Background: an optimization exercise with open tools, aiming at small area. Do not read the settings as production practice.
Function was checked by simulation only, so behaviour that the tests miss may differ from the original.
Not every run is shown, and edits may drop behaviour that the tests do not exercise.
No activity file was given, so power comes from the tool's default toggle rates.

File: design/flow/design.v
module REG8_hold(clk,rst_n,in,out,s);
parameter N=8;
input clk,s,rst_n;
input [N-1:0] in;
output [N-1:0] out;
reg [N-1:0] out;
always @ (posedge clk or negedge rst_n)
begin
    if (!rst_n) out <= {N{1'b0}};
    else if (!s) out <= in;
end
endmodule
module REG24_hold(clk,rst_n,in,out);
parameter N=24;
input clk,rst_n;
input [N-1:0] in;
output [N-1:0] out;
reg [N-1:0] out;
always @ (posedge clk or negedge rst_n)
begin
    if (!rst_n) out <= {N{1'b0}};
    else out <= in;
end
endmodule
module FA(a, b, c, s, co);
input a, b, c;
output s, co;
assign s = a ^ b ^ c;
assign co = (a & b) | (a & c) | (b & c);
endmodule
module HA(a, b, s, co);
input a, b;
output s, co;
assign s = a ^ b;
assign co = a & b;
endmodule
module PE_c2(Err_mac, Err_mult, w, a, w1, a1, mac1, mult1, c_out, k_out);
input Err_mac, Err_mult;
input [7:0] w, a;
output [16:0] c_out;
output [0:0] k_out;
wire [7:0] x = {a[7] & ~Err_mult, a[6:0]};
wire [7:0] y = {w[7:2] & {6{~(Err_mac | Err_mult)}}, w[1] & ~Err_mac, ~Err_mac & (Err_mult ? ~w[1] : w[0])};
input [7:0] w1, a1;
input mac1, mult1;
wire [7:0] x1 = {a1[7] & ~mult1, a1[6:0]};
wire [7:0] y1 = {w1[7:2] & {6{~(mac1 | mult1)}}, w1[1] & ~mac1, ~mac1 & (mult1 ? ~w1[1] : w1[0])};
wire n1, n2, n3, n4, n5, n6, n7, n8, n9, n10, n11, n12, n13, n14, n15, n16, n17, n18, n19, n20, n21, n22, n23, n24, n25, n26, n27, n28, n29, n30, n31, n32, n33, n34, n35, n36, n37, n38, n39, n40, n41, n42, n43, n44, n45, n46, n47, n48, n49, n50, n51, n52, n53, n54, n55, n56, n57, n58, n59, n60, n61, n62, n63, n64, n65, n66, n67, n68, n69, n70, n71, n72, n73, n74, n75, n76, n77, n78, n79, n80, n81, n82, n83, n84, n85, n86, n87, n88, n89, n90, n91, n92, n93, n94, n95, n96, n97, n98, n99, n100, n101, n102, n103, n104, n105, n106, n107, n108, n109, n110, n111, n112, n113, n114, n115, n116, n117, n118, n119, n120, n121, n122, n123, n124, n125, n126, n127, n128, n129, n130, n131, n132, n133, n134, n135, n136, n137, n138, n139, n140, n141, n142, n143, n144, n145, n146, n147, n148, n149, n150, n151, n152, n153, n154, n155, n156, n157, n158, n159, n160, n161, n162, n163, n164, n165, n166, n167, n168, n169, n170, n171, n172, n173, n174, n175, n176, n177, n178, n179, n180, n181, n182, n183, n184, n185, n186, n187, n188, n189, n190, n191, n192, n193, n194, n195, n196, n197, n198, n199, n200, n201, n202, n203, n204, n205, n206, n207, n208, n209, n210, n211, n212, n213, n214, n215, n216, n217, n218, n219, n220, n221, n222, n223, n224, n225, n226, n227, n228, n229, n230, n231, n232, n233, n234, n235, n236, n237, n238, n239, n240, n241, n242, n243, n244, n245, n246, n247, n248, n249, n250, n251, n252, n253, n254, n255, n256, n257, n258, n259, n260, n261, n262, n263, n264, n265, n266, n267, n268, n269, n270, n271, n272, n273, n274, n275, n276, n277, n278, n279, n280, n281, n282, n283, n284, n285, n286, n287, n288, n289, n290, n291, n292, n293, n294, n295, n296, n297, n298, n299, n300, n301, n302, n303, n304, n305, n306, n307, n308, n309, n310, n311, n312, n313, n314, n315, n316, n317, n318, n319, n320, n321, n322, n323, n324, n325, n326, n327, n328, n329, n330, n331, n332, n333, n334, n335, n336, n337, n338, n339, n340, n341, n342, n343, n344, n345, n346, n347, n348, n349, n350, n351, n352, n353, n354, n355, n356, n357, n358, n359, n360, n361, n362, n363, n364, n365, n366, n367, n368, n369;
assign n1 = x[0] & y[0];
assign n2 = x[0] & y[1];
assign n3 = x[0] & y[2];
assign n4 = x[0] & y[3];
assign n5 = x[0] & y[4];
assign n6 = x[0] & y[5];
assign n7 = x[0] & y[6];
assign n8 = ~(x[0] & y[7]);
assign n9 = x[1] & y[0];
assign n10 = x[1] & y[1];
assign n11 = x[1] & y[2];
assign n12 = x[1] & y[3];
assign n13 = x[1] & y[4];
assign n14 = x[1] & y[5];
assign n15 = x[1] & y[6];
assign n16 = ~(x[1] & y[7]);
assign n17 = x[2] & y[0];
assign n18 = x[2] & y[1];
assign n19 = x[2] & y[2];
assign n20 = x[2] & y[3];
assign n21 = x[2] & y[4];
assign n22 = x[2] & y[5];
assign n23 = x[2] & y[6];
assign n24 = ~(x[2] & y[7]);
assign n25 = x[3] & y[0];
assign n26 = x[3] & y[1];
assign n27 = x[3] & y[2];
assign n28 = x[3] & y[3];
assign n29 = x[3] & y[4];
assign n30 = x[3] & y[5];
assign n31 = x[3] & y[6];
assign n32 = ~(x[3] & y[7]);
assign n33 = x[4] & y[0];
assign n34 = x[4] & y[1];
assign n35 = x[4] & y[2];
assign n36 = x[4] & y[3];
assign n37 = x[4] & y[4];
assign n38 = x[4] & y[5];
assign n39 = x[4] & y[6];
assign n40 = ~(x[4] & y[7]);
assign n41 = x[5] & y[0];
assign n42 = x[5] & y[1];
assign n43 = x[5] & y[2];
assign n44 = x[5] & y[3];
assign n45 = x[5] & y[4];
assign n46 = x[5] & y[5];
assign n47 = x[5] & y[6];
assign n48 = ~(x[5] & y[7]);
assign n49 = x[6] & y[0];
assign n50 = x[6] & y[1];
assign n51 = x[6] & y[2];
assign n52 = x[6] & y[3];
assign n53 = x[6] & y[4];
assign n54 = x[6] & y[5];
assign n55 = x[6] & y[6];
assign n56 = ~(x[6] & y[7]);
assign n57 = ~(x[7] & y[0]);
assign n58 = ~(x[7] & y[1]);
assign n59 = ~(x[7] & y[2]);
assign n60 = ~(x[7] & y[3]);
assign n61 = ~(x[7] & y[4]);
assign n62 = ~(x[7] & y[5]);
assign n63 = ~(x[7] & y[6]);
assign n64 = x[7] & y[7];
assign n65 = x1[0] & y1[0];
assign n66 = x1[0] & y1[1];
assign n67 = x1[0] & y1[2];
assign n68 = x1[0] & y1[3];
assign n69 = x1[0] & y1[4];
assign n70 = x1[0] & y1[5];
assign n71 = x1[0] & y1[6];
assign n72 = ~(x1[0] & y1[7]);
assign n73 = x1[1] & y1[0];
assign n74 = x1[1] & y1[1];
assign n75 = x1[1] & y1[2];
assign n76 = x1[1] & y1[3];
assign n77 = x1[1] & y1[4];
assign n78 = x1[1] & y1[5];
assign n79 = x1[1] & y1[6];
assign n80 = ~(x1[1] & y1[7]);
assign n81 = x1[2] & y1[0];
assign n82 = x1[2] & y1[1];
assign n83 = x1[2] & y1[2];
assign n84 = x1[2] & y1[3];
assign n85 = x1[2] & y1[4];
assign n86 = x1[2] & y1[5];
assign n87 = x1[2] & y1[6];
assign n88 = ~(x1[2] & y1[7]);
assign n89 = x1[3] & y1[0];
assign n90 = x1[3] & y1[1];
assign n91 = x1[3] & y1[2];
assign n92 = x1[3] & y1[3];
assign n93 = x1[3] & y1[4];
assign n94 = x1[3] & y1[5];
assign n95 = x1[3] & y1[6];
assign n96 = ~(x1[3] & y1[7]);
assign n97 = x1[4] & y1[0];
assign n98 = x1[4] & y1[1];
assign n99 = x1[4] & y1[2];
assign n100 = x1[4] & y1[3];
assign n101 = x1[4] & y1[4];
assign n102 = x1[4] & y1[5];
assign n103 = x1[4] & y1[6];
assign n104 = ~(x1[4] & y1[7]);
assign n105 = x1[5] & y1[0];
assign n106 = x1[5] & y1[1];
assign n107 = x1[5] & y1[2];
assign n108 = x1[5] & y1[3];
assign n109 = x1[5] & y1[4];
assign n110 = x1[5] & y1[5];
assign n111 = x1[5] & y1[6];
assign n112 = ~(x1[5] & y1[7]);
assign n113 = x1[6] & y1[0];
assign n114 = x1[6] & y1[1];
assign n115 = x1[6] & y1[2];
assign n116 = x1[6] & y1[3];
assign n117 = x1[6] & y1[4];
assign n118 = x1[6] & y1[5];
assign n119 = x1[6] & y1[6];
assign n120 = ~(x1[6] & y1[7]);
assign n121 = ~(x1[7] & y1[0]);
assign n122 = ~(x1[7] & y1[1]);
assign n123 = ~(x1[7] & y1[2]);
assign n124 = ~(x1[7] & y1[3]);
assign n125 = ~(x1[7] & y1[4]);
assign n126 = ~(x1[7] & y1[5]);
assign n127 = ~(x1[7] & y1[6]);
assign n128 = x1[7] & y1[7];
FA u_n129 (n2, n9, n66, n129, n130);
FA u_n131 (n3, n10, n17, n131, n132);
FA u_n133 (n67, n74, n81, n133, n134);
FA u_n135 (n4, n11, n18, n135, n136);
FA u_n137 (n25, n68, n75, n137, n138);
FA u_n139 (n5, n12, n19, n139, n140);
FA u_n141 (n26, n33, n69, n141, n142);
FA u_n143 (n76, n83, n90, n143, n144);
FA u_n145 (n6, n13, n20, n145, n146);
FA u_n147 (n27, n34, n41, n147, n148);
FA u_n149 (n70, n77, n84, n149, n150);
FA u_n151 (n91, n98, n105, n151, n152);
FA u_n153 (n7, n14, n21, n153, n154);
FA u_n155 (n28, n35, n42, n155, n156);
FA u_n157 (n49, n71, n78, n157, n158);
FA u_n159 (n85, n92, n99, n159, n160);
FA u_n161 (n8, n15, n22, n161, n162);
FA u_n163 (n29, n36, n43, n163, n164);
FA u_n165 (n50, n57, n72, n165, n166);
FA u_n167 (n79, n86, n93, n167, n168);
FA u_n169 (n100, n107, n114, n169, n170);
FA u_n171 (n16, n23, n30, n171, n172);
FA u_n173 (n37, n44, n51, n173, n174);
FA u_n175 (n58, n80, n87, n175, n176);
FA u_n177 (n94, n101, n108, n177, n178);
FA u_n179 (n24, n31, n38, n179, n180);
FA u_n181 (n45, n52, n59, n181, n182);
FA u_n183 (n88, n95, n102, n183, n184);
FA u_n185 (n109, n116, n123, n185, n186);
FA u_n187 (n32, n39, n46, n187, n188);
FA u_n189 (n53, n60, n96, n189, n190);
FA u_n191 (n103, n110, n117, n191, n192);
FA u_n193 (n40, n47, n54, n193, n194);
FA u_n195 (n61, n104, n111, n195, n196);
FA u_n197 (n48, n55, n62, n197, n198);
FA u_n199 (n112, n119, n126, n199, n200);
FA u_n201 (n56, n63, n120, n201, n202);
FA u_n203 (n130, n131, n133, n203, n204);
FA u_n205 (n132, n134, n135, n205, n206);
FA u_n207 (n137, n82, n89, n207, n208);
FA u_n209 (n136, n138, n139, n209, n210);
FA u_n211 (n141, n143, n97, n211, n212);
FA u_n213 (n140, n142, n144, n213, n214);
FA u_n215 (n145, n147, n149, n215, n216);
FA u_n217 (n146, n148, n150, n217, n218);
FA u_n219 (n152, n153, n155, n219, n220);
FA u_n221 (n157, n159, n106, n221, n222);
FA u_n223 (n154, n156, n158, n223, n224);
FA u_n225 (n160, n161, n163, n225, n226);
FA u_n227 (n165, n167, n169, n227, n228);
FA u_n229 (n162, n164, n166, n229, n230);
FA u_n231 (n168, n170, n171, n231, n232);
FA u_n233 (n173, n175, n177, n233, n234);
FA u_n235 (n172, n174, n176, n235, n236);
FA u_n237 (n178, n179, n181, n237, n238);
FA u_n239 (n183, n185, 1'b1, n239, n240);
FA u_n241 (n180, n182, n184, n241, n242);
FA u_n243 (n186, n187, n189, n243, n244);
FA u_n245 (n188, n190, n192, n245, n246);
FA u_n247 (n193, n195, n118, n247, n248);
FA u_n249 (n194, n196, n197, n249, n250);
FA u_n251 (n198, n200, n201, n251, n252);
FA u_n253 (n202, n64, n128, n253, n254);
FA u_n255 (n204, n205, n207, n255, n256);
FA u_n257 (n206, n208, n209, n257, n258);
FA u_n259 (n210, n212, n213, n259, n260);
FA u_n261 (n214, n216, n217, n261, n262);
FA u_n263 (n219, n221, n113, n263, n264);
FA u_n265 (n218, n220, n222, n265, n266);
FA u_n267 (n223, n225, n227, n267, n268);
FA u_n269 (n224, n226, n228, n269, n270);
FA u_n271 (n229, n231, n233, n271, n272);
FA u_n273 (n230, n232, n234, n273, n274);
FA u_n275 (n235, n237, n239, n275, n276);
FA u_n277 (n236, n238, n240, n277, n278);
FA u_n279 (n241, n243, n191, n279, n280);
FA u_n281 (n242, n244, n245, n281, n282);
FA u_n283 (n246, n248, n249, n283, n284);
FA u_n285 (n250, n251, n127, n285, n286);
FA u_n287 (n256, n257, n211, n287, n288);
FA u_n289 (n258, n259, n215, n289, n290);
FA u_n291 (n260, n261, n263, n291, n292);
FA u_n293 (n262, n264, n265, n293, n294);
FA u_n295 (n266, n268, n269, n295, n296);
FA u_n297 (n271, n115, n122, n297, n298);
FA u_n299 (n270, n272, n273, n299, n300);
FA u_n301 (n274, n276, n277, n301, n302);
FA u_n303 (n278, n280, n281, n303, n304);
FA u_n305 (n282, n283, n199, n305, n306);
FA u_n307 (n286, n252, n253, n307, n308);
FA u_n309 (n288, n289, n151, n309, n310);
FA u_n311 (n292, n293, n267, n311, n312);
FA u_n313 (n294, n295, n297, n313, n314);
FA u_n315 (n296, n298, n299, n315, n316);
FA u_n317 (n300, n301, n279, n317, n318);
FA u_n319 (n302, n303, n247, n319, n320);
FA u_n321 (n306, n284, n285, n321, n322);
FA u_n323 (n310, n290, n291, n323, n324);
FA u_n325 (n314, n315, n275, n325, n326);
FA u_n327 (n316, n317, n124, n327, n328);
FA u_n329 (n318, n319, n125, n329, n330);
FA u_n331 (n320, n304, n305, n331, n332);
FA u_n333 (n324, n311, n121, n333, n334);
FA u_n335 (n334, n312, n313, n335, n336);
HA u_n337 (n1, n65, n337, n338);
FA u_n339 (n129, n73, n338, n339, n340);
HA u_n341 (n203, n340, n341, n342);
HA u_n343 (n255, n342, n343, n344);
HA u_n345 (n287, n344, n345, n346);
HA u_n347 (n309, n346, n347, n348);
HA u_n349 (n323, n348, n349, n350);
HA u_n351 (n333, n350, n351, n352);
HA u_n353 (n335, n352, n353, n354);
FA u_n355 (n336, n325, n354, n355, n356);
FA u_n357 (n326, n327, n356, n357, n358);
HA u_n359 (n328, n329, n359, n360);
FA u_n361 (n330, n331, n360, n361, n362);
FA u_n363 (n332, n321, n362, n363, n364);
FA u_n365 (n322, n307, n364, n365, n366);
FA u_n367 (n308, n254, n366, n367, n368);
assign n369 = 1'b1 ^ n368;
assign c_out = {n369, n367, n365, n363, n361, n359, n357, n355, n353, n351, n349, n347, n345, n343, n341, n339, n337};
assign k_out = {n358};
endmodule
module PE_c3(Err_mac, Err_mult, w, a, c_in, k_in, c_out, k_out);
input Err_mac, Err_mult;
input [7:0] w, a;
input [16:0] c_in;
input [0:0] k_in;
output [16:0] c_out;
output [0:0] k_out;
wire [7:0] x = {a[7] & ~Err_mult, a[6:0]};
wire [7:0] y = {w[7:2] & {6{~(Err_mac | Err_mult)}}, w[1] & ~Err_mac, ~Err_mac & (Err_mult ? ~w[1] : w[0])};
wire n1, n2, n3, n4, n5, n6, n7, n8, n9, n10, n11, n12, n13, n14, n15, n16, n17, n18, n19, n20, n21, n22, n23, n24, n25, n26, n27, n28, n29, n30, n31, n32, n33, n34, n35, n36, n37, n38, n39, n40, n41, n42, n43, n44, n45, n46, n47, n48, n49, n50, n51, n52, n53, n54, n55, n56, n57, n58, n59, n60, n61, n62, n63, n64, n65, n66, n67, n68, n69, n70, n71, n72, n73, n74, n75, n76, n77, n78, n79, n80, n81, n82, n83, n84, n85, n86, n87, n88, n89, n90, n91, n92, n93, n94, n95, n96, n97, n98, n99, n100, n101, n102, n103, n104, n105, n106, n107, n108, n109, n110, n111, n112, n113, n114, n115, n116, n117, n118, n119, n120, n121, n122, n123, n124, n125, n126, n127, n128, n129, n130, n131, n132, n133, n134, n135, n136, n137, n138, n139, n140, n141, n142, n143, n144, n145, n146, n147, n148, n149, n150, n151, n152, n153, n154, n155, n156, n157, n158, n159, n160, n161, n162, n163, n164, n165, n166, n167, n168, n169, n170, n171, n172, n173, n174, n175, n176, n177, n178, n179, n180, n181, n182, n183, n184, n185, n186, n187, n188, n189, n190, n191, n192, n193, n194, n195, n196, n197, n198, n199, n200, n201, n202, n203, n204, n205, n206, n207, n208, n209, n210, n211, n212;
assign n1 = x[0] & y[0];
assign n2 = x[0] & y[1];
assign n3 = x[0] & y[2];
assign n4 = x[0] & y[3];
assign n5 = x[0] & y[4];
assign n6 = x[0] & y[5];
assign n7 = x[0] & y[6];
assign n8 = ~(x[0] & y[7]);
assign n9 = x[1] & y[0];
assign n10 = x[1] & y[1];
assign n11 = x[1] & y[2];
assign n12 = x[1] & y[3];
assign n13 = x[1] & y[4];
assign n14 = x[1] & y[5];
assign n15 = x[1] & y[6];
assign n16 = ~(x[1] & y[7]);
assign n17 = x[2] & y[0];
assign n18 = x[2] & y[1];
assign n19 = x[2] & y[2];
assign n20 = x[2] & y[3];
assign n21 = x[2] & y[4];
assign n22 = x[2] & y[5];
assign n23 = x[2] & y[6];
assign n24 = ~(x[2] & y[7]);
assign n25 = x[3] & y[0];
assign n26 = x[3] & y[1];
assign n27 = x[3] & y[2];
assign n28 = x[3] & y[3];
assign n29 = x[3] & y[4];
assign n30 = x[3] & y[5];
assign n31 = x[3] & y[6];
assign n32 = ~(x[3] & y[7]);
assign n33 = x[4] & y[0];
assign n34 = x[4] & y[1];
assign n35 = x[4] & y[2];
assign n36 = x[4] & y[3];
assign n37 = x[4] & y[4];
assign n38 = x[4] & y[5];
assign n39 = x[4] & y[6];
assign n40 = ~(x[4] & y[7]);
assign n41 = x[5] & y[0];
assign n42 = x[5] & y[1];
assign n43 = x[5] & y[2];
assign n44 = x[5] & y[3];
assign n45 = x[5] & y[4];
assign n46 = x[5] & y[5];
assign n47 = x[5] & y[6];
assign n48 = ~(x[5] & y[7]);
assign n49 = x[6] & y[0];
assign n50 = x[6] & y[1];
assign n51 = x[6] & y[2];
assign n52 = x[6] & y[3];
assign n53 = x[6] & y[4];
assign n54 = x[6] & y[5];
assign n55 = x[6] & y[6];
assign n56 = ~(x[6] & y[7]);
assign n57 = ~(x[7] & y[0]);
assign n58 = ~(x[7] & y[1]);
assign n59 = ~(x[7] & y[2]);
assign n60 = ~(x[7] & y[3]);
assign n61 = ~(x[7] & y[4]);
assign n62 = ~(x[7] & y[5]);
assign n63 = ~(x[7] & y[6]);
assign n64 = x[7] & y[7];
assign n65 = ~c_in[16];
FA u_n66 (n2, n9, c_in[1], n66, n67);
FA u_n68 (n3, n10, n17, n68, n69);
FA u_n70 (n4, n11, n18, n70, n71);
FA u_n72 (n5, n12, n19, n72, n73);
FA u_n74 (n26, n33, c_in[4], n74, n75);
FA u_n76 (n6, n13, n20, n76, n77);
FA u_n78 (n27, n34, n41, n78, n79);
FA u_n80 (n7, n14, n21, n80, n81);
FA u_n82 (n28, n35, n42, n82, n83);
FA u_n84 (n8, n15, n22, n84, n85);
FA u_n86 (n29, n36, n43, n86, n87);
FA u_n88 (n50, n57, c_in[7], n88, n89);
FA u_n90 (n16, n23, n30, n90, n91);
FA u_n92 (n37, n44, n51, n92, n93);
FA u_n94 (n58, c_in[8], 1'b1, n94, n95);
FA u_n96 (n24, n31, n38, n96, n97);
FA u_n98 (n45, n52, n59, n98, n99);
FA u_n100 (n32, n39, n46, n100, n101);
FA u_n102 (n53, n60, c_in[10], n102, n103);
FA u_n104 (n40, n47, n54, n104, n105);
FA u_n106 (n61, c_in[11], k_in[0], n106, n107);
FA u_n108 (n48, n55, n62, n108, n109);
FA u_n110 (n56, n63, c_in[13], n110, n111);
FA u_n112 (n67, n68, c_in[2], n112, n113);
FA u_n114 (n69, n70, n25, n114, n115);
FA u_n116 (n71, n72, n74, n116, n117);
FA u_n118 (n73, n75, n76, n118, n119);
FA u_n120 (n77, n79, n80, n120, n121);
FA u_n122 (n82, n49, c_in[6], n122, n123);
FA u_n124 (n81, n83, n84, n124, n125);
FA u_n126 (n85, n87, n89, n126, n127);
FA u_n128 (n90, n92, n94, n128, n129);
FA u_n130 (n91, n93, n95, n130, n131);
FA u_n132 (n96, n98, c_in[9], n132, n133);
FA u_n134 (n97, n99, n100, n134, n135);
FA u_n136 (n101, n103, n104, n136, n137);
FA u_n138 (n105, n107, n108, n138, n139);
FA u_n140 (n111, n64, c_in[14], n140, n141);
FA u_n142 (n113, n114, c_in[3], n142, n143);
FA u_n144 (n117, n118, n78, n144, n145);
FA u_n146 (n119, n120, n122, n146, n147);
FA u_n148 (n121, n123, n124, n148, n149);
FA u_n150 (n125, n126, n128, n150, n151);
FA u_n152 (n127, n129, n130, n152, n153);
FA u_n154 (n131, n133, n134, n154, n155);
FA u_n156 (n135, n136, n106, n156, n157);
FA u_n158 (n137, n138, c_in[12], n158, n159);
FA u_n160 (n139, n109, n110, n160, n161);
FA u_n162 (n141, c_in[15], 1'b1, n162, n163);
FA u_n164 (n143, n115, n116, n164, n165);
FA u_n166 (n147, n148, n86, n166, n167);
FA u_n168 (n151, n152, n132, n168, n169);
FA u_n170 (n153, n154, n102, n170, n171);
FA u_n172 (n165, n144, c_in[5], n172, n173);
FA u_n174 (n167, n149, n150, n174, n175);
FA u_n176 (n171, n155, n156, n176, n177);
FA u_n178 (n173, n145, n146, n178, n179);
FA u_n180 (n177, n157, n158, n180, n181);
FA u_n182 (n179, n166, n88, n182, n183);
FA u_n184 (n181, n159, n160, n184, n185);
FA u_n186 (n185, n161, n140, n186, n187);
HA u_n188 (n1, c_in[0], n188, n189);
HA u_n190 (n66, n189, n190, n191);
HA u_n192 (n112, n191, n192, n193);
HA u_n194 (n142, n193, n194, n195);
HA u_n196 (n164, n195, n196, n197);
HA u_n198 (n172, n197, n198, n199);
HA u_n200 (n178, n199, n200, n201);
HA u_n202 (n182, n201, n202, n203);
FA u_n204 (n183, n174, n203, n204, n205);
FA u_n206 (n175, n168, n205, n206, n207);
FA u_n208 (n169, n170, n207, n208, n209);
HA u_n210 (n187, n162, n210, n211);
assign n212 = n163 ^ n65 ^ n211;
assign c_out = {n212, n210, n186, n184, n180, n176, n208, n206, n204, n202, n200, n198, n196, n194, n192, n190, n188};
assign k_out = {n209};
endmodule
module PE_c4(Err_mac, Err_mult, w, a, c_in, k_in, c_out, k_out);
input Err_mac, Err_mult;
input [7:0] w, a;
input [16:0] c_in;
input [0:0] k_in;
output [17:0] c_out;
output [0:0] k_out;
wire [7:0] x = {a[7] & ~Err_mult, a[6:0]};
wire [7:0] y = {w[7:2] & {6{~(Err_mac | Err_mult)}}, w[1] & ~Err_mac, ~Err_mac & (Err_mult ? ~w[1] : w[0])};
wire n1, n2, n3, n4, n5, n6, n7, n8, n9, n10, n11, n12, n13, n14, n15, n16, n17, n18, n19, n20, n21, n22, n23, n24, n25, n26, n27, n28, n29, n30, n31, n32, n33, n34, n35, n36, n37, n38, n39, n40, n41, n42, n43, n44, n45, n46, n47, n48, n49, n50, n51, n52, n53, n54, n55, n56, n57, n58, n59, n60, n61, n62, n63, n64, n65, n66, n67, n68, n69, n70, n71, n72, n73, n74, n75, n76, n77, n78, n79, n80, n81, n82, n83, n84, n85, n86, n87, n88, n89, n90, n91, n92, n93, n94, n95, n96, n97, n98, n99, n100, n101, n102, n103, n104, n105, n106, n107, n108, n109, n110, n111, n112, n113, n114, n115, n116, n117, n118, n119, n120, n121, n122, n123, n124, n125, n126, n127, n128, n129, n130, n131, n132, n133, n134, n135, n136, n137, n138, n139, n140, n141, n142, n143, n144, n145, n146, n147, n148, n149, n150, n151, n152, n153, n154, n155, n156, n157, n158, n159, n160, n161, n162, n163, n164, n165, n166, n167, n168, n169, n170, n171, n172, n173, n174, n175, n176, n177, n178, n179, n180, n181, n182, n183, n184, n185, n186, n187, n188, n189, n190, n191, n192, n193, n194, n195, n196, n197, n198, n199, n200, n201, n202, n203, n204, n205, n206, n207, n208, n209, n210, n211, n212, n213, n214;
assign n1 = x[0] & y[0];
assign n2 = x[0] & y[1];
assign n3 = x[0] & y[2];
assign n4 = x[0] & y[3];
assign n5 = x[0] & y[4];
assign n6 = x[0] & y[5];
assign n7 = x[0] & y[6];
assign n8 = ~(x[0] & y[7]);
assign n9 = x[1] & y[0];
assign n10 = x[1] & y[1];
assign n11 = x[1] & y[2];
assign n12 = x[1] & y[3];
assign n13 = x[1] & y[4];
assign n14 = x[1] & y[5];
assign n15 = x[1] & y[6];
assign n16 = ~(x[1] & y[7]);
assign n17 = x[2] & y[0];
assign n18 = x[2] & y[1];
assign n19 = x[2] & y[2];
assign n20 = x[2] & y[3];
assign n21 = x[2] & y[4];
assign n22 = x[2] & y[5];
assign n23 = x[2] & y[6];
assign n24 = ~(x[2] & y[7]);
assign n25 = x[3] & y[0];
assign n26 = x[3] & y[1];
assign n27 = x[3] & y[2];
assign n28 = x[3] & y[3];
assign n29 = x[3] & y[4];
assign n30 = x[3] & y[5];
assign n31 = x[3] & y[6];
assign n32 = ~(x[3] & y[7]);
assign n33 = x[4] & y[0];
assign n34 = x[4] & y[1];
assign n35 = x[4] & y[2];
assign n36 = x[4] & y[3];
assign n37 = x[4] & y[4];
assign n38 = x[4] & y[5];
assign n39 = x[4] & y[6];
assign n40 = ~(x[4] & y[7]);
assign n41 = x[5] & y[0];
assign n42 = x[5] & y[1];
assign n43 = x[5] & y[2];
assign n44 = x[5] & y[3];
assign n45 = x[5] & y[4];
assign n46 = x[5] & y[5];
assign n47 = x[5] & y[6];
assign n48 = ~(x[5] & y[7]);
assign n49 = x[6] & y[0];
assign n50 = x[6] & y[1];
assign n51 = x[6] & y[2];
assign n52 = x[6] & y[3];
assign n53 = x[6] & y[4];
assign n54 = x[6] & y[5];
assign n55 = x[6] & y[6];
assign n56 = ~(x[6] & y[7]);
assign n57 = ~(x[7] & y[0]);
assign n58 = ~(x[7] & y[1]);
assign n59 = ~(x[7] & y[2]);
assign n60 = ~(x[7] & y[3]);
assign n61 = ~(x[7] & y[4]);
assign n62 = ~(x[7] & y[5]);
assign n63 = ~(x[7] & y[6]);
assign n64 = x[7] & y[7];
assign n65 = ~c_in[16];
FA u_n66 (n2, n9, c_in[1], n66, n67);
FA u_n68 (n3, n10, n17, n68, n69);
FA u_n70 (n4, n11, n18, n70, n71);
FA u_n72 (n5, n12, n19, n72, n73);
FA u_n74 (n26, n33, c_in[4], n74, n75);
FA u_n76 (n6, n13, n20, n76, n77);
FA u_n78 (n27, n34, n41, n78, n79);
FA u_n80 (n7, n14, n21, n80, n81);
FA u_n82 (n28, n35, n42, n82, n83);
FA u_n84 (n8, n15, n22, n84, n85);
FA u_n86 (n29, n36, n43, n86, n87);
FA u_n88 (n50, n57, c_in[7], n88, n89);
FA u_n90 (n16, n23, n30, n90, n91);
FA u_n92 (n37, n44, n51, n92, n93);
FA u_n94 (n58, c_in[8], 1'b1, n94, n95);
FA u_n96 (n24, n31, n38, n96, n97);
FA u_n98 (n45, n52, n59, n98, n99);
FA u_n100 (n32, n39, n46, n100, n101);
FA u_n102 (n53, n60, c_in[10], n102, n103);
FA u_n104 (n40, n47, n54, n104, n105);
FA u_n106 (n61, c_in[11], k_in[0], n106, n107);
FA u_n108 (n48, n55, n62, n108, n109);
FA u_n110 (n56, n63, c_in[13], n110, n111);
FA u_n112 (n67, n68, c_in[2], n112, n113);
FA u_n114 (n69, n70, n25, n114, n115);
FA u_n116 (n71, n72, n74, n116, n117);
FA u_n118 (n73, n75, n76, n118, n119);
FA u_n120 (n77, n79, n80, n120, n121);
FA u_n122 (n82, n49, c_in[6], n122, n123);
FA u_n124 (n81, n83, n84, n124, n125);
FA u_n126 (n85, n87, n89, n126, n127);
FA u_n128 (n90, n92, n94, n128, n129);
FA u_n130 (n91, n93, n95, n130, n131);
FA u_n132 (n96, n98, c_in[9], n132, n133);
FA u_n134 (n97, n99, n100, n134, n135);
FA u_n136 (n101, n103, n104, n136, n137);
FA u_n138 (n105, n107, n108, n138, n139);
FA u_n140 (n111, n64, c_in[14], n140, n141);
FA u_n142 (n113, n114, c_in[3], n142, n143);
FA u_n144 (n117, n118, n78, n144, n145);
FA u_n146 (n119, n120, n122, n146, n147);
FA u_n148 (n121, n123, n124, n148, n149);
FA u_n150 (n125, n126, n128, n150, n151);
FA u_n152 (n127, n129, n130, n152, n153);
FA u_n154 (n131, n133, n134, n154, n155);
FA u_n156 (n135, n136, n106, n156, n157);
FA u_n158 (n137, n138, c_in[12], n158, n159);
FA u_n160 (n139, n109, n110, n160, n161);
FA u_n162 (n141, c_in[15], 1'b1, n162, n163);
FA u_n164 (n143, n115, n116, n164, n165);
FA u_n166 (n147, n148, n86, n166, n167);
FA u_n168 (n151, n152, n132, n168, n169);
FA u_n170 (n153, n154, n102, n170, n171);
FA u_n172 (n165, n144, c_in[5], n172, n173);
FA u_n174 (n167, n149, n150, n174, n175);
FA u_n176 (n171, n155, n156, n176, n177);
FA u_n178 (n173, n145, n146, n178, n179);
FA u_n180 (n177, n157, n158, n180, n181);
FA u_n182 (n179, n166, n88, n182, n183);
FA u_n184 (n181, n159, n160, n184, n185);
FA u_n186 (n185, n161, n140, n186, n187);
HA u_n188 (n1, c_in[0], n188, n189);
HA u_n190 (n66, n189, n190, n191);
HA u_n192 (n112, n191, n192, n193);
HA u_n194 (n142, n193, n194, n195);
HA u_n196 (n164, n195, n196, n197);
HA u_n198 (n172, n197, n198, n199);
HA u_n200 (n178, n199, n200, n201);
HA u_n202 (n182, n201, n202, n203);
FA u_n204 (n183, n174, n203, n204, n205);
FA u_n206 (n175, n168, n205, n206, n207);
FA u_n208 (n169, n170, n207, n208, n209);
HA u_n210 (n187, n162, n210, n211);
FA u_n212 (n163, n65, n211, n212, n213);
assign n214 = 1'b1 ^ n213;
assign c_out = {n214, n212, n210, n186, n184, n180, n176, n208, n206, n204, n202, n200, n198, n196, n194, n192, n190, n188};
assign k_out = {n209};
endmodule
module CSUM_out(s, k, c);
input [17:0] s;
input [0:0] k;
output [23:0] c;
wire n1, n2, n3, n4, n5, n6, n7, n8, n9, n10, n11, n12, n13;
HA u_n1 (s[11], k[0], n1, n2);
HA u_n3 (s[12], n2, n3, n4);
HA u_n5 (s[13], n4, n5, n6);
HA u_n7 (s[14], n6, n7, n8);
HA u_n9 (s[15], n8, n9, n10);
HA u_n11 (s[16], n10, n11, n12);
assign n13 = s[17] ^ n12;
wire [17:0] r = {n13, n11, n9, n7, n5, n3, n1, s[10], s[9], s[8], s[7], s[6], s[5], s[4], s[3], s[2], s[1], s[0]};
assign c = {{6{r[17]}}, r};
endmodule
module PEreg_c1(Err_mac, Err_mult, w_in, a_in, w_out, a_out, mac_d, mult_d, clk, rst_n, hold);
input [7:0] w_in, a_in;
input Err_mac, Err_mult, clk, rst_n, hold;
output [7:0] w_out, a_out;
output mac_d, mult_d;
REG8_hold regW(clk, rst_n, w_in, w_out, hold);
REG8_hold regA(clk, rst_n, a_in, a_out, 1'b0);
REG24_hold #(2) regE(clk, rst_n, {Err_mac, Err_mult}, {mac_d, mult_d});
endmodule
module PEreg_c2(Err_mac, Err_mult, w_in, a_in, a1, mac1, mult1, hold_d, w_out, a_out, c_out, k_out, clk, rst_n, hold);
input [7:0] w_in, a_in;
input Err_mac, Err_mult, clk, rst_n, hold;
output [7:0] w_out, a_out;
output [16:0] c_out;
output [0:0] k_out;
wire [16:0] p_sum;
wire [0:0] p_k;
input [7:0] a1;
input mac1, mult1, hold_d;
wire [7:0] w1 = hold_d ? w_in : w_out;
PE_c2 PE_no_reg(Err_mac, Err_mult, w_out, a_out, w1, a1, mac1, mult1, p_sum, p_k);
REG8_hold regW(clk, rst_n, w_in, w_out, hold);
REG8_hold regA(clk, rst_n, a_in, a_out, 1'b0);
REG24_hold #(17) regC(clk, rst_n, p_sum, c_out);
REG24_hold #(1) regK(clk, rst_n, p_k, k_out);
endmodule
module PEreg_c3(Err_mac, Err_mult, w_in, a_in, c_in, k_in, w_out, a_out, c_out, k_out, clk, rst_n, hold);
input [7:0] w_in, a_in;
input [16:0] c_in;
input [0:0] k_in;
input Err_mac, Err_mult, clk, rst_n, hold;
output [7:0] w_out, a_out;
output [16:0] c_out;
output [0:0] k_out;
wire [16:0] p_sum;
wire [0:0] p_k;
PE_c3 PE_no_reg(Err_mac, Err_mult, w_out, a_out, c_in, k_in, p_sum, p_k);
REG8_hold regW(clk, rst_n, w_in, w_out, hold);
REG8_hold regA(clk, rst_n, a_in, a_out, 1'b0);
REG24_hold #(17) regC(clk, rst_n, p_sum, c_out);
REG24_hold #(1) regK(clk, rst_n, p_k, k_out);
endmodule
module PEreg_c4(Err_mac, Err_mult, w_in, a_in, c_in, k_in, w_out, a_out, c_out, k_out, clk, rst_n, hold);
input [7:0] w_in, a_in;
input [16:0] c_in;
input [0:0] k_in;
input Err_mac, Err_mult, clk, rst_n, hold;
output [7:0] w_out, a_out;
output [17:0] c_out;
output [0:0] k_out;
wire [17:0] p_sum;
wire [0:0] p_k;
PE_c4 PE_no_reg(Err_mac, Err_mult, w_out, a_out, c_in, k_in, p_sum, p_k);
REG8_hold regW(clk, rst_n, w_in, w_out, hold);
REG8_hold regA(clk, rst_n, a_in, a_out, 1'b0);
REG24_hold #(18) regC(clk, rst_n, p_sum, c_out);
REG24_hold #(1) regK(clk, rst_n, p_k, k_out);
endmodule
module Arr4x4(Err_mac, Err_mult,
             w1_in, w2_in, w3_in, w4_in,
             a1_in, a2_in, a3_in, a4_in,
             w1_out, w2_out, w3_out, w4_out,
             a1_out, a2_out, a3_out, a4_out,
             c1_out, c2_out, c3_out, c4_out,
             clk, rst_n, hold);
input [7:0] w1_in, w2_in, w3_in, w4_in;
input [7:0] a1_in, a2_in, a3_in, a4_in;
input clk, rst_n, hold;
input [15:0] Err_mac, Err_mult;
output [7:0] w1_out, w2_out, w3_out, w4_out;
output [7:0] a1_out, a2_out, a3_out, a4_out;
output [23:0] c1_out, c2_out, c3_out, c4_out;
wire [7:0] w11, a11;
wire [15:0] c11;
wire [0:0] k11;
wire [7:0] w12, a12;
wire [16:0] c12;
wire [0:0] k12;
wire [7:0] w13, a13;
wire [16:0] c13;
wire [0:0] k13;
wire [7:0] w14, a14;
wire [17:0] c14;
wire [0:0] k14;
wire [7:0] w21, a21;
wire [15:0] c21;
wire [0:0] k21;
wire [7:0] w22, a22;
wire [16:0] c22;
wire [0:0] k22;
wire [7:0] w23, a23;
wire [16:0] c23;
wire [0:0] k23;
wire [7:0] w24, a24;
wire [17:0] c24;
wire [0:0] k24;
wire [7:0] w31, a31;
wire [15:0] c31;
wire [0:0] k31;
wire [7:0] w32, a32;
wire [16:0] c32;
wire [0:0] k32;
wire [7:0] w33, a33;
wire [16:0] c33;
wire [0:0] k33;
wire [7:0] w34, a34;
wire [17:0] c34;
wire [0:0] k34;
wire [7:0] w41, a41;
wire [15:0] c41;
wire [0:0] k41;
wire [7:0] w42, a42;
wire [16:0] c42;
wire [0:0] k42;
wire [7:0] w43, a43;
wire [16:0] c43;
wire [0:0] k43;
wire [7:0] w44, a44;
wire [17:0] c44;
wire [0:0] k44;
wire hold_d;
wire [7:0] a51;
REG24_hold #(1) regH(clk, rst_n, hold, hold_d);
REG8_hold regA5(clk, rst_n, a41, a51, 1'b0);
wire mac11, mult11;
wire mac21, mult21;
wire mac31, mult31;
wire mac41, mult41;
PEreg_c1 PE11(Err_mac[0], Err_mult[0], w1_in, a1_in, w11, a11, mac11, mult11, clk, rst_n, hold);
PEreg_c1 PE21(Err_mac[1], Err_mult[1], w2_in, a11, w21, a21, mac21, mult21, clk, rst_n, hold);
PEreg_c1 PE31(Err_mac[2], Err_mult[2], w3_in, a21, w31, a31, mac31, mult31, clk, rst_n, hold);
PEreg_c1 PE41(Err_mac[3], Err_mult[3], w4_in, a31, w41, a41, mac41, mult41, clk, rst_n, hold);
PEreg_c2 PE12(Err_mac[4], Err_mult[4], w11, a2_in, a21, mac11, mult11, hold_d, w12, a12, c12, k12, clk, rst_n, hold);
PEreg_c2 PE22(Err_mac[5], Err_mult[5], w21, a12, a31, mac21, mult21, hold_d, w22, a22, c22, k22, clk, rst_n, hold);
PEreg_c2 PE32(Err_mac[6], Err_mult[6], w31, a22, a41, mac31, mult31, hold_d, w32, a32, c32, k32, clk, rst_n, hold);
PEreg_c2 PE42(Err_mac[7], Err_mult[7], w41, a32, a51, mac41, mult41, hold_d, w42, a42, c42, k42, clk, rst_n, hold);
PEreg_c3 PE13(Err_mac[8], Err_mult[8], w12, a3_in, c12, k12, w13, a13, c13, k13, clk, rst_n, hold);
PEreg_c3 PE23(Err_mac[9], Err_mult[9], w22, a13, c22, k22, w23, a23, c23, k23, clk, rst_n, hold);
PEreg_c3 PE33(Err_mac[10], Err_mult[10], w32, a23, c32, k32, w33, a33, c33, k33, clk, rst_n, hold);
PEreg_c3 PE43(Err_mac[11], Err_mult[11], w42, a33, c42, k42, w43, a43, c43, k43, clk, rst_n, hold);
PEreg_c4 PE14(Err_mac[12], Err_mult[12], w13, a4_in, c13, k13, w14, a14, c14, k14, clk, rst_n, hold);
PEreg_c4 PE24(Err_mac[13], Err_mult[13], w23, a14, c23, k23, w24, a24, c24, k24, clk, rst_n, hold);
PEreg_c4 PE34(Err_mac[14], Err_mult[14], w33, a24, c33, k33, w34, a34, c34, k34, clk, rst_n, hold);
PEreg_c4 PE44(Err_mac[15], Err_mult[15], w43, a34, c43, k43, w44, a44, c44, k44, clk, rst_n, hold);
CSUM_out out1(c14, k14, c1_out);
assign w1_out = w14;
assign a1_out = a41;
CSUM_out out2(c24, k24, c2_out);
assign w2_out = w24;
assign a2_out = a42;
CSUM_out out3(c34, k34, c3_out);
assign w3_out = w34;
assign a3_out = a43;
CSUM_out out4(c44, k44, c4_out);
assign w4_out = w44;
assign a4_out = a44;
endmodule
File: design/flow/flow/run.sh
#!/bin/bash
# Standard layout, with one netlist step added after synthesis: invpush6.py
# removes inverters around full-adder cells (a full adder is self-dual, and a
# nand2 of two signals is a nor2 of their complements), which
# leaves the logic and every register unchanged. Ports are buffered with buf_1.
set -euo pipefail
W=$(pwd)
R=$W/orfs/results/$FLOW_PLATFORM/Arr4x4/base
bash standard.sh synth > $W/synth.log 2>&1
python3 $W/flow/invpush6.py $R/1_2_yosys.v $R/1_2_yosys_invpush.v 6 150000 > $W/invpush.log 2>&1
cp $R/1_2_yosys.v $W/1_2_yosys_standard.v
mv $R/1_2_yosys_invpush.v $R/1_2_yosys.v
rm -f $R/1_synth.odb $R/1_synth.sdc
bash standard.sh "BUFFER_PORTS_ARGS=-buffer_cell sky130_fd_sc_hd__buf_1" REMOVE_ABC_BUFFERS=1 finish > $W/layout.log 2>&1
File: design/flow/flow/invpush6.py
#!/usr/bin/env python3
"""Remove inverters around full-adder cells in a flat Yosys netlist.

A full adder is self-dual: FA(~a, ~b, ~c) = (~sum, ~cout). Synthesis leaves
inverters on many full-adder inputs and outputs. This pass flips the polarity
of full adders (the inversion moves from inputs to outputs or back) whenever
that lowers the cell area: an inverter that is no longer needed is removed, a
single-load driver gate is swapped for its complement (xor2/xnor2, nand2/and2,
nor2/or2) instead of adding an inverter, and an xor2/xnor2 load takes the
inversion by swapping type, and a single-load nand2/nor2 whose input
complements already exist is swapped for nor2/nand2 of the complements.
After a greedy pass, simulated annealing over the flips (fixed seed) looks for
a better polarity assignment; the best netlist seen is kept. The logic
function does not change; registers are not touched.

usage: invpush6.py IN.v OUT.v [temperature] [steps]
"""
import random
import re
import sys
from collections import defaultdict

P = "sky130_fd_sc_hd__"
OUT_PINS = {"X", "Y", "Q", "Q_N", "SUM", "COUT", "HI", "LO"}
INV_RE = re.compile(P + r"(inv|clkinv)_\d+$")
FA_RE = re.compile(P + r"fa_\d+$")
AREA = {"inv_1": 3.7536, "xor2_1": 8.7584, "xnor2_1": 8.7584, "nand2_1": 3.7536,
        "and2_1": 6.256, "and2_0": 6.256, "nor2_1": 3.7536, "or2_1": 6.256, "or2_0": 6.256}
# complement cell (same inputs, inverted output) and output pin names
COMP = {"xor2_1": ("xnor2_1", "X", "Y"), "xnor2_1": ("xor2_1", "Y", "X"),
        "nand2_1": ("and2_1", "Y", "X"), "and2_1": ("nand2_1", "X", "Y"),
        "and2_0": ("nand2_1", "X", "Y"),
        "nor2_1": ("or2_1", "Y", "X"), "or2_1": ("nor2_1", "X", "Y"), "or2_0": ("nor2_1", "X", "Y")}
# cells where inverting one input equals taking the complement cell
INPUT_COMP = {"xor2_1", "xnor2_1"}
INV_A = AREA["inv_1"]

src = open(sys.argv[1]).read()
src = re.sub(r"^\s*\(\*.*?\*\)\s*\n", "", src, flags=re.M)
m = re.search(r"^module\s+(\S+)\s*\(", src, re.M)
mod_start = m.start()
end = src.index("endmodule", mod_start)
body = src[mod_start:end]

cell_re = re.compile(r"^  (" + P + r"\w+)\s+(\S+)\s*\((.*?)\);\n", re.M | re.S)
pin_re = re.compile(r"\.(\w+)\(([^()]*)\)")
cells = {}
order = []
spans = []
for cm in cell_re.finditer(body):
    typ, name, pins = cm.group(1), cm.group(2), cm.group(3)
    cells[name] = [typ, {p: n.strip() for p, n in pin_re.findall(pins)}]
    order.append(name)
    spans.append((cm.start(), cm.end()))
rest = body
for s, e in reversed(spans):
    rest = rest[:s] + rest[e:]
fixed = set()
for am in re.finditer(r"assign\s+(.*?);", rest, re.S):
    for tok in re.findall(r"\\\S+(?:\s*\[\d+\])?|[A-Za-z_][\w$]*(?:\s*\[\d+\])?", am.group(1)):
        fixed.add(tok.strip())
for pm in re.finditer(r"^\s*(input|output|inout)\s+(?:\[(\d+):(\d+)\]\s+)?(\S+)\s*;", rest, re.M):
    nm = pm.group(4)
    if pm.group(2) is not None:
        a, b = int(pm.group(2)), int(pm.group(3))
        for i in range(min(a, b), max(a, b) + 1):
            fixed.add(f"{nm} [{i}]")
            fixed.add(f"{nm}[{i}]")
    else:
        fixed.add(nm)

drv = {}
loads = defaultdict(set)
for name, (typ, pd) in cells.items():
    for p, n in pd.items():
        if p in OUT_PINS:
            drv[n] = (name, p)
        else:
            loads[n].add((name, p))

cnt = [0]
new_wires = []


def fresh():
    cnt[0] += 1
    w = f"_ip_{cnt[0]}_"
    new_wires.append(w)
    return w


def short(c):
    return cells[c][0][len(P):]


def is_inv(c):
    return c in cells and INV_RE.match(cells[c][0])


def outnet(c):
    for p, n in cells[c][1].items():
        if p in OUT_PINS:
            return n


def inv_of(net):
    for (c, p) in loads.get(net, ()):
        if is_inv(c) and outnet(c) not in fixed:
            return c
    return None


def connect(c, p, net):
    old = cells[c][1][p]
    loads[old].discard((c, p))
    cells[c][1][p] = net
    loads[net].add((c, p))


def remove(c):
    for p, n in cells[c][1].items():
        if p in OUT_PINS:
            drv.pop(n, None)
        else:
            loads[n].discard((c, p))
    del cells[c]


def add_inv(a, y=None):
    cnt[0] += 1
    name = f"_ip_inv_{cnt[0]}_"
    if y is None:
        y = fresh()
    cells[name] = [P + "inv_1", {"A": a, "Y": y}]
    loads[a].add((name, "A"))
    drv[y] = (name, "Y")
    order.append(name)
    return name, y


def swap_type(c):
    """replace c by its complement cell, keeping its output net name"""
    typ, pd = cells[c]
    new, op, np_ = COMP[short(c)]
    n = pd.pop(op)
    pd[np_] = n
    cells[c][0] = P + new
    drv[n] = (c, np_)


DEMORGAN = {"nand2_1": "nor2_1", "nor2_1": "nand2_1"}


def comp_net(i):
    """a net that carries ~i without new cells, or None"""
    if i in fixed:
        j = inv_of(i)
        return outnet(j) if j else None
    d = drv.get(i)
    if d and is_inv(d[0]):
        return cells[d[0]][1]["A"]
    j = inv_of(i)
    return outnet(j) if j else None


def demorgan_ok(c):
    if short(c) not in DEMORGAN:
        return False
    pd = cells[c][1]
    return comp_net(pd["A"]) is not None and comp_net(pd["B"]) is not None


def demorgan_gain(c):
    """area freed by inverters that lose their last load when c swaps inputs"""
    pd = cells[c][1]
    g = 0.0
    for p in ("A", "B"):
        i = pd[p]
        d = drv.get(i)
        if d and is_inv(d[0]) and len(loads[i]) == 1 and i not in fixed:
            g += INV_A
    return g


def demorgan(c):
    pd = cells[c][1]
    na, nb = comp_net(pd["A"]), comp_net(pd["B"])
    olds = [pd["A"], pd["B"]]
    connect(c, "A", na)
    connect(c, "B", nb)
    cells[c][0] = P + DEMORGAN[short(c)]
    for i in olds:
        d = drv.get(i)
        if d and is_inv(d[0]) and not loads[i] and i not in fixed:
            remove(d[0])


def in_cost(n):
    """area change to make ~n available for one load that now takes n"""
    if n in fixed:
        return INV_A
    d = drv.get(n)
    if d and is_inv(d[0]):
        return -INV_A if len(loads[n]) == 1 else 0.0
    if d and len(loads[n]) == 1 and demorgan_ok(d[0]):
        return -demorgan_gain(d[0])
    if d and short(d[0]) in COMP and len(loads[n]) == 1:
        new = COMP[short(d[0])][0]
        return AREA[new] - AREA[short(d[0])]
    if inv_of(n) is not None:
        return 0.0
    return INV_A


def out_cost(o):
    """area change when the net o (driven by a flipped FA) changes polarity"""
    g = 0.0
    other = o in fixed
    for (c, q) in loads[o]:
        if is_inv(c) and outnet(c) not in fixed:
            g -= INV_A
        elif short(c) in INPUT_COMP:
            g += 0.0
        else:
            other = True
    if other:
        g += INV_A
    return g


def gain(f):
    pd = cells[f][1]
    ins = [pd["A"], pd["B"], pd["CIN"]]
    cost = 0.0
    seen = defaultdict(int)
    for n in ins:
        seen[n] += 1
    for n, k in seen.items():
        d = drv.get(n)
        if d and is_inv(d[0]) and n not in fixed:
            cost += -INV_A if len(loads[n]) == k else 0.0
        elif k == 1:
            cost += in_cost(n)
        else:
            cost += INV_A if inv_of(n) is None else 0.0
    cost += out_cost(pd["SUM"]) + out_cost(pd["COUT"])
    return -cost


def flip(f):
    pd = cells[f][1]
    for p in ("A", "B", "CIN"):
        n = pd[p]
        d = drv.get(n)
        if d and is_inv(d[0]) and n not in fixed:
            i = d[0]
            connect(f, p, cells[i][1]["A"])
            if not loads[n]:
                remove(i)
        elif d and len(loads[n]) == 1 and n not in fixed and demorgan_ok(d[0]):
            demorgan(d[0])
        elif d and short(d[0]) in COMP and len(loads[n]) == 1 and n not in fixed \
                and AREA[COMP[short(d[0])][0]] - AREA[short(d[0])] < INV_A and inv_of(n) is None:
            swap_type(d[0])
        else:
            j = inv_of(n)
            if j is None:
                j, _ = add_inv(n)
            connect(f, p, outnet(j))
    for p in ("SUM", "COUT"):
        o = pd[p]
        no = fresh()
        drv.pop(o, None)
        pd[p] = no
        drv[no] = (f, p)
        keep = o in fixed
        for (c, q) in list(loads[o]):
            if is_inv(c) and outnet(c) not in fixed:
                y = outnet(c)
                for (c2, q2) in list(loads[y]):
                    connect(c2, q2, no)
                remove(c)
            elif short(c) in INPUT_COMP:
                connect(c, q, no)
                swap_type(c)
            else:
                keep = True
        if keep:
            add_inv(no, o)


def area():
    return sum(AREA.get(short(c), 0.0) for c in cells)


def ninv():
    return sum(1 for c in cells if is_inv(c))


before = (ninv(), area())
rng = random.Random(1)
fas = [c for c in cells if FA_RE.match(cells[c][0])]
for it in range(200):
    changed = 0
    for f in fas:
        if f in cells and gain(f) > 1e-6:
            flip(f)
            changed += 1
    if not changed:
        break


def snapshot():
    return ({k: [v[0], dict(v[1])] for k, v in cells.items()}, list(order), list(new_wires))


def restore(s):
    cells.clear()
    cells.update({k: [v[0], dict(v[1])] for k, v in s[0].items()})
    order[:] = s[1]
    new_wires[:] = s[2]
    drv.clear()
    loads.clear()
    for name, (typ, pd) in cells.items():
        for p, n in pd.items():
            if p in OUT_PINS:
                drv[n] = (name, p)
            else:
                loads[n].add((name, p))


def fa_neighbours(f):
    """full adders joined to f by a net, directly or through one inverter"""
    out = set()
    pd = cells[f][1]
    for p in ("A", "B", "CIN"):
        n = pd[p]
        d = drv.get(n)
        if d and is_inv(d[0]):
            d = drv.get(cells[d[0]][1]["A"])
        if d and FA_RE.match(cells[d[0]][0]):
            out.add(d[0])
    for p in ("SUM", "COUT"):
        for (c, q) in loads[pd[p]]:
            if is_inv(c):
                for (c2, q2) in loads[outnet(c)]:
                    if FA_RE.match(cells[c2][0]):
                        out.add(c2)
            elif FA_RE.match(cells[c][0]):
                out.add(c)
    out.discard(f)
    return out


# neighbourhood moves: flip a full adder even at a loss, then flip its
# neighbours greedily; keep the result only if the total area went down
for rnd in range(3):
    improved = 0
    for f in fas:
        if f not in cells:
            continue
        a0 = area()
        s = snapshot()
        flip(f)
        for g in sorted(fa_neighbours(f)):
            if g in cells and gain(g) > 1e-6:
                flip(g)
        for g in fas:
            pass
        if area() < a0 - 1e-6:
            improved += 1
        else:
            restore(s)
    if not improved:
        break
    for f in fas:
        if f in cells and gain(f) > 1e-6:
            flip(f)



def cleanup():
    for c in list(cells):
        if c in cells and is_inv(c) and not loads[outnet(c)] and outnet(c) not in fixed:
            remove(c)


# simulated annealing over full-adder flips; keep the best netlist seen
cleanup()
best_area = area()
best = snapshot()
T0 = float(sys.argv[3]) if len(sys.argv) > 3 else 2.0
steps = int(sys.argv[4]) if len(sys.argv) > 4 else 20000
live = [f for f in fas if f in cells]
for step in range(steps):
    T = T0 * (1 - step / steps) + 1e-3
    f = rng.choice(live)
    g = gain(f)
    if g > 1e-6 or rng.random() < pow(2.718, g / T):
        flip(f)
    if step % 2000 == 1999:
        cleanup()
        a = area()
        if a < best_area - 1e-6:
            best_area = a
            best = snapshot()
# finish greedily from the best state
restore(best)
for it in range(50):
    ch = 0
    for f in fas:
        if f in cells and gain(f) > 1e-6:
            flip(f)
            ch += 1
    if not ch:
        break
cleanup()
if area() > best_area + 1e-6:
    restore(best)
after = (ninv(), area())
sys.stderr.write(f"invpush6: inverters {before[0]} -> {after[0]}, "
                 f"area of touched cell kinds {before[1]:.1f} -> {after[1]:.1f}\n")

decl = "".join(f"  wire {w};\n" for w in new_wires)
inst = []
for name in order:
    if name not in cells:
        continue
    typ, pd = cells[name]
    pins = ",\n".join(f"    .{p}({n}{' ' if n.startswith(chr(92)) else ''})" for p, n in pd.items())
    inst.append(f"  {typ} {name} (\n{pins}\n  );\n")
hdr_end = rest.index(";") + 1
out_body = rest[:hdr_end] + "\n" + decl + rest[hdr_end:]
out_body = out_body.rstrip() + "\n" + "".join(inst)
open(sys.argv[2], "w").write(src[:mod_start] + out_body + src[end:])
File: design/flow/standard.sh
#!/bin/bash
# synth_recipe.tcl (not shown) runs the flow's synth.tcl, then flattens the netlist and writes it again
# the make line also repeats each setting of config.mk as NAME=value (left out here)
make -C /OpenROAD-flow-scripts/flow DESIGN_CONFIG=/design/flow/config.mk WORK_HOME=/design/flow/orfs CLKGATE_MAP_FILE= SYNTH_SCRIPT=/design/flow/synth_recipe.tcl "${@:-finish}"
File: design/flow/config.mk
export PLATFORM = sky130hd
export DESIGN_NAME = Arr4x4
export DESIGN_NICKNAME = Arr4x4
export VERILOG_FILES = /design/flow/design.v
export SDC_FILE = /design/flow/constraint.sdc
export NUM_CORES = 4
export LEC_CHECK = 0
export ABC_AREA = 1
export CAP_MARGIN = 5
export CORE_MARGIN = 2
export CORE_UTILIZATION = 60
export CTS_BUF_LIST = sky130_fd_sc_hd__clkbuf_16
export CTS_CLUSTER_DIAMETER = 100
export CTS_CLUSTER_SIZE = 25
export SLEW_MARGIN = 5
File: design/flow/constraint.sdc
create_clock -name core_clock -period 7.5 [get_ports {clk}]
set_input_delay 1.5000 -clock core_clock [delete_from_list [all_inputs] [get_ports {clk}]]
set_output_delay 1.5000 -clock core_clock [all_outputs]
set_load 0.01 [all_outputs]
==> results list, run 1 <==
* Gate Count Post-Synth: 3626
- CTS hold repair buffers: 0
* Clock distribution power: 1.71 mW
* Met1 track utilization from global routing: 40.5%
- Clock buffers in the final layout number 29.
- Synth-to-layout area growth: 5.88%
- Comb. pwr: 7.74 mW
- TritonCTS built the clock tree.
* Largest net degree at the start of global routing: 171
* Busiest layer in global routing: met2
- Number of cells on the worst hold path: 0
- Post-route DRC: 0
- Share of the core filled with cells: 63.9%
- Clock latency (worst-skew pair): 610 ps
* Depth of the most critical reg-to-reg path: 14
- Number of buffers and inverters on the critical path: 1
- Family with the most delay on the worst path: adder cells
* Die outline width: 269 microns
* Uppermost signal routing layer after detailed routing: met5
* Final slew viol count: 0
- Fill cell total of the finished layout: 5585
- For this design the static power due to leakage is 21.1 nW.
- Die ar.: 0.0723 sq mm
* Maximum clock path buffer count: 3
- Timing analysis after detailed placement gives a worst setup slack of 52.0 ps.
- Type of the setup path with the least slack: in -> reg
- Post-Syn Area per Cell: 11.6 sq um
- Critical path capture point: PE32.regC.out[15]
- The worst register-to-register path ends at PE22.regC.out[10].
- Data required time of the critical path: 8000 ps
* Most frequent cells in the layout: 940 x fa_1, 908 x nor2_1, 492 x dfrtp_1
* Overflow after GRT: 0
* Share of the final layout cell area in multi-input gates: 61.8%
- After layout, the design draws a total of 13.5 mW.
- The worst setup path is captured at a flop.
- Power Dens Cells: 302 mW/mm^2
- Largest Pwr Group: combinational cells
- RSZ-0062 raised after global routing: no
* Hold Violations, Final: 0
- After routing the design area is 0.0446 sq mm.
- Worst Setup Slack, final: 641 ps
* GRT Total Usage: 30.2%
* Result of the run: finished clean
- The min-delay analysis places its worst path in the category reg -> reg.
* Share of final-layout standard cells stronger than drive strength 1: 4.06%
* Final critical path time including I/O delays and setup: 6860 ps
- Routed Antenna Nets: 0
* Count of multi-input combinational gates: 2658
- Once the clock tree was built, the resizer swapped 0 gates to a different size.
* Arrival time at the worst endpoint: 7360 ps
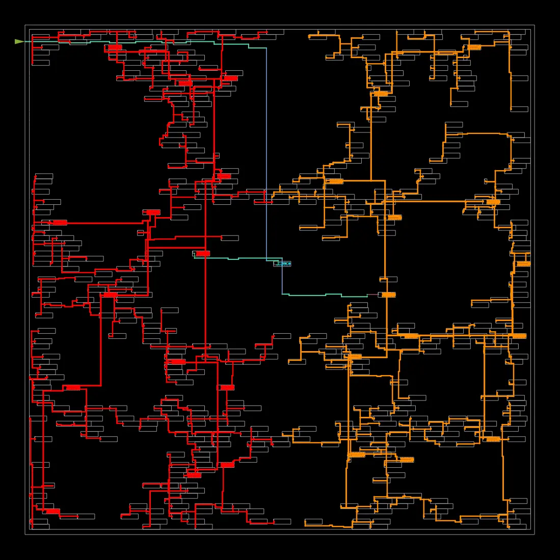
(run_1/cts.png)
clock sink total: 493
buffer type at the clock tree root: clkbuf_16
number of clock buffers inserted by TritonCTS: 28
CTS H-tree lvls: 1
Seq cells: 493

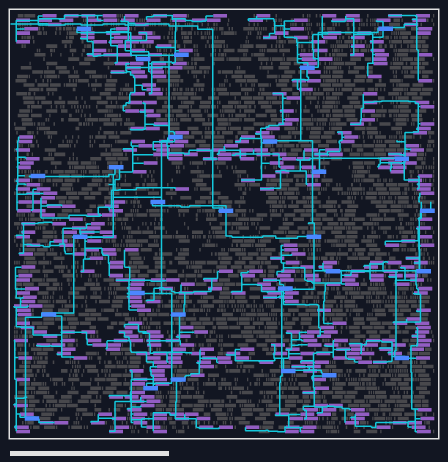
(run_1/clock_wires.png)
The bar under the picture is 100 microns long.
legend:
  clock-net drivers:
    colour: blue
    count: 28
  flip-flops:
    colour: purple
    count: 493
  clock wires:
    colour: cyan
    length: 5960 microns
routed clock nets: 29
flops lie: spread over the die

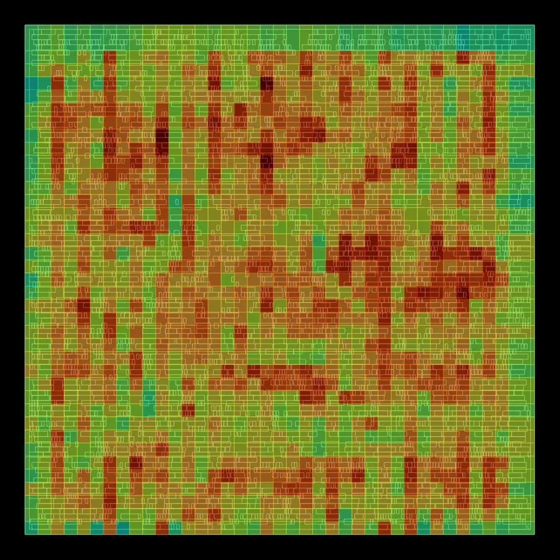
(run_1/congestion_map.png)
global-route met2 utilization: 52.2%
GR Util met3: 3.47%

==> run_1/util_map.png <==
The die is cut into 27 by 27 equal tiles; dark purple is low, yellow is high, 0 to 100% covered.
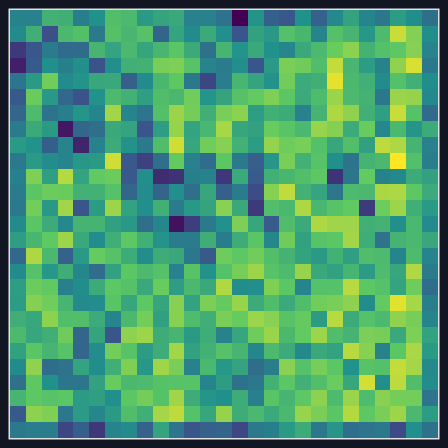

## Run 2: files that changed since run 1, shown whole
==> design/flow/design.v <==
module REG8_hold(clk,rst_n,in,out,s);
parameter N=8;
input clk,s,rst_n;
input [N-1:0] in;
output [N-1:0] out;
reg [N-1:0] out;
always @ (posedge clk or negedge rst_n)
begin
    if (!rst_n) out <= {N{1'b0}};
    else if (!s) out <= in;
end
endmodule
module REG24_hold(clk,rst_n,in,out);
parameter N=24;
input clk,rst_n;
input [N-1:0] in;
output [N-1:0] out;
reg [N-1:0] out;
always @ (posedge clk or negedge rst_n)
begin
    if (!rst_n) out <= {N{1'b0}};
    else out <= in;
end
endmodule
module FA(a, b, c, s, co);
input a, b, c;
output s, co;
assign s = a ^ b ^ c;
assign co = (a & b) | (a & c) | (b & c);
endmodule
module HA(a, b, s, co);
input a, b;
output s, co;
assign s = a ^ b;
assign co = a & b;
endmodule
module PE_c3(Err_mac, Err_mult, w, a, w1, a1, mac1, mult1, w2, a2, mac2, mult2, c_out, k_out);
input Err_mac, Err_mult;
input [7:0] w, a;
output [16:0] c_out;
output [0:0] k_out;
wire [7:0] x = {a[7] & ~Err_mult, a[6:0]};
wire [7:0] y = {w[7:2] & {6{~(Err_mac | Err_mult)}}, w[1] & ~Err_mac, ~Err_mac & (Err_mult ? ~w[1] : w[0])};
input [7:0] w1, a1;
input mac1, mult1;
wire [7:0] x1 = {a1[7] & ~mult1, a1[6:0]};
wire [7:0] y1 = {w1[7:2] & {6{~(mac1 | mult1)}}, w1[1] & ~mac1, ~mac1 & (mult1 ? ~w1[1] : w1[0])};
input [7:0] w2, a2;
input mac2, mult2;
wire [7:0] x2 = {a2[7] & ~mult2, a2[6:0]};
wire [7:0] y2 = {w2[7:2] & {6{~(mac2 | mult2)}}, w2[1] & ~mac2, ~mac2 & (mult2 ? ~w2[1] : w2[0])};
wire n1, n2, n3, n4, n5, n6, n7, n8, n9, n10, n11, n12, n13, n14, n15, n16, n17, n18, n19, n20, n21, n22, n23, n24, n25, n26, n27, n28, n29, n30, n31, n32, n33, n34, n35, n36, n37, n38, n39, n40, n41, n42, n43, n44, n45, n46, n47, n48, n49, n50, n51, n52, n53, n54, n55, n56, n57, n58, n59, n60, n61, n62, n63, n64, n65, n66, n67, n68, n69, n70, n71, n72, n73, n74, n75, n76, n77, n78, n79, n80, n81, n82, n83, n84, n85, n86, n87, n88, n89, n90, n91, n92, n93, n94, n95, n96, n97, n98, n99, n100, n101, n102, n103, n104, n105, n106, n107, n108, n109, n110, n111, n112, n113, n114, n115, n116, n117, n118, n119, n120, n121, n122, n123, n124, n125, n126, n127, n128, n129, n130, n131, n132, n133, n134, n135, n136, n137, n138, n139, n140, n141, n142, n143, n144, n145, n146, n147, n148, n149, n150, n151, n152, n153, n154, n155, n156, n157, n158, n159, n160, n161, n162, n163, n164, n165, n166, n167, n168, n169, n170, n171, n172, n173, n174, n175, n176, n177, n178, n179, n180, n181, n182, n183, n184, n185, n186, n187, n188, n189, n190, n191, n192, n193, n194, n195, n196, n197, n198, n199, n200, n201, n202, n203, n204, n205, n206, n207, n208, n209, n210, n211, n212, n213, n214, n215, n216, n217, n218, n219, n220, n221, n222, n223, n224, n225, n226, n227, n228, n229, n230, n231, n232, n233, n234, n235, n236, n237, n238, n239, n240, n241, n242, n243, n244, n245, n246, n247, n248, n249, n250, n251, n252, n253, n254, n255, n256, n257, n258, n259, n260, n261, n262, n263, n264, n265, n266, n267, n268, n269, n270, n271, n272, n273, n274, n275, n276, n277, n278, n279, n280, n281, n282, n283, n284, n285, n286, n287, n288, n289, n290, n291, n292, n293, n294, n295, n296, n297, n298, n299, n300, n301, n302, n303, n304, n305, n306, n307, n308, n309, n310, n311, n312, n313, n314, n315, n316, n317, n318, n319, n320, n321, n322, n323, n324, n325, n326, n327, n328, n329, n330, n331, n332, n333, n334, n335, n336, n337, n338, n339, n340, n341, n342, n343, n344, n345, n346, n347, n348, n349, n350, n351, n352, n353, n354, n355, n356, n357, n358, n359, n360, n361, n362, n363, n364, n365, n366, n367, n368, n369, n370, n371, n372, n373, n374, n375, n376, n377, n378, n379, n380, n381, n382, n383, n384, n385, n386, n387, n388, n389, n390, n391, n392, n393, n394, n395, n396, n397, n398, n399, n400, n401, n402, n403, n404, n405, n406, n407, n408, n409, n410, n411, n412, n413, n414, n415, n416, n417, n418, n419, n420, n421, n422, n423, n424, n425, n426, n427, n428, n429, n430, n431, n432, n433, n434, n435, n436, n437, n438, n439, n440, n441, n442, n443, n444, n445, n446, n447, n448, n449, n450, n451, n452, n453, n454, n455, n456, n457, n458, n459, n460, n461, n462, n463, n464, n465, n466, n467, n468, n469, n470, n471, n472, n473, n474, n475, n476, n477, n478, n479, n480, n481, n482, n483, n484, n485, n486, n487, n488, n489, n490, n491, n492, n493, n494, n495, n496, n497, n498, n499, n500, n501, n502, n503, n504, n505, n506, n507, n508, n509, n510, n511, n512, n513, n514, n515, n516, n517, n518, n519, n520, n521, n522, n523, n524, n525, n526, n527, n528, n529, n530, n531, n532, n533, n534, n535, n536, n537, n538, n539, n540, n541, n542, n543, n544, n545, n546, n547, n548, n549, n550, n551, n552, n553, n554, n555, n556, n557, n558, n559, n560, n561;
assign n1 = x[0] & y[0];
assign n2 = x[0] & y[1];
assign n3 = x[0] & y[2];
assign n4 = x[0] & y[3];
assign n5 = x[0] & y[4];
assign n6 = x[0] & y[5];
assign n7 = x[0] & y[6];
assign n8 = ~(x[0] & y[7]);
assign n9 = x[1] & y[0];
assign n10 = x[1] & y[1];
assign n11 = x[1] & y[2];
assign n12 = x[1] & y[3];
assign n13 = x[1] & y[4];
assign n14 = x[1] & y[5];
assign n15 = x[1] & y[6];
assign n16 = ~(x[1] & y[7]);
assign n17 = x[2] & y[0];
assign n18 = x[2] & y[1];
assign n19 = x[2] & y[2];
assign n20 = x[2] & y[3];
assign n21 = x[2] & y[4];
assign n22 = x[2] & y[5];
assign n23 = x[2] & y[6];
assign n24 = ~(x[2] & y[7]);
assign n25 = x[3] & y[0];
assign n26 = x[3] & y[1];
assign n27 = x[3] & y[2];
assign n28 = x[3] & y[3];
assign n29 = x[3] & y[4];
assign n30 = x[3] & y[5];
assign n31 = x[3] & y[6];
assign n32 = ~(x[3] & y[7]);
assign n33 = x[4] & y[0];
assign n34 = x[4] & y[1];
assign n35 = x[4] & y[2];
assign n36 = x[4] & y[3];
assign n37 = x[4] & y[4];
assign n38 = x[4] & y[5];
assign n39 = x[4] & y[6];
assign n40 = ~(x[4] & y[7]);
assign n41 = x[5] & y[0];
assign n42 = x[5] & y[1];
assign n43 = x[5] & y[2];
assign n44 = x[5] & y[3];
assign n45 = x[5] & y[4];
assign n46 = x[5] & y[5];
assign n47 = x[5] & y[6];
assign n48 = ~(x[5] & y[7]);
assign n49 = x[6] & y[0];
assign n50 = x[6] & y[1];
assign n51 = x[6] & y[2];
assign n52 = x[6] & y[3];
assign n53 = x[6] & y[4];
assign n54 = x[6] & y[5];
assign n55 = x[6] & y[6];
assign n56 = ~(x[6] & y[7]);
assign n57 = ~(x[7] & y[0]);
assign n58 = ~(x[7] & y[1]);
assign n59 = ~(x[7] & y[2]);
assign n60 = ~(x[7] & y[3]);
assign n61 = ~(x[7] & y[4]);
assign n62 = ~(x[7] & y[5]);
assign n63 = ~(x[7] & y[6]);
assign n64 = x[7] & y[7];
assign n65 = x1[0] & y1[0];
assign n66 = x1[0] & y1[1];
assign n67 = x1[0] & y1[2];
assign n68 = x1[0] & y1[3];
assign n69 = x1[0] & y1[4];
assign n70 = x1[0] & y1[5];
assign n71 = x1[0] & y1[6];
assign n72 = ~(x1[0] & y1[7]);
assign n73 = x1[1] & y1[0];
assign n74 = x1[1] & y1[1];
assign n75 = x1[1] & y1[2];
assign n76 = x1[1] & y1[3];
assign n77 = x1[1] & y1[4];
assign n78 = x1[1] & y1[5];
assign n79 = x1[1] & y1[6];
assign n80 = ~(x1[1] & y1[7]);
assign n81 = x1[2] & y1[0];
assign n82 = x1[2] & y1[1];
assign n83 = x1[2] & y1[2];
assign n84 = x1[2] & y1[3];
assign n85 = x1[2] & y1[4];
assign n86 = x1[2] & y1[5];
assign n87 = x1[2] & y1[6];
assign n88 = ~(x1[2] & y1[7]);
assign n89 = x1[3] & y1[0];
assign n90 = x1[3] & y1[1];
assign n91 = x1[3] & y1[2];
assign n92 = x1[3] & y1[3];
assign n93 = x1[3] & y1[4];
assign n94 = x1[3] & y1[5];
assign n95 = x1[3] & y1[6];
assign n96 = ~(x1[3] & y1[7]);
assign n97 = x1[4] & y1[0];
assign n98 = x1[4] & y1[1];
assign n99 = x1[4] & y1[2];
assign n100 = x1[4] & y1[3];
assign n101 = x1[4] & y1[4];
assign n102 = x1[4] & y1[5];
assign n103 = x1[4] & y1[6];
assign n104 = ~(x1[4] & y1[7]);
assign n105 = x1[5] & y1[0];
assign n106 = x1[5] & y1[1];
assign n107 = x1[5] & y1[2];
assign n108 = x1[5] & y1[3];
assign n109 = x1[5] & y1[4];
assign n110 = x1[5] & y1[5];
assign n111 = x1[5] & y1[6];
assign n112 = ~(x1[5] & y1[7]);
assign n113 = x1[6] & y1[0];
assign n114 = x1[6] & y1[1];
assign n115 = x1[6] & y1[2];
assign n116 = x1[6] & y1[3];
assign n117 = x1[6] & y1[4];
assign n118 = x1[6] & y1[5];
assign n119 = x1[6] & y1[6];
assign n120 = ~(x1[6] & y1[7]);
assign n121 = ~(x1[7] & y1[0]);
assign n122 = ~(x1[7] & y1[1]);
assign n123 = ~(x1[7] & y1[2]);
assign n124 = ~(x1[7] & y1[3]);
assign n125 = ~(x1[7] & y1[4]);
assign n126 = ~(x1[7] & y1[5]);
assign n127 = ~(x1[7] & y1[6]);
assign n128 = x1[7] & y1[7];
assign n129 = x2[0] & y2[0];
assign n130 = x2[0] & y2[1];
assign n131 = x2[0] & y2[2];
assign n132 = x2[0] & y2[3];
assign n133 = x2[0] & y2[4];
assign n134 = x2[0] & y2[5];
assign n135 = x2[0] & y2[6];
assign n136 = ~(x2[0] & y2[7]);
assign n137 = x2[1] & y2[0];
assign n138 = x2[1] & y2[1];
assign n139 = x2[1] & y2[2];
assign n140 = x2[1] & y2[3];
assign n141 = x2[1] & y2[4];
assign n142 = x2[1] & y2[5];
assign n143 = x2[1] & y2[6];
assign n144 = ~(x2[1] & y2[7]);
assign n145 = x2[2] & y2[0];
assign n146 = x2[2] & y2[1];
assign n147 = x2[2] & y2[2];
assign n148 = x2[2] & y2[3];
assign n149 = x2[2] & y2[4];
assign n150 = x2[2] & y2[5];
assign n151 = x2[2] & y2[6];
assign n152 = ~(x2[2] & y2[7]);
assign n153 = x2[3] & y2[0];
assign n154 = x2[3] & y2[1];
assign n155 = x2[3] & y2[2];
assign n156 = x2[3] & y2[3];
assign n157 = x2[3] & y2[4];
assign n158 = x2[3] & y2[5];
assign n159 = x2[3] & y2[6];
assign n160 = ~(x2[3] & y2[7]);
assign n161 = x2[4] & y2[0];
assign n162 = x2[4] & y2[1];
assign n163 = x2[4] & y2[2];
assign n164 = x2[4] & y2[3];
assign n165 = x2[4] & y2[4];
assign n166 = x2[4] & y2[5];
assign n167 = x2[4] & y2[6];
assign n168 = ~(x2[4] & y2[7]);
assign n169 = x2[5] & y2[0];
assign n170 = x2[5] & y2[1];
assign n171 = x2[5] & y2[2];
assign n172 = x2[5] & y2[3];
assign n173 = x2[5] & y2[4];
assign n174 = x2[5] & y2[5];
assign n175 = x2[5] & y2[6];
assign n176 = ~(x2[5] & y2[7]);
assign n177 = x2[6] & y2[0];
assign n178 = x2[6] & y2[1];
assign n179 = x2[6] & y2[2];
assign n180 = x2[6] & y2[3];
assign n181 = x2[6] & y2[4];
assign n182 = x2[6] & y2[5];
assign n183 = x2[6] & y2[6];
assign n184 = ~(x2[6] & y2[7]);
assign n185 = ~(x2[7] & y2[0]);
assign n186 = ~(x2[7] & y2[1]);
assign n187 = ~(x2[7] & y2[2]);
assign n188 = ~(x2[7] & y2[3]);
assign n189 = ~(x2[7] & y2[4]);
assign n190 = ~(x2[7] & y2[5]);
assign n191 = ~(x2[7] & y2[6]);
assign n192 = x2[7] & y2[7];
FA u_n193 (n1, n65, n129, n193, n194);
FA u_n195 (n2, n9, n66, n195, n196);
FA u_n197 (n73, n130, n137, n197, n198);
FA u_n199 (n3, n10, n17, n199, n200);
FA u_n201 (n67, n74, n81, n201, n202);
FA u_n203 (n131, n138, n145, n203, n204);
FA u_n205 (n4, n11, n18, n205, n206);
FA u_n207 (n25, n68, n75, n207, n208);
FA u_n209 (n82, n89, n132, n209, n210);
FA u_n211 (n139, n146, n153, n211, n212);
FA u_n213 (n5, n12, n19, n213, n214);
FA u_n215 (n26, n33, n69, n215, n216);
FA u_n217 (n76, n83, n90, n217, n218);
FA u_n219 (n97, n133, n140, n219, n220);
FA u_n221 (n147, n154, n161, n221, n222);
FA u_n223 (n6, n13, n20, n223, n224);
FA u_n225 (n27, n34, n41, n225, n226);
FA u_n227 (n70, n77, n84, n227, n228);
FA u_n229 (n91, n98, n105, n229, n230);
FA u_n231 (n134, n141, n148, n231, n232);
FA u_n233 (n155, n162, n169, n233, n234);
FA u_n235 (n7, n14, n21, n235, n236);
FA u_n237 (n28, n35, n42, n237, n238);
FA u_n239 (n49, n71, n78, n239, n240);
FA u_n241 (n85, n92, n99, n241, n242);
FA u_n243 (n106, n113, n135, n243, n244);
FA u_n245 (n142, n149, n156, n245, n246);
FA u_n247 (n163, n170, n177, n247, n248);
FA u_n249 (n8, n15, n22, n249, n250);
FA u_n251 (n29, n36, n43, n251, n252);
FA u_n253 (n50, n57, n72, n253, n254);
FA u_n255 (n79, n86, n93, n255, n256);
FA u_n257 (n100, n107, n114, n257, n258);
FA u_n259 (n121, n136, n143, n259, n260);
FA u_n261 (n150, n157, n164, n261, n262);
FA u_n263 (n171, n178, n185, n263, n264);
FA u_n265 (n16, n23, n30, n265, n266);
FA u_n267 (n37, n44, n51, n267, n268);
FA u_n269 (n58, n80, n87, n269, n270);
FA u_n271 (n94, n101, n108, n271, n272);
FA u_n273 (n115, n122, n144, n273, n274);
FA u_n275 (n151, n158, n165, n275, n276);
FA u_n277 (n172, n179, n186, n277, n278);
FA u_n279 (n24, n31, n38, n279, n280);
FA u_n281 (n45, n52, n59, n281, n282);
FA u_n283 (n88, n95, n102, n283, n284);
FA u_n285 (n109, n116, n123, n285, n286);
FA u_n287 (n152, n159, n166, n287, n288);
FA u_n289 (n173, n180, n187, n289, n290);
FA u_n291 (n32, n39, n46, n291, n292);
FA u_n293 (n53, n60, n96, n293, n294);
FA u_n295 (n103, n110, n117, n295, n296);
FA u_n297 (n124, n160, n167, n297, n298);
FA u_n299 (n174, n181, n188, n299, n300);
FA u_n301 (n40, n47, n54, n301, n302);
FA u_n303 (n61, n104, n111, n303, n304);
FA u_n305 (n118, n125, n168, n305, n306);
FA u_n307 (n175, n182, n189, n307, n308);
FA u_n309 (n48, n55, n62, n309, n310);
FA u_n311 (n112, n119, n126, n311, n312);
FA u_n313 (n176, n183, n190, n313, n314);
FA u_n315 (n56, n63, n120, n315, n316);
FA u_n317 (n127, n184, n191, n317, n318);
FA u_n319 (n64, n128, n192, n319, n320);
FA u_n321 (n194, n195, n197, n321, n322);
FA u_n323 (n196, n198, n199, n323, n324);
FA u_n325 (n200, n202, n204, n325, n326);
FA u_n327 (n205, n207, n209, n327, n328);
FA u_n329 (n206, n208, n210, n329, n330);
FA u_n331 (n212, n213, n215, n331, n332);
FA u_n333 (n217, n219, n221, n333, n334);
FA u_n335 (n214, n216, n218, n335, n336);
FA u_n337 (n220, n222, n223, n337, n338);
FA u_n339 (n225, n227, n229, n339, n340);
FA u_n341 (n224, n226, n228, n341, n342);
FA u_n343 (n230, n232, n234, n343, n344);
FA u_n345 (n235, n237, n239, n345, n346);
FA u_n347 (n241, n243, n245, n347, n348);
FA u_n349 (n236, n238, n240, n349, n350);
FA u_n351 (n242, n244, n246, n351, n352);
FA u_n353 (n248, n249, n251, n353, n354);
FA u_n355 (n253, n255, n257, n355, n356);
FA u_n357 (n259, n261, n263, n357, n358);
FA u_n359 (n250, n252, n254, n359, n360);
FA u_n361 (n256, n258, n260, n361, n362);
FA u_n363 (n262, n264, n265, n363, n364);
FA u_n365 (n267, n269, n271, n365, n366);
FA u_n367 (n273, n275, n277, n367, n368);
FA u_n369 (n266, n268, n270, n369, n370);
FA u_n371 (n272, n274, n276, n371, n372);
FA u_n373 (n278, n279, n281, n373, n374);
FA u_n375 (n283, n285, n287, n375, n376);
FA u_n377 (n280, n282, n284, n377, n378);
FA u_n379 (n286, n288, n290, n379, n380);
FA u_n381 (n291, n293, n295, n381, n382);
FA u_n383 (n292, n294, n296, n383, n384);
FA u_n385 (n298, n300, n301, n385, n386);
FA u_n387 (n303, n305, n307, n387, n388);
FA u_n389 (n302, n304, n306, n389, n390);
FA u_n391 (n308, n309, n311, n391, n392);
FA u_n393 (n310, n312, n314, n393, n394);
FA u_n395 (n316, n318, n319, n395, n396);
FA u_n397 (n322, n323, n201, n397, n398);
FA u_n399 (n324, n325, n327, n399, n400);
FA u_n401 (n326, n328, n329, n401, n402);
FA u_n403 (n330, n332, n334, n403, n404);
FA u_n405 (n335, n337, n339, n405, n406);
FA u_n407 (n336, n338, n340, n407, n408);
FA u_n409 (n341, n343, n345, n409, n410);
FA u_n411 (n342, n344, n346, n411, n412);
FA u_n413 (n348, n349, n351, n413, n414);
FA u_n415 (n353, n355, n357, n415, n416);
FA u_n417 (n350, n352, n354, n417, n418);
FA u_n419 (n356, n358, n359, n419, n420);
FA u_n421 (n361, n363, n365, n421, n422);
FA u_n423 (n360, n362, n364, n423, n424);
FA u_n425 (n366, n368, n369, n425, n426);
FA u_n427 (n371, n373, n375, n427, n428);
FA u_n429 (n370, n372, n374, n429, n430);
FA u_n431 (n376, n377, n379, n431, n432);
FA u_n433 (n381, n297, n299, n433, n434);
FA u_n435 (n378, n380, n382, n435, n436);
FA u_n437 (n383, n385, n387, n437, n438);
FA u_n439 (n384, n386, n388, n439, n440);
FA u_n441 (n389, n391, n313, n441, n442);
FA u_n443 (n390, n392, n393, n443, n444);
FA u_n445 (n396, n320, 1'b1, n445, n446);
FA u_n447 (n398, n399, n211, n447, n448);
FA u_n449 (n400, n401, n331, n449, n450);
FA u_n451 (n402, n403, n405, n451, n452);
FA u_n453 (n404, n406, n407, n453, n454);
FA u_n455 (n409, n347, n247, n455, n456);
FA u_n457 (n408, n410, n411, n457, n458);
FA u_n459 (n412, n414, n416, n459, n460);
FA u_n461 (n417, n419, n421, n461, n462);
FA u_n463 (n418, n420, n422, n463, n464);
FA u_n465 (n423, n425, n427, n465, n466);
FA u_n467 (n424, n426, n428, n467, n468);
FA u_n469 (n429, n431, n433, n469, n470);
FA u_n471 (n430, n432, n434, n471, n472);
FA u_n473 (n436, n438, n439, n473, n474);
FA u_n475 (n440, n442, n443, n475, n476);
FA u_n477 (n444, n394, n395, n477, n478);
FA u_n479 (n448, n449, n333, n479, n480);
FA u_n481 (n450, n451, n231, n481, n482);
FA u_n483 (n452, n453, n455, n483, n484);
FA u_n485 (n454, n456, n457, n485, n486);
FA u_n487 (n458, n459, n461, n487, n488);
FA u_n489 (n460, n462, n463, n489, n490);
FA u_n491 (n465, n289, 1'b1, n491, n492);
FA u_n493 (n464, n466, n467, n493, n494);
FA u_n495 (n468, n470, n471, n495, n496);
FA u_n497 (n472, n473, n441, n497, n498);
FA u_n499 (n474, n475, n315, n499, n500);
FA u_n501 (n480, n481, n233, n501, n502);
FA u_n503 (n484, n485, n413, n503, n504);
FA u_n505 (n486, n487, n367, n505, n506);
FA u_n507 (n488, n489, n491, n507, n508);
FA u_n509 (n490, n492, n493, n509, n510);
FA u_n511 (n494, n495, n435, n511, n512);
FA u_n513 (n498, n499, n317, n513, n514);
FA u_n515 (n500, n476, n477, n515, n516);
FA u_n517 (n502, n482, n483, n517, n518);
FA u_n519 (n504, n505, 1'b1, n519, n520);
FA u_n521 (n508, n509, n469, n521, n522);
FA u_n523 (n510, n511, n437, n523, n524);
FA u_n525 (n512, n496, n497, n525, n526);
FA u_n527 (n516, n478, n445, n527, n528);
FA u_n529 (n518, n503, n415, n529, n530);
FA u_n531 (n520, n506, n507, n531, n532);
HA u_n533 (n397, n203, n533, n534);
HA u_n535 (n447, n534, n535, n536);
HA u_n537 (n479, n536, n537, n538);
HA u_n539 (n501, n538, n539, n540);
HA u_n541 (n517, n540, n541, n542);
HA u_n543 (n529, n542, n543, n544);
FA u_n545 (n530, n519, n544, n545, n546);
HA u_n547 (n531, n546, n547, n548);
FA u_n549 (n532, n521, n548, n549, n550);
HA u_n551 (n522, n523, n551, n552);
FA u_n553 (n524, n525, n552, n553, n554);
FA u_n555 (n526, n513, n554, n555, n556);
FA u_n557 (n514, n515, n556, n557, n558);
HA u_n559 (n527, n558, n559, n560);
assign n561 = n528 ^ n446 ^ n560;
assign c_out = {n561, n559, n557, n555, n553, n551, n549, n547, n545, n543, n541, n539, n537, n535, n533, n321, n193};
assign k_out = {n550};
endmodule
module PE_c4(Err_mac, Err_mult, w, a, c_in, k_in, c_out, k_out);
input Err_mac, Err_mult;
input [7:0] w, a;
input [16:0] c_in;
input [0:0] k_in;
output [17:0] c_out;
output [0:0] k_out;
wire [7:0] x = {a[7] & ~Err_mult, a[6:0]};
wire [7:0] y = {w[7:2] & {6{~(Err_mac | Err_mult)}}, w[1] & ~Err_mac, ~Err_mac & (Err_mult ? ~w[1] : w[0])};
wire n1, n2, n3, n4, n5, n6, n7, n8, n9, n10, n11, n12, n13, n14, n15, n16, n17, n18, n19, n20, n21, n22, n23, n24, n25, n26, n27, n28, n29, n30, n31, n32, n33, n34, n35, n36, n37, n38, n39, n40, n41, n42, n43, n44, n45, n46, n47, n48, n49, n50, n51, n52, n53, n54, n55, n56, n57, n58, n59, n60, n61, n62, n63, n64, n65, n66, n67, n68, n69, n70, n71, n72, n73, n74, n75, n76, n77, n78, n79, n80, n81, n82, n83, n84, n85, n86, n87, n88, n89, n90, n91, n92, n93, n94, n95, n96, n97, n98, n99, n100, n101, n102, n103, n104, n105, n106, n107, n108, n109, n110, n111, n112, n113, n114, n115, n116, n117, n118, n119, n120, n121, n122, n123, n124, n125, n126, n127, n128, n129, n130, n131, n132, n133, n134, n135, n136, n137, n138, n139, n140, n141, n142, n143, n144, n145, n146, n147, n148, n149, n150, n151, n152, n153, n154, n155, n156, n157, n158, n159, n160, n161, n162, n163, n164, n165, n166, n167, n168, n169, n170, n171, n172, n173, n174, n175, n176, n177, n178, n179, n180, n181, n182, n183, n184, n185, n186, n187, n188, n189, n190, n191, n192, n193, n194, n195, n196, n197, n198, n199, n200, n201, n202, n203, n204, n205, n206, n207, n208, n209, n210, n211, n212, n213, n214;
assign n1 = x[0] & y[0];
assign n2 = x[0] & y[1];
assign n3 = x[0] & y[2];
assign n4 = x[0] & y[3];
assign n5 = x[0] & y[4];
assign n6 = x[0] & y[5];
assign n7 = x[0] & y[6];
assign n8 = ~(x[0] & y[7]);
assign n9 = x[1] & y[0];
assign n10 = x[1] & y[1];
assign n11 = x[1] & y[2];
assign n12 = x[1] & y[3];
assign n13 = x[1] & y[4];
assign n14 = x[1] & y[5];
assign n15 = x[1] & y[6];
assign n16 = ~(x[1] & y[7]);
assign n17 = x[2] & y[0];
assign n18 = x[2] & y[1];
assign n19 = x[2] & y[2];
assign n20 = x[2] & y[3];
assign n21 = x[2] & y[4];
assign n22 = x[2] & y[5];
assign n23 = x[2] & y[6];
assign n24 = ~(x[2] & y[7]);
assign n25 = x[3] & y[0];
assign n26 = x[3] & y[1];
assign n27 = x[3] & y[2];
assign n28 = x[3] & y[3];
assign n29 = x[3] & y[4];
assign n30 = x[3] & y[5];
assign n31 = x[3] & y[6];
assign n32 = ~(x[3] & y[7]);
assign n33 = x[4] & y[0];
assign n34 = x[4] & y[1];
assign n35 = x[4] & y[2];
assign n36 = x[4] & y[3];
assign n37 = x[4] & y[4];
assign n38 = x[4] & y[5];
assign n39 = x[4] & y[6];
assign n40 = ~(x[4] & y[7]);
assign n41 = x[5] & y[0];
assign n42 = x[5] & y[1];
assign n43 = x[5] & y[2];
assign n44 = x[5] & y[3];
assign n45 = x[5] & y[4];
assign n46 = x[5] & y[5];
assign n47 = x[5] & y[6];
assign n48 = ~(x[5] & y[7]);
assign n49 = x[6] & y[0];
assign n50 = x[6] & y[1];
assign n51 = x[6] & y[2];
assign n52 = x[6] & y[3];
assign n53 = x[6] & y[4];
assign n54 = x[6] & y[5];
assign n55 = x[6] & y[6];
assign n56 = ~(x[6] & y[7]);
assign n57 = ~(x[7] & y[0]);
assign n58 = ~(x[7] & y[1]);
assign n59 = ~(x[7] & y[2]);
assign n60 = ~(x[7] & y[3]);
assign n61 = ~(x[7] & y[4]);
assign n62 = ~(x[7] & y[5]);
assign n63 = ~(x[7] & y[6]);
assign n64 = x[7] & y[7];
assign n65 = ~c_in[16];
FA u_n66 (n2, n9, c_in[1], n66, n67);
FA u_n68 (n3, n10, n17, n68, n69);
FA u_n70 (n4, n11, n18, n70, n71);
FA u_n72 (n5, n12, n19, n72, n73);
FA u_n74 (n26, n33, c_in[4], n74, n75);
FA u_n76 (n6, n13, n20, n76, n77);
FA u_n78 (n27, n34, n41, n78, n79);
FA u_n80 (n7, n14, n21, n80, n81);
FA u_n82 (n28, n35, n42, n82, n83);
FA u_n84 (n8, n15, n22, n84, n85);
FA u_n86 (n29, n36, n43, n86, n87);
FA u_n88 (n50, n57, c_in[7], n88, n89);
FA u_n90 (n16, n23, n30, n90, n91);
FA u_n92 (n37, n44, n51, n92, n93);
FA u_n94 (n58, c_in[8], 1'b1, n94, n95);
FA u_n96 (n24, n31, n38, n96, n97);
FA u_n98 (n45, n52, n59, n98, n99);
FA u_n100 (n32, n39, n46, n100, n101);
FA u_n102 (n53, n60, c_in[10], n102, n103);
FA u_n104 (n40, n47, n54, n104, n105);
FA u_n106 (n61, c_in[11], k_in[0], n106, n107);
FA u_n108 (n48, n55, n62, n108, n109);
FA u_n110 (n56, n63, c_in[13], n110, n111);
FA u_n112 (n67, n68, c_in[2], n112, n113);
FA u_n114 (n69, n70, n25, n114, n115);
FA u_n116 (n71, n72, n74, n116, n117);
FA u_n118 (n73, n75, n76, n118, n119);
FA u_n120 (n77, n79, n80, n120, n121);
FA u_n122 (n82, n49, c_in[6], n122, n123);
FA u_n124 (n81, n83, n84, n124, n125);
FA u_n126 (n85, n87, n89, n126, n127);
FA u_n128 (n90, n92, n94, n128, n129);
FA u_n130 (n91, n93, n95, n130, n131);
FA u_n132 (n96, n98, c_in[9], n132, n133);
FA u_n134 (n97, n99, n100, n134, n135);
FA u_n136 (n101, n103, n104, n136, n137);
FA u_n138 (n105, n107, n108, n138, n139);
FA u_n140 (n111, n64, c_in[14], n140, n141);
FA u_n142 (n113, n114, c_in[3], n142, n143);
FA u_n144 (n117, n118, n78, n144, n145);
FA u_n146 (n119, n120, n122, n146, n147);
FA u_n148 (n121, n123, n124, n148, n149);
FA u_n150 (n125, n126, n128, n150, n151);
FA u_n152 (n127, n129, n130, n152, n153);
FA u_n154 (n131, n133, n134, n154, n155);
FA u_n156 (n135, n136, n106, n156, n157);
FA u_n158 (n137, n138, c_in[12], n158, n159);
FA u_n160 (n139, n109, n110, n160, n161);
FA u_n162 (n141, c_in[15], 1'b1, n162, n163);
FA u_n164 (n143, n115, n116, n164, n165);
FA u_n166 (n147, n148, n86, n166, n167);
FA u_n168 (n151, n152, n132, n168, n169);
FA u_n170 (n153, n154, n102, n170, n171);
FA u_n172 (n165, n144, c_in[5], n172, n173);
FA u_n174 (n167, n149, n150, n174, n175);
FA u_n176 (n171, n155, n156, n176, n177);
FA u_n178 (n173, n145, n146, n178, n179);
FA u_n180 (n177, n157, n158, n180, n181);
FA u_n182 (n179, n166, n88, n182, n183);
FA u_n184 (n181, n159, n160, n184, n185);
FA u_n186 (n185, n161, n140, n186, n187);
HA u_n188 (n1, c_in[0], n188, n189);
HA u_n190 (n66, n189, n190, n191);
HA u_n192 (n112, n191, n192, n193);
HA u_n194 (n142, n193, n194, n195);
HA u_n196 (n164, n195, n196, n197);
HA u_n198 (n172, n197, n198, n199);
HA u_n200 (n178, n199, n200, n201);
HA u_n202 (n182, n201, n202, n203);
FA u_n204 (n183, n174, n203, n204, n205);
FA u_n206 (n175, n168, n205, n206, n207);
FA u_n208 (n169, n170, n207, n208, n209);
HA u_n210 (n187, n162, n210, n211);
FA u_n212 (n163, n65, n211, n212, n213);
assign n214 = 1'b1 ^ n213;
assign c_out = {n214, n212, n210, n186, n184, n180, n176, n208, n206, n204, n202, n200, n198, n196, n194, n192, n190, n188};
assign k_out = {n209};
endmodule
module CSUM_out(s, k, c);
input [17:0] s;
input [0:0] k;
output [23:0] c;
wire n1, n2, n3, n4, n5, n6, n7, n8, n9, n10, n11, n12, n13;
HA u_n1 (s[11], k[0], n1, n2);
HA u_n3 (s[12], n2, n3, n4);
HA u_n5 (s[13], n4, n5, n6);
HA u_n7 (s[14], n6, n7, n8);
HA u_n9 (s[15], n8, n9, n10);
HA u_n11 (s[16], n10, n11, n12);
assign n13 = s[17] ^ n12;
wire [17:0] r = {n13, n11, n9, n7, n5, n3, n1, s[10], s[9], s[8], s[7], s[6], s[5], s[4], s[3], s[2], s[1], s[0]};
assign c = {{6{r[17]}}, r};
endmodule
module PEreg_c1(Err_mac, Err_mult, w_in, a_in, w_out, a_out, mac_d, mult_d, clk, rst_n, hold);
input [7:0] w_in, a_in;
input Err_mac, Err_mult, clk, rst_n, hold;
output [7:0] w_out, a_out;
output mac_d, mult_d;
REG8_hold regW(clk, rst_n, w_in, w_out, hold);
REG8_hold regA(clk, rst_n, a_in, a_out, 1'b0);
wire [1:0] e1;
REG24_hold #(2) regE1(clk, rst_n, {Err_mac, Err_mult}, e1);
wire [1:0] e2;
REG24_hold #(2) regE2(clk, rst_n, e1, e2);
assign {mac_d, mult_d} = e2;
endmodule
module PEreg_c2(Err_mac, Err_mult, w_in, a_in, w_out, a_out, mac_d, mult_d, clk, rst_n, hold);
input [7:0] w_in, a_in;
input Err_mac, Err_mult, clk, rst_n, hold;
output [7:0] w_out, a_out;
output mac_d, mult_d;
REG8_hold regW(clk, rst_n, w_in, w_out, hold);
REG8_hold regA(clk, rst_n, a_in, a_out, 1'b0);
wire [1:0] e1;
REG24_hold #(2) regE1(clk, rst_n, {Err_mac, Err_mult}, e1);
assign {mac_d, mult_d} = e1;
endmodule
module PEreg_c3(Err_mac, Err_mult, w_in, a_in, w1, a1, mac1, mult1, w2, a2, mac2, mult2, w_out, a_out, c_out, k_out, clk, rst_n, hold);
input [7:0] w_in, a_in;
input Err_mac, Err_mult, clk, rst_n, hold;
output [7:0] w_out, a_out;
output [16:0] c_out;
output [0:0] k_out;
wire [16:0] p_sum;
wire [0:0] p_k;
input [7:0] w1, a1;
input mac1, mult1;
input [7:0] w2, a2;
input mac2, mult2;
PE_c3 PE_no_reg(Err_mac, Err_mult, w_out, a_out, w1, a1, mac1, mult1, w2, a2, mac2, mult2, p_sum, p_k);
REG8_hold regW(clk, rst_n, w_in, w_out, hold);
REG8_hold regA(clk, rst_n, a_in, a_out, 1'b0);
REG24_hold #(17) regC(clk, rst_n, p_sum, c_out);
REG24_hold #(1) regK(clk, rst_n, p_k, k_out);
endmodule
module PEreg_c4(Err_mac, Err_mult, w_in, a_in, c_in, k_in, w_out, a_out, c_out, k_out, clk, rst_n, hold);
input [7:0] w_in, a_in;
input [16:0] c_in;
input [0:0] k_in;
input Err_mac, Err_mult, clk, rst_n, hold;
output [7:0] w_out, a_out;
output [17:0] c_out;
output [0:0] k_out;
wire [17:0] p_sum;
wire [0:0] p_k;
PE_c4 PE_no_reg(Err_mac, Err_mult, w_out, a_out, c_in, k_in, p_sum, p_k);
REG8_hold regW(clk, rst_n, w_in, w_out, hold);
REG8_hold regA(clk, rst_n, a_in, a_out, 1'b0);
REG24_hold #(18) regC(clk, rst_n, p_sum, c_out);
REG24_hold #(1) regK(clk, rst_n, p_k, k_out);
endmodule
module Arr4x4(Err_mac, Err_mult,
             w1_in, w2_in, w3_in, w4_in,
             a1_in, a2_in, a3_in, a4_in,
             w1_out, w2_out, w3_out, w4_out,
             a1_out, a2_out, a3_out, a4_out,
             c1_out, c2_out, c3_out, c4_out,
             clk, rst_n, hold);
input [7:0] w1_in, w2_in, w3_in, w4_in;
input [7:0] a1_in, a2_in, a3_in, a4_in;
input clk, rst_n, hold;
input [15:0] Err_mac, Err_mult;
output [7:0] w1_out, w2_out, w3_out, w4_out;
output [7:0] a1_out, a2_out, a3_out, a4_out;
output [23:0] c1_out, c2_out, c3_out, c4_out;
wire [7:0] w11, a11;
wire mac11, mult11;
wire [7:0] w12, a12;
wire mac12, mult12;
wire [7:0] w13, a13;
wire [16:0] c13;
wire [0:0] k13;
wire [7:0] w14, a14;
wire [17:0] c14;
wire [0:0] k14;
wire [7:0] w21, a21;
wire mac21, mult21;
wire [7:0] w22, a22;
wire mac22, mult22;
wire [7:0] w23, a23;
wire [16:0] c23;
wire [0:0] k23;
wire [7:0] w24, a24;
wire [17:0] c24;
wire [0:0] k24;
wire [7:0] w31, a31;
wire mac31, mult31;
wire [7:0] w32, a32;
wire mac32, mult32;
wire [7:0] w33, a33;
wire [16:0] c33;
wire [0:0] k33;
wire [7:0] w34, a34;
wire [17:0] c34;
wire [0:0] k34;
wire [7:0] w41, a41;
wire mac41, mult41;
wire [7:0] w42, a42;
wire mac42, mult42;
wire [7:0] w43, a43;
wire [16:0] c43;
wire [0:0] k43;
wire [7:0] w44, a44;
wire [17:0] c44;
wire [0:0] k44;
wire [1:0] hold_d;
REG24_hold #(1) regH1(clk, rst_n, hold, hold_d[0]);
REG24_hold #(1) regH2(clk, rst_n, hold_d[0], hold_d[1]);
wire [7:0] a51;
REG8_hold regA51(clk, rst_n, a41, a51, 1'b0);
wire [7:0] a61;
REG8_hold regA61(clk, rst_n, a51, a61, 1'b0);
wire [7:0] a52;
REG8_hold regA52(clk, rst_n, a42, a52, 1'b0);
PEreg_c1 PE11(Err_mac[0], Err_mult[0], w1_in, a1_in, w11, a11, mac11, mult11, clk, rst_n, hold);
PEreg_c1 PE21(Err_mac[1], Err_mult[1], w2_in, a11, w21, a21, mac21, mult21, clk, rst_n, hold);
PEreg_c1 PE31(Err_mac[2], Err_mult[2], w3_in, a21, w31, a31, mac31, mult31, clk, rst_n, hold);
PEreg_c1 PE41(Err_mac[3], Err_mult[3], w4_in, a31, w41, a41, mac41, mult41, clk, rst_n, hold);
PEreg_c2 PE12(Err_mac[4], Err_mult[4], w11, a2_in, w12, a12, mac12, mult12, clk, rst_n, hold);
PEreg_c2 PE22(Err_mac[5], Err_mult[5], w21, a12, w22, a22, mac22, mult22, clk, rst_n, hold);
PEreg_c2 PE32(Err_mac[6], Err_mult[6], w31, a22, w32, a32, mac32, mult32, clk, rst_n, hold);
PEreg_c2 PE42(Err_mac[7], Err_mult[7], w41, a32, w42, a42, mac42, mult42, clk, rst_n, hold);
wire [1:0] n11 = {1'b0, ~hold_d[0]} + {1'b0, ~hold_d[1]};
wire [7:0] wsel11 = (n11 == 2'd0) ? w11 : (n11 == 2'd1) ? w12 : w13;
wire [1:0] n12 = {1'b0, ~hold_d[0]};
wire [7:0] wsel12 = (n12 == 2'd0) ? w12 : w13;
PEreg_c3 PE13(Err_mac[8], Err_mult[8], w12, a3_in, wsel11, a31, mac11, mult11, wsel12, a22, mac12, mult12, w13, a13, c13, k13, clk, rst_n, hold);
wire [1:0] n21 = {1'b0, ~hold_d[0]} + {1'b0, ~hold_d[1]};
wire [7:0] wsel21 = (n21 == 2'd0) ? w21 : (n21 == 2'd1) ? w22 : w23;
wire [1:0] n22 = {1'b0, ~hold_d[0]};
wire [7:0] wsel22 = (n22 == 2'd0) ? w22 : w23;
PEreg_c3 PE23(Err_mac[9], Err_mult[9], w22, a13, wsel21, a41, mac21, mult21, wsel22, a32, mac22, mult22, w23, a23, c23, k23, clk, rst_n, hold);
wire [1:0] n31 = {1'b0, ~hold_d[0]} + {1'b0, ~hold_d[1]};
wire [7:0] wsel31 = (n31 == 2'd0) ? w31 : (n31 == 2'd1) ? w32 : w33;
wire [1:0] n32 = {1'b0, ~hold_d[0]};
wire [7:0] wsel32 = (n32 == 2'd0) ? w32 : w33;
PEreg_c3 PE33(Err_mac[10], Err_mult[10], w32, a23, wsel31, a51, mac31, mult31, wsel32, a42, mac32, mult32, w33, a33, c33, k33, clk, rst_n, hold);
wire [1:0] n41 = {1'b0, ~hold_d[0]} + {1'b0, ~hold_d[1]};
wire [7:0] wsel41 = (n41 == 2'd0) ? w41 : (n41 == 2'd1) ? w42 : w43;
wire [1:0] n42 = {1'b0, ~hold_d[0]};
wire [7:0] wsel42 = (n42 == 2'd0) ? w42 : w43;
PEreg_c3 PE43(Err_mac[11], Err_mult[11], w42, a33, wsel41, a61, mac41, mult41, wsel42, a52, mac42, mult42, w43, a43, c43, k43, clk, rst_n, hold);
PEreg_c4 PE14(Err_mac[12], Err_mult[12], w13, a4_in, c13, k13, w14, a14, c14, k14, clk, rst_n, hold);
PEreg_c4 PE24(Err_mac[13], Err_mult[13], w23, a14, c23, k23, w24, a24, c24, k24, clk, rst_n, hold);
PEreg_c4 PE34(Err_mac[14], Err_mult[14], w33, a24, c33, k33, w34, a34, c34, k34, clk, rst_n, hold);
PEreg_c4 PE44(Err_mac[15], Err_mult[15], w43, a34, c43, k43, w44, a44, c44, k44, clk, rst_n, hold);
CSUM_out out1(c14, k14, c1_out);
assign w1_out = w14;
assign a1_out = a41;
CSUM_out out2(c24, k24, c2_out);
assign w2_out = w24;
assign a2_out = a42;
CSUM_out out3(c34, k34, c3_out);
assign w3_out = w34;
assign a3_out = a43;
CSUM_out out4(c44, k44, c4_out);
assign w4_out = w44;
assign a4_out = a44;
endmodule
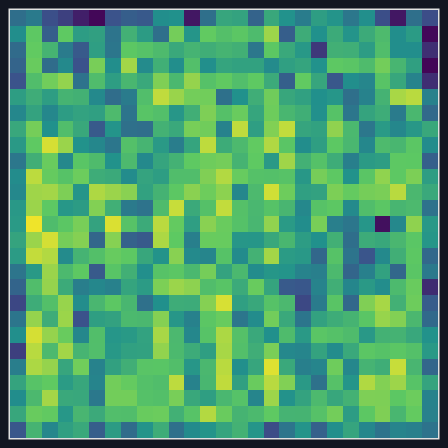
(run_2/util_map.png)
The die is cut into 27 by 27 equal tiles; dark purple is low, yellow is high, 0 to 100% covered.
mean over tiles: 61%
nearly empty tiles: 0.30%
fullest tile: 98%
tiles over 75% full: 22%

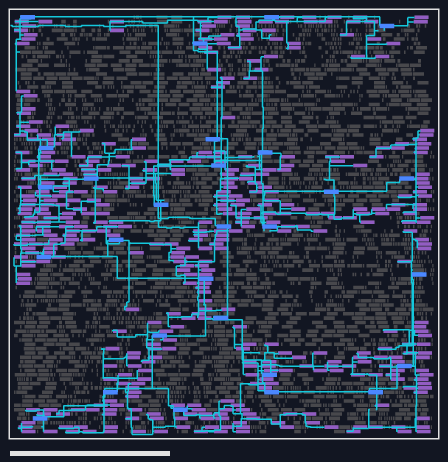
(run_2/clock_wires.png)
The bar under the picture is 100 microns long.
legend:
  flip-flops:
    colour: purple
    count: 454
  clock wires:
    colour: cyan
    length: 5740 microns
  clock-net drivers:
    colour: blue
    count: 28
flops lie: spread over the die

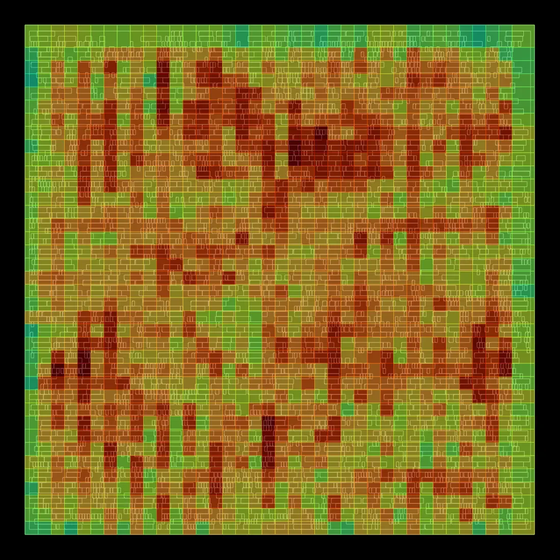
(run_2/congestion_map.png)
GR Util met3: 5.79%
GRT Total Usage: 34.8%
busiest layer in global routing: met2
WL per Instance: 23.6 microns
met1 track utilization from global routing: 48.2%

==> results list, run 2 <==
* Largest Pwr Group: combinational cells (unchanged)
* Post-Syn Area per Cell: 11.2 sq um (was 11.6 sq um)
* Share of the core filled with cells: 65.0% (was 63.9%)
- Gate Count Post-Synth: 3713 (was 3626)
* Count of multi-input combinational gates: 2701 (was 2658)
* Routed Antenna Nets: 0 (unchanged)
- Die outline width: 267 microns (was 269 microns)
- Die ar.: 0.0713 sq mm (was 0.0723 sq mm)
- The critical path endpoint category is a flop (unchanged).
- Result of the run: finished clean (unchanged)
* Worst Setup Slack post-DPL: -355 ps (was 52.0 ps)
- Final critical path time including I/O delays and setup: 7230 ps (was 6860 ps)
* Post-Layout Inst Area: 0.0446 sq mm (about the same)
- The final critical-path setup slack came to 270 ps (was 641 ps).
* Clock tree from TritonCTS: done (unchanged)
* Crit Reg-Reg Endpoint: PE43.regC.out[16] (was PE22.regC.out[10])
- Comb. pwr: 9.67 mW (was 7.74 mW)
- Uppermost signal routing layer after detailed routing: met5 (unchanged)
- Lkg Pwr: 19.0 nW (was 21.1 nW)
* Type of the setup path with the least slack: reg -> reg (was in -> reg)
* Arrival time at the worst endpoint: 7730 ps (was 7360 ps)
- The number of buffers and inverters on the critical path is 3 (was 1).
- The global routing usage on met2 is 55.5% (was 52.2%).
- Worst hold path class: reg -> reg (unchanged)
- The number of flip-flops and latches is 454 (was 493).
- The number of max-cap violations is 0 (unchanged).
- Largest net degree at the start of global routing: 166 (was 171)
* Number of cells on the worst hold path: 0 (unchanged)
- Synth-to-layout area growth: 7.34% (was 5.88%)
- Depth of the most critical reg-to-reg path: 22 (was 14)
- RSZ-0062 raised after global routing: yes (was no).
- Overflow after GRT: 0 (unchanged)
* Buffer type at the clock tree root: clkbuf_16 (unchanged)
- The number of resized instances in the post-cts repair step came to 0 (unchanged).
* Clock distribution power: 1.79 mW (was 1.71 mW)
- The number of buffers inserted by hold repair at cts is 0 (unchanged).
* Post-route DRC: 0 (unchanged)
- Final-layout clock buffer total: 29 (unchanged)
- Share of the final layout cell area in multi-input gates: 62.0% (was 61.8%)
* Hold Violations, Final: 0 (unchanged)
- Family with the most delay on the worst path: adder cells (unchanged)
- Data required time of the critical path: 8000 ps (about the same)
* Critical path capture point: PE43.regC.out[16] (was PE32.regC.out[15])
* Number of clock buffers inserted by TritonCTS: 28 (unchanged)
* Most frequent cells in the layout: 940 x fa_1, 758 x nand2_1, 454 x dfrtp_1 (was 940 x fa_1, 908 x nor2_1, 492 x dfrtp_1)
- The inverter count was 415 (was 346).
==> run_2/layers.png <==
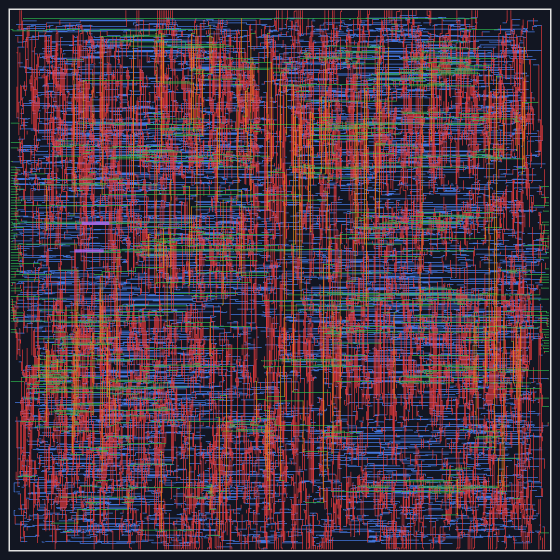

==> run 3: a larger rewrite; changed files in full <==
removed: design/flow/flow/invpush6.py
==> design/flow/design.v <==
module REG8_hold(clk,rst_n,in,out,s);
parameter N=8;
input clk,s,rst_n;
input [N-1:0] in;
output [N-1:0] out;
reg [N-1:0] out;
always @ (posedge clk or negedge rst_n)
begin
    if (!rst_n) out <= {N{1'b0}};
    else if (!s) out <= in;
end
endmodule
module REG24_hold(clk,rst_n,in,out);
parameter N=24;
input clk,rst_n;
input [N-1:0] in;
output [N-1:0] out;
reg [N-1:0] out;
always @ (posedge clk or negedge rst_n)
begin
    if (!rst_n) out <= {N{1'b0}};
    else out <= in;
end
endmodule
module FA(a, b, c, s, co);
input a, b, c;
output s, co;
assign s = a ^ b ^ c;
assign co = (a & b) | (a & c) | (b & c);
endmodule
module HA(a, b, s, co);
input a, b;
output s, co;
assign s = a ^ b;
assign co = a & b;
endmodule
module PE_c3(Err_mac, Err_mult, w, a, w1, a1, mac1, mult1, w2, a2, mac2, mult2, c_out, k_out);
input Err_mac, Err_mult;
input [7:0] w, a;
output [16:0] c_out;
output [0:0] k_out;
wire [7:0] x = {a[7] & ~Err_mult, a[6:0]};
wire [7:0] y = {w[7:2] & {6{~(Err_mac | Err_mult)}}, w[1] & ~Err_mac, ~Err_mac & (Err_mult ? ~w[1] : w[0])};
input [7:0] w1, a1;
input mac1, mult1;
wire [7:0] x1 = {a1[7] & ~mult1, a1[6:0]};
wire [7:0] y1 = {w1[7:2] & {6{~(mac1 | mult1)}}, w1[1] & ~mac1, ~mac1 & (mult1 ? ~w1[1] : w1[0])};
input [7:0] w2, a2;
input mac2, mult2;
wire [7:0] x2 = {a2[7] & ~mult2, a2[6:0]};
wire [7:0] y2 = {w2[7:2] & {6{~(mac2 | mult2)}}, w2[1] & ~mac2, ~mac2 & (mult2 ? ~w2[1] : w2[0])};
wire n1, n2, n3, n4, n5, n6, n7, n8, n9, n10, n11, n12, n13, n14, n15, n16, n17, n18, n19, n20, n21, n22, n23, n24, n25, n26, n27, n28, n29, n30, n31, n32, n33, n34, n35, n36, n37, n38, n39, n40, n41, n42, n43, n44, n45, n46, n47, n48, n49, n50, n51, n52, n53, n54, n55, n56, n57, n58, n59, n60, n61, n62, n63, n64, n65, n66, n67, n68, n69, n70, n71, n72, n73, n74, n75, n76, n77, n78, n79, n80, n81, n82, n83, n84, n85, n86, n87, n88, n89, n90, n91, n92, n93, n94, n95, n96, n97, n98, n99, n100, n101, n102, n103, n104, n105, n106, n107, n108, n109, n110, n111, n112, n113, n114, n115, n116, n117, n118, n119, n120, n121, n122, n123, n124, n125, n126, n127, n128, n129, n130, n131, n132, n133, n134, n135, n136, n137, n138, n139, n140, n141, n142, n143, n144, n145, n146, n147, n148, n149, n150, n151, n152, n153, n154, n155, n156, n157, n158, n159, n160, n161, n162, n163, n164, n165, n166, n167, n168, n169, n170, n171, n172, n173, n174, n175, n176, n177, n178, n179, n180, n181, n182, n183, n184, n185, n186, n187, n188, n189, n190, n191, n192, n193, n194, n195, n196, n197, n198, n199, n200, n201, n202, n203, n204, n205, n206, n207, n208, n209, n210, n211, n212, n213, n214, n215, n216, n217, n218, n219, n220, n221, n222, n223, n224, n225, n226, n227, n228, n229, n230, n231, n232, n233, n234, n235, n236, n237, n238, n239, n240, n241, n242, n243, n244, n245, n246, n247, n248, n249, n250, n251, n252, n253, n254, n255, n256, n257, n258, n259, n260, n261, n262, n263, n264, n265, n266, n267, n268, n269, n270, n271, n272, n273, n274, n275, n276, n277, n278, n279, n280, n281, n282, n283, n284, n285, n286, n287, n288, n289, n290, n291, n292, n293, n294, n295, n296, n297, n298, n299, n300, n301, n302, n303, n304, n305, n306, n307, n308, n309, n310, n311, n312, n313, n314, n315, n316, n317, n318, n319, n320, n321, n322, n323, n324, n325, n326, n327, n328, n329, n330, n331, n332, n333, n334, n335, n336, n337, n338, n339, n340, n341, n342, n343, n344, n345, n346, n347, n348, n349, n350, n351, n352, n353, n354, n355, n356, n357, n358, n359, n360, n361, n362, n363, n364, n365, n366, n367, n368, n369, n370, n371, n372, n373, n374, n375, n376, n377, n378, n379, n380, n381, n382, n383, n384, n385, n386, n387, n388, n389, n390, n391, n392, n393, n394, n395, n396, n397, n398, n399, n400, n401, n402, n403, n404, n405, n406, n407, n408, n409, n410, n411, n412, n413, n414, n415, n416, n417, n418, n419, n420, n421, n422, n423, n424, n425, n426, n427, n428, n429, n430, n431, n432, n433, n434, n435, n436, n437, n438, n439, n440, n441, n442, n443, n444, n445, n446, n447, n448, n449, n450, n451, n452, n453, n454, n455, n456, n457, n458, n459, n460, n461, n462, n463, n464, n465, n466, n467, n468, n469, n470, n471, n472, n473, n474, n475, n476, n477, n478, n479, n480, n481, n482, n483, n484, n485, n486, n487, n488, n489, n490, n491, n492, n493, n494, n495, n496, n497, n498, n499, n500, n501, n502, n503, n504, n505, n506, n507, n508, n509, n510, n511, n512, n513, n514, n515, n516, n517, n518, n519, n520, n521, n522, n523, n524, n525, n526, n527, n528, n529, n530, n531, n532, n533, n534, n535, n536, n537, n538, n539, n540, n541, n542, n543, n544, n545, n546, n547, n548, n549, n550, n551, n552, n553, n554, n555, n556, n557, n558, n559, n560, n561;
assign n1 = x[0] & y[0];
assign n2 = x[0] & y[1];
assign n3 = x[0] & y[2];
assign n4 = x[0] & y[3];
assign n5 = x[0] & y[4];
assign n6 = x[0] & y[5];
assign n7 = x[0] & y[6];
assign n8 = ~(x[0] & y[7]);
assign n9 = x[1] & y[0];
assign n10 = x[1] & y[1];
assign n11 = x[1] & y[2];
assign n12 = x[1] & y[3];
assign n13 = x[1] & y[4];
assign n14 = x[1] & y[5];
assign n15 = x[1] & y[6];
assign n16 = ~(x[1] & y[7]);
assign n17 = x[2] & y[0];
assign n18 = x[2] & y[1];
assign n19 = x[2] & y[2];
assign n20 = x[2] & y[3];
assign n21 = x[2] & y[4];
assign n22 = x[2] & y[5];
assign n23 = x[2] & y[6];
assign n24 = ~(x[2] & y[7]);
assign n25 = x[3] & y[0];
assign n26 = x[3] & y[1];
assign n27 = x[3] & y[2];
assign n28 = x[3] & y[3];
assign n29 = x[3] & y[4];
assign n30 = x[3] & y[5];
assign n31 = x[3] & y[6];
assign n32 = ~(x[3] & y[7]);
assign n33 = x[4] & y[0];
assign n34 = x[4] & y[1];
assign n35 = x[4] & y[2];
assign n36 = x[4] & y[3];
assign n37 = x[4] & y[4];
assign n38 = x[4] & y[5];
assign n39 = x[4] & y[6];
assign n40 = ~(x[4] & y[7]);
assign n41 = x[5] & y[0];
assign n42 = x[5] & y[1];
assign n43 = x[5] & y[2];
assign n44 = x[5] & y[3];
assign n45 = x[5] & y[4];
assign n46 = x[5] & y[5];
assign n47 = x[5] & y[6];
assign n48 = ~(x[5] & y[7]);
assign n49 = x[6] & y[0];
assign n50 = x[6] & y[1];
assign n51 = x[6] & y[2];
assign n52 = x[6] & y[3];
assign n53 = x[6] & y[4];
assign n54 = x[6] & y[5];
assign n55 = x[6] & y[6];
assign n56 = ~(x[6] & y[7]);
assign n57 = ~(x[7] & y[0]);
assign n58 = ~(x[7] & y[1]);
assign n59 = ~(x[7] & y[2]);
assign n60 = ~(x[7] & y[3]);
assign n61 = ~(x[7] & y[4]);
assign n62 = ~(x[7] & y[5]);
assign n63 = ~(x[7] & y[6]);
assign n64 = x[7] & y[7];
assign n65 = x1[0] & y1[0];
assign n66 = x1[0] & y1[1];
assign n67 = x1[0] & y1[2];
assign n68 = x1[0] & y1[3];
assign n69 = x1[0] & y1[4];
assign n70 = x1[0] & y1[5];
assign n71 = x1[0] & y1[6];
assign n72 = ~(x1[0] & y1[7]);
assign n73 = x1[1] & y1[0];
assign n74 = x1[1] & y1[1];
assign n75 = x1[1] & y1[2];
assign n76 = x1[1] & y1[3];
assign n77 = x1[1] & y1[4];
assign n78 = x1[1] & y1[5];
assign n79 = x1[1] & y1[6];
assign n80 = ~(x1[1] & y1[7]);
assign n81 = x1[2] & y1[0];
assign n82 = x1[2] & y1[1];
assign n83 = x1[2] & y1[2];
assign n84 = x1[2] & y1[3];
assign n85 = x1[2] & y1[4];
assign n86 = x1[2] & y1[5];
assign n87 = x1[2] & y1[6];
assign n88 = ~(x1[2] & y1[7]);
assign n89 = x1[3] & y1[0];
assign n90 = x1[3] & y1[1];
assign n91 = x1[3] & y1[2];
assign n92 = x1[3] & y1[3];
assign n93 = x1[3] & y1[4];
assign n94 = x1[3] & y1[5];
assign n95 = x1[3] & y1[6];
assign n96 = ~(x1[3] & y1[7]);
assign n97 = x1[4] & y1[0];
assign n98 = x1[4] & y1[1];
assign n99 = x1[4] & y1[2];
assign n100 = x1[4] & y1[3];
assign n101 = x1[4] & y1[4];
assign n102 = x1[4] & y1[5];
assign n103 = x1[4] & y1[6];
assign n104 = ~(x1[4] & y1[7]);
assign n105 = x1[5] & y1[0];
assign n106 = x1[5] & y1[1];
assign n107 = x1[5] & y1[2];
assign n108 = x1[5] & y1[3];
assign n109 = x1[5] & y1[4];
assign n110 = x1[5] & y1[5];
assign n111 = x1[5] & y1[6];
assign n112 = ~(x1[5] & y1[7]);
assign n113 = x1[6] & y1[0];
assign n114 = x1[6] & y1[1];
assign n115 = x1[6] & y1[2];
assign n116 = x1[6] & y1[3];
assign n117 = x1[6] & y1[4];
assign n118 = x1[6] & y1[5];
assign n119 = x1[6] & y1[6];
assign n120 = ~(x1[6] & y1[7]);
assign n121 = ~(x1[7] & y1[0]);
assign n122 = ~(x1[7] & y1[1]);
assign n123 = ~(x1[7] & y1[2]);
assign n124 = ~(x1[7] & y1[3]);
assign n125 = ~(x1[7] & y1[4]);
assign n126 = ~(x1[7] & y1[5]);
assign n127 = ~(x1[7] & y1[6]);
assign n128 = x1[7] & y1[7];
assign n129 = x2[0] & y2[0];
assign n130 = x2[0] & y2[1];
assign n131 = x2[0] & y2[2];
assign n132 = x2[0] & y2[3];
assign n133 = x2[0] & y2[4];
assign n134 = x2[0] & y2[5];
assign n135 = x2[0] & y2[6];
assign n136 = ~(x2[0] & y2[7]);
assign n137 = x2[1] & y2[0];
assign n138 = x2[1] & y2[1];
assign n139 = x2[1] & y2[2];
assign n140 = x2[1] & y2[3];
assign n141 = x2[1] & y2[4];
assign n142 = x2[1] & y2[5];
assign n143 = x2[1] & y2[6];
assign n144 = ~(x2[1] & y2[7]);
assign n145 = x2[2] & y2[0];
assign n146 = x2[2] & y2[1];
assign n147 = x2[2] & y2[2];
assign n148 = x2[2] & y2[3];
assign n149 = x2[2] & y2[4];
assign n150 = x2[2] & y2[5];
assign n151 = x2[2] & y2[6];
assign n152 = ~(x2[2] & y2[7]);
assign n153 = x2[3] & y2[0];
assign n154 = x2[3] & y2[1];
assign n155 = x2[3] & y2[2];
assign n156 = x2[3] & y2[3];
assign n157 = x2[3] & y2[4];
assign n158 = x2[3] & y2[5];
assign n159 = x2[3] & y2[6];
assign n160 = ~(x2[3] & y2[7]);
assign n161 = x2[4] & y2[0];
assign n162 = x2[4] & y2[1];
assign n163 = x2[4] & y2[2];
assign n164 = x2[4] & y2[3];
assign n165 = x2[4] & y2[4];
assign n166 = x2[4] & y2[5];
assign n167 = x2[4] & y2[6];
assign n168 = ~(x2[4] & y2[7]);
assign n169 = x2[5] & y2[0];
assign n170 = x2[5] & y2[1];
assign n171 = x2[5] & y2[2];
assign n172 = x2[5] & y2[3];
assign n173 = x2[5] & y2[4];
assign n174 = x2[5] & y2[5];
assign n175 = x2[5] & y2[6];
assign n176 = ~(x2[5] & y2[7]);
assign n177 = x2[6] & y2[0];
assign n178 = x2[6] & y2[1];
assign n179 = x2[6] & y2[2];
assign n180 = x2[6] & y2[3];
assign n181 = x2[6] & y2[4];
assign n182 = x2[6] & y2[5];
assign n183 = x2[6] & y2[6];
assign n184 = ~(x2[6] & y2[7]);
assign n185 = ~(x2[7] & y2[0]);
assign n186 = ~(x2[7] & y2[1]);
assign n187 = ~(x2[7] & y2[2]);
assign n188 = ~(x2[7] & y2[3]);
assign n189 = ~(x2[7] & y2[4]);
assign n190 = ~(x2[7] & y2[5]);
assign n191 = ~(x2[7] & y2[6]);
assign n192 = x2[7] & y2[7];
FA u_n193 (n65, n129, n1, n193, n194);
FA u_n195 (n66, n73, n130, n195, n196);
FA u_n197 (n137, n195, n2, n197, n198);
FA u_n199 (n9, n194, n197, n199, n200);
FA u_n201 (n67, n74, n81, n201, n202);
FA u_n203 (n131, n138, n145, n203, n204);
FA u_n205 (n196, n203, n201, n205, n206);
FA u_n207 (n3, n10, n17, n207, n208);
FA u_n209 (n205, n198, n207, n209, n210);
FA u_n211 (n68, n75, n82, n211, n212);
FA u_n213 (n89, n132, n139, n213, n214);
FA u_n215 (n146, n153, n204, n215, n216);
FA u_n217 (n202, n213, n211, n217, n218);
FA u_n219 (n4, n11, n18, n219, n220);
FA u_n221 (n25, n215, n206, n221, n222);
FA u_n223 (n217, n208, n219, n223, n224);
FA u_n225 (n221, n210, n223, n225, n226);
FA u_n227 (n69, n76, n83, n227, n228);
FA u_n229 (n90, n97, n133, n229, n230);
FA u_n231 (n140, n147, n154, n231, n232);
FA u_n233 (n161, n214, n212, n233, n234);
FA u_n235 (n231, n229, n227, n235, n236);
FA u_n237 (n5, n12, n19, n237, n238);
FA u_n239 (n26, n33, n216, n239, n240);
FA u_n241 (n233, n218, n235, n241, n242);
FA u_n243 (n220, n237, n239, n243, n244);
FA u_n245 (n222, n241, n224, n245, n246);
FA u_n247 (n243, n245, n226, n247, n248);
FA u_n249 (n70, n77, n84, n249, n250);
FA u_n251 (n91, n98, n105, n251, n252);
FA u_n253 (n134, n141, n148, n253, n254);
FA u_n255 (n155, n162, n169, n255, n256);
FA u_n257 (n232, n230, n228, n257, n258);
FA u_n259 (n255, n253, n251, n259, n260);
FA u_n261 (n249, n6, n13, n261, n262);
FA u_n263 (n20, n27, n34, n263, n264);
FA u_n265 (n41, n234, n257, n265, n266);
FA u_n267 (n236, n259, n238, n267, n268);
FA u_n269 (n240, n263, n261, n269, n270);
FA u_n271 (n265, n242, n267, n271, n272);
FA u_n273 (n244, n269, n246, n273, n274);
FA u_n275 (n271, n273, n248, n275, n276);
FA u_n277 (n71, n78, n85, n277, n278);
FA u_n279 (n92, n99, n106, n279, n280);
FA u_n281 (n113, n135, n142, n281, n282);
FA u_n283 (n149, n156, n163, n283, n284);
FA u_n285 (n170, n177, n256, n285, n286);
FA u_n287 (n254, n252, n250, n287, n288);
FA u_n289 (n283, n281, n279, n289, n290);
FA u_n291 (n277, n7, n14, n291, n292);
FA u_n293 (n21, n28, n35, n293, n294);
FA u_n295 (n42, n49, n258, n295, n296);
FA u_n297 (n287, n285, n260, n297, n298);
FA u_n299 (n289, n264, n262, n299, n300);
FA u_n301 (n293, n291, n295, n301, n302);
FA u_n303 (n266, n297, n268, n303, n304);
FA u_n305 (n299, n270, n301, n305, n306);
FA u_n307 (n303, n272, n305, n307, n308);
FA u_n309 (n274, n307, n276, n309, n310);
FA u_n311 (n72, n79, n86, n311, n312);
FA u_n313 (n93, n100, n107, n313, n314);
FA u_n315 (n114, n121, n136, n315, n316);
FA u_n317 (n143, n150, n157, n317, n318);
FA u_n319 (n164, n171, n178, n319, n320);
FA u_n321 (n185, n284, n282, n321, n322);
FA u_n323 (n280, n278, n319, n323, n324);
FA u_n325 (n317, n315, n313, n325, n326);
FA u_n327 (n311, n8, n15, n327, n328);
FA u_n329 (n22, n29, n36, n329, n330);
FA u_n331 (n43, n50, n57, n331, n332);
FA u_n333 (n288, n286, n321, n333, n334);
FA u_n335 (n290, n325, n323, n335, n336);
FA u_n337 (n294, n292, n296, n337, n338);
FA u_n339 (n331, n329, n327, n339, n340);
FA u_n341 (n298, n333, n335, n341, n342);
FA u_n343 (n300, n337, n302, n343, n344);
FA u_n345 (n339, n304, n341, n345, n346);
FA u_n347 (n343, n306, n345, n347, n348);
FA u_n349 (n308, n347, n310, n349, n350);
FA u_n351 (1'b1, n80, n87, n351, n352);
FA u_n353 (n94, n101, n108, n353, n354);
FA u_n355 (n115, n122, n144, n355, n356);
FA u_n357 (n151, n158, n165, n357, n358);
FA u_n359 (n172, n179, n186, n359, n360);
FA u_n361 (n320, n318, n316, n361, n362);
FA u_n363 (n314, n312, n359, n363, n364);
FA u_n365 (n357, n355, n353, n365, n366);
FA u_n367 (n351, n16, n23, n367, n368);
FA u_n369 (n30, n37, n44, n369, n370);
FA u_n371 (n51, n58, n322, n371, n372);
FA u_n373 (n361, n326, n324, n373, n374);
FA u_n375 (n365, n363, n332, n375, n376);
FA u_n377 (n330, n328, n369, n377, n378);
FA u_n379 (n367, n371, n334, n379, n380);
FA u_n381 (n373, n336, n338, n381, n382);
FA u_n383 (n375, n340, n377, n383, n384);
FA u_n385 (n379, n342, n381, n385, n386);
FA u_n387 (n344, n383, n346, n387, n388);
FA u_n389 (n385, n387, n348, n389, n390);
FA u_n391 (1'b1, n88, n95, n391, n392);
FA u_n393 (n102, n109, n116, n393, n394);
FA u_n395 (n123, n152, n159, n395, n396);
FA u_n397 (n166, n173, n180, n397, n398);
FA u_n399 (n187, n360, n358, n399, n400);
FA u_n401 (n356, n354, n352, n401, n402);
FA u_n403 (n397, n395, n393, n403, n404);
FA u_n405 (n391, n24, n31, n405, n406);
FA u_n407 (n38, n45, n52, n407, n408);
FA u_n409 (n59, n362, n401, n409, n410);
FA u_n411 (n399, n366, n364, n411, n412);
FA u_n413 (n403, n370, n368, n413, n414);
FA u_n415 (n372, n407, n405, n415, n416);
FA u_n417 (n374, n411, n409, n417, n418);
FA u_n419 (n376, n413, n378, n419, n420);
FA u_n421 (n380, n415, n417, n421, n422);
FA u_n423 (n382, n419, n384, n423, n424);
FA u_n425 (n421, n386, n423, n425, n426);
FA u_n427 (n388, n425, n390, n427, n428);
FA u_n429 (n96, n103, n110, n429, n430);
FA u_n431 (n117, n124, n160, n431, n432);
FA u_n433 (n167, n174, n181, n433, n434);
FA u_n435 (n188, n398, n396, n435, n436);
FA u_n437 (n394, n392, n433, n437, n438);
FA u_n439 (n431, n429, n32, n439, n440);
FA u_n441 (n39, n46, n53, n441, n442);
FA u_n443 (n60, n402, n400, n443, n444);
FA u_n445 (n435, n404, n437, n445, n446);
FA u_n447 (n408, n406, n441, n447, n448);
FA u_n449 (n439, n443, n412, n449, n450);
FA u_n451 (n410, n445, n414, n451, n452);
FA u_n453 (n416, n447, n449, n453, n454);
FA u_n455 (n418, n451, n420, n455, n456);
FA u_n457 (n453, n422, n455, n457, n458);
FA u_n459 (n424, n457, n426, n459, n460);
FA u_n461 (n104, n111, n118, n461, n462);
FA u_n463 (n125, n168, n175, n463, n464);
FA u_n465 (n182, n189, n434, n465, n466);
FA u_n467 (n432, n430, n463, n467, n468);
FA u_n469 (n461, n40, n47, n469, n470);
FA u_n471 (n54, n61, n436, n471, n472);
FA u_n473 (n465, n438, n467, n473, n474);
FA u_n475 (n442, n440, n444, n475, n476);
FA u_n477 (n469, n471, n446, n477, n478);
FA u_n479 (n473, n448, n475, n479, n480);
FA u_n481 (n450, n477, n452, n481, n482);
FA u_n483 (n479, n454, n481, n483, n484);
FA u_n485 (n456, n483, n458, n485, n486);
FA u_n487 (n112, n119, n126, n487, n488);
FA u_n489 (n176, n183, n190, n489, n490);
FA u_n491 (n464, n462, n489, n491, n492);
FA u_n493 (n487, n48, n55, n493, n494);
FA u_n495 (n62, n466, n468, n495, n496);
FA u_n497 (n491, n470, n472, n497, n498);
FA u_n499 (n493, n495, n474, n499, n500);
FA u_n501 (n476, n497, n478, n501, n502);
FA u_n503 (n499, n480, n501, n503, n504);
FA u_n505 (n482, n503, n484, n505, n506);
FA u_n507 (n120, n127, n184, n507, n508);
FA u_n509 (n191, n490, n488, n509, n510);
FA u_n511 (n507, n56, n63, n511, n512);
FA u_n513 (n509, n492, n494, n513, n514);
FA u_n515 (n511, n496, n498, n515, n516);
FA u_n517 (n513, n500, n515, n517, n518);
FA u_n519 (n502, n517, n504, n519, n520);
FA u_n521 (n128, n192, n508, n521, n522);
FA u_n523 (n64, n510, n521, n523, n524);
FA u_n525 (n512, n523, n514, n525, n526);
FA u_n527 (n516, n525, n518, n527, n528);
FA u_n529 (1'b1, n522, n524, n529, n530);
FA u_n531 (n529, n526, n528, n531, n532);
HA u_n533 (n200, n209, n533, n534);
HA u_n535 (n225, n534, n535, n536);
HA u_n537 (n247, n536, n537, n538);
HA u_n539 (n275, n538, n539, n540);
HA u_n541 (n309, n540, n541, n542);
HA u_n543 (n349, n542, n543, n544);
FA u_n545 (n389, n350, n544, n545, n546);
HA u_n547 (n427, n546, n547, n548);
FA u_n549 (n459, n428, n548, n549, n550);
FA u_n551 (n485, n460, n550, n551, n552);
FA u_n553 (n505, n486, n552, n553, n554);
HA u_n555 (n519, n506, n555, n556);
FA u_n557 (n527, n520, n556, n557, n558);
HA u_n559 (n531, n558, n559, n560);
assign n561 = n530 ^ n532 ^ n560;
assign c_out = {n561, n559, n557, n555, n553, n551, n549, n547, n545, n543, n541, n539, n537, n535, n533, n199, n193};
assign k_out = {n554};
endmodule
module PE_c4(Err_mac, Err_mult, w, a, c_in, k_in, c_out, k_out);
input Err_mac, Err_mult;
input [7:0] w, a;
input [16:0] c_in;
input [0:0] k_in;
output [17:0] c_out;
output [0:0] k_out;
wire [7:0] x = {a[7] & ~Err_mult, a[6:0]};
wire [7:0] y = {w[7:2] & {6{~(Err_mac | Err_mult)}}, w[1] & ~Err_mac, ~Err_mac & (Err_mult ? ~w[1] : w[0])};
wire n1, n2, n3, n4, n5, n6, n7, n8, n9, n10, n11, n12, n13, n14, n15, n16, n17, n18, n19, n20, n21, n22, n23, n24, n25, n26, n27, n28, n29, n30, n31, n32, n33, n34, n35, n36, n37, n38, n39, n40, n41, n42, n43, n44, n45, n46, n47, n48, n49, n50, n51, n52, n53, n54, n55, n56, n57, n58, n59, n60, n61, n62, n63, n64, n65, n66, n67, n68, n69, n70, n71, n72, n73, n74, n75, n76, n77, n78, n79, n80, n81, n82, n83, n84, n85, n86, n87, n88, n89, n90, n91, n92, n93, n94, n95, n96, n97, n98, n99, n100, n101, n102, n103, n104, n105, n106, n107, n108, n109, n110, n111, n112, n113, n114, n115, n116, n117, n118, n119, n120, n121, n122, n123, n124, n125, n126, n127, n128, n129, n130, n131, n132, n133, n134, n135, n136, n137, n138, n139, n140, n141, n142, n143, n144, n145, n146, n147, n148, n149, n150, n151, n152, n153, n154, n155, n156, n157, n158, n159, n160, n161, n162, n163, n164, n165, n166, n167, n168, n169, n170, n171, n172, n173, n174, n175, n176, n177, n178, n179, n180, n181, n182, n183, n184, n185, n186, n187, n188, n189, n190, n191, n192, n193, n194, n195, n196, n197, n198, n199, n200, n201, n202, n203, n204, n205, n206, n207, n208, n209, n210, n211, n212, n213, n214;
assign n1 = x[0] & y[0];
assign n2 = x[0] & y[1];
assign n3 = x[0] & y[2];
assign n4 = x[0] & y[3];
assign n5 = x[0] & y[4];
assign n6 = x[0] & y[5];
assign n7 = x[0] & y[6];
assign n8 = ~(x[0] & y[7]);
assign n9 = x[1] & y[0];
assign n10 = x[1] & y[1];
assign n11 = x[1] & y[2];
assign n12 = x[1] & y[3];
assign n13 = x[1] & y[4];
assign n14 = x[1] & y[5];
assign n15 = x[1] & y[6];
assign n16 = ~(x[1] & y[7]);
assign n17 = x[2] & y[0];
assign n18 = x[2] & y[1];
assign n19 = x[2] & y[2];
assign n20 = x[2] & y[3];
assign n21 = x[2] & y[4];
assign n22 = x[2] & y[5];
assign n23 = x[2] & y[6];
assign n24 = ~(x[2] & y[7]);
assign n25 = x[3] & y[0];
assign n26 = x[3] & y[1];
assign n27 = x[3] & y[2];
assign n28 = x[3] & y[3];
assign n29 = x[3] & y[4];
assign n30 = x[3] & y[5];
assign n31 = x[3] & y[6];
assign n32 = ~(x[3] & y[7]);
assign n33 = x[4] & y[0];
assign n34 = x[4] & y[1];
assign n35 = x[4] & y[2];
assign n36 = x[4] & y[3];
assign n37 = x[4] & y[4];
assign n38 = x[4] & y[5];
assign n39 = x[4] & y[6];
assign n40 = ~(x[4] & y[7]);
assign n41 = x[5] & y[0];
assign n42 = x[5] & y[1];
assign n43 = x[5] & y[2];
assign n44 = x[5] & y[3];
assign n45 = x[5] & y[4];
assign n46 = x[5] & y[5];
assign n47 = x[5] & y[6];
assign n48 = ~(x[5] & y[7]);
assign n49 = x[6] & y[0];
assign n50 = x[6] & y[1];
assign n51 = x[6] & y[2];
assign n52 = x[6] & y[3];
assign n53 = x[6] & y[4];
assign n54 = x[6] & y[5];
assign n55 = x[6] & y[6];
assign n56 = ~(x[6] & y[7]);
assign n57 = ~(x[7] & y[0]);
assign n58 = ~(x[7] & y[1]);
assign n59 = ~(x[7] & y[2]);
assign n60 = ~(x[7] & y[3]);
assign n61 = ~(x[7] & y[4]);
assign n62 = ~(x[7] & y[5]);
assign n63 = ~(x[7] & y[6]);
assign n64 = x[7] & y[7];
assign n65 = ~c_in[16];
FA u_n66 (c_in[1], n2, n9, n66, n67);
FA u_n68 (c_in[2], n3, n10, n68, n69);
FA u_n70 (n17, n67, n68, n70, n71);
FA u_n72 (c_in[3], n4, n11, n72, n73);
FA u_n74 (n18, n25, n69, n74, n75);
FA u_n76 (n72, n74, n71, n76, n77);
FA u_n78 (c_in[4], n5, n12, n78, n79);
FA u_n80 (n19, n26, n33, n80, n81);
FA u_n82 (n73, n80, n78, n82, n83);
FA u_n84 (n75, n82, n77, n84, n85);
FA u_n86 (c_in[5], n6, n13, n86, n87);
FA u_n88 (n20, n27, n34, n88, n89);
FA u_n90 (n41, n81, n79, n90, n91);
FA u_n92 (n88, n86, n90, n92, n93);
FA u_n94 (n83, n92, n85, n94, n95);
FA u_n96 (c_in[6], n7, n14, n96, n97);
FA u_n98 (n21, n28, n35, n98, n99);
FA u_n100 (n42, n49, n89, n100, n101);
FA u_n102 (n87, n98, n96, n102, n103);
FA u_n104 (n91, n100, n102, n104, n105);
FA u_n106 (n93, n104, n95, n106, n107);
FA u_n108 (c_in[7], n8, n15, n108, n109);
FA u_n110 (n22, n29, n36, n110, n111);
FA u_n112 (n43, n50, n57, n112, n113);
FA u_n114 (n99, n97, n112, n114, n115);
FA u_n116 (n110, n108, n101, n116, n117);
FA u_n118 (n103, n114, n116, n118, n119);
FA u_n120 (n105, n118, n107, n120, n121);
FA u_n122 (1'b1, c_in[8], n16, n122, n123);
FA u_n124 (n23, n30, n37, n124, n125);
FA u_n126 (n44, n51, n58, n126, n127);
FA u_n128 (n113, n111, n109, n128, n129);
FA u_n130 (n126, n124, n122, n130, n131);
FA u_n132 (n128, n115, n130, n132, n133);
FA u_n134 (n117, n132, n119, n134, n135);
FA u_n136 (c_in[9], n24, n31, n136, n137);
FA u_n138 (n38, n45, n52, n138, n139);
FA u_n140 (n59, n127, n125, n140, n141);
FA u_n142 (n123, n138, n136, n142, n143);
FA u_n144 (n129, n140, n131, n144, n145);
FA u_n146 (n142, n144, n133, n146, n147);
FA u_n148 (c_in[10], n32, n39, n148, n149);
FA u_n150 (n46, n53, n60, n150, n151);
FA u_n152 (n139, n137, n150, n152, n153);
FA u_n154 (n148, n141, n143, n154, n155);
FA u_n156 (n152, n145, n154, n156, n157);
FA u_n158 (c_in[11], n40, n47, n158, n159);
FA u_n160 (n54, n61, n151, n160, n161);
FA u_n162 (n149, n158, n160, n162, n163);
FA u_n164 (n153, n155, n162, n164, n165);
FA u_n166 (c_in[12], n48, n55, n166, n167);
FA u_n168 (n62, n159, n166, n168, n169);
FA u_n170 (n161, n168, n163, n170, n171);
FA u_n172 (c_in[13], k_in[0], n56, n172, n173);
FA u_n174 (n63, n167, n172, n174, n175);
FA u_n176 (n169, n174, n171, n176, n177);
FA u_n178 (c_in[14], n64, n173, n178, n179);
FA u_n180 (n178, n175, n177, n180, n181);
FA u_n182 (1'b1, c_in[15], n179, n182, n183);
HA u_n184 (c_in[0], n1, n184, n185);
HA u_n186 (n66, n185, n186, n187);
HA u_n188 (n70, n187, n188, n189);
HA u_n190 (n76, n189, n190, n191);
HA u_n192 (n84, n191, n192, n193);
HA u_n194 (n94, n193, n194, n195);
HA u_n196 (n106, n195, n196, n197);
HA u_n198 (n120, n197, n198, n199);
FA u_n200 (n134, n121, n199, n200, n201);
FA u_n202 (n146, n135, n201, n202, n203);
FA u_n204 (n147, n156, n203, n204, n205);
FA u_n206 (n157, n164, n205, n206, n207);
FA u_n208 (n170, n165, n207, n208, n209);
HA u_n210 (n182, n181, n210, n211);
FA u_n212 (n65, n183, n211, n212, n213);
assign n214 = 1'b1 ^ n213;
assign c_out = {n214, n212, n210, n180, n176, n208, n206, n204, n202, n200, n198, n196, n194, n192, n190, n188, n186, n184};
assign k_out = {n209};
endmodule
module CSUM_out(s, k, c);
input [17:0] s;
input [0:0] k;
output [23:0] c;
wire n1, n2, n3, n4, n5, n6, n7, n8, n9;
HA u_n1 (s[13], k[0], n1, n2);
HA u_n3 (s[14], n2, n3, n4);
HA u_n5 (s[15], n4, n5, n6);
HA u_n7 (s[16], n6, n7, n8);
assign n9 = s[17] ^ n8;
wire [17:0] r = {n9, n7, n5, n3, n1, s[12], s[11], s[10], s[9], s[8], s[7], s[6], s[5], s[4], s[3], s[2], s[1], s[0]};
assign c = {{6{r[17]}}, r};
endmodule
module PEreg_c1(Err_mac, Err_mult, w_in, a_in, w_out, a_out, mac_d, mult_d, clk, rst_n, hold);
input [7:0] w_in, a_in;
input Err_mac, Err_mult, clk, rst_n, hold;
output [7:0] w_out, a_out;
output mac_d, mult_d;
REG8_hold regW(clk, rst_n, w_in, w_out, hold);
REG8_hold regA(clk, rst_n, a_in, a_out, 1'b0);
wire [1:0] e1;
REG24_hold #(2) regE1(clk, rst_n, {Err_mac, Err_mult}, e1);
wire [1:0] e2;
REG24_hold #(2) regE2(clk, rst_n, e1, e2);
assign {mac_d, mult_d} = e2;
endmodule
module PEreg_c2(Err_mac, Err_mult, w_in, a_in, w_out, a_out, mac_d, mult_d, clk, rst_n, hold);
input [7:0] w_in, a_in;
input Err_mac, Err_mult, clk, rst_n, hold;
output [7:0] w_out, a_out;
output mac_d, mult_d;
REG8_hold regW(clk, rst_n, w_in, w_out, hold);
REG8_hold regA(clk, rst_n, a_in, a_out, 1'b0);
wire [1:0] e1;
REG24_hold #(2) regE1(clk, rst_n, {Err_mac, Err_mult}, e1);
assign {mac_d, mult_d} = e1;
endmodule
module PEreg_c3(Err_mac, Err_mult, w_in, a_in, w1, a1, mac1, mult1, w2, a2, mac2, mult2, w_out, a_out, c_out, k_out, clk, rst_n, hold);
input [7:0] w_in, a_in;
input Err_mac, Err_mult, clk, rst_n, hold;
output [7:0] w_out, a_out;
output [16:0] c_out;
output [0:0] k_out;
wire [16:0] p_sum;
wire [0:0] p_k;
input [7:0] w1, a1;
input mac1, mult1;
input [7:0] w2, a2;
input mac2, mult2;
PE_c3 PE_no_reg(Err_mac, Err_mult, w_out, a_out, w1, a1, mac1, mult1, w2, a2, mac2, mult2, p_sum, p_k);
REG8_hold regW(clk, rst_n, w_in, w_out, hold);
REG8_hold regA(clk, rst_n, a_in, a_out, 1'b0);
REG24_hold #(17) regC(clk, rst_n, p_sum, c_out);
REG24_hold #(1) regK(clk, rst_n, p_k, k_out);
endmodule
module PEreg_c4(Err_mac, Err_mult, w_in, a_in, c_in, k_in, w_out, a_out, c_out, k_out, clk, rst_n, hold);
input [7:0] w_in, a_in;
input [16:0] c_in;
input [0:0] k_in;
input Err_mac, Err_mult, clk, rst_n, hold;
output [7:0] w_out, a_out;
output [17:0] c_out;
output [0:0] k_out;
wire [17:0] p_sum;
wire [0:0] p_k;
PE_c4 PE_no_reg(Err_mac, Err_mult, w_out, a_out, c_in, k_in, p_sum, p_k);
REG8_hold regW(clk, rst_n, w_in, w_out, hold);
REG8_hold regA(clk, rst_n, a_in, a_out, 1'b0);
REG24_hold #(18) regC(clk, rst_n, p_sum, c_out);
REG24_hold #(1) regK(clk, rst_n, p_k, k_out);
endmodule
module Arr4x4(Err_mac, Err_mult,
             w1_in, w2_in, w3_in, w4_in,
             a1_in, a2_in, a3_in, a4_in,
             w1_out, w2_out, w3_out, w4_out,
             a1_out, a2_out, a3_out, a4_out,
             c1_out, c2_out, c3_out, c4_out,
             clk, rst_n, hold);
input [7:0] w1_in, w2_in, w3_in, w4_in;
input [7:0] a1_in, a2_in, a3_in, a4_in;
input clk, rst_n, hold;
input [15:0] Err_mac, Err_mult;
output [7:0] w1_out, w2_out, w3_out, w4_out;
output [7:0] a1_out, a2_out, a3_out, a4_out;
output [23:0] c1_out, c2_out, c3_out, c4_out;
wire [7:0] w11, a11;
wire mac11, mult11;
wire [7:0] w12, a12;
wire mac12, mult12;
wire [7:0] w13, a13;
wire [16:0] c13;
wire [0:0] k13;
wire [7:0] w14, a14;
wire [17:0] c14;
wire [0:0] k14;
wire [7:0] w21, a21;
wire mac21, mult21;
wire [7:0] w22, a22;
wire mac22, mult22;
wire [7:0] w23, a23;
wire [16:0] c23;
wire [0:0] k23;
wire [7:0] w24, a24;
wire [17:0] c24;
wire [0:0] k24;
wire [7:0] w31, a31;
wire mac31, mult31;
wire [7:0] w32, a32;
wire mac32, mult32;
wire [7:0] w33, a33;
wire [16:0] c33;
wire [0:0] k33;
wire [7:0] w34, a34;
wire [17:0] c34;
wire [0:0] k34;
wire [7:0] w41, a41;
wire mac41, mult41;
wire [7:0] w42, a42;
wire mac42, mult42;
wire [7:0] w43, a43;
wire [16:0] c43;
wire [0:0] k43;
wire [7:0] w44, a44;
wire [17:0] c44;
wire [0:0] k44;
wire [1:0] hold_d;
REG24_hold #(1) regH1(clk, rst_n, hold, hold_d[0]);
REG24_hold #(1) regH2(clk, rst_n, hold_d[0], hold_d[1]);
wire [7:0] a51;
REG8_hold regA51(clk, rst_n, a41, a51, 1'b0);
wire [7:0] a61;
REG8_hold regA61(clk, rst_n, a51, a61, 1'b0);
wire [7:0] a52;
REG8_hold regA52(clk, rst_n, a42, a52, 1'b0);
PEreg_c1 PE11(Err_mac[0], Err_mult[0], w1_in, a1_in, w11, a11, mac11, mult11, clk, rst_n, hold);
PEreg_c1 PE21(Err_mac[1], Err_mult[1], w2_in, a11, w21, a21, mac21, mult21, clk, rst_n, hold);
PEreg_c1 PE31(Err_mac[2], Err_mult[2], w3_in, a21, w31, a31, mac31, mult31, clk, rst_n, hold);
PEreg_c1 PE41(Err_mac[3], Err_mult[3], w4_in, a31, w41, a41, mac41, mult41, clk, rst_n, hold);
PEreg_c2 PE12(Err_mac[4], Err_mult[4], w11, a2_in, w12, a12, mac12, mult12, clk, rst_n, hold);
PEreg_c2 PE22(Err_mac[5], Err_mult[5], w21, a12, w22, a22, mac22, mult22, clk, rst_n, hold);
PEreg_c2 PE32(Err_mac[6], Err_mult[6], w31, a22, w32, a32, mac32, mult32, clk, rst_n, hold);
PEreg_c2 PE42(Err_mac[7], Err_mult[7], w41, a32, w42, a42, mac42, mult42, clk, rst_n, hold);
wire [1:0] n11 = {1'b0, ~hold_d[0]} + {1'b0, ~hold_d[1]};
wire [7:0] wsel11 = (n11 == 2'd0) ? w11 : (n11 == 2'd1) ? w12 : w13;
wire [1:0] n12 = {1'b0, ~hold_d[0]};
wire [7:0] wsel12 = (n12 == 2'd0) ? w12 : w13;
PEreg_c3 PE13(Err_mac[8], Err_mult[8], w12, a3_in, wsel11, a31, mac11, mult11, wsel12, a22, mac12, mult12, w13, a13, c13, k13, clk, rst_n, hold);
wire [1:0] n21 = {1'b0, ~hold_d[0]} + {1'b0, ~hold_d[1]};
wire [7:0] wsel21 = (n21 == 2'd0) ? w21 : (n21 == 2'd1) ? w22 : w23;
wire [1:0] n22 = {1'b0, ~hold_d[0]};
wire [7:0] wsel22 = (n22 == 2'd0) ? w22 : w23;
PEreg_c3 PE23(Err_mac[9], Err_mult[9], w22, a13, wsel21, a41, mac21, mult21, wsel22, a32, mac22, mult22, w23, a23, c23, k23, clk, rst_n, hold);
wire [1:0] n31 = {1'b0, ~hold_d[0]} + {1'b0, ~hold_d[1]};
wire [7:0] wsel31 = (n31 == 2'd0) ? w31 : (n31 == 2'd1) ? w32 : w33;
wire [1:0] n32 = {1'b0, ~hold_d[0]};
wire [7:0] wsel32 = (n32 == 2'd0) ? w32 : w33;
PEreg_c3 PE33(Err_mac[10], Err_mult[10], w32, a23, wsel31, a51, mac31, mult31, wsel32, a42, mac32, mult32, w33, a33, c33, k33, clk, rst_n, hold);
wire [1:0] n41 = {1'b0, ~hold_d[0]} + {1'b0, ~hold_d[1]};
wire [7:0] wsel41 = (n41 == 2'd0) ? w41 : (n41 == 2'd1) ? w42 : w43;
wire [1:0] n42 = {1'b0, ~hold_d[0]};
wire [7:0] wsel42 = (n42 == 2'd0) ? w42 : w43;
PEreg_c3 PE43(Err_mac[11], Err_mult[11], w42, a33, wsel41, a61, mac41, mult41, wsel42, a52, mac42, mult42, w43, a43, c43, k43, clk, rst_n, hold);
PEreg_c4 PE14(Err_mac[12], Err_mult[12], w13, a4_in, c13, k13, w14, a14, c14, k14, clk, rst_n, hold);
PEreg_c4 PE24(Err_mac[13], Err_mult[13], w23, a14, c23, k23, w24, a24, c24, k24, clk, rst_n, hold);
PEreg_c4 PE34(Err_mac[14], Err_mult[14], w33, a24, c33, k33, w34, a34, c34, k34, clk, rst_n, hold);
PEreg_c4 PE44(Err_mac[15], Err_mult[15], w43, a34, c43, k43, w44, a44, c44, k44, clk, rst_n, hold);
CSUM_out out1(c14, k14, c1_out);
assign w1_out = w14;
assign a1_out = a41;
CSUM_out out2(c24, k24, c2_out);
assign w2_out = w24;
assign a2_out = a42;
CSUM_out out3(c34, k34, c3_out);
assign w3_out = w34;
assign a3_out = a43;
CSUM_out out4(c44, k44, c4_out);
assign w4_out = w44;
assign a4_out = a44;
endmodule
==> design/flow/flow/run.sh <==
#!/bin/bash
# Standard layout, with one netlist step added after synthesis: invpush7.py
# removes inverters around full-adder cells (a full adder is self-dual, and a
# nand2 of two signals is a nor2 of their complements), which
# leaves the logic and every register unchanged. Ports are buffered with buf_1.
set -euo pipefail
W=$(pwd)
R=$W/orfs/results/$FLOW_PLATFORM/Arr4x4/base
bash standard.sh synth > $W/synth.log 2>&1
python3 $W/flow/invpush7.py $R/1_2_yosys.v $R/1_2_yosys_invpush.v 6 150000 > $W/invpush.log 2>&1
cp $R/1_2_yosys.v $W/1_2_yosys_standard.v
mv $R/1_2_yosys_invpush.v $R/1_2_yosys.v
rm -f $R/1_synth.odb $R/1_synth.sdc
bash standard.sh "BUFFER_PORTS_ARGS=-buffer_cell sky130_fd_sc_hd__buf_1" REMOVE_ABC_BUFFERS=1 finish > $W/layout.log 2>&1
==> design/flow/flow/invpush7.py <==
#!/usr/bin/env python3
"""Remove inverters around full-adder cells in a flat Yosys netlist.

A full adder is self-dual: FA(~a, ~b, ~c) = (~sum, ~cout). Synthesis leaves
inverters on many full-adder inputs and outputs. This pass flips the polarity
of full adders (the inversion moves from inputs to outputs or back) whenever
that lowers the cell area: an inverter that is no longer needed is removed, a
single-load driver gate is swapped for its complement (xor2/xnor2, nand2/and2,
nor2/or2) instead of adding an inverter, and an xor2/xnor2 load takes the
inversion by swapping type, and a single-load nand2/nor2 whose input
complements already exist is swapped for nor2/nand2 of the complements.
After a greedy pass, simulated annealing over the flips (fixed seed) looks for
a better polarity assignment; the best netlist seen is kept. Last, and2/or2
gates become nor2/nand2 of their inputs' complements where those exist (or
where one added inverter serves two or more gates). The logic function does
not change; registers are not touched.

usage: invpush7.py IN.v OUT.v [temperature] [steps]
"""
import random
import re
import sys
from collections import defaultdict

P = "sky130_fd_sc_hd__"
OUT_PINS = {"X", "Y", "Q", "Q_N", "SUM", "COUT", "HI", "LO"}
INV_RE = re.compile(P + r"(inv|clkinv)_\d+$")
FA_RE = re.compile(P + r"fa_\d+$")
AREA = {"inv_1": 3.7536, "xor2_1": 8.7584, "xnor2_1": 8.7584, "nand2_1": 3.7536,
        "and2_1": 6.256, "and2_0": 6.256, "nor2_1": 3.7536, "or2_1": 6.256, "or2_0": 6.256}
# complement cell (same inputs, inverted output) and output pin names
COMP = {"xor2_1": ("xnor2_1", "X", "Y"), "xnor2_1": ("xor2_1", "Y", "X"),
        "nand2_1": ("and2_1", "Y", "X"), "and2_1": ("nand2_1", "X", "Y"),
        "and2_0": ("nand2_1", "X", "Y"),
        "nor2_1": ("or2_1", "Y", "X"), "or2_1": ("nor2_1", "X", "Y"), "or2_0": ("nor2_1", "X", "Y")}
# cells where inverting one input equals taking the complement cell
INPUT_COMP = {"xor2_1", "xnor2_1"}
INV_A = AREA["inv_1"]

src = open(sys.argv[1]).read()
src = re.sub(r"^\s*\(\*.*?\*\)\s*\n", "", src, flags=re.M)
m = re.search(r"^module\s+(\S+)\s*\(", src, re.M)
mod_start = m.start()
end = src.index("endmodule", mod_start)
body = src[mod_start:end]

cell_re = re.compile(r"^  (" + P + r"\w+)\s+(\S+)\s*\((.*?)\);\n", re.M | re.S)
pin_re = re.compile(r"\.(\w+)\(([^()]*)\)")
cells = {}
order = []
spans = []
for cm in cell_re.finditer(body):
    typ, name, pins = cm.group(1), cm.group(2), cm.group(3)
    cells[name] = [typ, {p: n.strip() for p, n in pin_re.findall(pins)}]
    order.append(name)
    spans.append((cm.start(), cm.end()))
rest = body
for s, e in reversed(spans):
    rest = rest[:s] + rest[e:]
fixed = set()
for am in re.finditer(r"assign\s+(.*?);", rest, re.S):
    for tok in re.findall(r"\\\S+(?:\s*\[\d+\])?|[A-Za-z_][\w$]*(?:\s*\[\d+\])?", am.group(1)):
        fixed.add(tok.strip())
for pm in re.finditer(r"^\s*(input|output|inout)\s+(?:\[(\d+):(\d+)\]\s+)?(\S+)\s*;", rest, re.M):
    nm = pm.group(4)
    if pm.group(2) is not None:
        a, b = int(pm.group(2)), int(pm.group(3))
        for i in range(min(a, b), max(a, b) + 1):
            fixed.add(f"{nm} [{i}]")
            fixed.add(f"{nm}[{i}]")
    else:
        fixed.add(nm)

drv = {}
loads = defaultdict(set)
for name, (typ, pd) in cells.items():
    for p, n in pd.items():
        if p in OUT_PINS:
            drv[n] = (name, p)
        else:
            loads[n].add((name, p))

cnt = [0]
new_wires = []


def fresh():
    cnt[0] += 1
    w = f"_ip_{cnt[0]}_"
    new_wires.append(w)
    return w


def short(c):
    return cells[c][0][len(P):]


def is_inv(c):
    return c in cells and INV_RE.match(cells[c][0])


def outnet(c):
    for p, n in cells[c][1].items():
        if p in OUT_PINS:
            return n


def inv_of(net):
    for (c, p) in loads.get(net, ()):
        if is_inv(c) and outnet(c) not in fixed:
            return c
    return None


def connect(c, p, net):
    old = cells[c][1][p]
    loads[old].discard((c, p))
    cells[c][1][p] = net
    loads[net].add((c, p))


def remove(c):
    for p, n in cells[c][1].items():
        if p in OUT_PINS:
            drv.pop(n, None)
        else:
            loads[n].discard((c, p))
    del cells[c]


def add_inv(a, y=None):
    cnt[0] += 1
    name = f"_ip_inv_{cnt[0]}_"
    if y is None:
        y = fresh()
    cells[name] = [P + "inv_1", {"A": a, "Y": y}]
    loads[a].add((name, "A"))
    drv[y] = (name, "Y")
    order.append(name)
    return name, y


def swap_type(c):
    """replace c by its complement cell, keeping its output net name"""
    typ, pd = cells[c]
    new, op, np_ = COMP[short(c)]
    n = pd.pop(op)
    pd[np_] = n
    cells[c][0] = P + new
    drv[n] = (c, np_)


DEMORGAN = {"nand2_1": "nor2_1", "nor2_1": "nand2_1"}


def comp_net(i):
    """a net that carries ~i without new cells, or None"""
    if i in fixed:
        j = inv_of(i)
        return outnet(j) if j else None
    d = drv.get(i)
    if d and is_inv(d[0]):
        return cells[d[0]][1]["A"]
    j = inv_of(i)
    return outnet(j) if j else None


def demorgan_ok(c):
    if short(c) not in DEMORGAN:
        return False
    pd = cells[c][1]
    return comp_net(pd["A"]) is not None and comp_net(pd["B"]) is not None


def demorgan_gain(c):
    """area freed by inverters that lose their last load when c swaps inputs"""
    pd = cells[c][1]
    g = 0.0
    for p in ("A", "B"):
        i = pd[p]
        d = drv.get(i)
        if d and is_inv(d[0]) and len(loads[i]) == 1 and i not in fixed:
            g += INV_A
    return g


def demorgan(c):
    pd = cells[c][1]
    na, nb = comp_net(pd["A"]), comp_net(pd["B"])
    olds = [pd["A"], pd["B"]]
    connect(c, "A", na)
    connect(c, "B", nb)
    cells[c][0] = P + DEMORGAN[short(c)]
    for i in olds:
        d = drv.get(i)
        if d and is_inv(d[0]) and not loads[i] and i not in fixed:
            remove(d[0])


def in_cost(n):
    """area change to make ~n available for one load that now takes n"""
    if n in fixed:
        return INV_A
    d = drv.get(n)
    if d and is_inv(d[0]):
        return -INV_A if len(loads[n]) == 1 else 0.0
    if d and len(loads[n]) == 1 and demorgan_ok(d[0]):
        return -demorgan_gain(d[0])
    if d and short(d[0]) in COMP and len(loads[n]) == 1:
        new = COMP[short(d[0])][0]
        return AREA[new] - AREA[short(d[0])]
    if inv_of(n) is not None:
        return 0.0
    return INV_A


def out_cost(o):
    """area change when the net o (driven by a flipped FA) changes polarity"""
    g = 0.0
    other = o in fixed
    for (c, q) in loads[o]:
        if is_inv(c) and outnet(c) not in fixed:
            g -= INV_A
        elif short(c) in INPUT_COMP:
            g += 0.0
        else:
            other = True
    if other:
        g += INV_A
    return g


def gain(f):
    pd = cells[f][1]
    ins = [pd["A"], pd["B"], pd["CIN"]]
    cost = 0.0
    seen = defaultdict(int)
    for n in ins:
        seen[n] += 1
    for n, k in seen.items():
        d = drv.get(n)
        if d and is_inv(d[0]) and n not in fixed:
            cost += -INV_A if len(loads[n]) == k else 0.0
        elif k == 1:
            cost += in_cost(n)
        else:
            cost += INV_A if inv_of(n) is None else 0.0
    cost += out_cost(pd["SUM"]) + out_cost(pd["COUT"])
    return -cost


def flip(f):
    pd = cells[f][1]
    for p in ("A", "B", "CIN"):
        n = pd[p]
        d = drv.get(n)
        if d and is_inv(d[0]) and n not in fixed:
            i = d[0]
            connect(f, p, cells[i][1]["A"])
            if not loads[n]:
                remove(i)
        elif d and len(loads[n]) == 1 and n not in fixed and demorgan_ok(d[0]):
            demorgan(d[0])
        elif d and short(d[0]) in COMP and len(loads[n]) == 1 and n not in fixed \
                and AREA[COMP[short(d[0])][0]] - AREA[short(d[0])] < INV_A and inv_of(n) is None:
            swap_type(d[0])
        else:
            j = inv_of(n)
            if j is None:
                j, _ = add_inv(n)
            connect(f, p, outnet(j))
    for p in ("SUM", "COUT"):
        o = pd[p]
        no = fresh()
        drv.pop(o, None)
        pd[p] = no
        drv[no] = (f, p)
        keep = o in fixed
        for (c, q) in list(loads[o]):
            if is_inv(c) and outnet(c) not in fixed:
                y = outnet(c)
                for (c2, q2) in list(loads[y]):
                    connect(c2, q2, no)
                remove(c)
            elif short(c) in INPUT_COMP:
                connect(c, q, no)
                swap_type(c)
            else:
                keep = True
        if keep:
            add_inv(no, o)


def area():
    return sum(AREA.get(short(c), 0.0) for c in cells)


def ninv():
    return sum(1 for c in cells if is_inv(c))


before = (ninv(), area())
rng = random.Random(1)
fas = [c for c in cells if FA_RE.match(cells[c][0])]
for it in range(200):
    changed = 0
    for f in fas:
        if f in cells and gain(f) > 1e-6:
            flip(f)
            changed += 1
    if not changed:
        break


def snapshot():
    return ({k: [v[0], dict(v[1])] for k, v in cells.items()}, list(order), list(new_wires))


def restore(s):
    cells.clear()
    cells.update({k: [v[0], dict(v[1])] for k, v in s[0].items()})
    order[:] = s[1]
    new_wires[:] = s[2]
    drv.clear()
    loads.clear()
    for name, (typ, pd) in cells.items():
        for p, n in pd.items():
            if p in OUT_PINS:
                drv[n] = (name, p)
            else:
                loads[n].add((name, p))


def fa_neighbours(f):
    """full adders joined to f by a net, directly or through one inverter"""
    out = set()
    pd = cells[f][1]
    for p in ("A", "B", "CIN"):
        n = pd[p]
        d = drv.get(n)
        if d and is_inv(d[0]):
            d = drv.get(cells[d[0]][1]["A"])
        if d and FA_RE.match(cells[d[0]][0]):
            out.add(d[0])
    for p in ("SUM", "COUT"):
        for (c, q) in loads[pd[p]]:
            if is_inv(c):
                for (c2, q2) in loads[outnet(c)]:
                    if FA_RE.match(cells[c2][0]):
                        out.add(c2)
            elif FA_RE.match(cells[c][0]):
                out.add(c)
    out.discard(f)
    return out


# neighbourhood moves: flip a full adder even at a loss, then flip its
# neighbours greedily; keep the result only if the total area went down
for rnd in range(3):
    improved = 0
    for f in fas:
        if f not in cells:
            continue
        a0 = area()
        s = snapshot()
        flip(f)
        for g in sorted(fa_neighbours(f)):
            if g in cells and gain(g) > 1e-6:
                flip(g)
        for g in fas:
            pass
        if area() < a0 - 1e-6:
            improved += 1
        else:
            restore(s)
    if not improved:
        break
    for f in fas:
        if f in cells and gain(f) > 1e-6:
            flip(f)



def cleanup():
    for c in list(cells):
        if c in cells and is_inv(c) and not loads[outnet(c)] and outnet(c) not in fixed:
            remove(c)


# simulated annealing over full-adder flips; keep the best netlist seen
cleanup()
best_area = area()
best = snapshot()
T0 = float(sys.argv[3]) if len(sys.argv) > 3 else 2.0
steps = int(sys.argv[4]) if len(sys.argv) > 4 else 20000
live = [f for f in fas if f in cells]
for step in range(steps):
    T = T0 * (1 - step / steps) + 1e-3
    f = rng.choice(live)
    g = gain(f)
    if g > 1e-6 or rng.random() < pow(2.718, g / T):
        flip(f)
    if step % 2000 == 1999:
        cleanup()
        a = area()
        if a < best_area - 1e-6:
            best_area = a
            best = snapshot()
# finish greedily from the best state
restore(best)
for it in range(50):
    ch = 0
    for f in fas:
        if f in cells and gain(f) > 1e-6:
            flip(f)
            ch += 1
    if not ch:
        break
cleanup()
if area() > best_area + 1e-6:
    restore(best)


# and2(x, y) = nor2(~x, ~y) and or2(x, y) = nand2(~x, ~y): where the complements
# exist (or one inverter makes them exist for several gates) use the smaller cell
DM2 = {"and2_1": "nor2_1", "and2_0": "nor2_1", "or2_1": "nand2_1", "or2_0": "nand2_1"}


def dm2_convert(c):
    pd = cells[c][1]
    na, nb = comp_net(pd["A"]), comp_net(pd["B"])
    olds = [pd["A"], pd["B"]]
    connect(c, "A", na)
    connect(c, "B", nb)
    o = pd.pop("X")
    pd["Y"] = o
    drv[o] = (c, "Y")
    cells[c][0] = P + DM2[short(c)]
    for i in olds:
        d = drv.get(i)
        if d and is_inv(d[0]) and not loads[i] and i not in fixed:
            remove(d[0])


for rnd in range(3):
    conv = 0
    for c in list(cells):
        if c in cells and short(c) in DM2:
            pd = cells[c][1]
            if comp_net(pd["A"]) is not None and comp_net(pd["B"]) is not None:
                dm2_convert(c)
                conv += 1
    # nets whose missing complement blocks two or more such gates: add an inverter
    want = defaultdict(list)
    for c in list(cells):
        if short(c) in DM2:
            pd = cells[c][1]
            ca, cb = comp_net(pd["A"]), comp_net(pd["B"])
            if ca is None and cb is not None:
                want[pd["A"]].append(c)
            elif cb is None and ca is not None:
                want[pd["B"]].append(c)
    for n, cs in want.items():
        if len(cs) >= 2 and n not in fixed:
            add_inv(n)
            for c in cs:
                if c in cells and short(c) in DM2 and comp_net(cells[c][1]["A"]) is not None \
                        and comp_net(cells[c][1]["B"]) is not None:
                    dm2_convert(c)
                    conv += 1
    sys.stderr.write(f"and2/or2 to nor2/nand2: {conv}\n")
    if not conv:
        break
after = (ninv(), area())
sys.stderr.write(f"invpush7: inverters {before[0]} -> {after[0]}, "
                 f"area of touched cell kinds {before[1]:.1f} -> {after[1]:.1f}\n")

decl = "".join(f"  wire {w};\n" for w in new_wires)
inst = []
for name in order:
    if name not in cells:
        continue
    typ, pd = cells[name]
    pins = ",\n".join(f"    .{p}({n}{' ' if n.startswith(chr(92)) else ''})" for p, n in pd.items())
    inst.append(f"  {typ} {name} (\n{pins}\n  );\n")
hdr_end = rest.index(";") + 1
out_body = rest[:hdr_end] + "\n" + decl + rest[hdr_end:]
out_body = out_body.rstrip() + "\n" + "".join(inst)
open(sys.argv[2], "w").write(src[:mod_start] + out_body + src[end:])
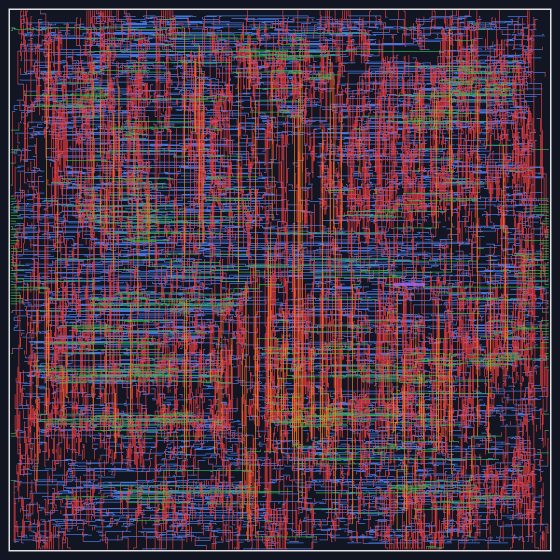
(run_3/layers.png)
legend:
  M2:
    colour: red
    wire_length: 55.8 mm
  M1:
    colour: blue
    wire_length: 45.6 mm
  M4:
    colour: orange
    wire_length: 6030 microns
  M5:
    colour: purple
    wire_length: 13.8 microns
  M3:
    colour: green
    wire_length: 8840 microns

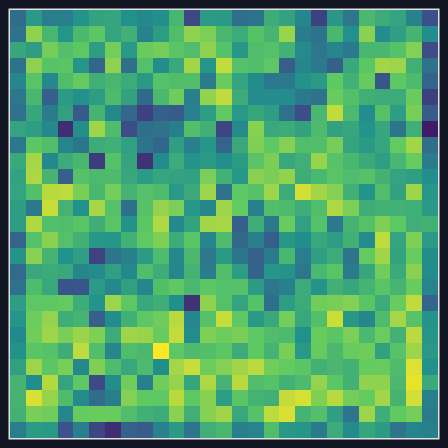
(run_3/util_map.png)
The die is cut into 27 by 27 equal tiles; dark purple is low, yellow is high, 0 to 100% covered.
tiles over 75% full: 24%
fullest tile: 100%
mean over tiles: 62%

==> results list, run 3 <==
- The wire length per cell is 23.4 microns (was 23.6 microns).
* Post-Layout Inst Area: 0.0449 sq mm (was 0.0446 sq mm)
- Depth of the most critical reg-to-reg path: 24 (was 22)
- Worst Setup Slack, final: 188 ps (was 270 ps)
- Maximum clock path buffer count: 3 (unchanged)
* Final-layout clock buffer total: 27 (was 29)
- Result of the run: finished clean (unchanged)
- Die outline width: 266 microns (was 267 microns)
- The power dissipated in the clock network came to 1.60 mW (was 1.79 mW).
- The total power consumption of the routed design came to 14.6 mW (was 15.1 mW).
- List of cells traversed by the critical path: ha_4 -> buf_8 -> nand2_1 -> nand2_1 -> nand2_2 -> nand2_1 -> nand2_1 -> inv_2 -> nand2_1 -> fa_1 -> fa_1 -> fa_1 -> fa_1 -> fa_1 -> fa_2 -> fa_2 -> fa_1 -> inv_1 -> ha_1 -> fa_1 -> ha_1 -> fa_1 -> fa_1 -> fa_1 (was ha_2 -> buf_12 -> nand2_1 -> o211ai_1 -> nand2_1 -> inv_2 -> nand2_1 -> fa_1 -> fa_1 -> fa_1 -> fa_1 -> fa_1 -> fa_1 -> inv_1 -> fa_1 -> ha_1 -> fa_1 -> fa_1 -> fa_1 -> ha_1 -> xnor2_1 -> xor2_1)
* Post-route DRC: 0 (unchanged)
- Final critical path time including I/O delays and setup: 7310 ps (was 7230 ps)
- Largest net degree at the start of global routing: 132 (was 166)
- CTS H-tree lvls: 1 (unchanged)
* Largest Pwr Group: combinational cells (unchanged)
* Setup crit end kind: flop (unchanged)
- The instance count of the mapped netlist was 3739 (was 3713).
- Highest net fanout along the worst path: 5 (was 42)
- Startpoint type of the worst setup path: flop (unchanged)
* Reported max-cap violation count: 0 (unchanged)
- Non-Clock Inverter Count: 433 (was 415)
- The global routing usage on met2 came to 55.2% (was 55.5%).
- Share of final-layout standard cells stronger than drive strength 1: 8.29% (was 5.61%)
- The number of buffers and inverters on the critical path is 3 (unchanged).
- Seq group: 3.59 mW (was 3.63 mW)
* Busiest layer in global routing: met2 (unchanged)
- Share of the final layout cell area in multi-input gates: 61.0% (was 62.0%)
- The endpoint of the lowest-slack register-to-register path was PE43.regC.out[12] (was PE43.regC.out[16]).
* Power Dens Cells: 326 mW/mm^2 (was 339 mW/mm^2)
- Count of multi-input combinational gates: 2708 (was 2701)
- The layout-stage area growth over the synthesis result was 8.79% (was 7.34%).
- The class of the tightest hold or removal check is reg -> reg (unchanged).
- The area of the die was 0.0709 sq mm (was 0.0713 sq mm).
- The global-route total usage across every layer came to 34.5% (was 34.8%).
* Critical path capture point: PE43.regC.out[12] (was PE43.regC.out[16])
* Share of the core filled with cells: 65.7% (was 65.0%)
* Final weighted congestion in routability-driven placement: 1.01 (was 1.00)
- Data required time of the critical path: 8000 ps (about the same)
- The terminating pin of the worst hold path is PE31.regA.out[3] (was PE22.regA.out[4]).
- Comb. pwr: 9.44 mW (was 9.67 mW)
- Family with the most delay on the worst path: adder cells (unchanged)
- The average instance area after synthesis came to 11.0 sq um (was 11.2 sq um).
- Routed Antenna Nets: 0 (unchanged)
- The worst slack after detailed placement was -205 ps (was -355 ps).
- The number of hold-slack violations in the final timing report is 0 (unchanged).
* GR Util met3: 5.84% (was 5.79%)
* Post-cts repair resize count: 7 (was 0)
- Most frequent cells in the layout: 919 x fa_1, 728 x nand2_1, 560 x nor2_1 (was 940 x fa_1, 758 x nand2_1, 454 x dfrtp_1).
* Buffer type at the clock tree root: clkbuf_16 (unchanged)
- Fill cell total of the finished layout: 5422 (was 5419)
- Final slew viol count: 0 (unchanged)
* CP max stage cell: fa_1 (unchanged)
- Clock latency (worst-skew pair): 630 ps (about the same)
- Number of cells on the worst hold path: 0 (unchanged)
- Worst supply voltage drop on vdd: 0.409 mV (was 0.489 mV)
* Overflow after GRT: 0 (unchanged)
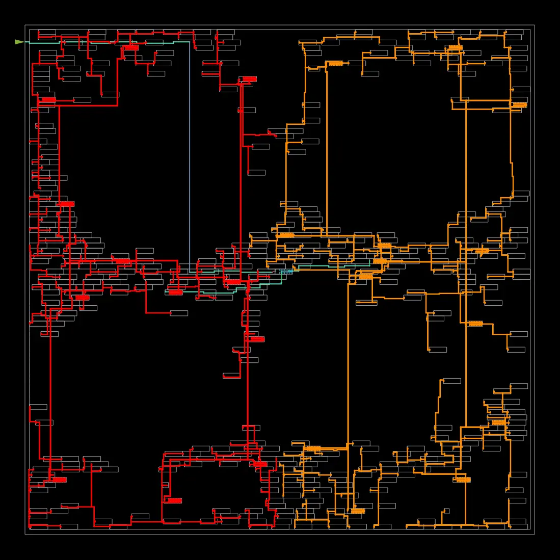
(run_3/cts.png)
number of clock buffers inserted by TritonCTS: 26
Seq cells: 454
clock sink total: 454

==> run_3/port_trees.png <==
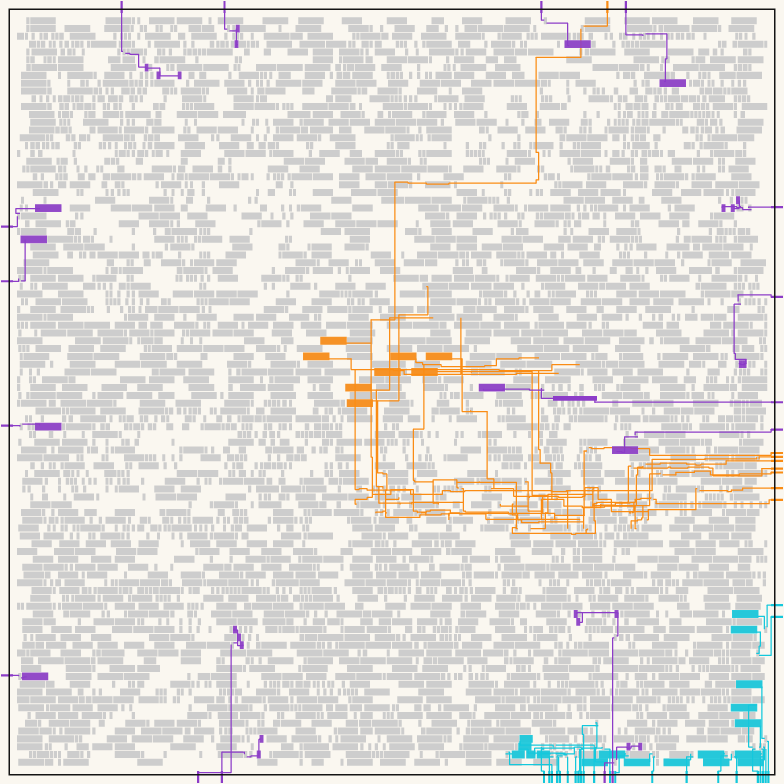

==> run 4: changes to the inputs <==
--- a/design/flow/design.v
+++ b/design/flow/design.v
@@ -243,191 +243,191 @@
 assign n191 = ~(x2[7] & y2[6]);
 assign n192 = x2[7] & y2[7];
-FA u_n193 (n65, n129, n1, n193, n194);
-FA u_n195 (n66, n73, n130, n195, n196);
-FA u_n197 (n137, n195, n2, n197, n198);
-FA u_n199 (n9, n194, n197, n199, n200);
-FA u_n201 (n67, n74, n81, n201, n202);
-FA u_n203 (n131, n138, n145, n203, n204);
-FA u_n205 (n196, n203, n201, n205, n206);
-FA u_n207 (n3, n10, n17, n207, n208);
-FA u_n209 (n205, n198, n207, n209, n210);
-FA u_n211 (n68, n75, n82, n211, n212);
-FA u_n213 (n89, n132, n139, n213, n214);
-FA u_n215 (n146, n153, n204, n215, n216);
-FA u_n217 (n202, n213, n211, n217, n218);
-FA u_n219 (n4, n11, n18, n219, n220);
-FA u_n221 (n25, n215, n206, n221, n222);
-FA u_n223 (n217, n208, n219, n223, n224);
-FA u_n225 (n221, n210, n223, n225, n226);
-FA u_n227 (n69, n76, n83, n227, n228);
-FA u_n229 (n90, n97, n133, n229, n230);
-FA u_n231 (n140, n147, n154, n231, n232);
-FA u_n233 (n161, n214, n212, n233, n234);
-FA u_n235 (n231, n229, n227, n235, n236);
-FA u_n237 (n5, n12, n19, n237, n238);
-FA u_n239 (n26, n33, n216, n239, n240);
-FA u_n241 (n233, n218, n235, n241, n242);
-FA u_n243 (n220, n237, n239, n243, n244);
-FA u_n245 (n222, n241, n224, n245, n246);
-FA u_n247 (n243, n245, n226, n247, n248);
-FA u_n249 (n70, n77, n84, n249, n250);
-FA u_n251 (n91, n98, n105, n251, n252);
-FA u_n253 (n134, n141, n148, n253, n254);
-FA u_n255 (n155, n162, n169, n255, n256);
-FA u_n257 (n232, n230, n228, n257, n258);
-FA u_n259 (n255, n253, n251, n259, n260);
-FA u_n261 (n249, n6, n13, n261, n262);
-FA u_n263 (n20, n27, n34, n263, n264);
-FA u_n265 (n41, n234, n257, n265, n266);
-FA u_n267 (n236, n259, n238, n267, n268);
-FA u_n269 (n240, n263, n261, n269, n270);
-FA u_n271 (n265, n242, n267, n271, n272);
-FA u_n273 (n244, n269, n246, n273, n274);
-FA u_n275 (n271, n273, n248, n275, n276);
-FA u_n277 (n71, n78, n85, n277, n278);
-FA u_n279 (n92, n99, n106, n279, n280);
-FA u_n281 (n113, n135, n142, n281, n282);
-FA u_n283 (n149, n156, n163, n283, n284);
-FA u_n285 (n170, n177, n256, n285, n286);
-FA u_n287 (n254, n252, n250, n287, n288);
-FA u_n289 (n283, n281, n279, n289, n290);
-FA u_n291 (n277, n7, n14, n291, n292);
-FA u_n293 (n21, n28, n35, n293, n294);
-FA u_n295 (n42, n49, n258, n295, n296);
-FA u_n297 (n287, n285, n260, n297, n298);
-FA u_n299 (n289, n264, n262, n299, n300);
-FA u_n301 (n293, n291, n295, n301, n302);
-FA u_n303 (n266, n297, n268, n303, n304);
-FA u_n305 (n299, n270, n301, n305, n306);
-FA u_n307 (n303, n272, n305, n307, n308);
-FA u_n309 (n274, n307, n276, n309, n310);
-FA u_n311 (n72, n79, n86, n311, n312);
-FA u_n313 (n93, n100, n107, n313, n314);
-FA u_n315 (n114, n121, n136, n315, n316);
-FA u_n317 (n143, n150, n157, n317, n318);
-FA u_n319 (n164, n171, n178, n319, n320);
-FA u_n321 (n185, n284, n282, n321, n322);
-FA u_n323 (n280, n278, n319, n323, n324);
-FA u_n325 (n317, n315, n313, n325, n326);
-FA u_n327 (n311, n8, n15, n327, n328);
-FA u_n329 (n22, n29, n36, n329, n330);
-FA u_n331 (n43, n50, n57, n331, n332);
-FA u_n333 (n288, n286, n321, n333, n334);
-FA u_n335 (n290, n325, n323, n335, n336);
-FA u_n337 (n294, n292, n296, n337, n338);
-FA u_n339 (n331, n329, n327, n339, n340);
-FA u_n341 (n298, n333, n335, n341, n342);
-FA u_n343 (n300, n337, n302, n343, n344);
-FA u_n345 (n339, n304, n341, n345, n346);
-FA u_n347 (n343, n306, n345, n347, n348);
-FA u_n349 (n308, n347, n310, n349, n350);
-FA u_n351 (1'b1, n80, n87, n351, n352);
-FA u_n353 (n94, n101, n108, n353, n354);
-FA u_n355 (n115, n122, n144, n355, n356);
-FA u_n357 (n151, n158, n165, n357, n358);
-FA u_n359 (n172, n179, n186, n359, n360);
-FA u_n361 (n320, n318, n316, n361, n362);
-FA u_n363 (n314, n312, n359, n363, n364);
-FA u_n365 (n357, n355, n353, n365, n366);
-FA u_n367 (n351, n16, n23, n367, n368);
-FA u_n369 (n30, n37, n44, n369, n370);
-FA u_n371 (n51, n58, n322, n371, n372);
-FA u_n373 (n361, n326, n324, n373, n374);
-FA u_n375 (n365, n363, n332, n375, n376);
-FA u_n377 (n330, n328, n369, n377, n378);
-FA u_n379 (n367, n371, n334, n379, n380);
-FA u_n381 (n373, n336, n338, n381, n382);
-FA u_n383 (n375, n340, n377, n383, n384);
-FA u_n385 (n379, n342, n381, n385, n386);
-FA u_n387 (n344, n383, n346, n387, n388);
-FA u_n389 (n385, n387, n348, n389, n390);
-FA u_n391 (1'b1, n88, n95, n391, n392);
-FA u_n393 (n102, n109, n116, n393, n394);
-FA u_n395 (n123, n152, n159, n395, n396);
-FA u_n397 (n166, n173, n180, n397, n398);
-FA u_n399 (n187, n360, n358, n399, n400);
-FA u_n401 (n356, n354, n352, n401, n402);
-FA u_n403 (n397, n395, n393, n403, n404);
-FA u_n405 (n391, n24, n31, n405, n406);
-FA u_n407 (n38, n45, n52, n407, n408);
-FA u_n409 (n59, n362, n401, n409, n410);
-FA u_n411 (n399, n366, n364, n411, n412);
-FA u_n413 (n403, n370, n368, n413, n414);
-FA u_n415 (n372, n407, n405, n415, n416);
-FA u_n417 (n374, n411, n409, n417, n418);
-FA u_n419 (n376, n413, n378, n419, n420);
-FA u_n421 (n380, n415, n417, n421, n422);
-FA u_n423 (n382, n419, n384, n423, n424);
-FA u_n425 (n421, n386, n423, n425, n426);
-FA u_n427 (n388, n425, n390, n427, n428);
-FA u_n429 (n96, n103, n110, n429, n430);
-FA u_n431 (n117, n124, n160, n431, n432);
-FA u_n433 (n167, n174, n181, n433, n434);
-FA u_n435 (n188, n398, n396, n435, n436);
-FA u_n437 (n394, n392, n433, n437, n438);
-FA u_n439 (n431, n429, n32, n439, n440);
-FA u_n441 (n39, n46, n53, n441, n442);
-FA u_n443 (n60, n402, n400, n443, n444);
-FA u_n445 (n435, n404, n437, n445, n446);
-FA u_n447 (n408, n406, n441, n447, n448);
-FA u_n449 (n439, n443, n412, n449, n450);
-FA u_n451 (n410, n445, n414, n451, n452);
-FA u_n453 (n416, n447, n449, n453, n454);
-FA u_n455 (n418, n451, n420, n455, n456);
-FA u_n457 (n453, n422, n455, n457, n458);
-FA u_n459 (n424, n457, n426, n459, n460);
-FA u_n461 (n104, n111, n118, n461, n462);
-FA u_n463 (n125, n168, n175, n463, n464);
-FA u_n465 (n182, n189, n434, n465, n466);
-FA u_n467 (n432, n430, n463, n467, n468);
-FA u_n469 (n461, n40, n47, n469, n470);
-FA u_n471 (n54, n61, n436, n471, n472);
-FA u_n473 (n465, n438, n467, n473, n474);
-FA u_n475 (n442, n440, n444, n475, n476);
-FA u_n477 (n469, n471, n446, n477, n478);
-FA u_n479 (n473, n448, n475, n479, n480);
-FA u_n481 (n450, n477, n452, n481, n482);
-FA u_n483 (n479, n454, n481, n483, n484);
-FA u_n485 (n456, n483, n458, n485, n486);
-FA u_n487 (n112, n119, n126, n487, n488);
-FA u_n489 (n176, n183, n190, n489, n490);
-FA u_n491 (n464, n462, n489, n491, n492);
-FA u_n493 (n487, n48, n55, n493, n494);
-FA u_n495 (n62, n466, n468, n495, n496);
-FA u_n497 (n491, n470, n472, n497, n498);
-FA u_n499 (n493, n495, n474, n499, n500);
-FA u_n501 (n476, n497, n478, n501, n502);
-FA u_n503 (n499, n480, n501, n503, n504);
-FA u_n505 (n482, n503, n484, n505, n506);
-FA u_n507 (n120, n127, n184, n507, n508);
-FA u_n509 (n191, n490, n488, n509, n510);
-FA u_n511 (n507, n56, n63, n511, n512);
-FA u_n513 (n509, n492, n494, n513, n514);
-FA u_n515 (n511, n496, n498, n515, n516);
-FA u_n517 (n513, n500, n515, n517, n518);
-FA u_n519 (n502, n517, n504, n519, n520);
-FA u_n521 (n128, n192, n508, n521, n522);
-FA u_n523 (n64, n510, n521, n523, n524);
-FA u_n525 (n512, n523, n514, n525, n526);
-FA u_n527 (n516, n525, n518, n527, n528);
-FA u_n529 (1'b1, n522, n524, n529, n530);
-FA u_n531 (n529, n526, n528, n531, n532);
-HA u_n533 (n200, n209, n533, n534);
-HA u_n535 (n225, n534, n535, n536);
-HA u_n537 (n247, n536, n537, n538);
-HA u_n539 (n275, n538, n539, n540);
-HA u_n541 (n309, n540, n541, n542);
-HA u_n543 (n349, n542, n543, n544);
-FA u_n545 (n389, n350, n544, n545, n546);
-HA u_n547 (n427, n546, n547, n548);
-FA u_n549 (n459, n428, n548, n549, n550);
-FA u_n551 (n485, n460, n550, n551, n552);
-FA u_n553 (n505, n486, n552, n553, n554);
-HA u_n555 (n519, n506, n555, n556);
-FA u_n557 (n527, n520, n556, n557, n558);
-HA u_n559 (n531, n558, n559, n560);
-assign n561 = n530 ^ n532 ^ n560;
-assign c_out = {n561, n559, n557, n555, n553, n551, n549, n547, n545, n543, n541, n539, n537, n535, n533, n199, n193};
-assign k_out = {n554};
+FA u_n193 (n66, n73, n130, n193, n194);
+FA u_n195 (n137, n193, n2, n195, n196);
+FA u_n197 (n67, n74, n81, n197, n198);
+FA u_n199 (n131, n138, n145, n199, n200);
+FA u_n201 (n194, n199, n197, n201, n202);
+FA u_n203 (n3, n10, n17, n203, n204);
+FA u_n205 (n201, n196, n203, n205, n206);
+FA u_n207 (n68, n75, n82, n207, n208);
+FA u_n209 (n89, n132, n139, n209, n210);
+FA u_n211 (n146, n153, n200, n211, n212);
+FA u_n213 (n198, n209, n207, n213, n214);
+FA u_n215 (n4, n11, n18, n215, n216);
+FA u_n217 (n25, n211, n202, n217, n218);
+FA u_n219 (n213, n204, n215, n219, n220);
+FA u_n221 (n217, n206, n219, n221, n222);
+FA u_n223 (n69, n76, n83, n223, n224);
+FA u_n225 (n90, n97, n133, n225, n226);
+FA u_n227 (n140, n147, n154, n227, n228);
+FA u_n229 (n161, n210, n208, n229, n230);
+FA u_n231 (n227, n225, n223, n231, n232);
+FA u_n233 (n5, n12, n19, n233, n234);
+FA u_n235 (n26, n33, n212, n235, n236);
+FA u_n237 (n229, n214, n231, n237, n238);
+FA u_n239 (n216, n233, n235, n239, n240);
+FA u_n241 (n218, n237, n220, n241, n242);
+FA u_n243 (n239, n241, n222, n243, n244);
+FA u_n245 (n70, n77, n84, n245, n246);
+FA u_n247 (n91, n98, n105, n247, n248);
+FA u_n249 (n134, n141, n148, n249, n250);
+FA u_n251 (n155, n162, n169, n251, n252);
+FA u_n253 (n228, n226, n224, n253, n254);
+FA u_n255 (n251, n249, n247, n255, n256);
+FA u_n257 (n245, n6, n13, n257, n258);
+FA u_n259 (n20, n27, n34, n259, n260);
+FA u_n261 (n41, n230, n253, n261, n262);
+FA u_n263 (n232, n255, n234, n263, n264);
+FA u_n265 (n236, n259, n257, n265, n266);
+FA u_n267 (n261, n238, n263, n267, n268);
+FA u_n269 (n240, n265, n242, n269, n270);
+FA u_n271 (n267, n269, n244, n271, n272);
+FA u_n273 (n71, n78, n85, n273, n274);
+FA u_n275 (n92, n99, n106, n275, n276);
+FA u_n277 (n113, n135, n142, n277, n278);
+FA u_n279 (n149, n156, n163, n279, n280);
+FA u_n281 (n170, n177, n252, n281, n282);
+FA u_n283 (n250, n248, n246, n283, n284);
+FA u_n285 (n279, n277, n275, n285, n286);
+FA u_n287 (n273, n7, n14, n287, n288);
+FA u_n289 (n21, n28, n35, n289, n290);
+FA u_n291 (n42, n49, n254, n291, n292);
+FA u_n293 (n283, n281, n256, n293, n294);
+FA u_n295 (n285, n260, n258, n295, n296);
+FA u_n297 (n289, n287, n291, n297, n298);
+FA u_n299 (n262, n293, n264, n299, n300);
+FA u_n301 (n295, n266, n297, n301, n302);
+FA u_n303 (n299, n268, n301, n303, n304);
+FA u_n305 (n270, n303, n272, n305, n306);
+FA u_n307 (n72, n79, n86, n307, n308);
+FA u_n309 (n93, n100, n107, n309, n310);
+FA u_n311 (n114, n121, n136, n311, n312);
+FA u_n313 (n143, n150, n157, n313, n314);
+FA u_n315 (n164, n171, n178, n315, n316);
+FA u_n317 (n185, n280, n278, n317, n318);
+FA u_n319 (n276, n274, n315, n319, n320);
+FA u_n321 (n313, n311, n309, n321, n322);
+FA u_n323 (n307, n8, n15, n323, n324);
+FA u_n325 (n22, n29, n36, n325, n326);
+FA u_n327 (n43, n50, n57, n327, n328);
+FA u_n329 (n284, n282, n317, n329, n330);
+FA u_n331 (n286, n321, n319, n331, n332);
+FA u_n333 (n290, n288, n292, n333, n334);
+FA u_n335 (n327, n325, n323, n335, n336);
+FA u_n337 (n294, n329, n331, n337, n338);
+FA u_n339 (n296, n333, n298, n339, n340);
+FA u_n341 (n335, n300, n337, n341, n342);
+FA u_n343 (n339, n302, n341, n343, n344);
+FA u_n345 (n304, n343, n306, n345, n346);
+FA u_n347 (1'b1, n80, n87, n347, n348);
+FA u_n349 (n94, n101, n108, n349, n350);
+FA u_n351 (n115, n122, n144, n351, n352);
+FA u_n353 (n151, n158, n165, n353, n354);
+FA u_n355 (n172, n179, n186, n355, n356);
+FA u_n357 (n316, n314, n312, n357, n358);
+FA u_n359 (n310, n308, n355, n359, n360);
+FA u_n361 (n353, n351, n349, n361, n362);
+FA u_n363 (n347, n16, n23, n363, n364);
+FA u_n365 (n30, n37, n44, n365, n366);
+FA u_n367 (n51, n58, n318, n367, n368);
+FA u_n369 (n357, n322, n320, n369, n370);
+FA u_n371 (n361, n359, n328, n371, n372);
+FA u_n373 (n326, n324, n365, n373, n374);
+FA u_n375 (n363, n367, n330, n375, n376);
+FA u_n377 (n369, n332, n334, n377, n378);
+FA u_n379 (n371, n336, n373, n379, n380);
+FA u_n381 (n375, n338, n377, n381, n382);
+FA u_n383 (n340, n379, n342, n383, n384);
+FA u_n385 (n381, n383, n344, n385, n386);
+FA u_n387 (1'b1, n88, n95, n387, n388);
+FA u_n389 (n102, n109, n116, n389, n390);
+FA u_n391 (n123, n152, n159, n391, n392);
+FA u_n393 (n166, n173, n180, n393, n394);
+FA u_n395 (n187, n356, n354, n395, n396);
+FA u_n397 (n352, n350, n348, n397, n398);
+FA u_n399 (n393, n391, n389, n399, n400);
+FA u_n401 (n387, n24, n31, n401, n402);
+FA u_n403 (n38, n45, n52, n403, n404);
+FA u_n405 (n59, n358, n397, n405, n406);
+FA u_n407 (n395, n362, n360, n407, n408);
+FA u_n409 (n399, n366, n364, n409, n410);
+FA u_n411 (n368, n403, n401, n411, n412);
+FA u_n413 (n370, n407, n405, n413, n414);
+FA u_n415 (n372, n409, n374, n415, n416);
+FA u_n417 (n376, n411, n413, n417, n418);
+FA u_n419 (n378, n415, n380, n419, n420);
+FA u_n421 (n417, n382, n419, n421, n422);
+FA u_n423 (n384, n421, n386, n423, n424);
+FA u_n425 (n96, n103, n110, n425, n426);
+FA u_n427 (n117, n124, n160, n427, n428);
+FA u_n429 (n167, n174, n181, n429, n430);
+FA u_n431 (n188, n394, n392, n431, n432);
+FA u_n433 (n390, n388, n429, n433, n434);
+FA u_n435 (n427, n425, n32, n435, n436);
+FA u_n437 (n39, n46, n53, n437, n438);
+FA u_n439 (n60, n398, n396, n439, n440);
+FA u_n441 (n431, n400, n433, n441, n442);
+FA u_n443 (n404, n402, n437, n443, n444);
+FA u_n445 (n435, n439, n408, n445, n446);
+FA u_n447 (n406, n441, n410, n447, n448);
+FA u_n449 (n412, n443, n445, n449, n450);
+FA u_n451 (n414, n447, n416, n451, n452);
+FA u_n453 (n449, n418, n451, n453, n454);
+FA u_n455 (n420, n453, n422, n455, n456);
+FA u_n457 (n104, n111, n118, n457, n458);
+FA u_n459 (n125, n168, n175, n459, n460);
+FA u_n461 (n182, n189, n430, n461, n462);
+FA u_n463 (n428, n426, n459, n463, n464);
+FA u_n465 (n457, n40, n47, n465, n466);
+FA u_n467 (n54, n61, n432, n467, n468);
+FA u_n469 (n461, n434, n463, n469, n470);
+FA u_n471 (n438, n436, n440, n471, n472);
+FA u_n473 (n465, n467, n442, n473, n474);
+FA u_n475 (n469, n444, n471, n475, n476);
+FA u_n477 (n446, n473, n448, n477, n478);
+FA u_n479 (n475, n450, n477, n479, n480);
+FA u_n481 (n452, n479, n454, n481, n482);
+FA u_n483 (n112, n119, n126, n483, n484);
+FA u_n485 (n176, n183, n190, n485, n486);
+FA u_n487 (n460, n458, n485, n487, n488);
+FA u_n489 (n483, n48, n55, n489, n490);
+FA u_n491 (n62, n462, n464, n491, n492);
+FA u_n493 (n487, n466, n468, n493, n494);
+FA u_n495 (n489, n491, n470, n495, n496);
+FA u_n497 (n472, n493, n474, n497, n498);
+FA u_n499 (n495, n476, n497, n499, n500);
+FA u_n501 (n478, n499, n480, n501, n502);
+FA u_n503 (n120, n127, n184, n503, n504);
+FA u_n505 (n191, n486, n484, n505, n506);
+FA u_n507 (n503, n56, n63, n507, n508);
+FA u_n509 (n505, n488, n490, n509, n510);
+FA u_n511 (n507, n492, n494, n511, n512);
+FA u_n513 (n509, n496, n511, n513, n514);
+FA u_n515 (n498, n513, n500, n515, n516);
+FA u_n517 (n128, n192, n504, n517, n518);
+FA u_n519 (n64, n506, n517, n519, n520);
+FA u_n521 (n508, n519, n510, n521, n522);
+FA u_n523 (n512, n521, n514, n523, n524);
+FA u_n525 (1'b1, n518, n520, n525, n526);
+FA u_n527 (n525, n522, n524, n527, n528);
+FA u_n529 (n65, n129, n1, n529, n530);
+FA u_n531 (n9, n195, n530, n531, n532);
+HA u_n533 (n205, n532, n533, n534);
+HA u_n535 (n221, n534, n535, n536);
+HA u_n537 (n243, n536, n537, n538);
+HA u_n539 (n271, n538, n539, n540);
+HA u_n541 (n305, n540, n541, n542);
+HA u_n543 (n345, n542, n543, n544);
+FA u_n545 (n385, n346, n544, n545, n546);
+HA u_n547 (n423, n546, n547, n548);
+FA u_n549 (n455, n424, n548, n549, n550);
+HA u_n551 (n481, n456, n551, n552);
+FA u_n553 (n501, n482, n552, n553, n554);
+FA u_n555 (n515, n502, n554, n555, n556);
+FA u_n557 (n523, n516, n556, n557, n558);
+HA u_n559 (n527, n558, n559, n560);
+assign n561 = n526 ^ n528 ^ n560;
+assign c_out = {n561, n559, n557, n555, n553, n551, n549, n547, n545, n543, n541, n539, n537, n535, n533, n531, n529};
+assign k_out = {n550};
 endmodule
 module PE_c4(Err_mac, Err_mult, w, a, c_in, k_in, c_out, k_out);
@@ -552,35 +552,35 @@
 FA u_n154 (n148, n141, n143, n154, n155);
 FA u_n156 (n152, n145, n154, n156, n157);
-FA u_n158 (c_in[11], n40, n47, n158, n159);
-FA u_n160 (n54, n61, n151, n160, n161);
-FA u_n162 (n149, n158, n160, n162, n163);
-FA u_n164 (n153, n155, n162, n164, n165);
+FA u_n158 (c_in[11], k_in[0], n40, n158, n159);
+FA u_n160 (n47, n54, n61, n160, n161);
+FA u_n162 (n151, n149, n160, n162, n163);
+FA u_n164 (n158, n153, n162, n164, n165);
 FA u_n166 (c_in[12], n48, n55, n166, n167);
-FA u_n168 (n62, n159, n166, n168, n169);
-FA u_n170 (n161, n168, n163, n170, n171);
-FA u_n172 (c_in[13], k_in[0], n56, n172, n173);
-FA u_n174 (n63, n167, n172, n174, n175);
-FA u_n176 (n169, n174, n171, n176, n177);
-FA u_n178 (c_in[14], n64, n173, n178, n179);
-FA u_n180 (n178, n175, n177, n180, n181);
-FA u_n182 (1'b1, c_in[15], n179, n182, n183);
-HA u_n184 (c_in[0], n1, n184, n185);
-HA u_n186 (n66, n185, n186, n187);
-HA u_n188 (n70, n187, n188, n189);
-HA u_n190 (n76, n189, n190, n191);
-HA u_n192 (n84, n191, n192, n193);
-HA u_n194 (n94, n193, n194, n195);
-HA u_n196 (n106, n195, n196, n197);
-HA u_n198 (n120, n197, n198, n199);
-FA u_n200 (n134, n121, n199, n200, n201);
-FA u_n202 (n146, n135, n201, n202, n203);
-FA u_n204 (n147, n156, n203, n204, n205);
-FA u_n206 (n157, n164, n205, n206, n207);
-FA u_n208 (n170, n165, n207, n208, n209);
-HA u_n210 (n182, n181, n210, n211);
-FA u_n212 (n65, n183, n211, n212, n213);
+FA u_n168 (n62, n161, n159, n168, n169);
+FA u_n170 (n166, n168, n163, n170, n171);
+FA u_n172 (c_in[13], n56, n63, n172, n173);
+FA u_n174 (n167, n172, n169, n174, n175);
+FA u_n176 (c_in[14], n64, n173, n176, n177);
+FA u_n178 (1'b1, c_in[15], n177, n178, n179);
+HA u_n180 (c_in[0], n1, n180, n181);
+HA u_n182 (n66, n181, n182, n183);
+HA u_n184 (n70, n183, n184, n185);
+HA u_n186 (n76, n185, n186, n187);
+HA u_n188 (n84, n187, n188, n189);
+HA u_n190 (n94, n189, n190, n191);
+HA u_n192 (n106, n191, n192, n193);
+HA u_n194 (n120, n193, n194, n195);
+FA u_n196 (n134, n121, n195, n196, n197);
+FA u_n198 (n146, n135, n197, n198, n199);
+FA u_n200 (n147, n156, n199, n200, n201);
+FA u_n202 (n155, n164, n157, n202, n203);
+FA u_n204 (n170, n165, n203, n204, n205);
+FA u_n206 (n174, n171, n205, n206, n207);
+FA u_n208 (n176, n175, n207, n208, n209);
+HA u_n210 (n178, n209, n210, n211);
+FA u_n212 (n65, n179, n211, n212, n213);
 assign n214 = 1'b1 ^ n213;
-assign c_out = {n214, n212, n210, n180, n176, n208, n206, n204, n202, n200, n198, n196, n194, n192, n190, n188, n186, n184};
-assign k_out = {n209};
+assign c_out = {n214, n212, n210, n208, n206, n204, n202, n200, n198, n196, n194, n192, n190, n188, n186, n184, n182, n180};
+assign k_out = {n201};
 endmodule
 module CSUM_out(s, k, c);
@@ -588,11 +588,13 @@
 input [0:0] k;
 output [23:0] c;
-wire n1, n2, n3, n4, n5, n6, n7, n8, n9;
-HA u_n1 (s[13], k[0], n1, n2);
-HA u_n3 (s[14], n2, n3, n4);
-HA u_n5 (s[15], n4, n5, n6);
-HA u_n7 (s[16], n6, n7, n8);
-assign n9 = s[17] ^ n8;
-wire [17:0] r = {n9, n7, n5, n3, n1, s[12], s[11], s[10], s[9], s[8], s[7], s[6], s[5], s[4], s[3], s[2], s[1], s[0]};
+wire n1, n2, n3, n4, n5, n6, n7, n8, n9, n10, n11, n12, n13;
+HA u_n1 (s[11], k[0], n1, n2);
+HA u_n3 (s[12], n2, n3, n4);
+HA u_n5 (s[13], n4, n5, n6);
+HA u_n7 (s[14], n6, n7, n8);
+HA u_n9 (s[15], n8, n9, n10);
+HA u_n11 (s[16], n10, n11, n12);
+assign n13 = s[17] ^ n12;
+wire [17:0] r = {n13, n11, n9, n7, n5, n3, n1, s[10], s[9], s[8], s[7], s[6], s[5], s[4], s[3], s[2], s[1], s[0]};
 assign c = {{6{r[17]}}, r};
 endmodule
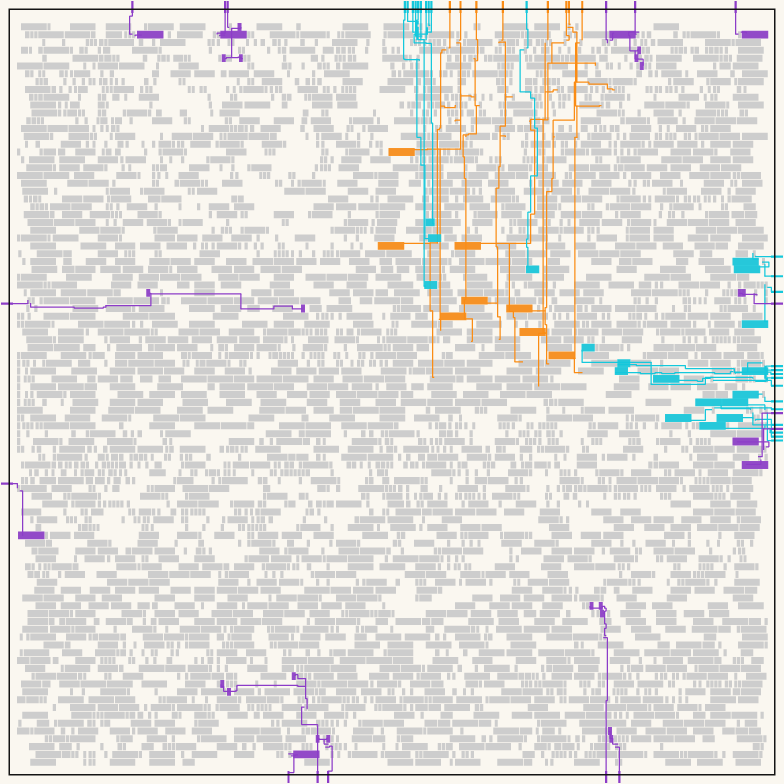
(run_4/port_trees.png)
legend:
  Err_mac:
    colour: purple
    bits: 16
    direction: input
    edge: 6 top, 5 bottom, 3 right, 2 left
    end_cells: 28
    buffers: 16
    wire: 514 microns
  c3_out:
    colour: cyan
    bits: 24
    direction: output
    edge: 14 right, 10 top
    end_cells: 18
    buffers: 24
    wire: 842 microns
  a2_out:
    colour: orange
    bits: 8
    direction: output
    edge: top
    end_cells: 8
    buffers: 8
    wire: 1160 microns

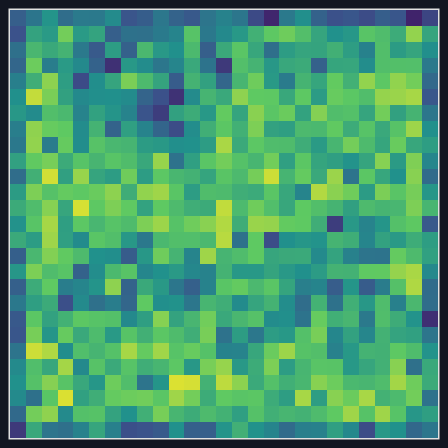
(run_4/util_map.png)
The die is cut into 27 by 27 equal tiles; dark purple is low, yellow is high, 0 to 100% covered.
fullest tile: 95%
mean over tiles: 60%
tiles over 75% full: 19%

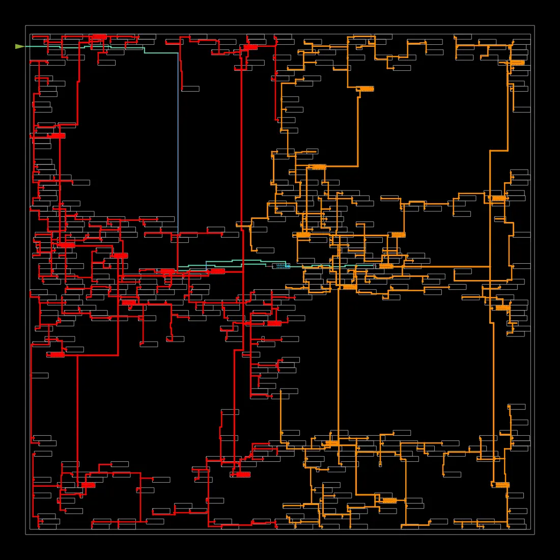
(run_4/cts.png)
number of clock buffers inserted by TritonCTS: 25

==> results list, run 4 <==
- Clock sink total: 454 (unchanged)
* Comb. pwr: 8.79 mW (was 9.44 mW)
- The global-route track usage on met3 is 5.02% (was 5.84%).
* Gate Count Post-Synth: 3690 (was 3739)
* Number of buffers and inverters on the critical path: 1 (was 3)
- Global-route met2 utilization: 51.9% (was 55.2%)
* Share of final-layout standard cells stronger than drive strength 1: 3.30% (was 8.29%)
- The total power consumption of the routed design was 13.9 mW (was 14.6 mW).
- The largest delay contributor family on the critical path is adder cells (unchanged).
- List of cells traversed by the critical path: ha_2 -> buf_12 -> nand2_1 -> nand2_1 -> nand2_1 -> nand2_1 -> nand2_1 -> or2_1 -> fa_1 -> fa_1 -> fa_1 -> fa_1 -> fa_1 -> fa_1 -> fa_1 -> ha_1 -> fa_1 -> fa_1 -> fa_1 -> ha_1 -> xnor2_1 -> xor2_1 (was ha_4 -> buf_8 -> nand2_1 -> nand2_1 -> nand2_2 -> nand2_1 -> nand2_1 -> inv_2 -> nand2_1 -> fa_1 -> fa_1 -> fa_1 -> fa_1 -> fa_1 -> fa_2 -> fa_2 -> fa_1 -> inv_1 -> ha_1 -> fa_1 -> ha_1 -> fa_1 -> fa_1 -> fa_1).
* Reported max-cap violation count: 0 (unchanged)
- Post-Syn Area per Cell: 11.1 sq um (was 11.0 sq um)
* Power Dens Cells: 321 mW/mm^2 (was 326 mW/mm^2)
* Post-cts repair resize count: 0 (was 7)
- The worst hold path depth came to 0 (unchanged).
- Largest net degree at the start of global routing: 173 (was 132)
* Lkg Pwr: 19.7 nW (about the same)
* Highest net fanout along the worst path: 56 (was 5)
- The routability congestion estimate came to 1.00 (was 1.01).
* Result of the run: finished clean (unchanged)
* Clock tree from TritonCTS: done (unchanged)
* Clock latency (worst-skew pair): 610 ps (was 630 ps)
- The group with the largest share of power is combinational cells (unchanged).
- The sequential logic power is 3.58 mW (was 3.59 mW).
- Worst Setup Slack, final: 355 ps (was 188 ps)
* Post-route DRC: 0 (unchanged)
* CTS hold repair buffers: 0 (unchanged)
- WL per Instance: 23.0 microns (was 23.4 microns)
- Most frequent cells in the layout: 940 x fa_1, 809 x nor2_1, 510 x nand2_1 (was 919 x fa_1, 728 x nand2_1, 560 x nor2_1)
* Final-layout clock buffer total: 25 (was 27)
* Routed Antenna Nets: 0 (unchanged)
- The length in cells of the worst reg-to-reg path came to 22 (was 24).
- The number of max-slew violations in the final report was 0 (unchanged).
- Non-Clock Inverter Count: 370 (was 433)
* Type of the setup path with the least slack: reg -> reg (unchanged)
- Die outline width: 266 microns (about the same)
- The number of hold-slack violations in the final timing report was 0 (unchanged).
- The critical path endpoint category was a flop (unchanged).
- Setup repair after global routing left no endpoint under its margin.
- The buffer cell driving the clock tree root was clkbuf_16 (unchanged).
- The minimum clock period after layout is 7140 ps (was 7310 ps).
- Seq cells: 454 (unchanged)
* Worst hold path class: reg -> reg (unchanged)
* Fill cell total of the finished layout: 5475 (was 5422)
- The core occupancy in the finished layout came to 64.1% (was 65.7%).
- Worst supply voltage drop on vdd: 0.297 mV (was 0.409 mV)
* Critical path capture point: PE43.regC.out[16] (was PE43.regC.out[12])
- Hold Path End: PE21.regA.out[1] (was PE31.regA.out[3])
* Share of the final layout cell area in multi-input gates: 63.2% (was 61.0%)
- The global-route congestion overflow total came to 0 (unchanged).
* Crit Reg-Reg Endpoint: PE43.regC.out[16] (was PE43.regC.out[12])
- Data required time of the critical path: 8040 ps (was 8000 ps)
* CP max stage cell: fa_1 (unchanged)
==> run_4/congestion_map.png <==
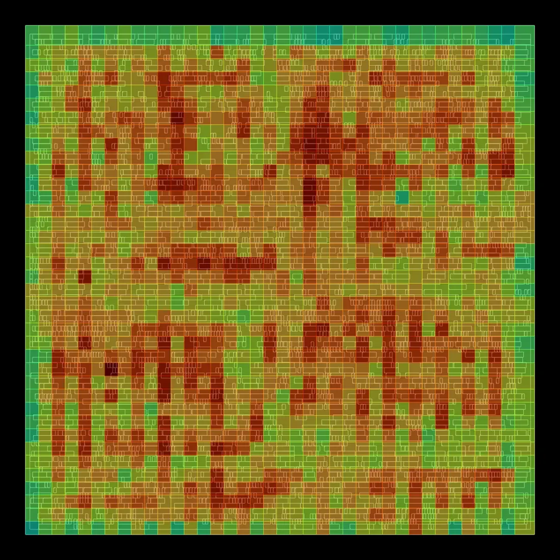

==> run 5: changes to the inputs <==
--- a/design/flow/config.mk
+++ b/design/flow/config.mk
@@ -12,4 +12,4 @@
 export CTS_BUF_LIST = sky130_fd_sc_hd__clkbuf_16
 export CTS_CLUSTER_DIAMETER = 100
-export CTS_CLUSTER_SIZE = 25
+export CTS_CLUSTER_SIZE = 30
 export SLEW_MARGIN = 5
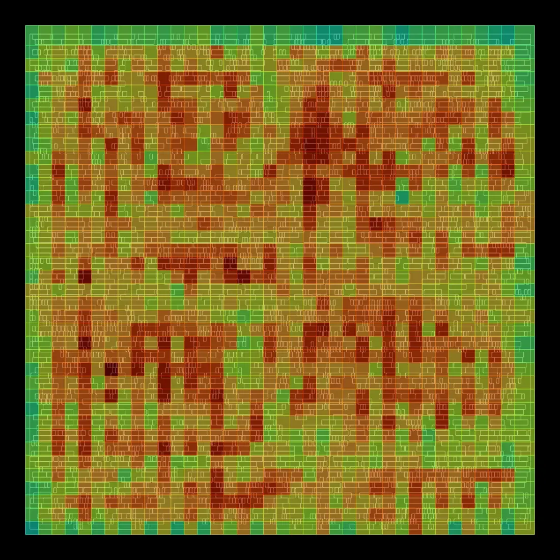
(run_5/congestion_map.png)
GRT Total Usage: 32.7%
GR Util met3: 5.08%
global-route met2 utilization: 51.9%
WL per Instance: 23.0 microns
met1 track utilization from global routing: 47.0%

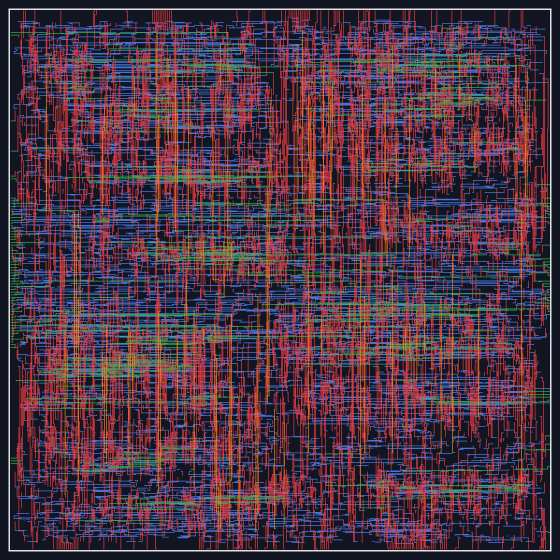
(run_5/layers.png)
legend:
  M4:
    colour: orange
    wire_length: 4940 microns
  M3:
    colour: green
    wire_length: 8470 microns
  M2:
    colour: red
    wire_length: 52.6 mm
  M1:
    colour: blue
    wire_length: 43.6 mm

==> results list, run 5 <==
- Number of buffers and inverters on the critical path: 1 (unchanged)
- The pin count of the biggest net entering global routing came to 173 (unchanged).
* Type of the setup path with the least slack: reg -> reg (unchanged)
- Tot Pwr: 14.0 mW (was 13.9 mW)
- The area of the die was 0.0706 sq mm (unchanged).
- The number of flip-flops and latches was 454 (unchanged).
- The global-route congestion overflow total came to 0 (unchanged).
* Gate Count Post-Synth: 3690 (unchanged)
- The combinational cell power was 8.81 mW (was 8.79 mW).
- Worst hold path class: reg -> reg (unchanged)
- RSZ-0062 raised after global routing: no (unchanged)
- Buffer type at the clock tree root: clkbuf_16 (unchanged)
* Clock tree from TritonCTS: done (unchanged)
* Share of the final layout cell area in multi-input gates: 63.0% (was 63.2%)
* Largest Pwr Group: combinational cells (unchanged)
* Uppermost signal routing layer after detailed routing: met4 (unchanged)
- The number of clock buffers in the layout came to 25 (unchanged).
* Buffer share of cell area: 3.02% (was 3.03%)
* Worst supply voltage drop on vdd: 0.293 mV (was 0.297 mV)
- The length in cells of the worst reg-to-reg path was 22 (unchanged).
* Data required time of the critical path: 8050 ps (was 8040 ps)
- Result of the run: finished clean (unchanged)
* Non-Clock Inverter Count: 370 (unchanged)
- The core occupancy in the finished layout was 64.2% (was 64.1%).
- Reported max-cap violation count: 0 (unchanged)
- CTS H-tree lvls: 1 (unchanged)
- The number of nets with antenna violations after routing is 0 (unchanged).
* Antenna violations before repair: 7 (was 8)
* Most frequent cells in the layout: 940 x fa_1, 809 x nor2_1, 510 x nand2_1 (unchanged)
- Final weighted congestion in routability-driven placement: 1.00 (unchanged)
- List of cells traversed by the critical path: ha_2 -> buf_12 -> nand2_1 -> nand2_1 -> nand2_1 -> nand2_1 -> nand2_1 -> or2_1 -> fa_1 -> fa_1 -> fa_1 -> fa_1 -> fa_1 -> fa_1 -> fa_1 -> ha_1 -> fa_1 -> fa_1 -> fa_1 -> ha_1 -> xnor2_1 -> xor2_1 (unchanged).
* Synth-to-layout area growth: 5.57% (was 5.36%)
* Crit Reg-Reg Endpoint: PE43.regC.out[16] (unchanged)
* Critical path capture point: PE43.regC.out[16] (unchanged)
- The sequential logic power is 3.58 mW (about the same).
- Arrival time at the worst endpoint: 7700 ps (was 7680 ps)
- Hold Path End: PE21.regA.out[3] (was PE21.regA.out[1])
* Family with the most delay on the worst path: adder cells (unchanged)
- Count of multi-input combinational gates: 2722 (unchanged)
* Fill cell total of the finished layout: 5450 (was 5475)
- The cell area power density is 324 mW/mm^2 (was 321 mW/mm^2).
- CTS hold repair buffers: 0 (unchanged)
* FF/Latch Area: 0.0114 sq mm (unchanged)
* CP max stage cell: fa_1 (unchanged)
- Maximum clock path buffer count: 3 (unchanged)
- The worst hold path depth came to 0 (unchanged).
- Worst Setup Slack, final: 352 ps (was 355 ps)
* Post-cts repair resize count: 0 (unchanged)
* Hold Violations, Final: 0 (unchanged)
- Clock latency (worst-skew pair): 620 ps (was 610 ps)
- Post-Syn Area per Cell: 11.1 sq um (unchanged)
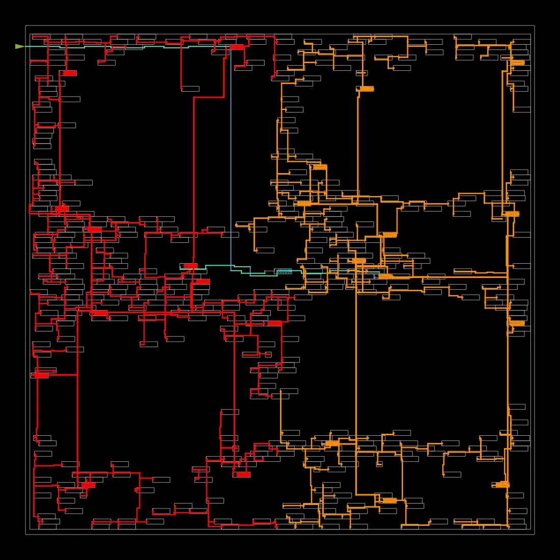
(run_5/cts.png)
number of clock buffers inserted by TritonCTS: 24

==> run_5/clock_wires.png <==
The bar under the picture is 100 microns long.
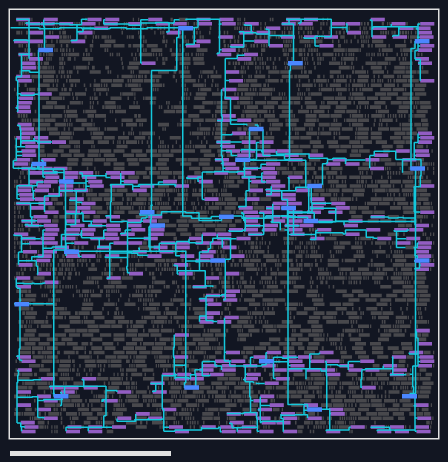

==> run 6: changes to the inputs <==
==> design/flow/flow/run.sh (replaced) <==
#!/bin/bash
# Standard layout, with one netlist step added after synthesis: invpush9.py
# removes inverters around full-adder cells (a full adder is self-dual, and a
# nand2 of two signals is a nor2 of their complements), which
# leaves the logic and every register unchanged. Ports are buffered with buf_1.
set -euo pipefail
W=$(pwd)
R=$W/orfs/results/$FLOW_PLATFORM/Arr4x4/base
bash standard.sh synth > $W/synth.log 2>&1
python3 $W/flow/invpush9.py $R/1_2_yosys.v $R/1_2_yosys_invpush.v 6 150000 > $W/invpush.log 2>&1
cp $R/1_2_yosys.v $W/1_2_yosys_standard.v
mv $R/1_2_yosys_invpush.v $R/1_2_yosys.v
rm -f $R/1_synth.odb $R/1_synth.sdc
bash standard.sh "BUFFER_PORTS_ARGS=-buffer_cell sky130_fd_sc_hd__buf_1" REMOVE_ABC_BUFFERS=1 finish > $W/layout.log 2>&1
==> design/flow/flow/invpush9.py (new file) <==
#!/usr/bin/env python3
"""Remove inverters around full-adder cells in a flat Yosys netlist.

A full adder is self-dual: FA(~a, ~b, ~c) = (~sum, ~cout). Synthesis leaves
inverters on many full-adder inputs and outputs. This pass flips the polarity
of full adders (the inversion moves from inputs to outputs or back) whenever
that lowers the cell area: an inverter that is no longer needed is removed, a
single-load driver gate is swapped for its complement (xor2/xnor2, nand2/and2,
nor2/or2) instead of adding an inverter, and an xor2/xnor2 load takes the
inversion by swapping type, and a single-load nand2/nor2 whose input
complements already exist is swapped for nor2/nand2 of the complements.
After a greedy pass, simulated annealing over the flips (fixed seed) looks for
a better polarity assignment; the best netlist seen is kept. Then and2/or2
gates become nor2/nand2 of their inputs' complements where those exist (or
where one added inverter serves two or more gates). Last, combinational cells
that synthesis upsized go back to their smallest size (the layout's repair
steps resize and buffer where needed). The logic function does not change;
registers are not touched.

usage: invpush9.py IN.v OUT.v [temperature] [steps]
"""
import random
import re
import sys
from collections import defaultdict

P = "sky130_fd_sc_hd__"
OUT_PINS = {"X", "Y", "Q", "Q_N", "SUM", "COUT", "HI", "LO"}
INV_RE = re.compile(P + r"(inv|clkinv)_\d+$")
FA_RE = re.compile(P + r"fa_\d+$")
AREA = {"inv_1": 3.7536, "xor2_1": 8.7584, "xnor2_1": 8.7584, "nand2_1": 3.7536,
        "and2_1": 6.256, "and2_0": 6.256, "nor2_1": 3.7536, "or2_1": 6.256, "or2_0": 6.256}
# complement cell (same inputs, inverted output) and output pin names
COMP = {"xor2_1": ("xnor2_1", "X", "Y"), "xnor2_1": ("xor2_1", "Y", "X"),
        "nand2_1": ("and2_1", "Y", "X"), "and2_1": ("nand2_1", "X", "Y"),
        "and2_0": ("nand2_1", "X", "Y"),
        "nor2_1": ("or2_1", "Y", "X"), "or2_1": ("nor2_1", "X", "Y"), "or2_0": ("nor2_1", "X", "Y")}
# cells where inverting one input equals taking the complement cell
INPUT_COMP = {"xor2_1", "xnor2_1"}
INV_A = AREA["inv_1"]

DOWNSIZE = int(__import__('os').environ.get('DOWNSIZE', '1'))
LIB = '/OpenROAD-flow-scripts/flow/platforms/sky130hd/lib/sky130_fd_sc_hd__tt_025C_1v80.lib'
DONT = set()
src = open(sys.argv[1]).read()
src = re.sub(r"^\s*\(\*.*?\*\)\s*\n", "", src, flags=re.M)
m = re.search(r"^module\s+(\S+)\s*\(", src, re.M)
mod_start = m.start()
end = src.index("endmodule", mod_start)
body = src[mod_start:end]

cell_re = re.compile(r"^  (" + P + r"\w+)\s+(\S+)\s*\((.*?)\);\n", re.M | re.S)
pin_re = re.compile(r"\.(\w+)\(([^()]*)\)")
cells = {}
order = []
spans = []
for cm in cell_re.finditer(body):
    typ, name, pins = cm.group(1), cm.group(2), cm.group(3)
    cells[name] = [typ, {p: n.strip() for p, n in pin_re.findall(pins)}]
    order.append(name)
    spans.append((cm.start(), cm.end()))
rest = body
for s, e in reversed(spans):
    rest = rest[:s] + rest[e:]
fixed = set()
for am in re.finditer(r"assign\s+(.*?);", rest, re.S):
    for tok in re.findall(r"\\\S+(?:\s*\[\d+\])?|[A-Za-z_][\w$]*(?:\s*\[\d+\])?", am.group(1)):
        fixed.add(tok.strip())
for pm in re.finditer(r"^\s*(input|output|inout)\s+(?:\[(\d+):(\d+)\]\s+)?(\S+)\s*;", rest, re.M):
    nm = pm.group(4)
    if pm.group(2) is not None:
        a, b = int(pm.group(2)), int(pm.group(3))
        for i in range(min(a, b), max(a, b) + 1):
            fixed.add(f"{nm} [{i}]")
            fixed.add(f"{nm}[{i}]")
    else:
        fixed.add(nm)

drv = {}
loads = defaultdict(set)
for name, (typ, pd) in cells.items():
    for p, n in pd.items():
        if p in OUT_PINS:
            drv[n] = (name, p)
        else:
            loads[n].add((name, p))

cnt = [0]
new_wires = []


def fresh():
    cnt[0] += 1
    w = f"_ip_{cnt[0]}_"
    new_wires.append(w)
    return w


def short(c):
    return cells[c][0][len(P):]


def is_inv(c):
    return c in cells and INV_RE.match(cells[c][0])


def outnet(c):
    for p, n in cells[c][1].items():
        if p in OUT_PINS:
            return n


def inv_of(net):
    for (c, p) in loads.get(net, ()):
        if is_inv(c) and outnet(c) not in fixed:
            return c
    return None


def connect(c, p, net):
    old = cells[c][1][p]
    loads[old].discard((c, p))
    cells[c][1][p] = net
    loads[net].add((c, p))


def remove(c):
    for p, n in cells[c][1].items():
        if p in OUT_PINS:
            drv.pop(n, None)
        else:
            loads[n].discard((c, p))
    del cells[c]


def add_inv(a, y=None):
    cnt[0] += 1
    name = f"_ip_inv_{cnt[0]}_"
    if y is None:
        y = fresh()
    cells[name] = [P + "inv_1", {"A": a, "Y": y}]
    loads[a].add((name, "A"))
    drv[y] = (name, "Y")
    order.append(name)
    return name, y


def swap_type(c):
    """replace c by its complement cell, keeping its output net name"""
    typ, pd = cells[c]
    new, op, np_ = COMP[short(c)]
    n = pd.pop(op)
    pd[np_] = n
    cells[c][0] = P + new
    drv[n] = (c, np_)


DEMORGAN = {"nand2_1": "nor2_1", "nor2_1": "nand2_1"}


def comp_net(i):
    """a net that carries ~i without new cells, or None"""
    if i in fixed:
        j = inv_of(i)
        return outnet(j) if j else None
    d = drv.get(i)
    if d and is_inv(d[0]):
        return cells[d[0]][1]["A"]
    j = inv_of(i)
    return outnet(j) if j else None


def demorgan_ok(c):
    if short(c) not in DEMORGAN:
        return False
    pd = cells[c][1]
    return comp_net(pd["A"]) is not None and comp_net(pd["B"]) is not None


def demorgan_gain(c):
    """area freed by inverters that lose their last load when c swaps inputs"""
    pd = cells[c][1]
    g = 0.0
    for p in ("A", "B"):
        i = pd[p]
        d = drv.get(i)
        if d and is_inv(d[0]) and len(loads[i]) == 1 and i not in fixed:
            g += INV_A
    return g


def demorgan(c):
    pd = cells[c][1]
    na, nb = comp_net(pd["A"]), comp_net(pd["B"])
    olds = [pd["A"], pd["B"]]
    connect(c, "A", na)
    connect(c, "B", nb)
    cells[c][0] = P + DEMORGAN[short(c)]
    for i in olds:
        d = drv.get(i)
        if d and is_inv(d[0]) and not loads[i] and i not in fixed:
            remove(d[0])


def in_cost(n):
    """area change to make ~n available for one load that now takes n"""
    if n in fixed:
        return INV_A
    d = drv.get(n)
    if d and is_inv(d[0]):
        return -INV_A if len(loads[n]) == 1 else 0.0
    if d and len(loads[n]) == 1 and demorgan_ok(d[0]):
        return -demorgan_gain(d[0])
    if d and short(d[0]) in COMP and len(loads[n]) == 1:
        new = COMP[short(d[0])][0]
        return AREA[new] - AREA[short(d[0])]
    if inv_of(n) is not None:
        return 0.0
    return INV_A


def out_cost(o):
    """area change when the net o (driven by a flipped FA) changes polarity"""
    g = 0.0
    other = o in fixed
    for (c, q) in loads[o]:
        if is_inv(c) and outnet(c) not in fixed:
            g -= INV_A
        elif short(c) in INPUT_COMP:
            g += 0.0
        else:
            other = True
    if other:
        g += INV_A
    return g


def gain(f):
    pd = cells[f][1]
    ins = [pd["A"], pd["B"], pd["CIN"]]
    cost = 0.0
    seen = defaultdict(int)
    for n in ins:
        seen[n] += 1
    for n, k in seen.items():
        d = drv.get(n)
        if d and is_inv(d[0]) and n not in fixed:
            cost += -INV_A if len(loads[n]) == k else 0.0
        elif k == 1:
            cost += in_cost(n)
        else:
            cost += INV_A if inv_of(n) is None else 0.0
    cost += out_cost(pd["SUM"]) + out_cost(pd["COUT"])
    return -cost


def flip(f):
    pd = cells[f][1]
    for p in ("A", "B", "CIN"):
        n = pd[p]
        d = drv.get(n)
        if d and is_inv(d[0]) and n not in fixed:
            i = d[0]
            connect(f, p, cells[i][1]["A"])
            if not loads[n]:
                remove(i)
        elif d and len(loads[n]) == 1 and n not in fixed and demorgan_ok(d[0]):
            demorgan(d[0])
        elif d and short(d[0]) in COMP and len(loads[n]) == 1 and n not in fixed \
                and AREA[COMP[short(d[0])][0]] - AREA[short(d[0])] < INV_A and inv_of(n) is None:
            swap_type(d[0])
        else:
            j = inv_of(n)
            if j is None:
                j, _ = add_inv(n)
            connect(f, p, outnet(j))
    for p in ("SUM", "COUT"):
        o = pd[p]
        no = fresh()
        drv.pop(o, None)
        pd[p] = no
        drv[no] = (f, p)
        keep = o in fixed
        for (c, q) in list(loads[o]):
            if is_inv(c) and outnet(c) not in fixed:
                y = outnet(c)
                for (c2, q2) in list(loads[y]):
                    connect(c2, q2, no)
                remove(c)
            elif short(c) in INPUT_COMP:
                connect(c, q, no)
                swap_type(c)
            else:
                keep = True
        if keep:
            add_inv(no, o)


def area():
    return sum(AREA.get(short(c), 0.0) for c in cells)


def ninv():
    return sum(1 for c in cells if is_inv(c))


before = (ninv(), area())
rng = random.Random(1)
fas = [c for c in cells if FA_RE.match(cells[c][0])]
for it in range(200):
    changed = 0
    for f in fas:
        if f in cells and gain(f) > 1e-6:
            flip(f)
            changed += 1
    if not changed:
        break


def snapshot():
    return ({k: [v[0], dict(v[1])] for k, v in cells.items()}, list(order), list(new_wires))


def restore(s):
    cells.clear()
    cells.update({k: [v[0], dict(v[1])] for k, v in s[0].items()})
    order[:] = s[1]
    new_wires[:] = s[2]
    drv.clear()
    loads.clear()
    for name, (typ, pd) in cells.items():
        for p, n in pd.items():
            if p in OUT_PINS:
                drv[n] = (name, p)
            else:
                loads[n].add((name, p))


def fa_neighbours(f):
    """full adders joined to f by a net, directly or through one inverter"""
    out = set()
    pd = cells[f][1]
    for p in ("A", "B", "CIN"):
        n = pd[p]
        d = drv.get(n)
        if d and is_inv(d[0]):
            d = drv.get(cells[d[0]][1]["A"])
        if d and FA_RE.match(cells[d[0]][0]):
            out.add(d[0])
    for p in ("SUM", "COUT"):
        for (c, q) in loads[pd[p]]:
            if is_inv(c):
                for (c2, q2) in loads[outnet(c)]:
                    if FA_RE.match(cells[c2][0]):
                        out.add(c2)
            elif FA_RE.match(cells[c][0]):
                out.add(c)
    out.discard(f)
    return out


# neighbourhood moves: flip a full adder even at a loss, then flip its
# neighbours greedily; keep the result only if the total area went down
for rnd in range(3):
    improved = 0
    for f in fas:
        if f not in cells:
            continue
        a0 = area()
        s = snapshot()
        flip(f)
        for g in sorted(fa_neighbours(f)):
            if g in cells and gain(g) > 1e-6:
                flip(g)
        for g in fas:
            pass
        if area() < a0 - 1e-6:
            improved += 1
        else:
            restore(s)
    if not improved:
        break
    for f in fas:
        if f in cells and gain(f) > 1e-6:
            flip(f)



def cleanup():
    for c in list(cells):
        if c in cells and is_inv(c) and not loads[outnet(c)] and outnet(c) not in fixed:
            remove(c)


# simulated annealing over full-adder flips; keep the best netlist seen
cleanup()
best_area = area()
best = snapshot()
T0 = float(sys.argv[3]) if len(sys.argv) > 3 else 2.0
steps = int(sys.argv[4]) if len(sys.argv) > 4 else 20000
live = [f for f in fas if f in cells]
for step in range(steps):
    T = T0 * (1 - step / steps) + 1e-3
    f = rng.choice(live)
    g = gain(f)
    if g > 1e-6 or rng.random() < pow(2.718, g / T):
        flip(f)
    if step % 2000 == 1999:
        cleanup()
        a = area()
        if a < best_area - 1e-6:
            best_area = a
            best = snapshot()
# finish greedily from the best state
restore(best)
for it in range(50):
    ch = 0
    for f in fas:
        if f in cells and gain(f) > 1e-6:
            flip(f)
            ch += 1
    if not ch:
        break
cleanup()
if area() > best_area + 1e-6:
    restore(best)


# and2(x, y) = nor2(~x, ~y) and or2(x, y) = nand2(~x, ~y): where the complements
# exist (or one inverter makes them exist for several gates) use the smaller cell
DM2 = {"and2_1": "nor2_1", "and2_0": "nor2_1", "or2_1": "nand2_1", "or2_0": "nand2_1"}


def dm2_convert(c):
    pd = cells[c][1]
    na, nb = comp_net(pd["A"]), comp_net(pd["B"])
    olds = [pd["A"], pd["B"]]
    connect(c, "A", na)
    connect(c, "B", nb)
    o = pd.pop("X")
    pd["Y"] = o
    drv[o] = (c, "Y")
    cells[c][0] = P + DM2[short(c)]
    for i in olds:
        d = drv.get(i)
        if d and is_inv(d[0]) and not loads[i] and i not in fixed:
            remove(d[0])


for rnd in range(3):
    conv = 0
    for c in list(cells):
        if c in cells and short(c) in DM2:
            pd = cells[c][1]
            if comp_net(pd["A"]) is not None and comp_net(pd["B"]) is not None:
                dm2_convert(c)
                conv += 1
    # nets whose missing complement blocks two or more such gates: add an inverter
    want = defaultdict(list)
    for c in list(cells):
        if short(c) in DM2:
            pd = cells[c][1]
            ca, cb = comp_net(pd["A"]), comp_net(pd["B"])
            if ca is None and cb is not None:
                want[pd["A"]].append(c)
            elif cb is None and ca is not None:
                want[pd["B"]].append(c)
    for n, cs in want.items():
        if len(cs) >= 2 and n not in fixed:
            add_inv(n)
            for c in cs:
                if c in cells and short(c) in DM2 and comp_net(cells[c][1]["A"]) is not None \
                        and comp_net(cells[c][1]["B"]) is not None:
                    dm2_convert(c)
                    conv += 1
    sys.stderr.write(f"and2/or2 to nor2/nand2: {conv}\n")
    if not conv:
        break
AREA["nand2_1"] = AREA["nand2_1"]

# cells that synthesis upsized for fanout go back to their smallest size; the
# layout's repair steps size and buffer them again where slew or timing needs it
if DOWNSIZE:
    import glob
    libcells = set(re.findall(r'cell\s*\(\s*"?(sky130_fd_sc_hd__\w+)"?\s*\)', open(LIB).read()))
    ds = 0
    for c in cells:
        t = cells[c][0]
        m2 = re.match(r"(" + P + r"\w+?)_(\d+)$", t)
        if not m2 or t.startswith(P + "dfrtp") or t.startswith(P + "fa_") or t.startswith(P + "ha_"):
            continue
        base, size = m2.group(1), int(m2.group(2))
        for s in (1, 0):
            if s < size and f"{base}_{s}" in libcells and f"{base}_{s}" not in DONT:
                cells[c][0] = f"{base}_{s}"
                ds += 1
                break
    sys.stderr.write(f"downsized {ds} cells\n")
after = (ninv(), area())
sys.stderr.write(f"invpush9: inverters {before[0]} -> {after[0]}, "
                 f"area of touched cell kinds {before[1]:.1f} -> {after[1]:.1f}\n")

decl = "".join(f"  wire {w};\n" for w in new_wires)
inst = []
for name in order:
    if name not in cells:
        continue
    typ, pd = cells[name]
    pins = ",\n".join(f"    .{p}({n}{' ' if n.startswith(chr(92)) else ''})" for p, n in pd.items())
    inst.append(f"  {typ} {name} (\n{pins}\n  );\n")
hdr_end = rest.index(";") + 1
out_body = rest[:hdr_end] + "\n" + decl + rest[hdr_end:]
out_body = out_body.rstrip() + "\n" + "".join(inst)
open(sys.argv[2], "w").write(src[:mod_start] + out_body + src[end:])
--- a/design/flow/config.mk
+++ b/design/flow/config.mk
@@ -12,4 +12,4 @@
 export CTS_BUF_LIST = sky130_fd_sc_hd__clkbuf_16
 export CTS_CLUSTER_DIAMETER = 100
-export CTS_CLUSTER_SIZE = 30
+export CTS_CLUSTER_SIZE = 25
 export SLEW_MARGIN = 5
removed: design/flow/flow/invpush7.py
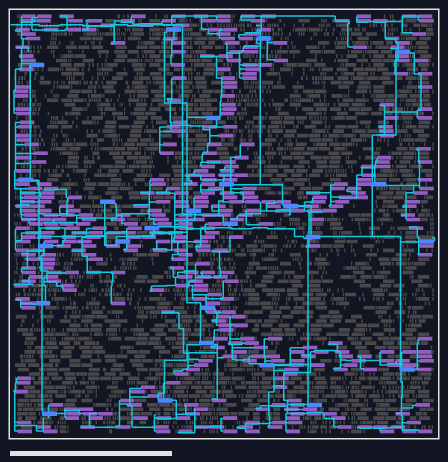
(run_6/clock_wires.png)
The bar under the picture is 100 microns long.
legend:
  clock wires:
    colour: cyan
    length: 5530 microns
  clock-net drivers:
    colour: blue
    count: 25
  flip-flops:
    colour: purple
    count: 454
routed clock nets: 26

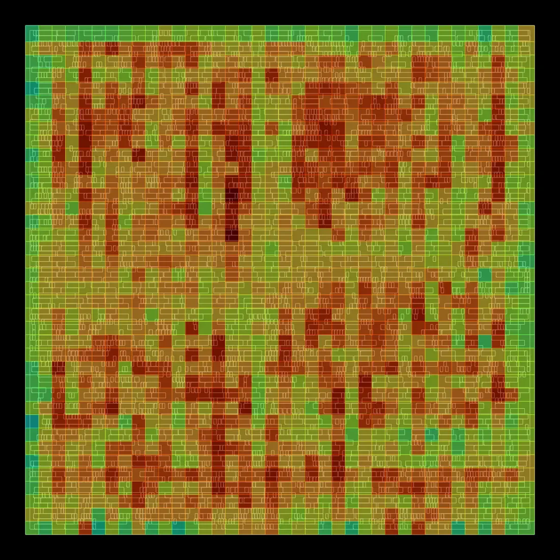
(run_6/congestion_map.png)
global-route met2 utilization: 55.6%
GR Util met3: 4.76%
share of the core filled with cells: 64.5%
GRT Total Usage: 33.4%

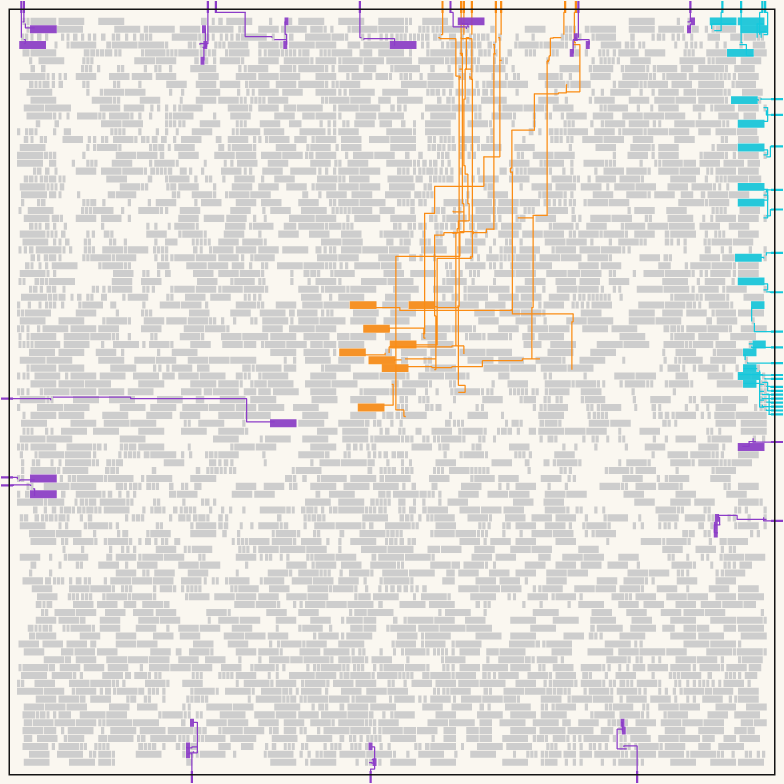
(run_6/port_trees.png)
legend:
  c3_out:
    colour: cyan
    bits: 24
    direction: output
    edge: 20 right, 4 top
    end_cells: 18
    buffers: 24
    wire: 245 microns
  a2_out:
    colour: orange
    bits: 8
    direction: output
    edge: top
    end_cells: 8
    buffers: 11
    wire: 1360 microns
  Err_mac:
    colour: purple
    bits: 16
    direction: input
    edge: 8 top, 3 left, 3 bottom, 2 right
    end_cells: 28
    buffers: 16
    wire: 393 microns

==> results list, run 6 <==
- Result of the run: finished clean (unchanged).
* Highest net fanout along the worst path: 44 (was 56)
* Count of multi-input combinational gates: 2722 (unchanged)
* Critical path capture point: PE43.regC.out[16] (unchanged)
* Tot Pwr: 14.1 mW (was 14.0 mW)
* Number of buffers and inverters on the critical path: 4 (was 1)
- The critical setup path kind is reg -> reg (unchanged).
- The DRC violations left is 0 (unchanged).
* Share of final-layout standard cells stronger than drive strength 1: 2.01% (was 3.45%)
* Setup crit end kind: flop (unchanged)
- Final-layout clock buffer total: 25 (unchanged)
- The data required time at the worst endpoint came to 8050 ps (about the same).
* Family with the most delay on the worst path: adder cells (unchanged)
* CP max stage cell: fa_1 (unchanged)
- The layout-stage area growth over the synthesis result was 6.71% (was 5.57%).
- Die ar.: 0.0695 sq mm (was 0.0706 sq mm)
- Most frequent cells in the layout: 940 x fa_1, 811 x nor2_1, 510 x nand2_1 (was 940 x fa_1, 809 x nor2_1, 510 x nand2_1)
* Worst hold path class: reg -> reg (unchanged)
- List of cells traversed by the critical path: buf_12 -> inv_1 -> buf_12 -> nor2_1 -> nor3_1 -> inv_1 -> nor2_1 -> fa_1 -> fa_1 -> fa_1 -> fa_1 -> fa_1 -> fa_1 -> fa_1 -> ha_1 -> fa_1 -> fa_1 -> fa_1 -> ha_1 -> xnor2_1 -> xor2_1 (was ha_2 -> buf_12 -> nand2_1 -> nand2_1 -> nand2_1 -> nand2_1 -> nand2_1 -> or2_1 -> fa_1 -> fa_1 -> fa_1 -> fa_1 -> fa_1 -> fa_1 -> fa_1 -> ha_1 -> fa_1 -> fa_1 -> fa_1 -> ha_1 -> xnor2_1 -> xor2_1)
- The group with the largest share of power is combinational cells (unchanged).
- Antenna violations before repair: 6 (was 7)
- The critical path arrival was 7760 ps (was 7700 ps).
- Gate Count Post-Synth: 3690 (unchanged)
* CTS hold repair buffers: 0 (unchanged)
- Power Dens Cells: 326 mW/mm^2 (was 324 mW/mm^2)
- The sequential logic power is 3.55 mW (was 3.58 mW).
- The number of max-cap violations came to 0 (unchanged).
- The pin count of the biggest net entering global routing was 169 (was 173).
- The x dimension of the die came to 264 microns (was 266 microns).
- Buffer type at the clock tree root: clkbuf_16 (unchanged)
* Worst Setup Slack post-DPL: 183 ps (was 242 ps)
- The number of resized instances in the post-cts repair step is 0 (unchanged).
- The met1 usage in global routing came to 45.5% (was 47.0%).
- Post-Layout Inst Area: 0.0432 sq mm (was 0.0434 sq mm)
- The minimum clock period after layout came to 7220 ps (was 7150 ps).
- Crit Reg-Reg Endpoint: PE43.regC.out[16] (unchanged)
- The uppermost metal layer occupied by signal nets is met4 (unchanged).
* Clock sink total: 454 (unchanged)
- Fill cell total of the finished layout: 5325 (was 5450)
* Hold Violations, Final: 0 (unchanged)
- Clock latency (worst-skew pair): 630 ps (was 620 ps)
- WL per Instance: 23.2 microns (was 23.0 microns)
* CTS H-tree lvls: 1 (unchanged)
* Worst Setup Slack, final: 282 ps (was 352 ps)
==> run_6/util_map.png <==
The die is cut into 26 by 26 equal tiles; dark purple is low, yellow is high, 0 to 100% covered.
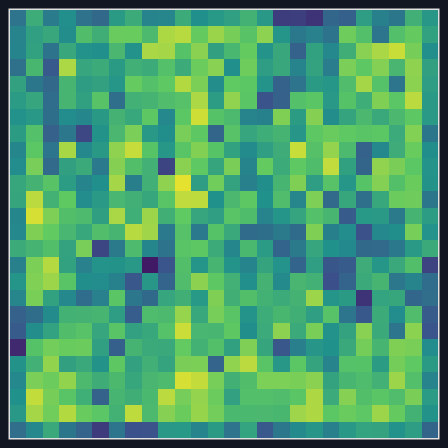

==> run 7: changes to the inputs <==
--- a/design/flow/flow/invpush9.py
+++ b/design/flow/flow/invpush9.py
@@ -41,5 +41,5 @@
 
 DOWNSIZE = int(__import__('os').environ.get('DOWNSIZE', '1'))
-LIB = '/OpenROAD-flow-scripts/flow/platforms/sky130hd/lib/sky130_fd_sc_hd__tt_025C_1v80.lib'
+LIB = __import__('os').path.join(__import__('os').environ.get('FLOW_HOME', '/OpenROAD-flow-scripts/flow'), 'platforms/sky130hd/lib/sky130_fd_sc_hd__tt_025C_1v80.lib')
 DONT = set()
 src = open(sys.argv[1]).read()
--- a/design/flow/config.mk
+++ b/design/flow/config.mk
@@ -13,3 +13,4 @@
 export CTS_CLUSTER_DIAMETER = 100
 export CTS_CLUSTER_SIZE = 25
+export PLACE_DENSITY = 0.72
 export SLEW_MARGIN = 5
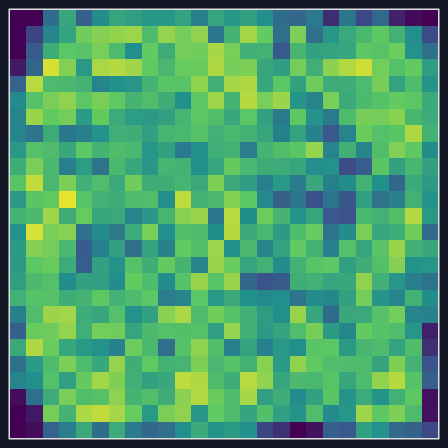
(run_7/util_map.png)
The die is cut into 26 by 26 equal tiles; dark purple is low, yellow is high, 0 to 100% covered.
tiles over 75% full: 22%
fullest tile: 97%
nearly empty tiles: 1.2%

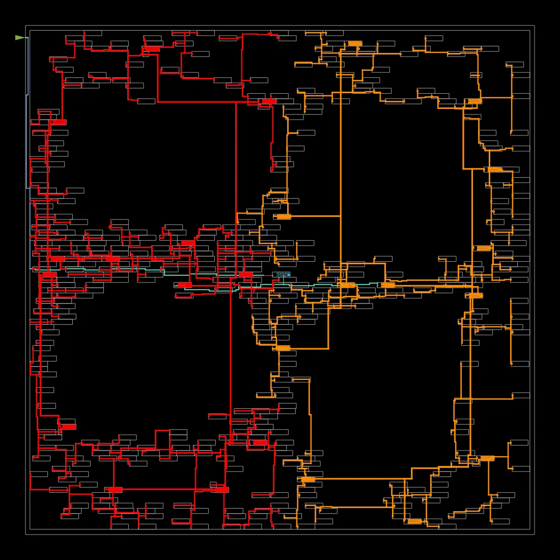
(run_7/cts.png)
number of clock buffers inserted by TritonCTS: 26

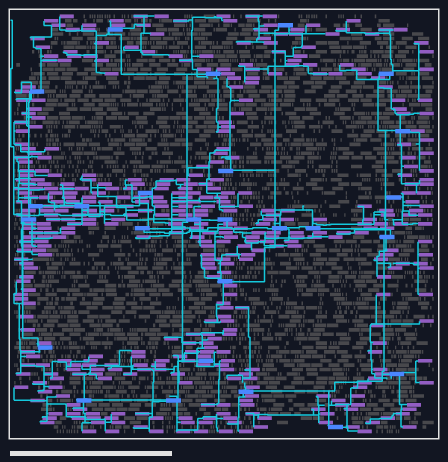
(run_7/clock_wires.png)
The bar under the picture is 100 microns long.
legend:
  flip-flops:
    colour: purple
    count: 454
  clock-net drivers:
    colour: blue
    count: 26
  clock wires:
    colour: cyan
    length: 5750 microns
flops lie: spread over the die

==> results list, run 7 <==
* Share of the final layout cell area in multi-input gates: 62.8% (was 62.9%)
- Antenna violations before repair: 0 (was 6)
- The global routing's busiest layer is met2 (unchanged).
* Final-layout clock buffer total: 27 (was 25)
- The number of max-slew violations in the final report came to 0 (unchanged).
* Crit Reg-Reg Endpoint: PE43.regC.out[16] (unchanged)
* Largest net degree at the start of global routing: 205 (was 169)
- Gate Count Post-Synth: 3690 (unchanged)
- The length in cells of the worst reg-to-reg path came to 22 (was 21).
- The proportion of final cell area spent on non-clock buffers is 3.16% (was 3.20%).
* Seq cells: 454 (unchanged)
* Worst hold path class: reg -> reg (unchanged)
- Post-Syn Area per Cell: 11.0 sq um (unchanged)
- Result of the run: finished clean (unchanged)
- The core occupancy in the finished layout is 64.6% (was 64.5%).
* Data required time of the critical path: 8040 ps (was 8050 ps)
- Hold Path End: PE22.regA.out[1] (was PE31.regA.out[6])
- RSZ-0062 raised after global routing: yes (was no)
- Routed Antenna Nets: 0 (unchanged)
- The critical path endpoint category was a flop (unchanged).
- Comb. pwr: 8.61 mW (was 9.01 mW)
* Overflow after GRT: 0 (unchanged)
* Die outline width: 264 microns (unchanged)
- Met1 track utilization from global routing: 45.2% (was 45.5%)
- List of cells traversed by the critical path: ha_2 -> buf_4 -> nand2_1 -> nand2_1 -> nand2_1 -> nand2_1 -> nand2_1 -> or2_0 -> fa_1 -> fa_1 -> fa_1 -> fa_1 -> fa_1 -> fa_1 -> fa_1 -> ha_1 -> fa_1 -> fa_1 -> fa_1 -> ha_1 -> xnor2_1 -> xor2_1 (was buf_12 -> inv_1 -> buf_12 -> nor2_1 -> nor3_1 -> inv_1 -> nor2_1 -> fa_1 -> fa_1 -> fa_1 -> fa_1 -> fa_1 -> fa_1 -> fa_1 -> ha_1 -> fa_1 -> fa_1 -> fa_1 -> ha_1 -> xnor2_1 -> xor2_1)
- The layout-stage area growth over the synthesis result was 6.92% (was 6.71%).
- Post-route DRC: 0 (unchanged)
- The number of hold-slack violations in the final timing report is 0 (unchanged).
* Startpoint type of the worst setup path: flop (unchanged)
- The buffer cell driving the clock tree root is clkbuf_16 (unchanged).
- The worst slack after detailed placement is 260 ps (was 183 ps).
- Non-Clock Inverter Count: 370 (unchanged)
* Post-Layout Inst Area: 0.0433 sq mm (was 0.0432 sq mm)
- Most frequent cells in the layout: 940 x fa_1, 811 x nor2_1, 511 x nand2_1 (was 940 x fa_1, 811 x nor2_1, 510 x nand2_1)
- GR Util met3: 5.49% (was 4.76%)
==> run_7/port_trees.png <==
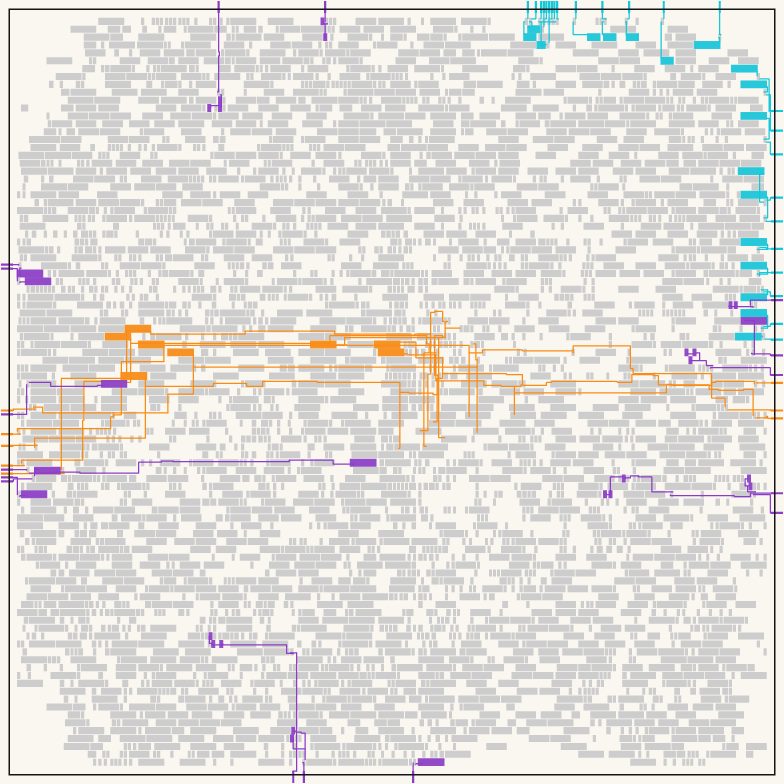

==> run 8: changes to the inputs <==
--- a/design/flow/config.mk
+++ b/design/flow/config.mk
@@ -13,4 +13,4 @@
 export CTS_CLUSTER_DIAMETER = 100
 export CTS_CLUSTER_SIZE = 25
-export PLACE_DENSITY = 0.72
+export PLACE_DENSITY = 0.63
 export SLEW_MARGIN = 5
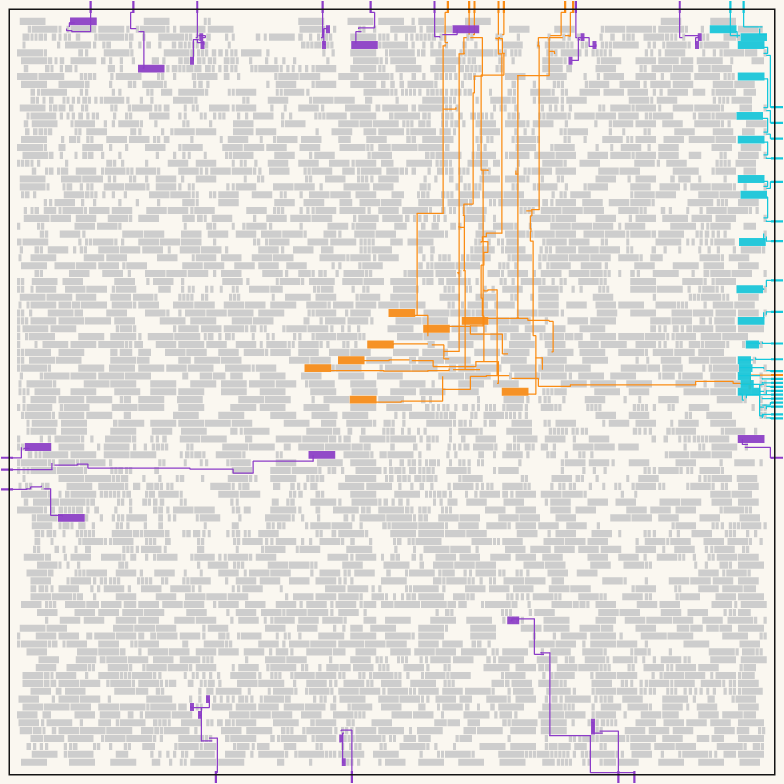
(run_8/port_trees.png)
legend:
  c3_out:
    colour: cyan
    bits: 24
    direction: output
    edge: 22 right, 2 top
    end_cells: 18
    buffers: 24
    wire: 242 microns
  a2_out:
    colour: orange
    bits: 8
    direction: output
    edge: 7 top, 1 right
    end_cells: 8
    buffers: 11
    wire: 1330 microns
  Err_mac:
    colour: purple
    bits: 16
    direction: input
    edge: 8 top, 4 bottom, 3 left, 1 right
    end_cells: 28
    buffers: 16
    wire: 540 microns

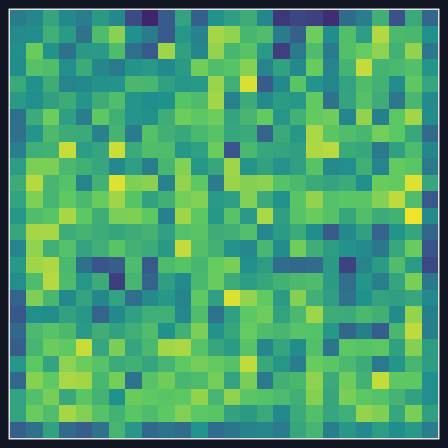
(run_8/util_map.png)
The die is cut into 26 by 26 equal tiles; dark purple is low, yellow is high, 0 to 100% covered.
fullest tile: 98%
tiles over 75% full: 19%
mean over tiles: 61%

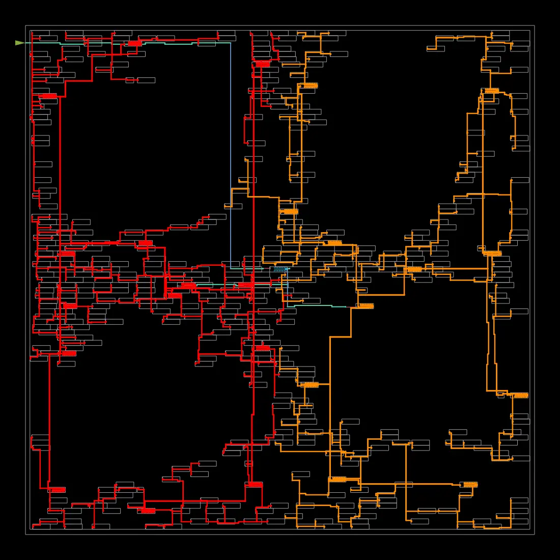
(run_8/cts.png)

==> results list, run 8 <==
* Result of the run: finished clean (unchanged)
- The termination of the worst setup path was PE33.regC.out[16] (was PE43.regC.out[16]).
- Buffer type at the clock tree root: clkbuf_16 (unchanged)
- Overflow after GRT: 0 (unchanged)
- Number of buffers and inverters on the critical path: 4 (was 1)
- Family with the most delay on the worst path: adder cells (unchanged)
* Clock tree from TritonCTS: done (unchanged)
- Depth of the most critical reg-to-reg path: 21 (was 22)
- The global routing usage on met2 was 55.4% (was 53.1%).
- The number of hold-slack violations in the final timing report was 0 (unchanged).
* Power Dens Cells: 324 mW/mm^2 (was 320 mW/mm^2)
- The layout cell share with drive strength beyond 1 was 2.19% (was 2.39%).
- The inverter count came to 370 (unchanged).
* Share of the final layout cell area in multi-input gates: 62.9% (was 62.8%)
- Die ar.: 0.0695 sq mm (unchanged)
* Seq cells: 454 (unchanged)
- The leakage power total came to 19.7 nW (about the same).
* Met1 track utilization from global routing: 45.6% (was 45.2%)
- The critical path endpoint category is a flop (unchanged).
- RSZ-0062 raised after global routing: no (was yes)
- The initial antenna violation count was 9 (was 0).
- The critical path arrival came to 7780 ps (was 7790 ps).
* Largest Pwr Group: combinational cells (unchanged)
- Post-Layout Inst Area: 0.0432 sq mm (was 0.0433 sq mm)
* Post-route DRC: 0 (unchanged)
- The number of buffers added by the clock tree synthesis step is 26 (unchanged).
- FF/Latch Area: 0.0114 sq mm (unchanged)
- Final slew viol count: 0 (unchanged)
- WL per Instance: 23.1 microns (was 22.5 microns)
- The CTS H-tree depth is 1 (unchanged).
- Reported max-cap violation count: 0 (unchanged)
* Post-cts repair resize count: 0 (unchanged)
* Share of the core filled with cells: 64.6% (about the same)
- The combinational cell power is 8.81 mW (was 8.61 mW).
* Worst supply voltage drop on vdd: 0.447 mV (was 0.270 mV)
- Final weighted congestion in routability-driven placement: 0.976 (was 1.02)
- Synth-to-layout area growth: 6.83% (was 6.92%)
- The number of buffers inserted by hold repair at cts came to 0 (unchanged).
* Clock distribution power: 1.66 mW (was 1.67 mW)
* Crit Reg-Reg Endpoint: PE33.regC.out[16] (was PE43.regC.out[16])
* Post-Syn Area per Cell: 11.0 sq um (unchanged)
- Clock latency (worst-skew pair): 640 ps (was 620 ps)
- The uppermost metal layer occupied by signal nets was met4 (unchanged).
- The class of the tightest hold or removal check is reg -> reg (unchanged).
* Highest net fanout along the worst path: 44 (was 28)
- The global-route track usage on met3 came to 4.34% (was 5.49%).
- The pin count of the biggest net entering global routing came to 183 (was 205).
- The minimum clock period after layout was 7230 ps (was 7250 ps).
* Gate Count Post-Synth: 3690 (unchanged)
- Data required time of the critical path: 8040 ps (about the same)
==> run_8/congestion_map.png <==
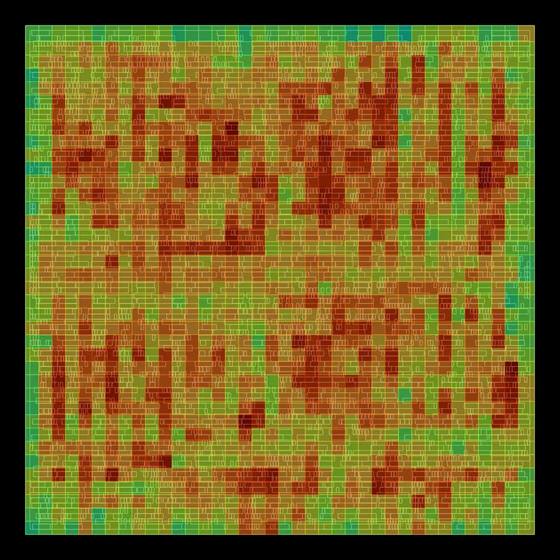

==> run 9: changes to the inputs <==
--- a/design/flow/config.mk
+++ b/design/flow/config.mk
@@ -9,8 +9,7 @@
 export CAP_MARGIN = 5
 export CORE_MARGIN = 2
-export CORE_UTILIZATION = 60
+export CORE_UTILIZATION = 55
 export CTS_BUF_LIST = sky130_fd_sc_hd__clkbuf_16
 export CTS_CLUSTER_DIAMETER = 100
 export CTS_CLUSTER_SIZE = 25
-export PLACE_DENSITY = 0.63
 export SLEW_MARGIN = 5
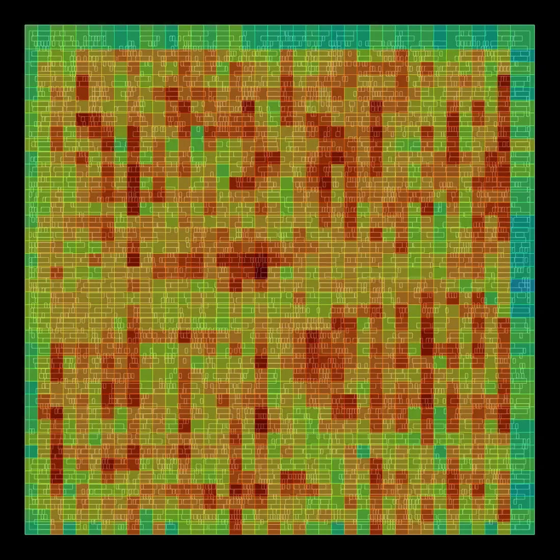
(run_9/congestion_map.png)
global-route met2 utilization: 50.9%
GR Util met3: 4.76%
share of the core filled with cells: 59.5%

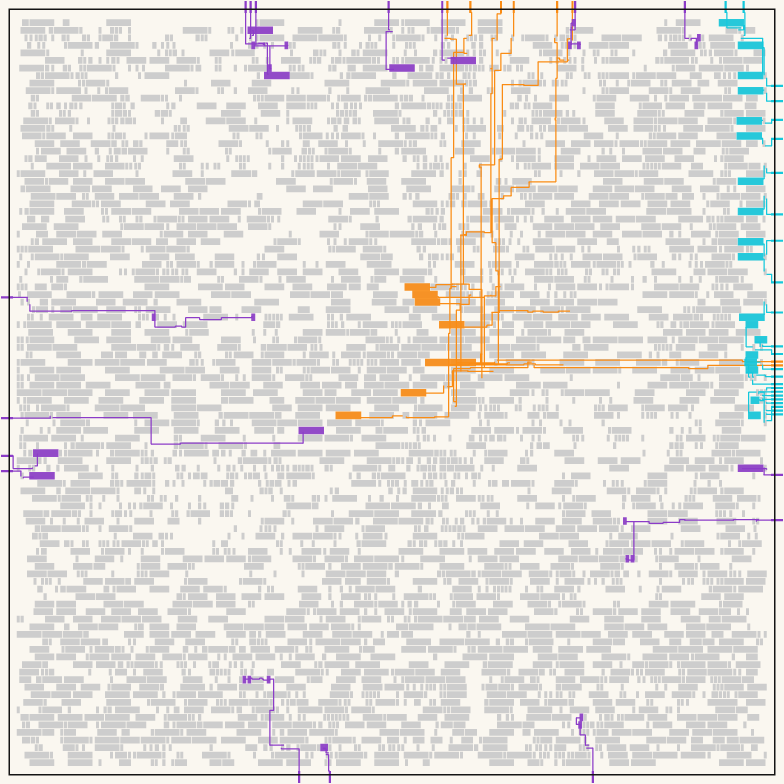
(run_9/port_trees.png)
legend:
  a2_out:
    colour: orange
    bits: 8
    direction: output
    edge: 6 top, 2 right
    end_cells: 8
    buffers: 10
    wire: 1410 microns
  c3_out:
    colour: cyan
    bits: 24
    direction: output
    edge: 22 right, 2 top
    end_cells: 18
    buffers: 24
    wire: 248 microns
  Err_mac:
    colour: purple
    bits: 16
    direction: input
    edge: 7 top, 4 left, 3 bottom, 2 right
    end_cells: 28
    buffers: 16
    wire: 602 microns

==> results list, run 9 <==
- Final critical path time including I/O delays and setup: 7210 ps (was 7230 ps)
- Uppermost signal routing layer after detailed routing: met4 (unchanged)
- Share of the final layout cell area in multi-input gates: 62.7% (was 62.9%)
* Depth of the most critical reg-to-reg path: 22 (was 21)
* Type of the setup path with the least slack: reg -> reg (unchanged)
- The termination of the worst setup path is PE43.regC.out[16] (was PE33.regC.out[16]).
- The inverter count is 370 (unchanged).
- FF/Latch Area: 0.0114 sq mm (unchanged)
- Seq cells: 454 (unchanged)
- The number of buffers inserted by hold repair at cts is 0 (unchanged).
- The slowest cell on the critical path was fa_1 (unchanged).
* RSZ-0062 raised after global routing: no (unchanged)
- The number of max-cap violations is 0 (unchanged).
- The instance count of the mapped netlist is 3690 (unchanged).
- Antenna violations before repair: 10 (was 9)
* Synth-to-layout area growth: 7.20% (was 6.83%)
- Power Dens Cells: 328 mW/mm^2 (was 324 mW/mm^2)
* Worst Setup Slack post-DPL: 177 ps (was 213 ps)
* Largest net degree at the start of global routing: 153 (was 183)
* GRT Total Usage: 31.8% (was 33.2%)
* Buffer type at the clock tree root: clkbuf_16 (unchanged)
* Clock distribution power: 1.63 mW (was 1.66 mW)
- The terminating pin of the worst hold path was PE22.regA.out[7] (was PE31.regA.out[1]).
- Count of multi-input combinational gates: 2722 (unchanged)
* Result of the run: finished clean (unchanged)
- The proportion of final cell area spent on non-clock buffers was 3.28% (was 3.08%).
- The number of hold-slack violations in the final timing report is 0 (unchanged).
- The endpoint of the lowest-slack register-to-register path is PE43.regC.out[16] (was PE33.regC.out[16]).
* Arrival time at the worst endpoint: 7700 ps (was 7780 ps)
* Post-Layout Inst Area: 0.0434 sq mm (was 0.0432 sq mm)
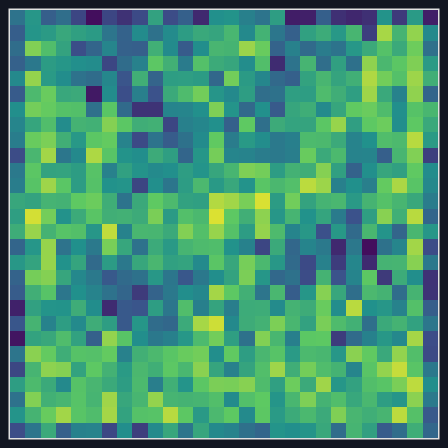
(run_9/util_map.png)
The die is cut into 28 by 28 equal tiles; dark purple is low, yellow is high, 0 to 100% covered.
fullest tile: 95%
mean over tiles: 56%
tiles over 75% full: 15%

==> run_9/cts.png <==
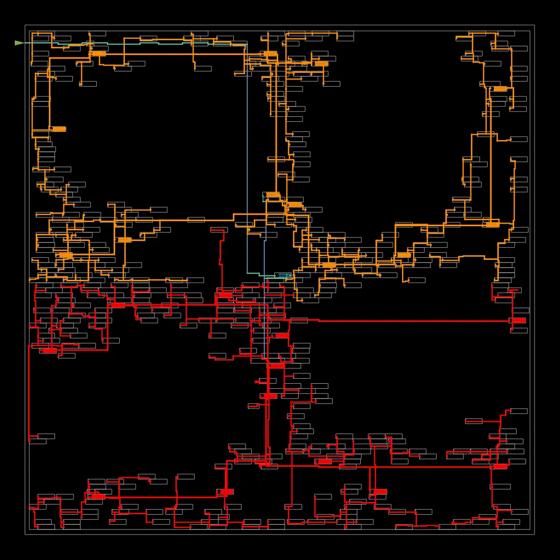

## Run 10: large edit since run 9, in outline
design/flow/design.v: 766 -> 1391 lines; modules unchanged: 4
  PE_c2_e1: new, 264 lines
  PE_c3_e1: new, 152 lines
  PE_c4_e1: new, 155 lines
  PE_c3_e2: new, 396 lines
  PE_c4_e2: new, 155 lines
  CSUM_out: edited, 15 -> 13 lines
  PEreg_c1_e1: new, 11 lines
  PEreg_c2_e1: new, 16 lines
  PEreg_c3_e1: new, 16 lines
  PEreg_c4_e1: new, 16 lines
  PEreg_c1_e2: new, 13 lines
  PEreg_c2_e2: new, 11 lines
  PEreg_c3_e2: new, 18 lines
  PEreg_c4_e2: new, 16 lines
  Arr4x4: edited, 108 -> 103 lines
  removed: PE_c3, PE_c4, PEreg_c1, PEreg_c2, PEreg_c3, PEreg_c4
==> module PEreg_c1_e2 as of run 10 <==
module PEreg_c1_e2(Err_mac, Err_mult, w_in, a_in, w_out, a_out, mac_d, mult_d, clk, rst_n, hold);
input [7:0] w_in, a_in;
input Err_mac, Err_mult, clk, rst_n, hold;
output [7:0] w_out, a_out;
output mac_d, mult_d;
REG8_hold regW(clk, rst_n, w_in, w_out, hold);
REG8_hold regA(clk, rst_n, a_in, a_out, 1'b0);
wire [1:0] e1;
REG24_hold #(2) regE1(clk, rst_n, {Err_mac, Err_mult}, e1);
wire [1:0] e2;
REG24_hold #(2) regE2(clk, rst_n, e1, e2);
assign {mac_d, mult_d} = e2;
endmodule
==> module CSUM_out as of run 10 <==
module CSUM_out(s, k, c);
input [17:0] s;
input [0:0] k;
output [23:0] c;
wire n1, n2, n3, n4, n5, n6, n7, n8, n9;
HA u_n1 (s[13], k[0], n1, n2);
HA u_n3 (s[14], n2, n3, n4);
HA u_n5 (s[15], n4, n5, n6);
HA u_n7 (s[16], n6, n7, n8);
assign n9 = s[17] ^ n8;
wire [17:0] r = {n9, n7, n5, n3, n1, s[12], s[11], s[10], s[9], s[8], s[7], s[6], s[5], s[4], s[3], s[2], s[1], s[0]};
assign c = {{6{r[17]}}, r};
endmodule
==> module PEreg_c4_e2 as of run 10 <==
module PEreg_c4_e2(Err_mac, Err_mult, w_in, a_in, c_in, k_in, w_out, a_out, c_out, k_out, clk, rst_n, hold);
input [7:0] w_in, a_in;
input [16:0] c_in;
input [0:0] k_in;
input Err_mac, Err_mult, clk, rst_n, hold;
output [7:0] w_out, a_out;
output [17:0] c_out;
output [0:0] k_out;
wire [17:0] p_sum;
wire [0:0] p_k;
PE_c4_e2 PE_no_reg(Err_mac, Err_mult, w_out, a_out, c_in, k_in, p_sum, p_k);
REG8_hold regW(clk, rst_n, w_in, w_out, hold);
REG8_hold regA(clk, rst_n, a_in, a_out, 1'b0);
REG24_hold #(18) regC(clk, rst_n, p_sum, c_out);
REG24_hold #(1) regK(clk, rst_n, p_k, k_out);
endmodule
==> module PEreg_c4_e1 as of run 10 <==
module PEreg_c4_e1(Err_mac, Err_mult, w_in, a_in, c_in, k_in, w_out, a_out, c_out, k_out, clk, rst_n, hold);
input [7:0] w_in, a_in;
input [16:0] c_in;
input [0:0] k_in;
input Err_mac, Err_mult, clk, rst_n, hold;
output [7:0] w_out, a_out;
output [17:0] c_out;
output [0:0] k_out;
wire [17:0] p_sum;
wire [0:0] p_k;
PE_c4_e1 PE_no_reg(Err_mac, Err_mult, w_out, a_out, c_in, k_in, p_sum, p_k);
REG8_hold regW(clk, rst_n, w_in, w_out, hold);
REG8_hold regA(clk, rst_n, a_in, a_out, 1'b0);
REG24_hold #(18) regC(clk, rst_n, p_sum, c_out);
REG24_hold #(1) regK(clk, rst_n, p_k, k_out);
endmodule
==> module PEreg_c3_e2 as of run 10 <==
module PEreg_c3_e2(Err_mac, Err_mult, w_in, a_in, w1, a1, mac1, mult1, w2, a2, mac2, mult2, w_out, a_out, c_out, k_out, clk, rst_n, hold);
input [7:0] w_in, a_in;
input Err_mac, Err_mult, clk, rst_n, hold;
output [7:0] w_out, a_out;
output [16:0] c_out;
output [0:0] k_out;
wire [16:0] p_sum;
wire [0:0] p_k;
input [7:0] w1, a1;
input mac1, mult1;
input [7:0] w2, a2;
input mac2, mult2;
PE_c3_e2 PE_no_reg(Err_mac, Err_mult, w_out, a_out, w1, a1, mac1, mult1, w2, a2, mac2, mult2, p_sum, p_k);
REG8_hold regW(clk, rst_n, w_in, w_out, hold);
REG8_hold regA(clk, rst_n, a_in, a_out, 1'b0);
REG24_hold #(17) regC(clk, rst_n, p_sum, c_out);
REG24_hold #(1) regK(clk, rst_n, p_k, k_out);
endmodule
==> module PEreg_c2_e2 as of run 10 <==
module PEreg_c2_e2(Err_mac, Err_mult, w_in, a_in, w_out, a_out, mac_d, mult_d, clk, rst_n, hold);
input [7:0] w_in, a_in;
input Err_mac, Err_mult, clk, rst_n, hold;
output [7:0] w_out, a_out;
output mac_d, mult_d;
REG8_hold regW(clk, rst_n, w_in, w_out, hold);
REG8_hold regA(clk, rst_n, a_in, a_out, 1'b0);
wire [1:0] e1;
REG24_hold #(2) regE1(clk, rst_n, {Err_mac, Err_mult}, e1);
assign {mac_d, mult_d} = e1;
endmodule
--- a/design/flow/config.mk
+++ b/design/flow/config.mk
@@ -9,5 +9,5 @@
 export CAP_MARGIN = 5
 export CORE_MARGIN = 2
-export CORE_UTILIZATION = 55
+export CORE_UTILIZATION = 60
 export CTS_BUF_LIST = sky130_fd_sc_hd__clkbuf_16
 export CTS_CLUSTER_DIAMETER = 100
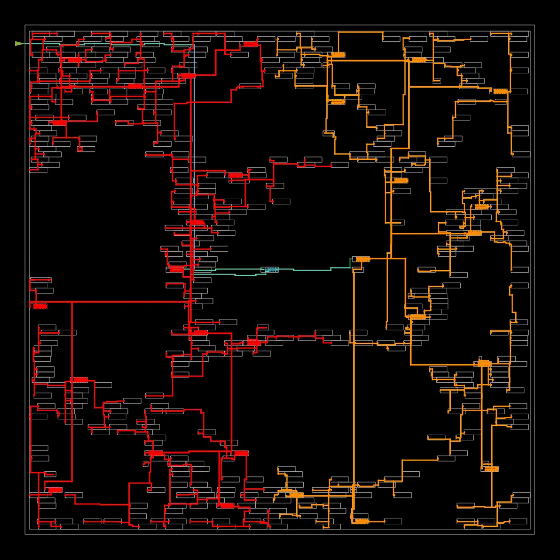
(run_10/cts.png)
number of clock buffers inserted by TritonCTS: 30
Seq cells: 452
clock sink total: 452

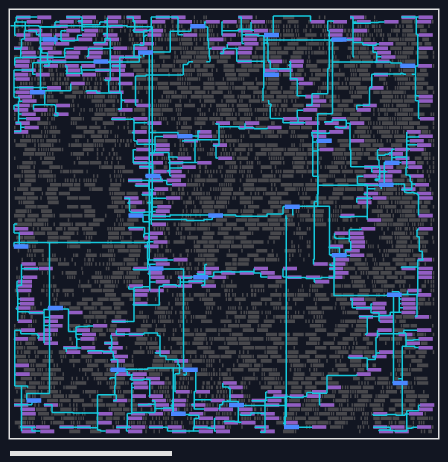
(run_10/clock_wires.png)
The bar under the picture is 100 microns long.
legend:
  clock wires:
    colour: cyan
    length: 5930 microns
  flip-flops:
    colour: purple
    count: 452
  clock-net drivers:
    colour: blue
    count: 30
routed clock nets: 31
flops lie: spread over the die

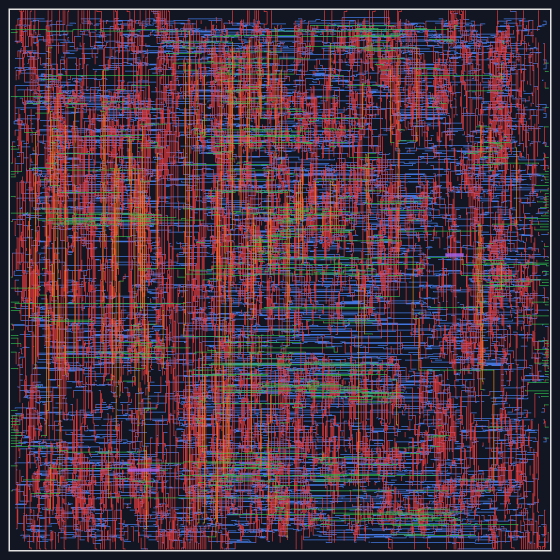
(run_10/layers.png)
legend:
  M3:
    colour: green
    wire_length: 7230 microns
  M1:
    colour: blue
    wire_length: 42.2 mm
  M5:
    colour: purple
    wire_length: 21.2 microns
  M2:
    colour: red
    wire_length: 54.5 mm
  M4:
    colour: orange
    wire_length: 5630 microns

==> results list, run 10 <==
- Result of the run: finished clean (unchanged).
- RSZ-0062 raised after global routing: no (unchanged).
- Family with the most delay on the worst path: adder cells (unchanged)
* Share of the final layout cell area in multi-input gates: 61.9% (was 62.7%)
- The number of max-cap violations came to 0 (unchanged).
- Post-Syn Area per Cell: 10.8 sq um (was 11.0 sq um)
* Tot Pwr: 14.8 mW (was 14.2 mW)
- Global-route met2 utilization: 54.8% (was 50.9%)
- The uppermost metal layer occupied by signal nets is met5 (was met4).
- Non-Clock Inverter Count: 492 (was 370)
- Power Dens Cells: 339 mW/mm^2 (was 328 mW/mm^2)
* Maximum clock path buffer count: 3 (unchanged)
- The initial antenna violation count came to 3 (was 10).
- Largest Pwr Group: combinational cells (unchanged)
- Share of final-layout standard cells stronger than drive strength 1: 2.12% (was 2.24%)
- The pin count of the biggest net entering global routing was 159 (was 153).
- Most frequent cells in the layout: 940 x fa_1, 840 x nor2_1, 494 x nand2_1 (was 940 x fa_1, 811 x nor2_1, 511 x nand2_1).
- The leakage power total came to 20.5 nW (was 19.7 nW).
- Buffer share of cell area: 2.91% (was 3.28%)
- The startpoint kind of the worst setup timing path is a flop (unchanged).
- The summed area of non-filler cells in the final layout is 0.0435 sq mm (was 0.0434 sq mm).
- The routability congestion estimate is 0.973 (was 0.975).
* Hold Path End: PE31.regA.out[3] (was PE22.regA.out[7])
- Overflow after GRT: 0 (unchanged)
* Critical path capture point: PE13.regC.out[16] (was PE43.regC.out[16])
- The critical setup path kind was reg -> reg (unchanged).
- The final critical-path setup slack is 346 ps (was 293 ps).

[static timing again, ports no longer ideal]
Ports are ideal in the flow. The routed layouts listed here were re-timed in OpenROAD. Step 1: set_driving_cell puts a clkbuf_16 on clk and a buf_2 on each other input, an assumption about the parent block. Step 2 adds t to the input delays and takes it off the output delays; t is the mean of the earliest and latest rising clock arrival at the registers after step 1. Input paths then give back, and output paths get back, about the clock's delay inside the block. a / b / c = ideal / step 1 / step 2; a / b = the first two.
run	t, ns	setup slack, ns	hold slack, ns	worst setup path after step 2	worst data-port slew with drivers (ns)
run 1	0.677	0.641 / 0.686 / 0.009	0.352 / 0.352 / 0.352	input to register	0.08
run 2	0.685	0.270 / 0.270 / -0.362	0.346 / 0.346 / 0.346	input to register	0.08
run 3	0.686	0.188 / 0.188 / 0.001	0.355 / 0.355 / 0.355	input to register	0.11
run 4	0.669	0.355 / 0.355 / 0.205	0.351 / 0.351 / 0.351	input to register	0.06
run 5	0.676	0.352 / 0.352 / 0.209	0.355 / 0.355 / 0.355	input to register	0.05
run 6	0.686	0.282 / 0.282 / 0.192	0.341 / 0.341 / 0.341	input to register	0.05
run 7	0.677	0.247 / 0.247 / 0.229	0.353 / 0.353 / 0.353	input to register	0.07
run 8	0.693	0.268 / 0.268 / 0.231	0.353 / 0.353 / 0.353	input to register	0.08
run 9	0.671	0.293 / 0.293 / 0.126	0.341 / 0.341 / 0.341	input to register	0.04
run 10	0.699	0.346 / 0.346 / 0.217	0.352 / 0.352 / 0.352	input to register	0.08
Met with ideal ports but missed after step 2: setup timing in run 2.
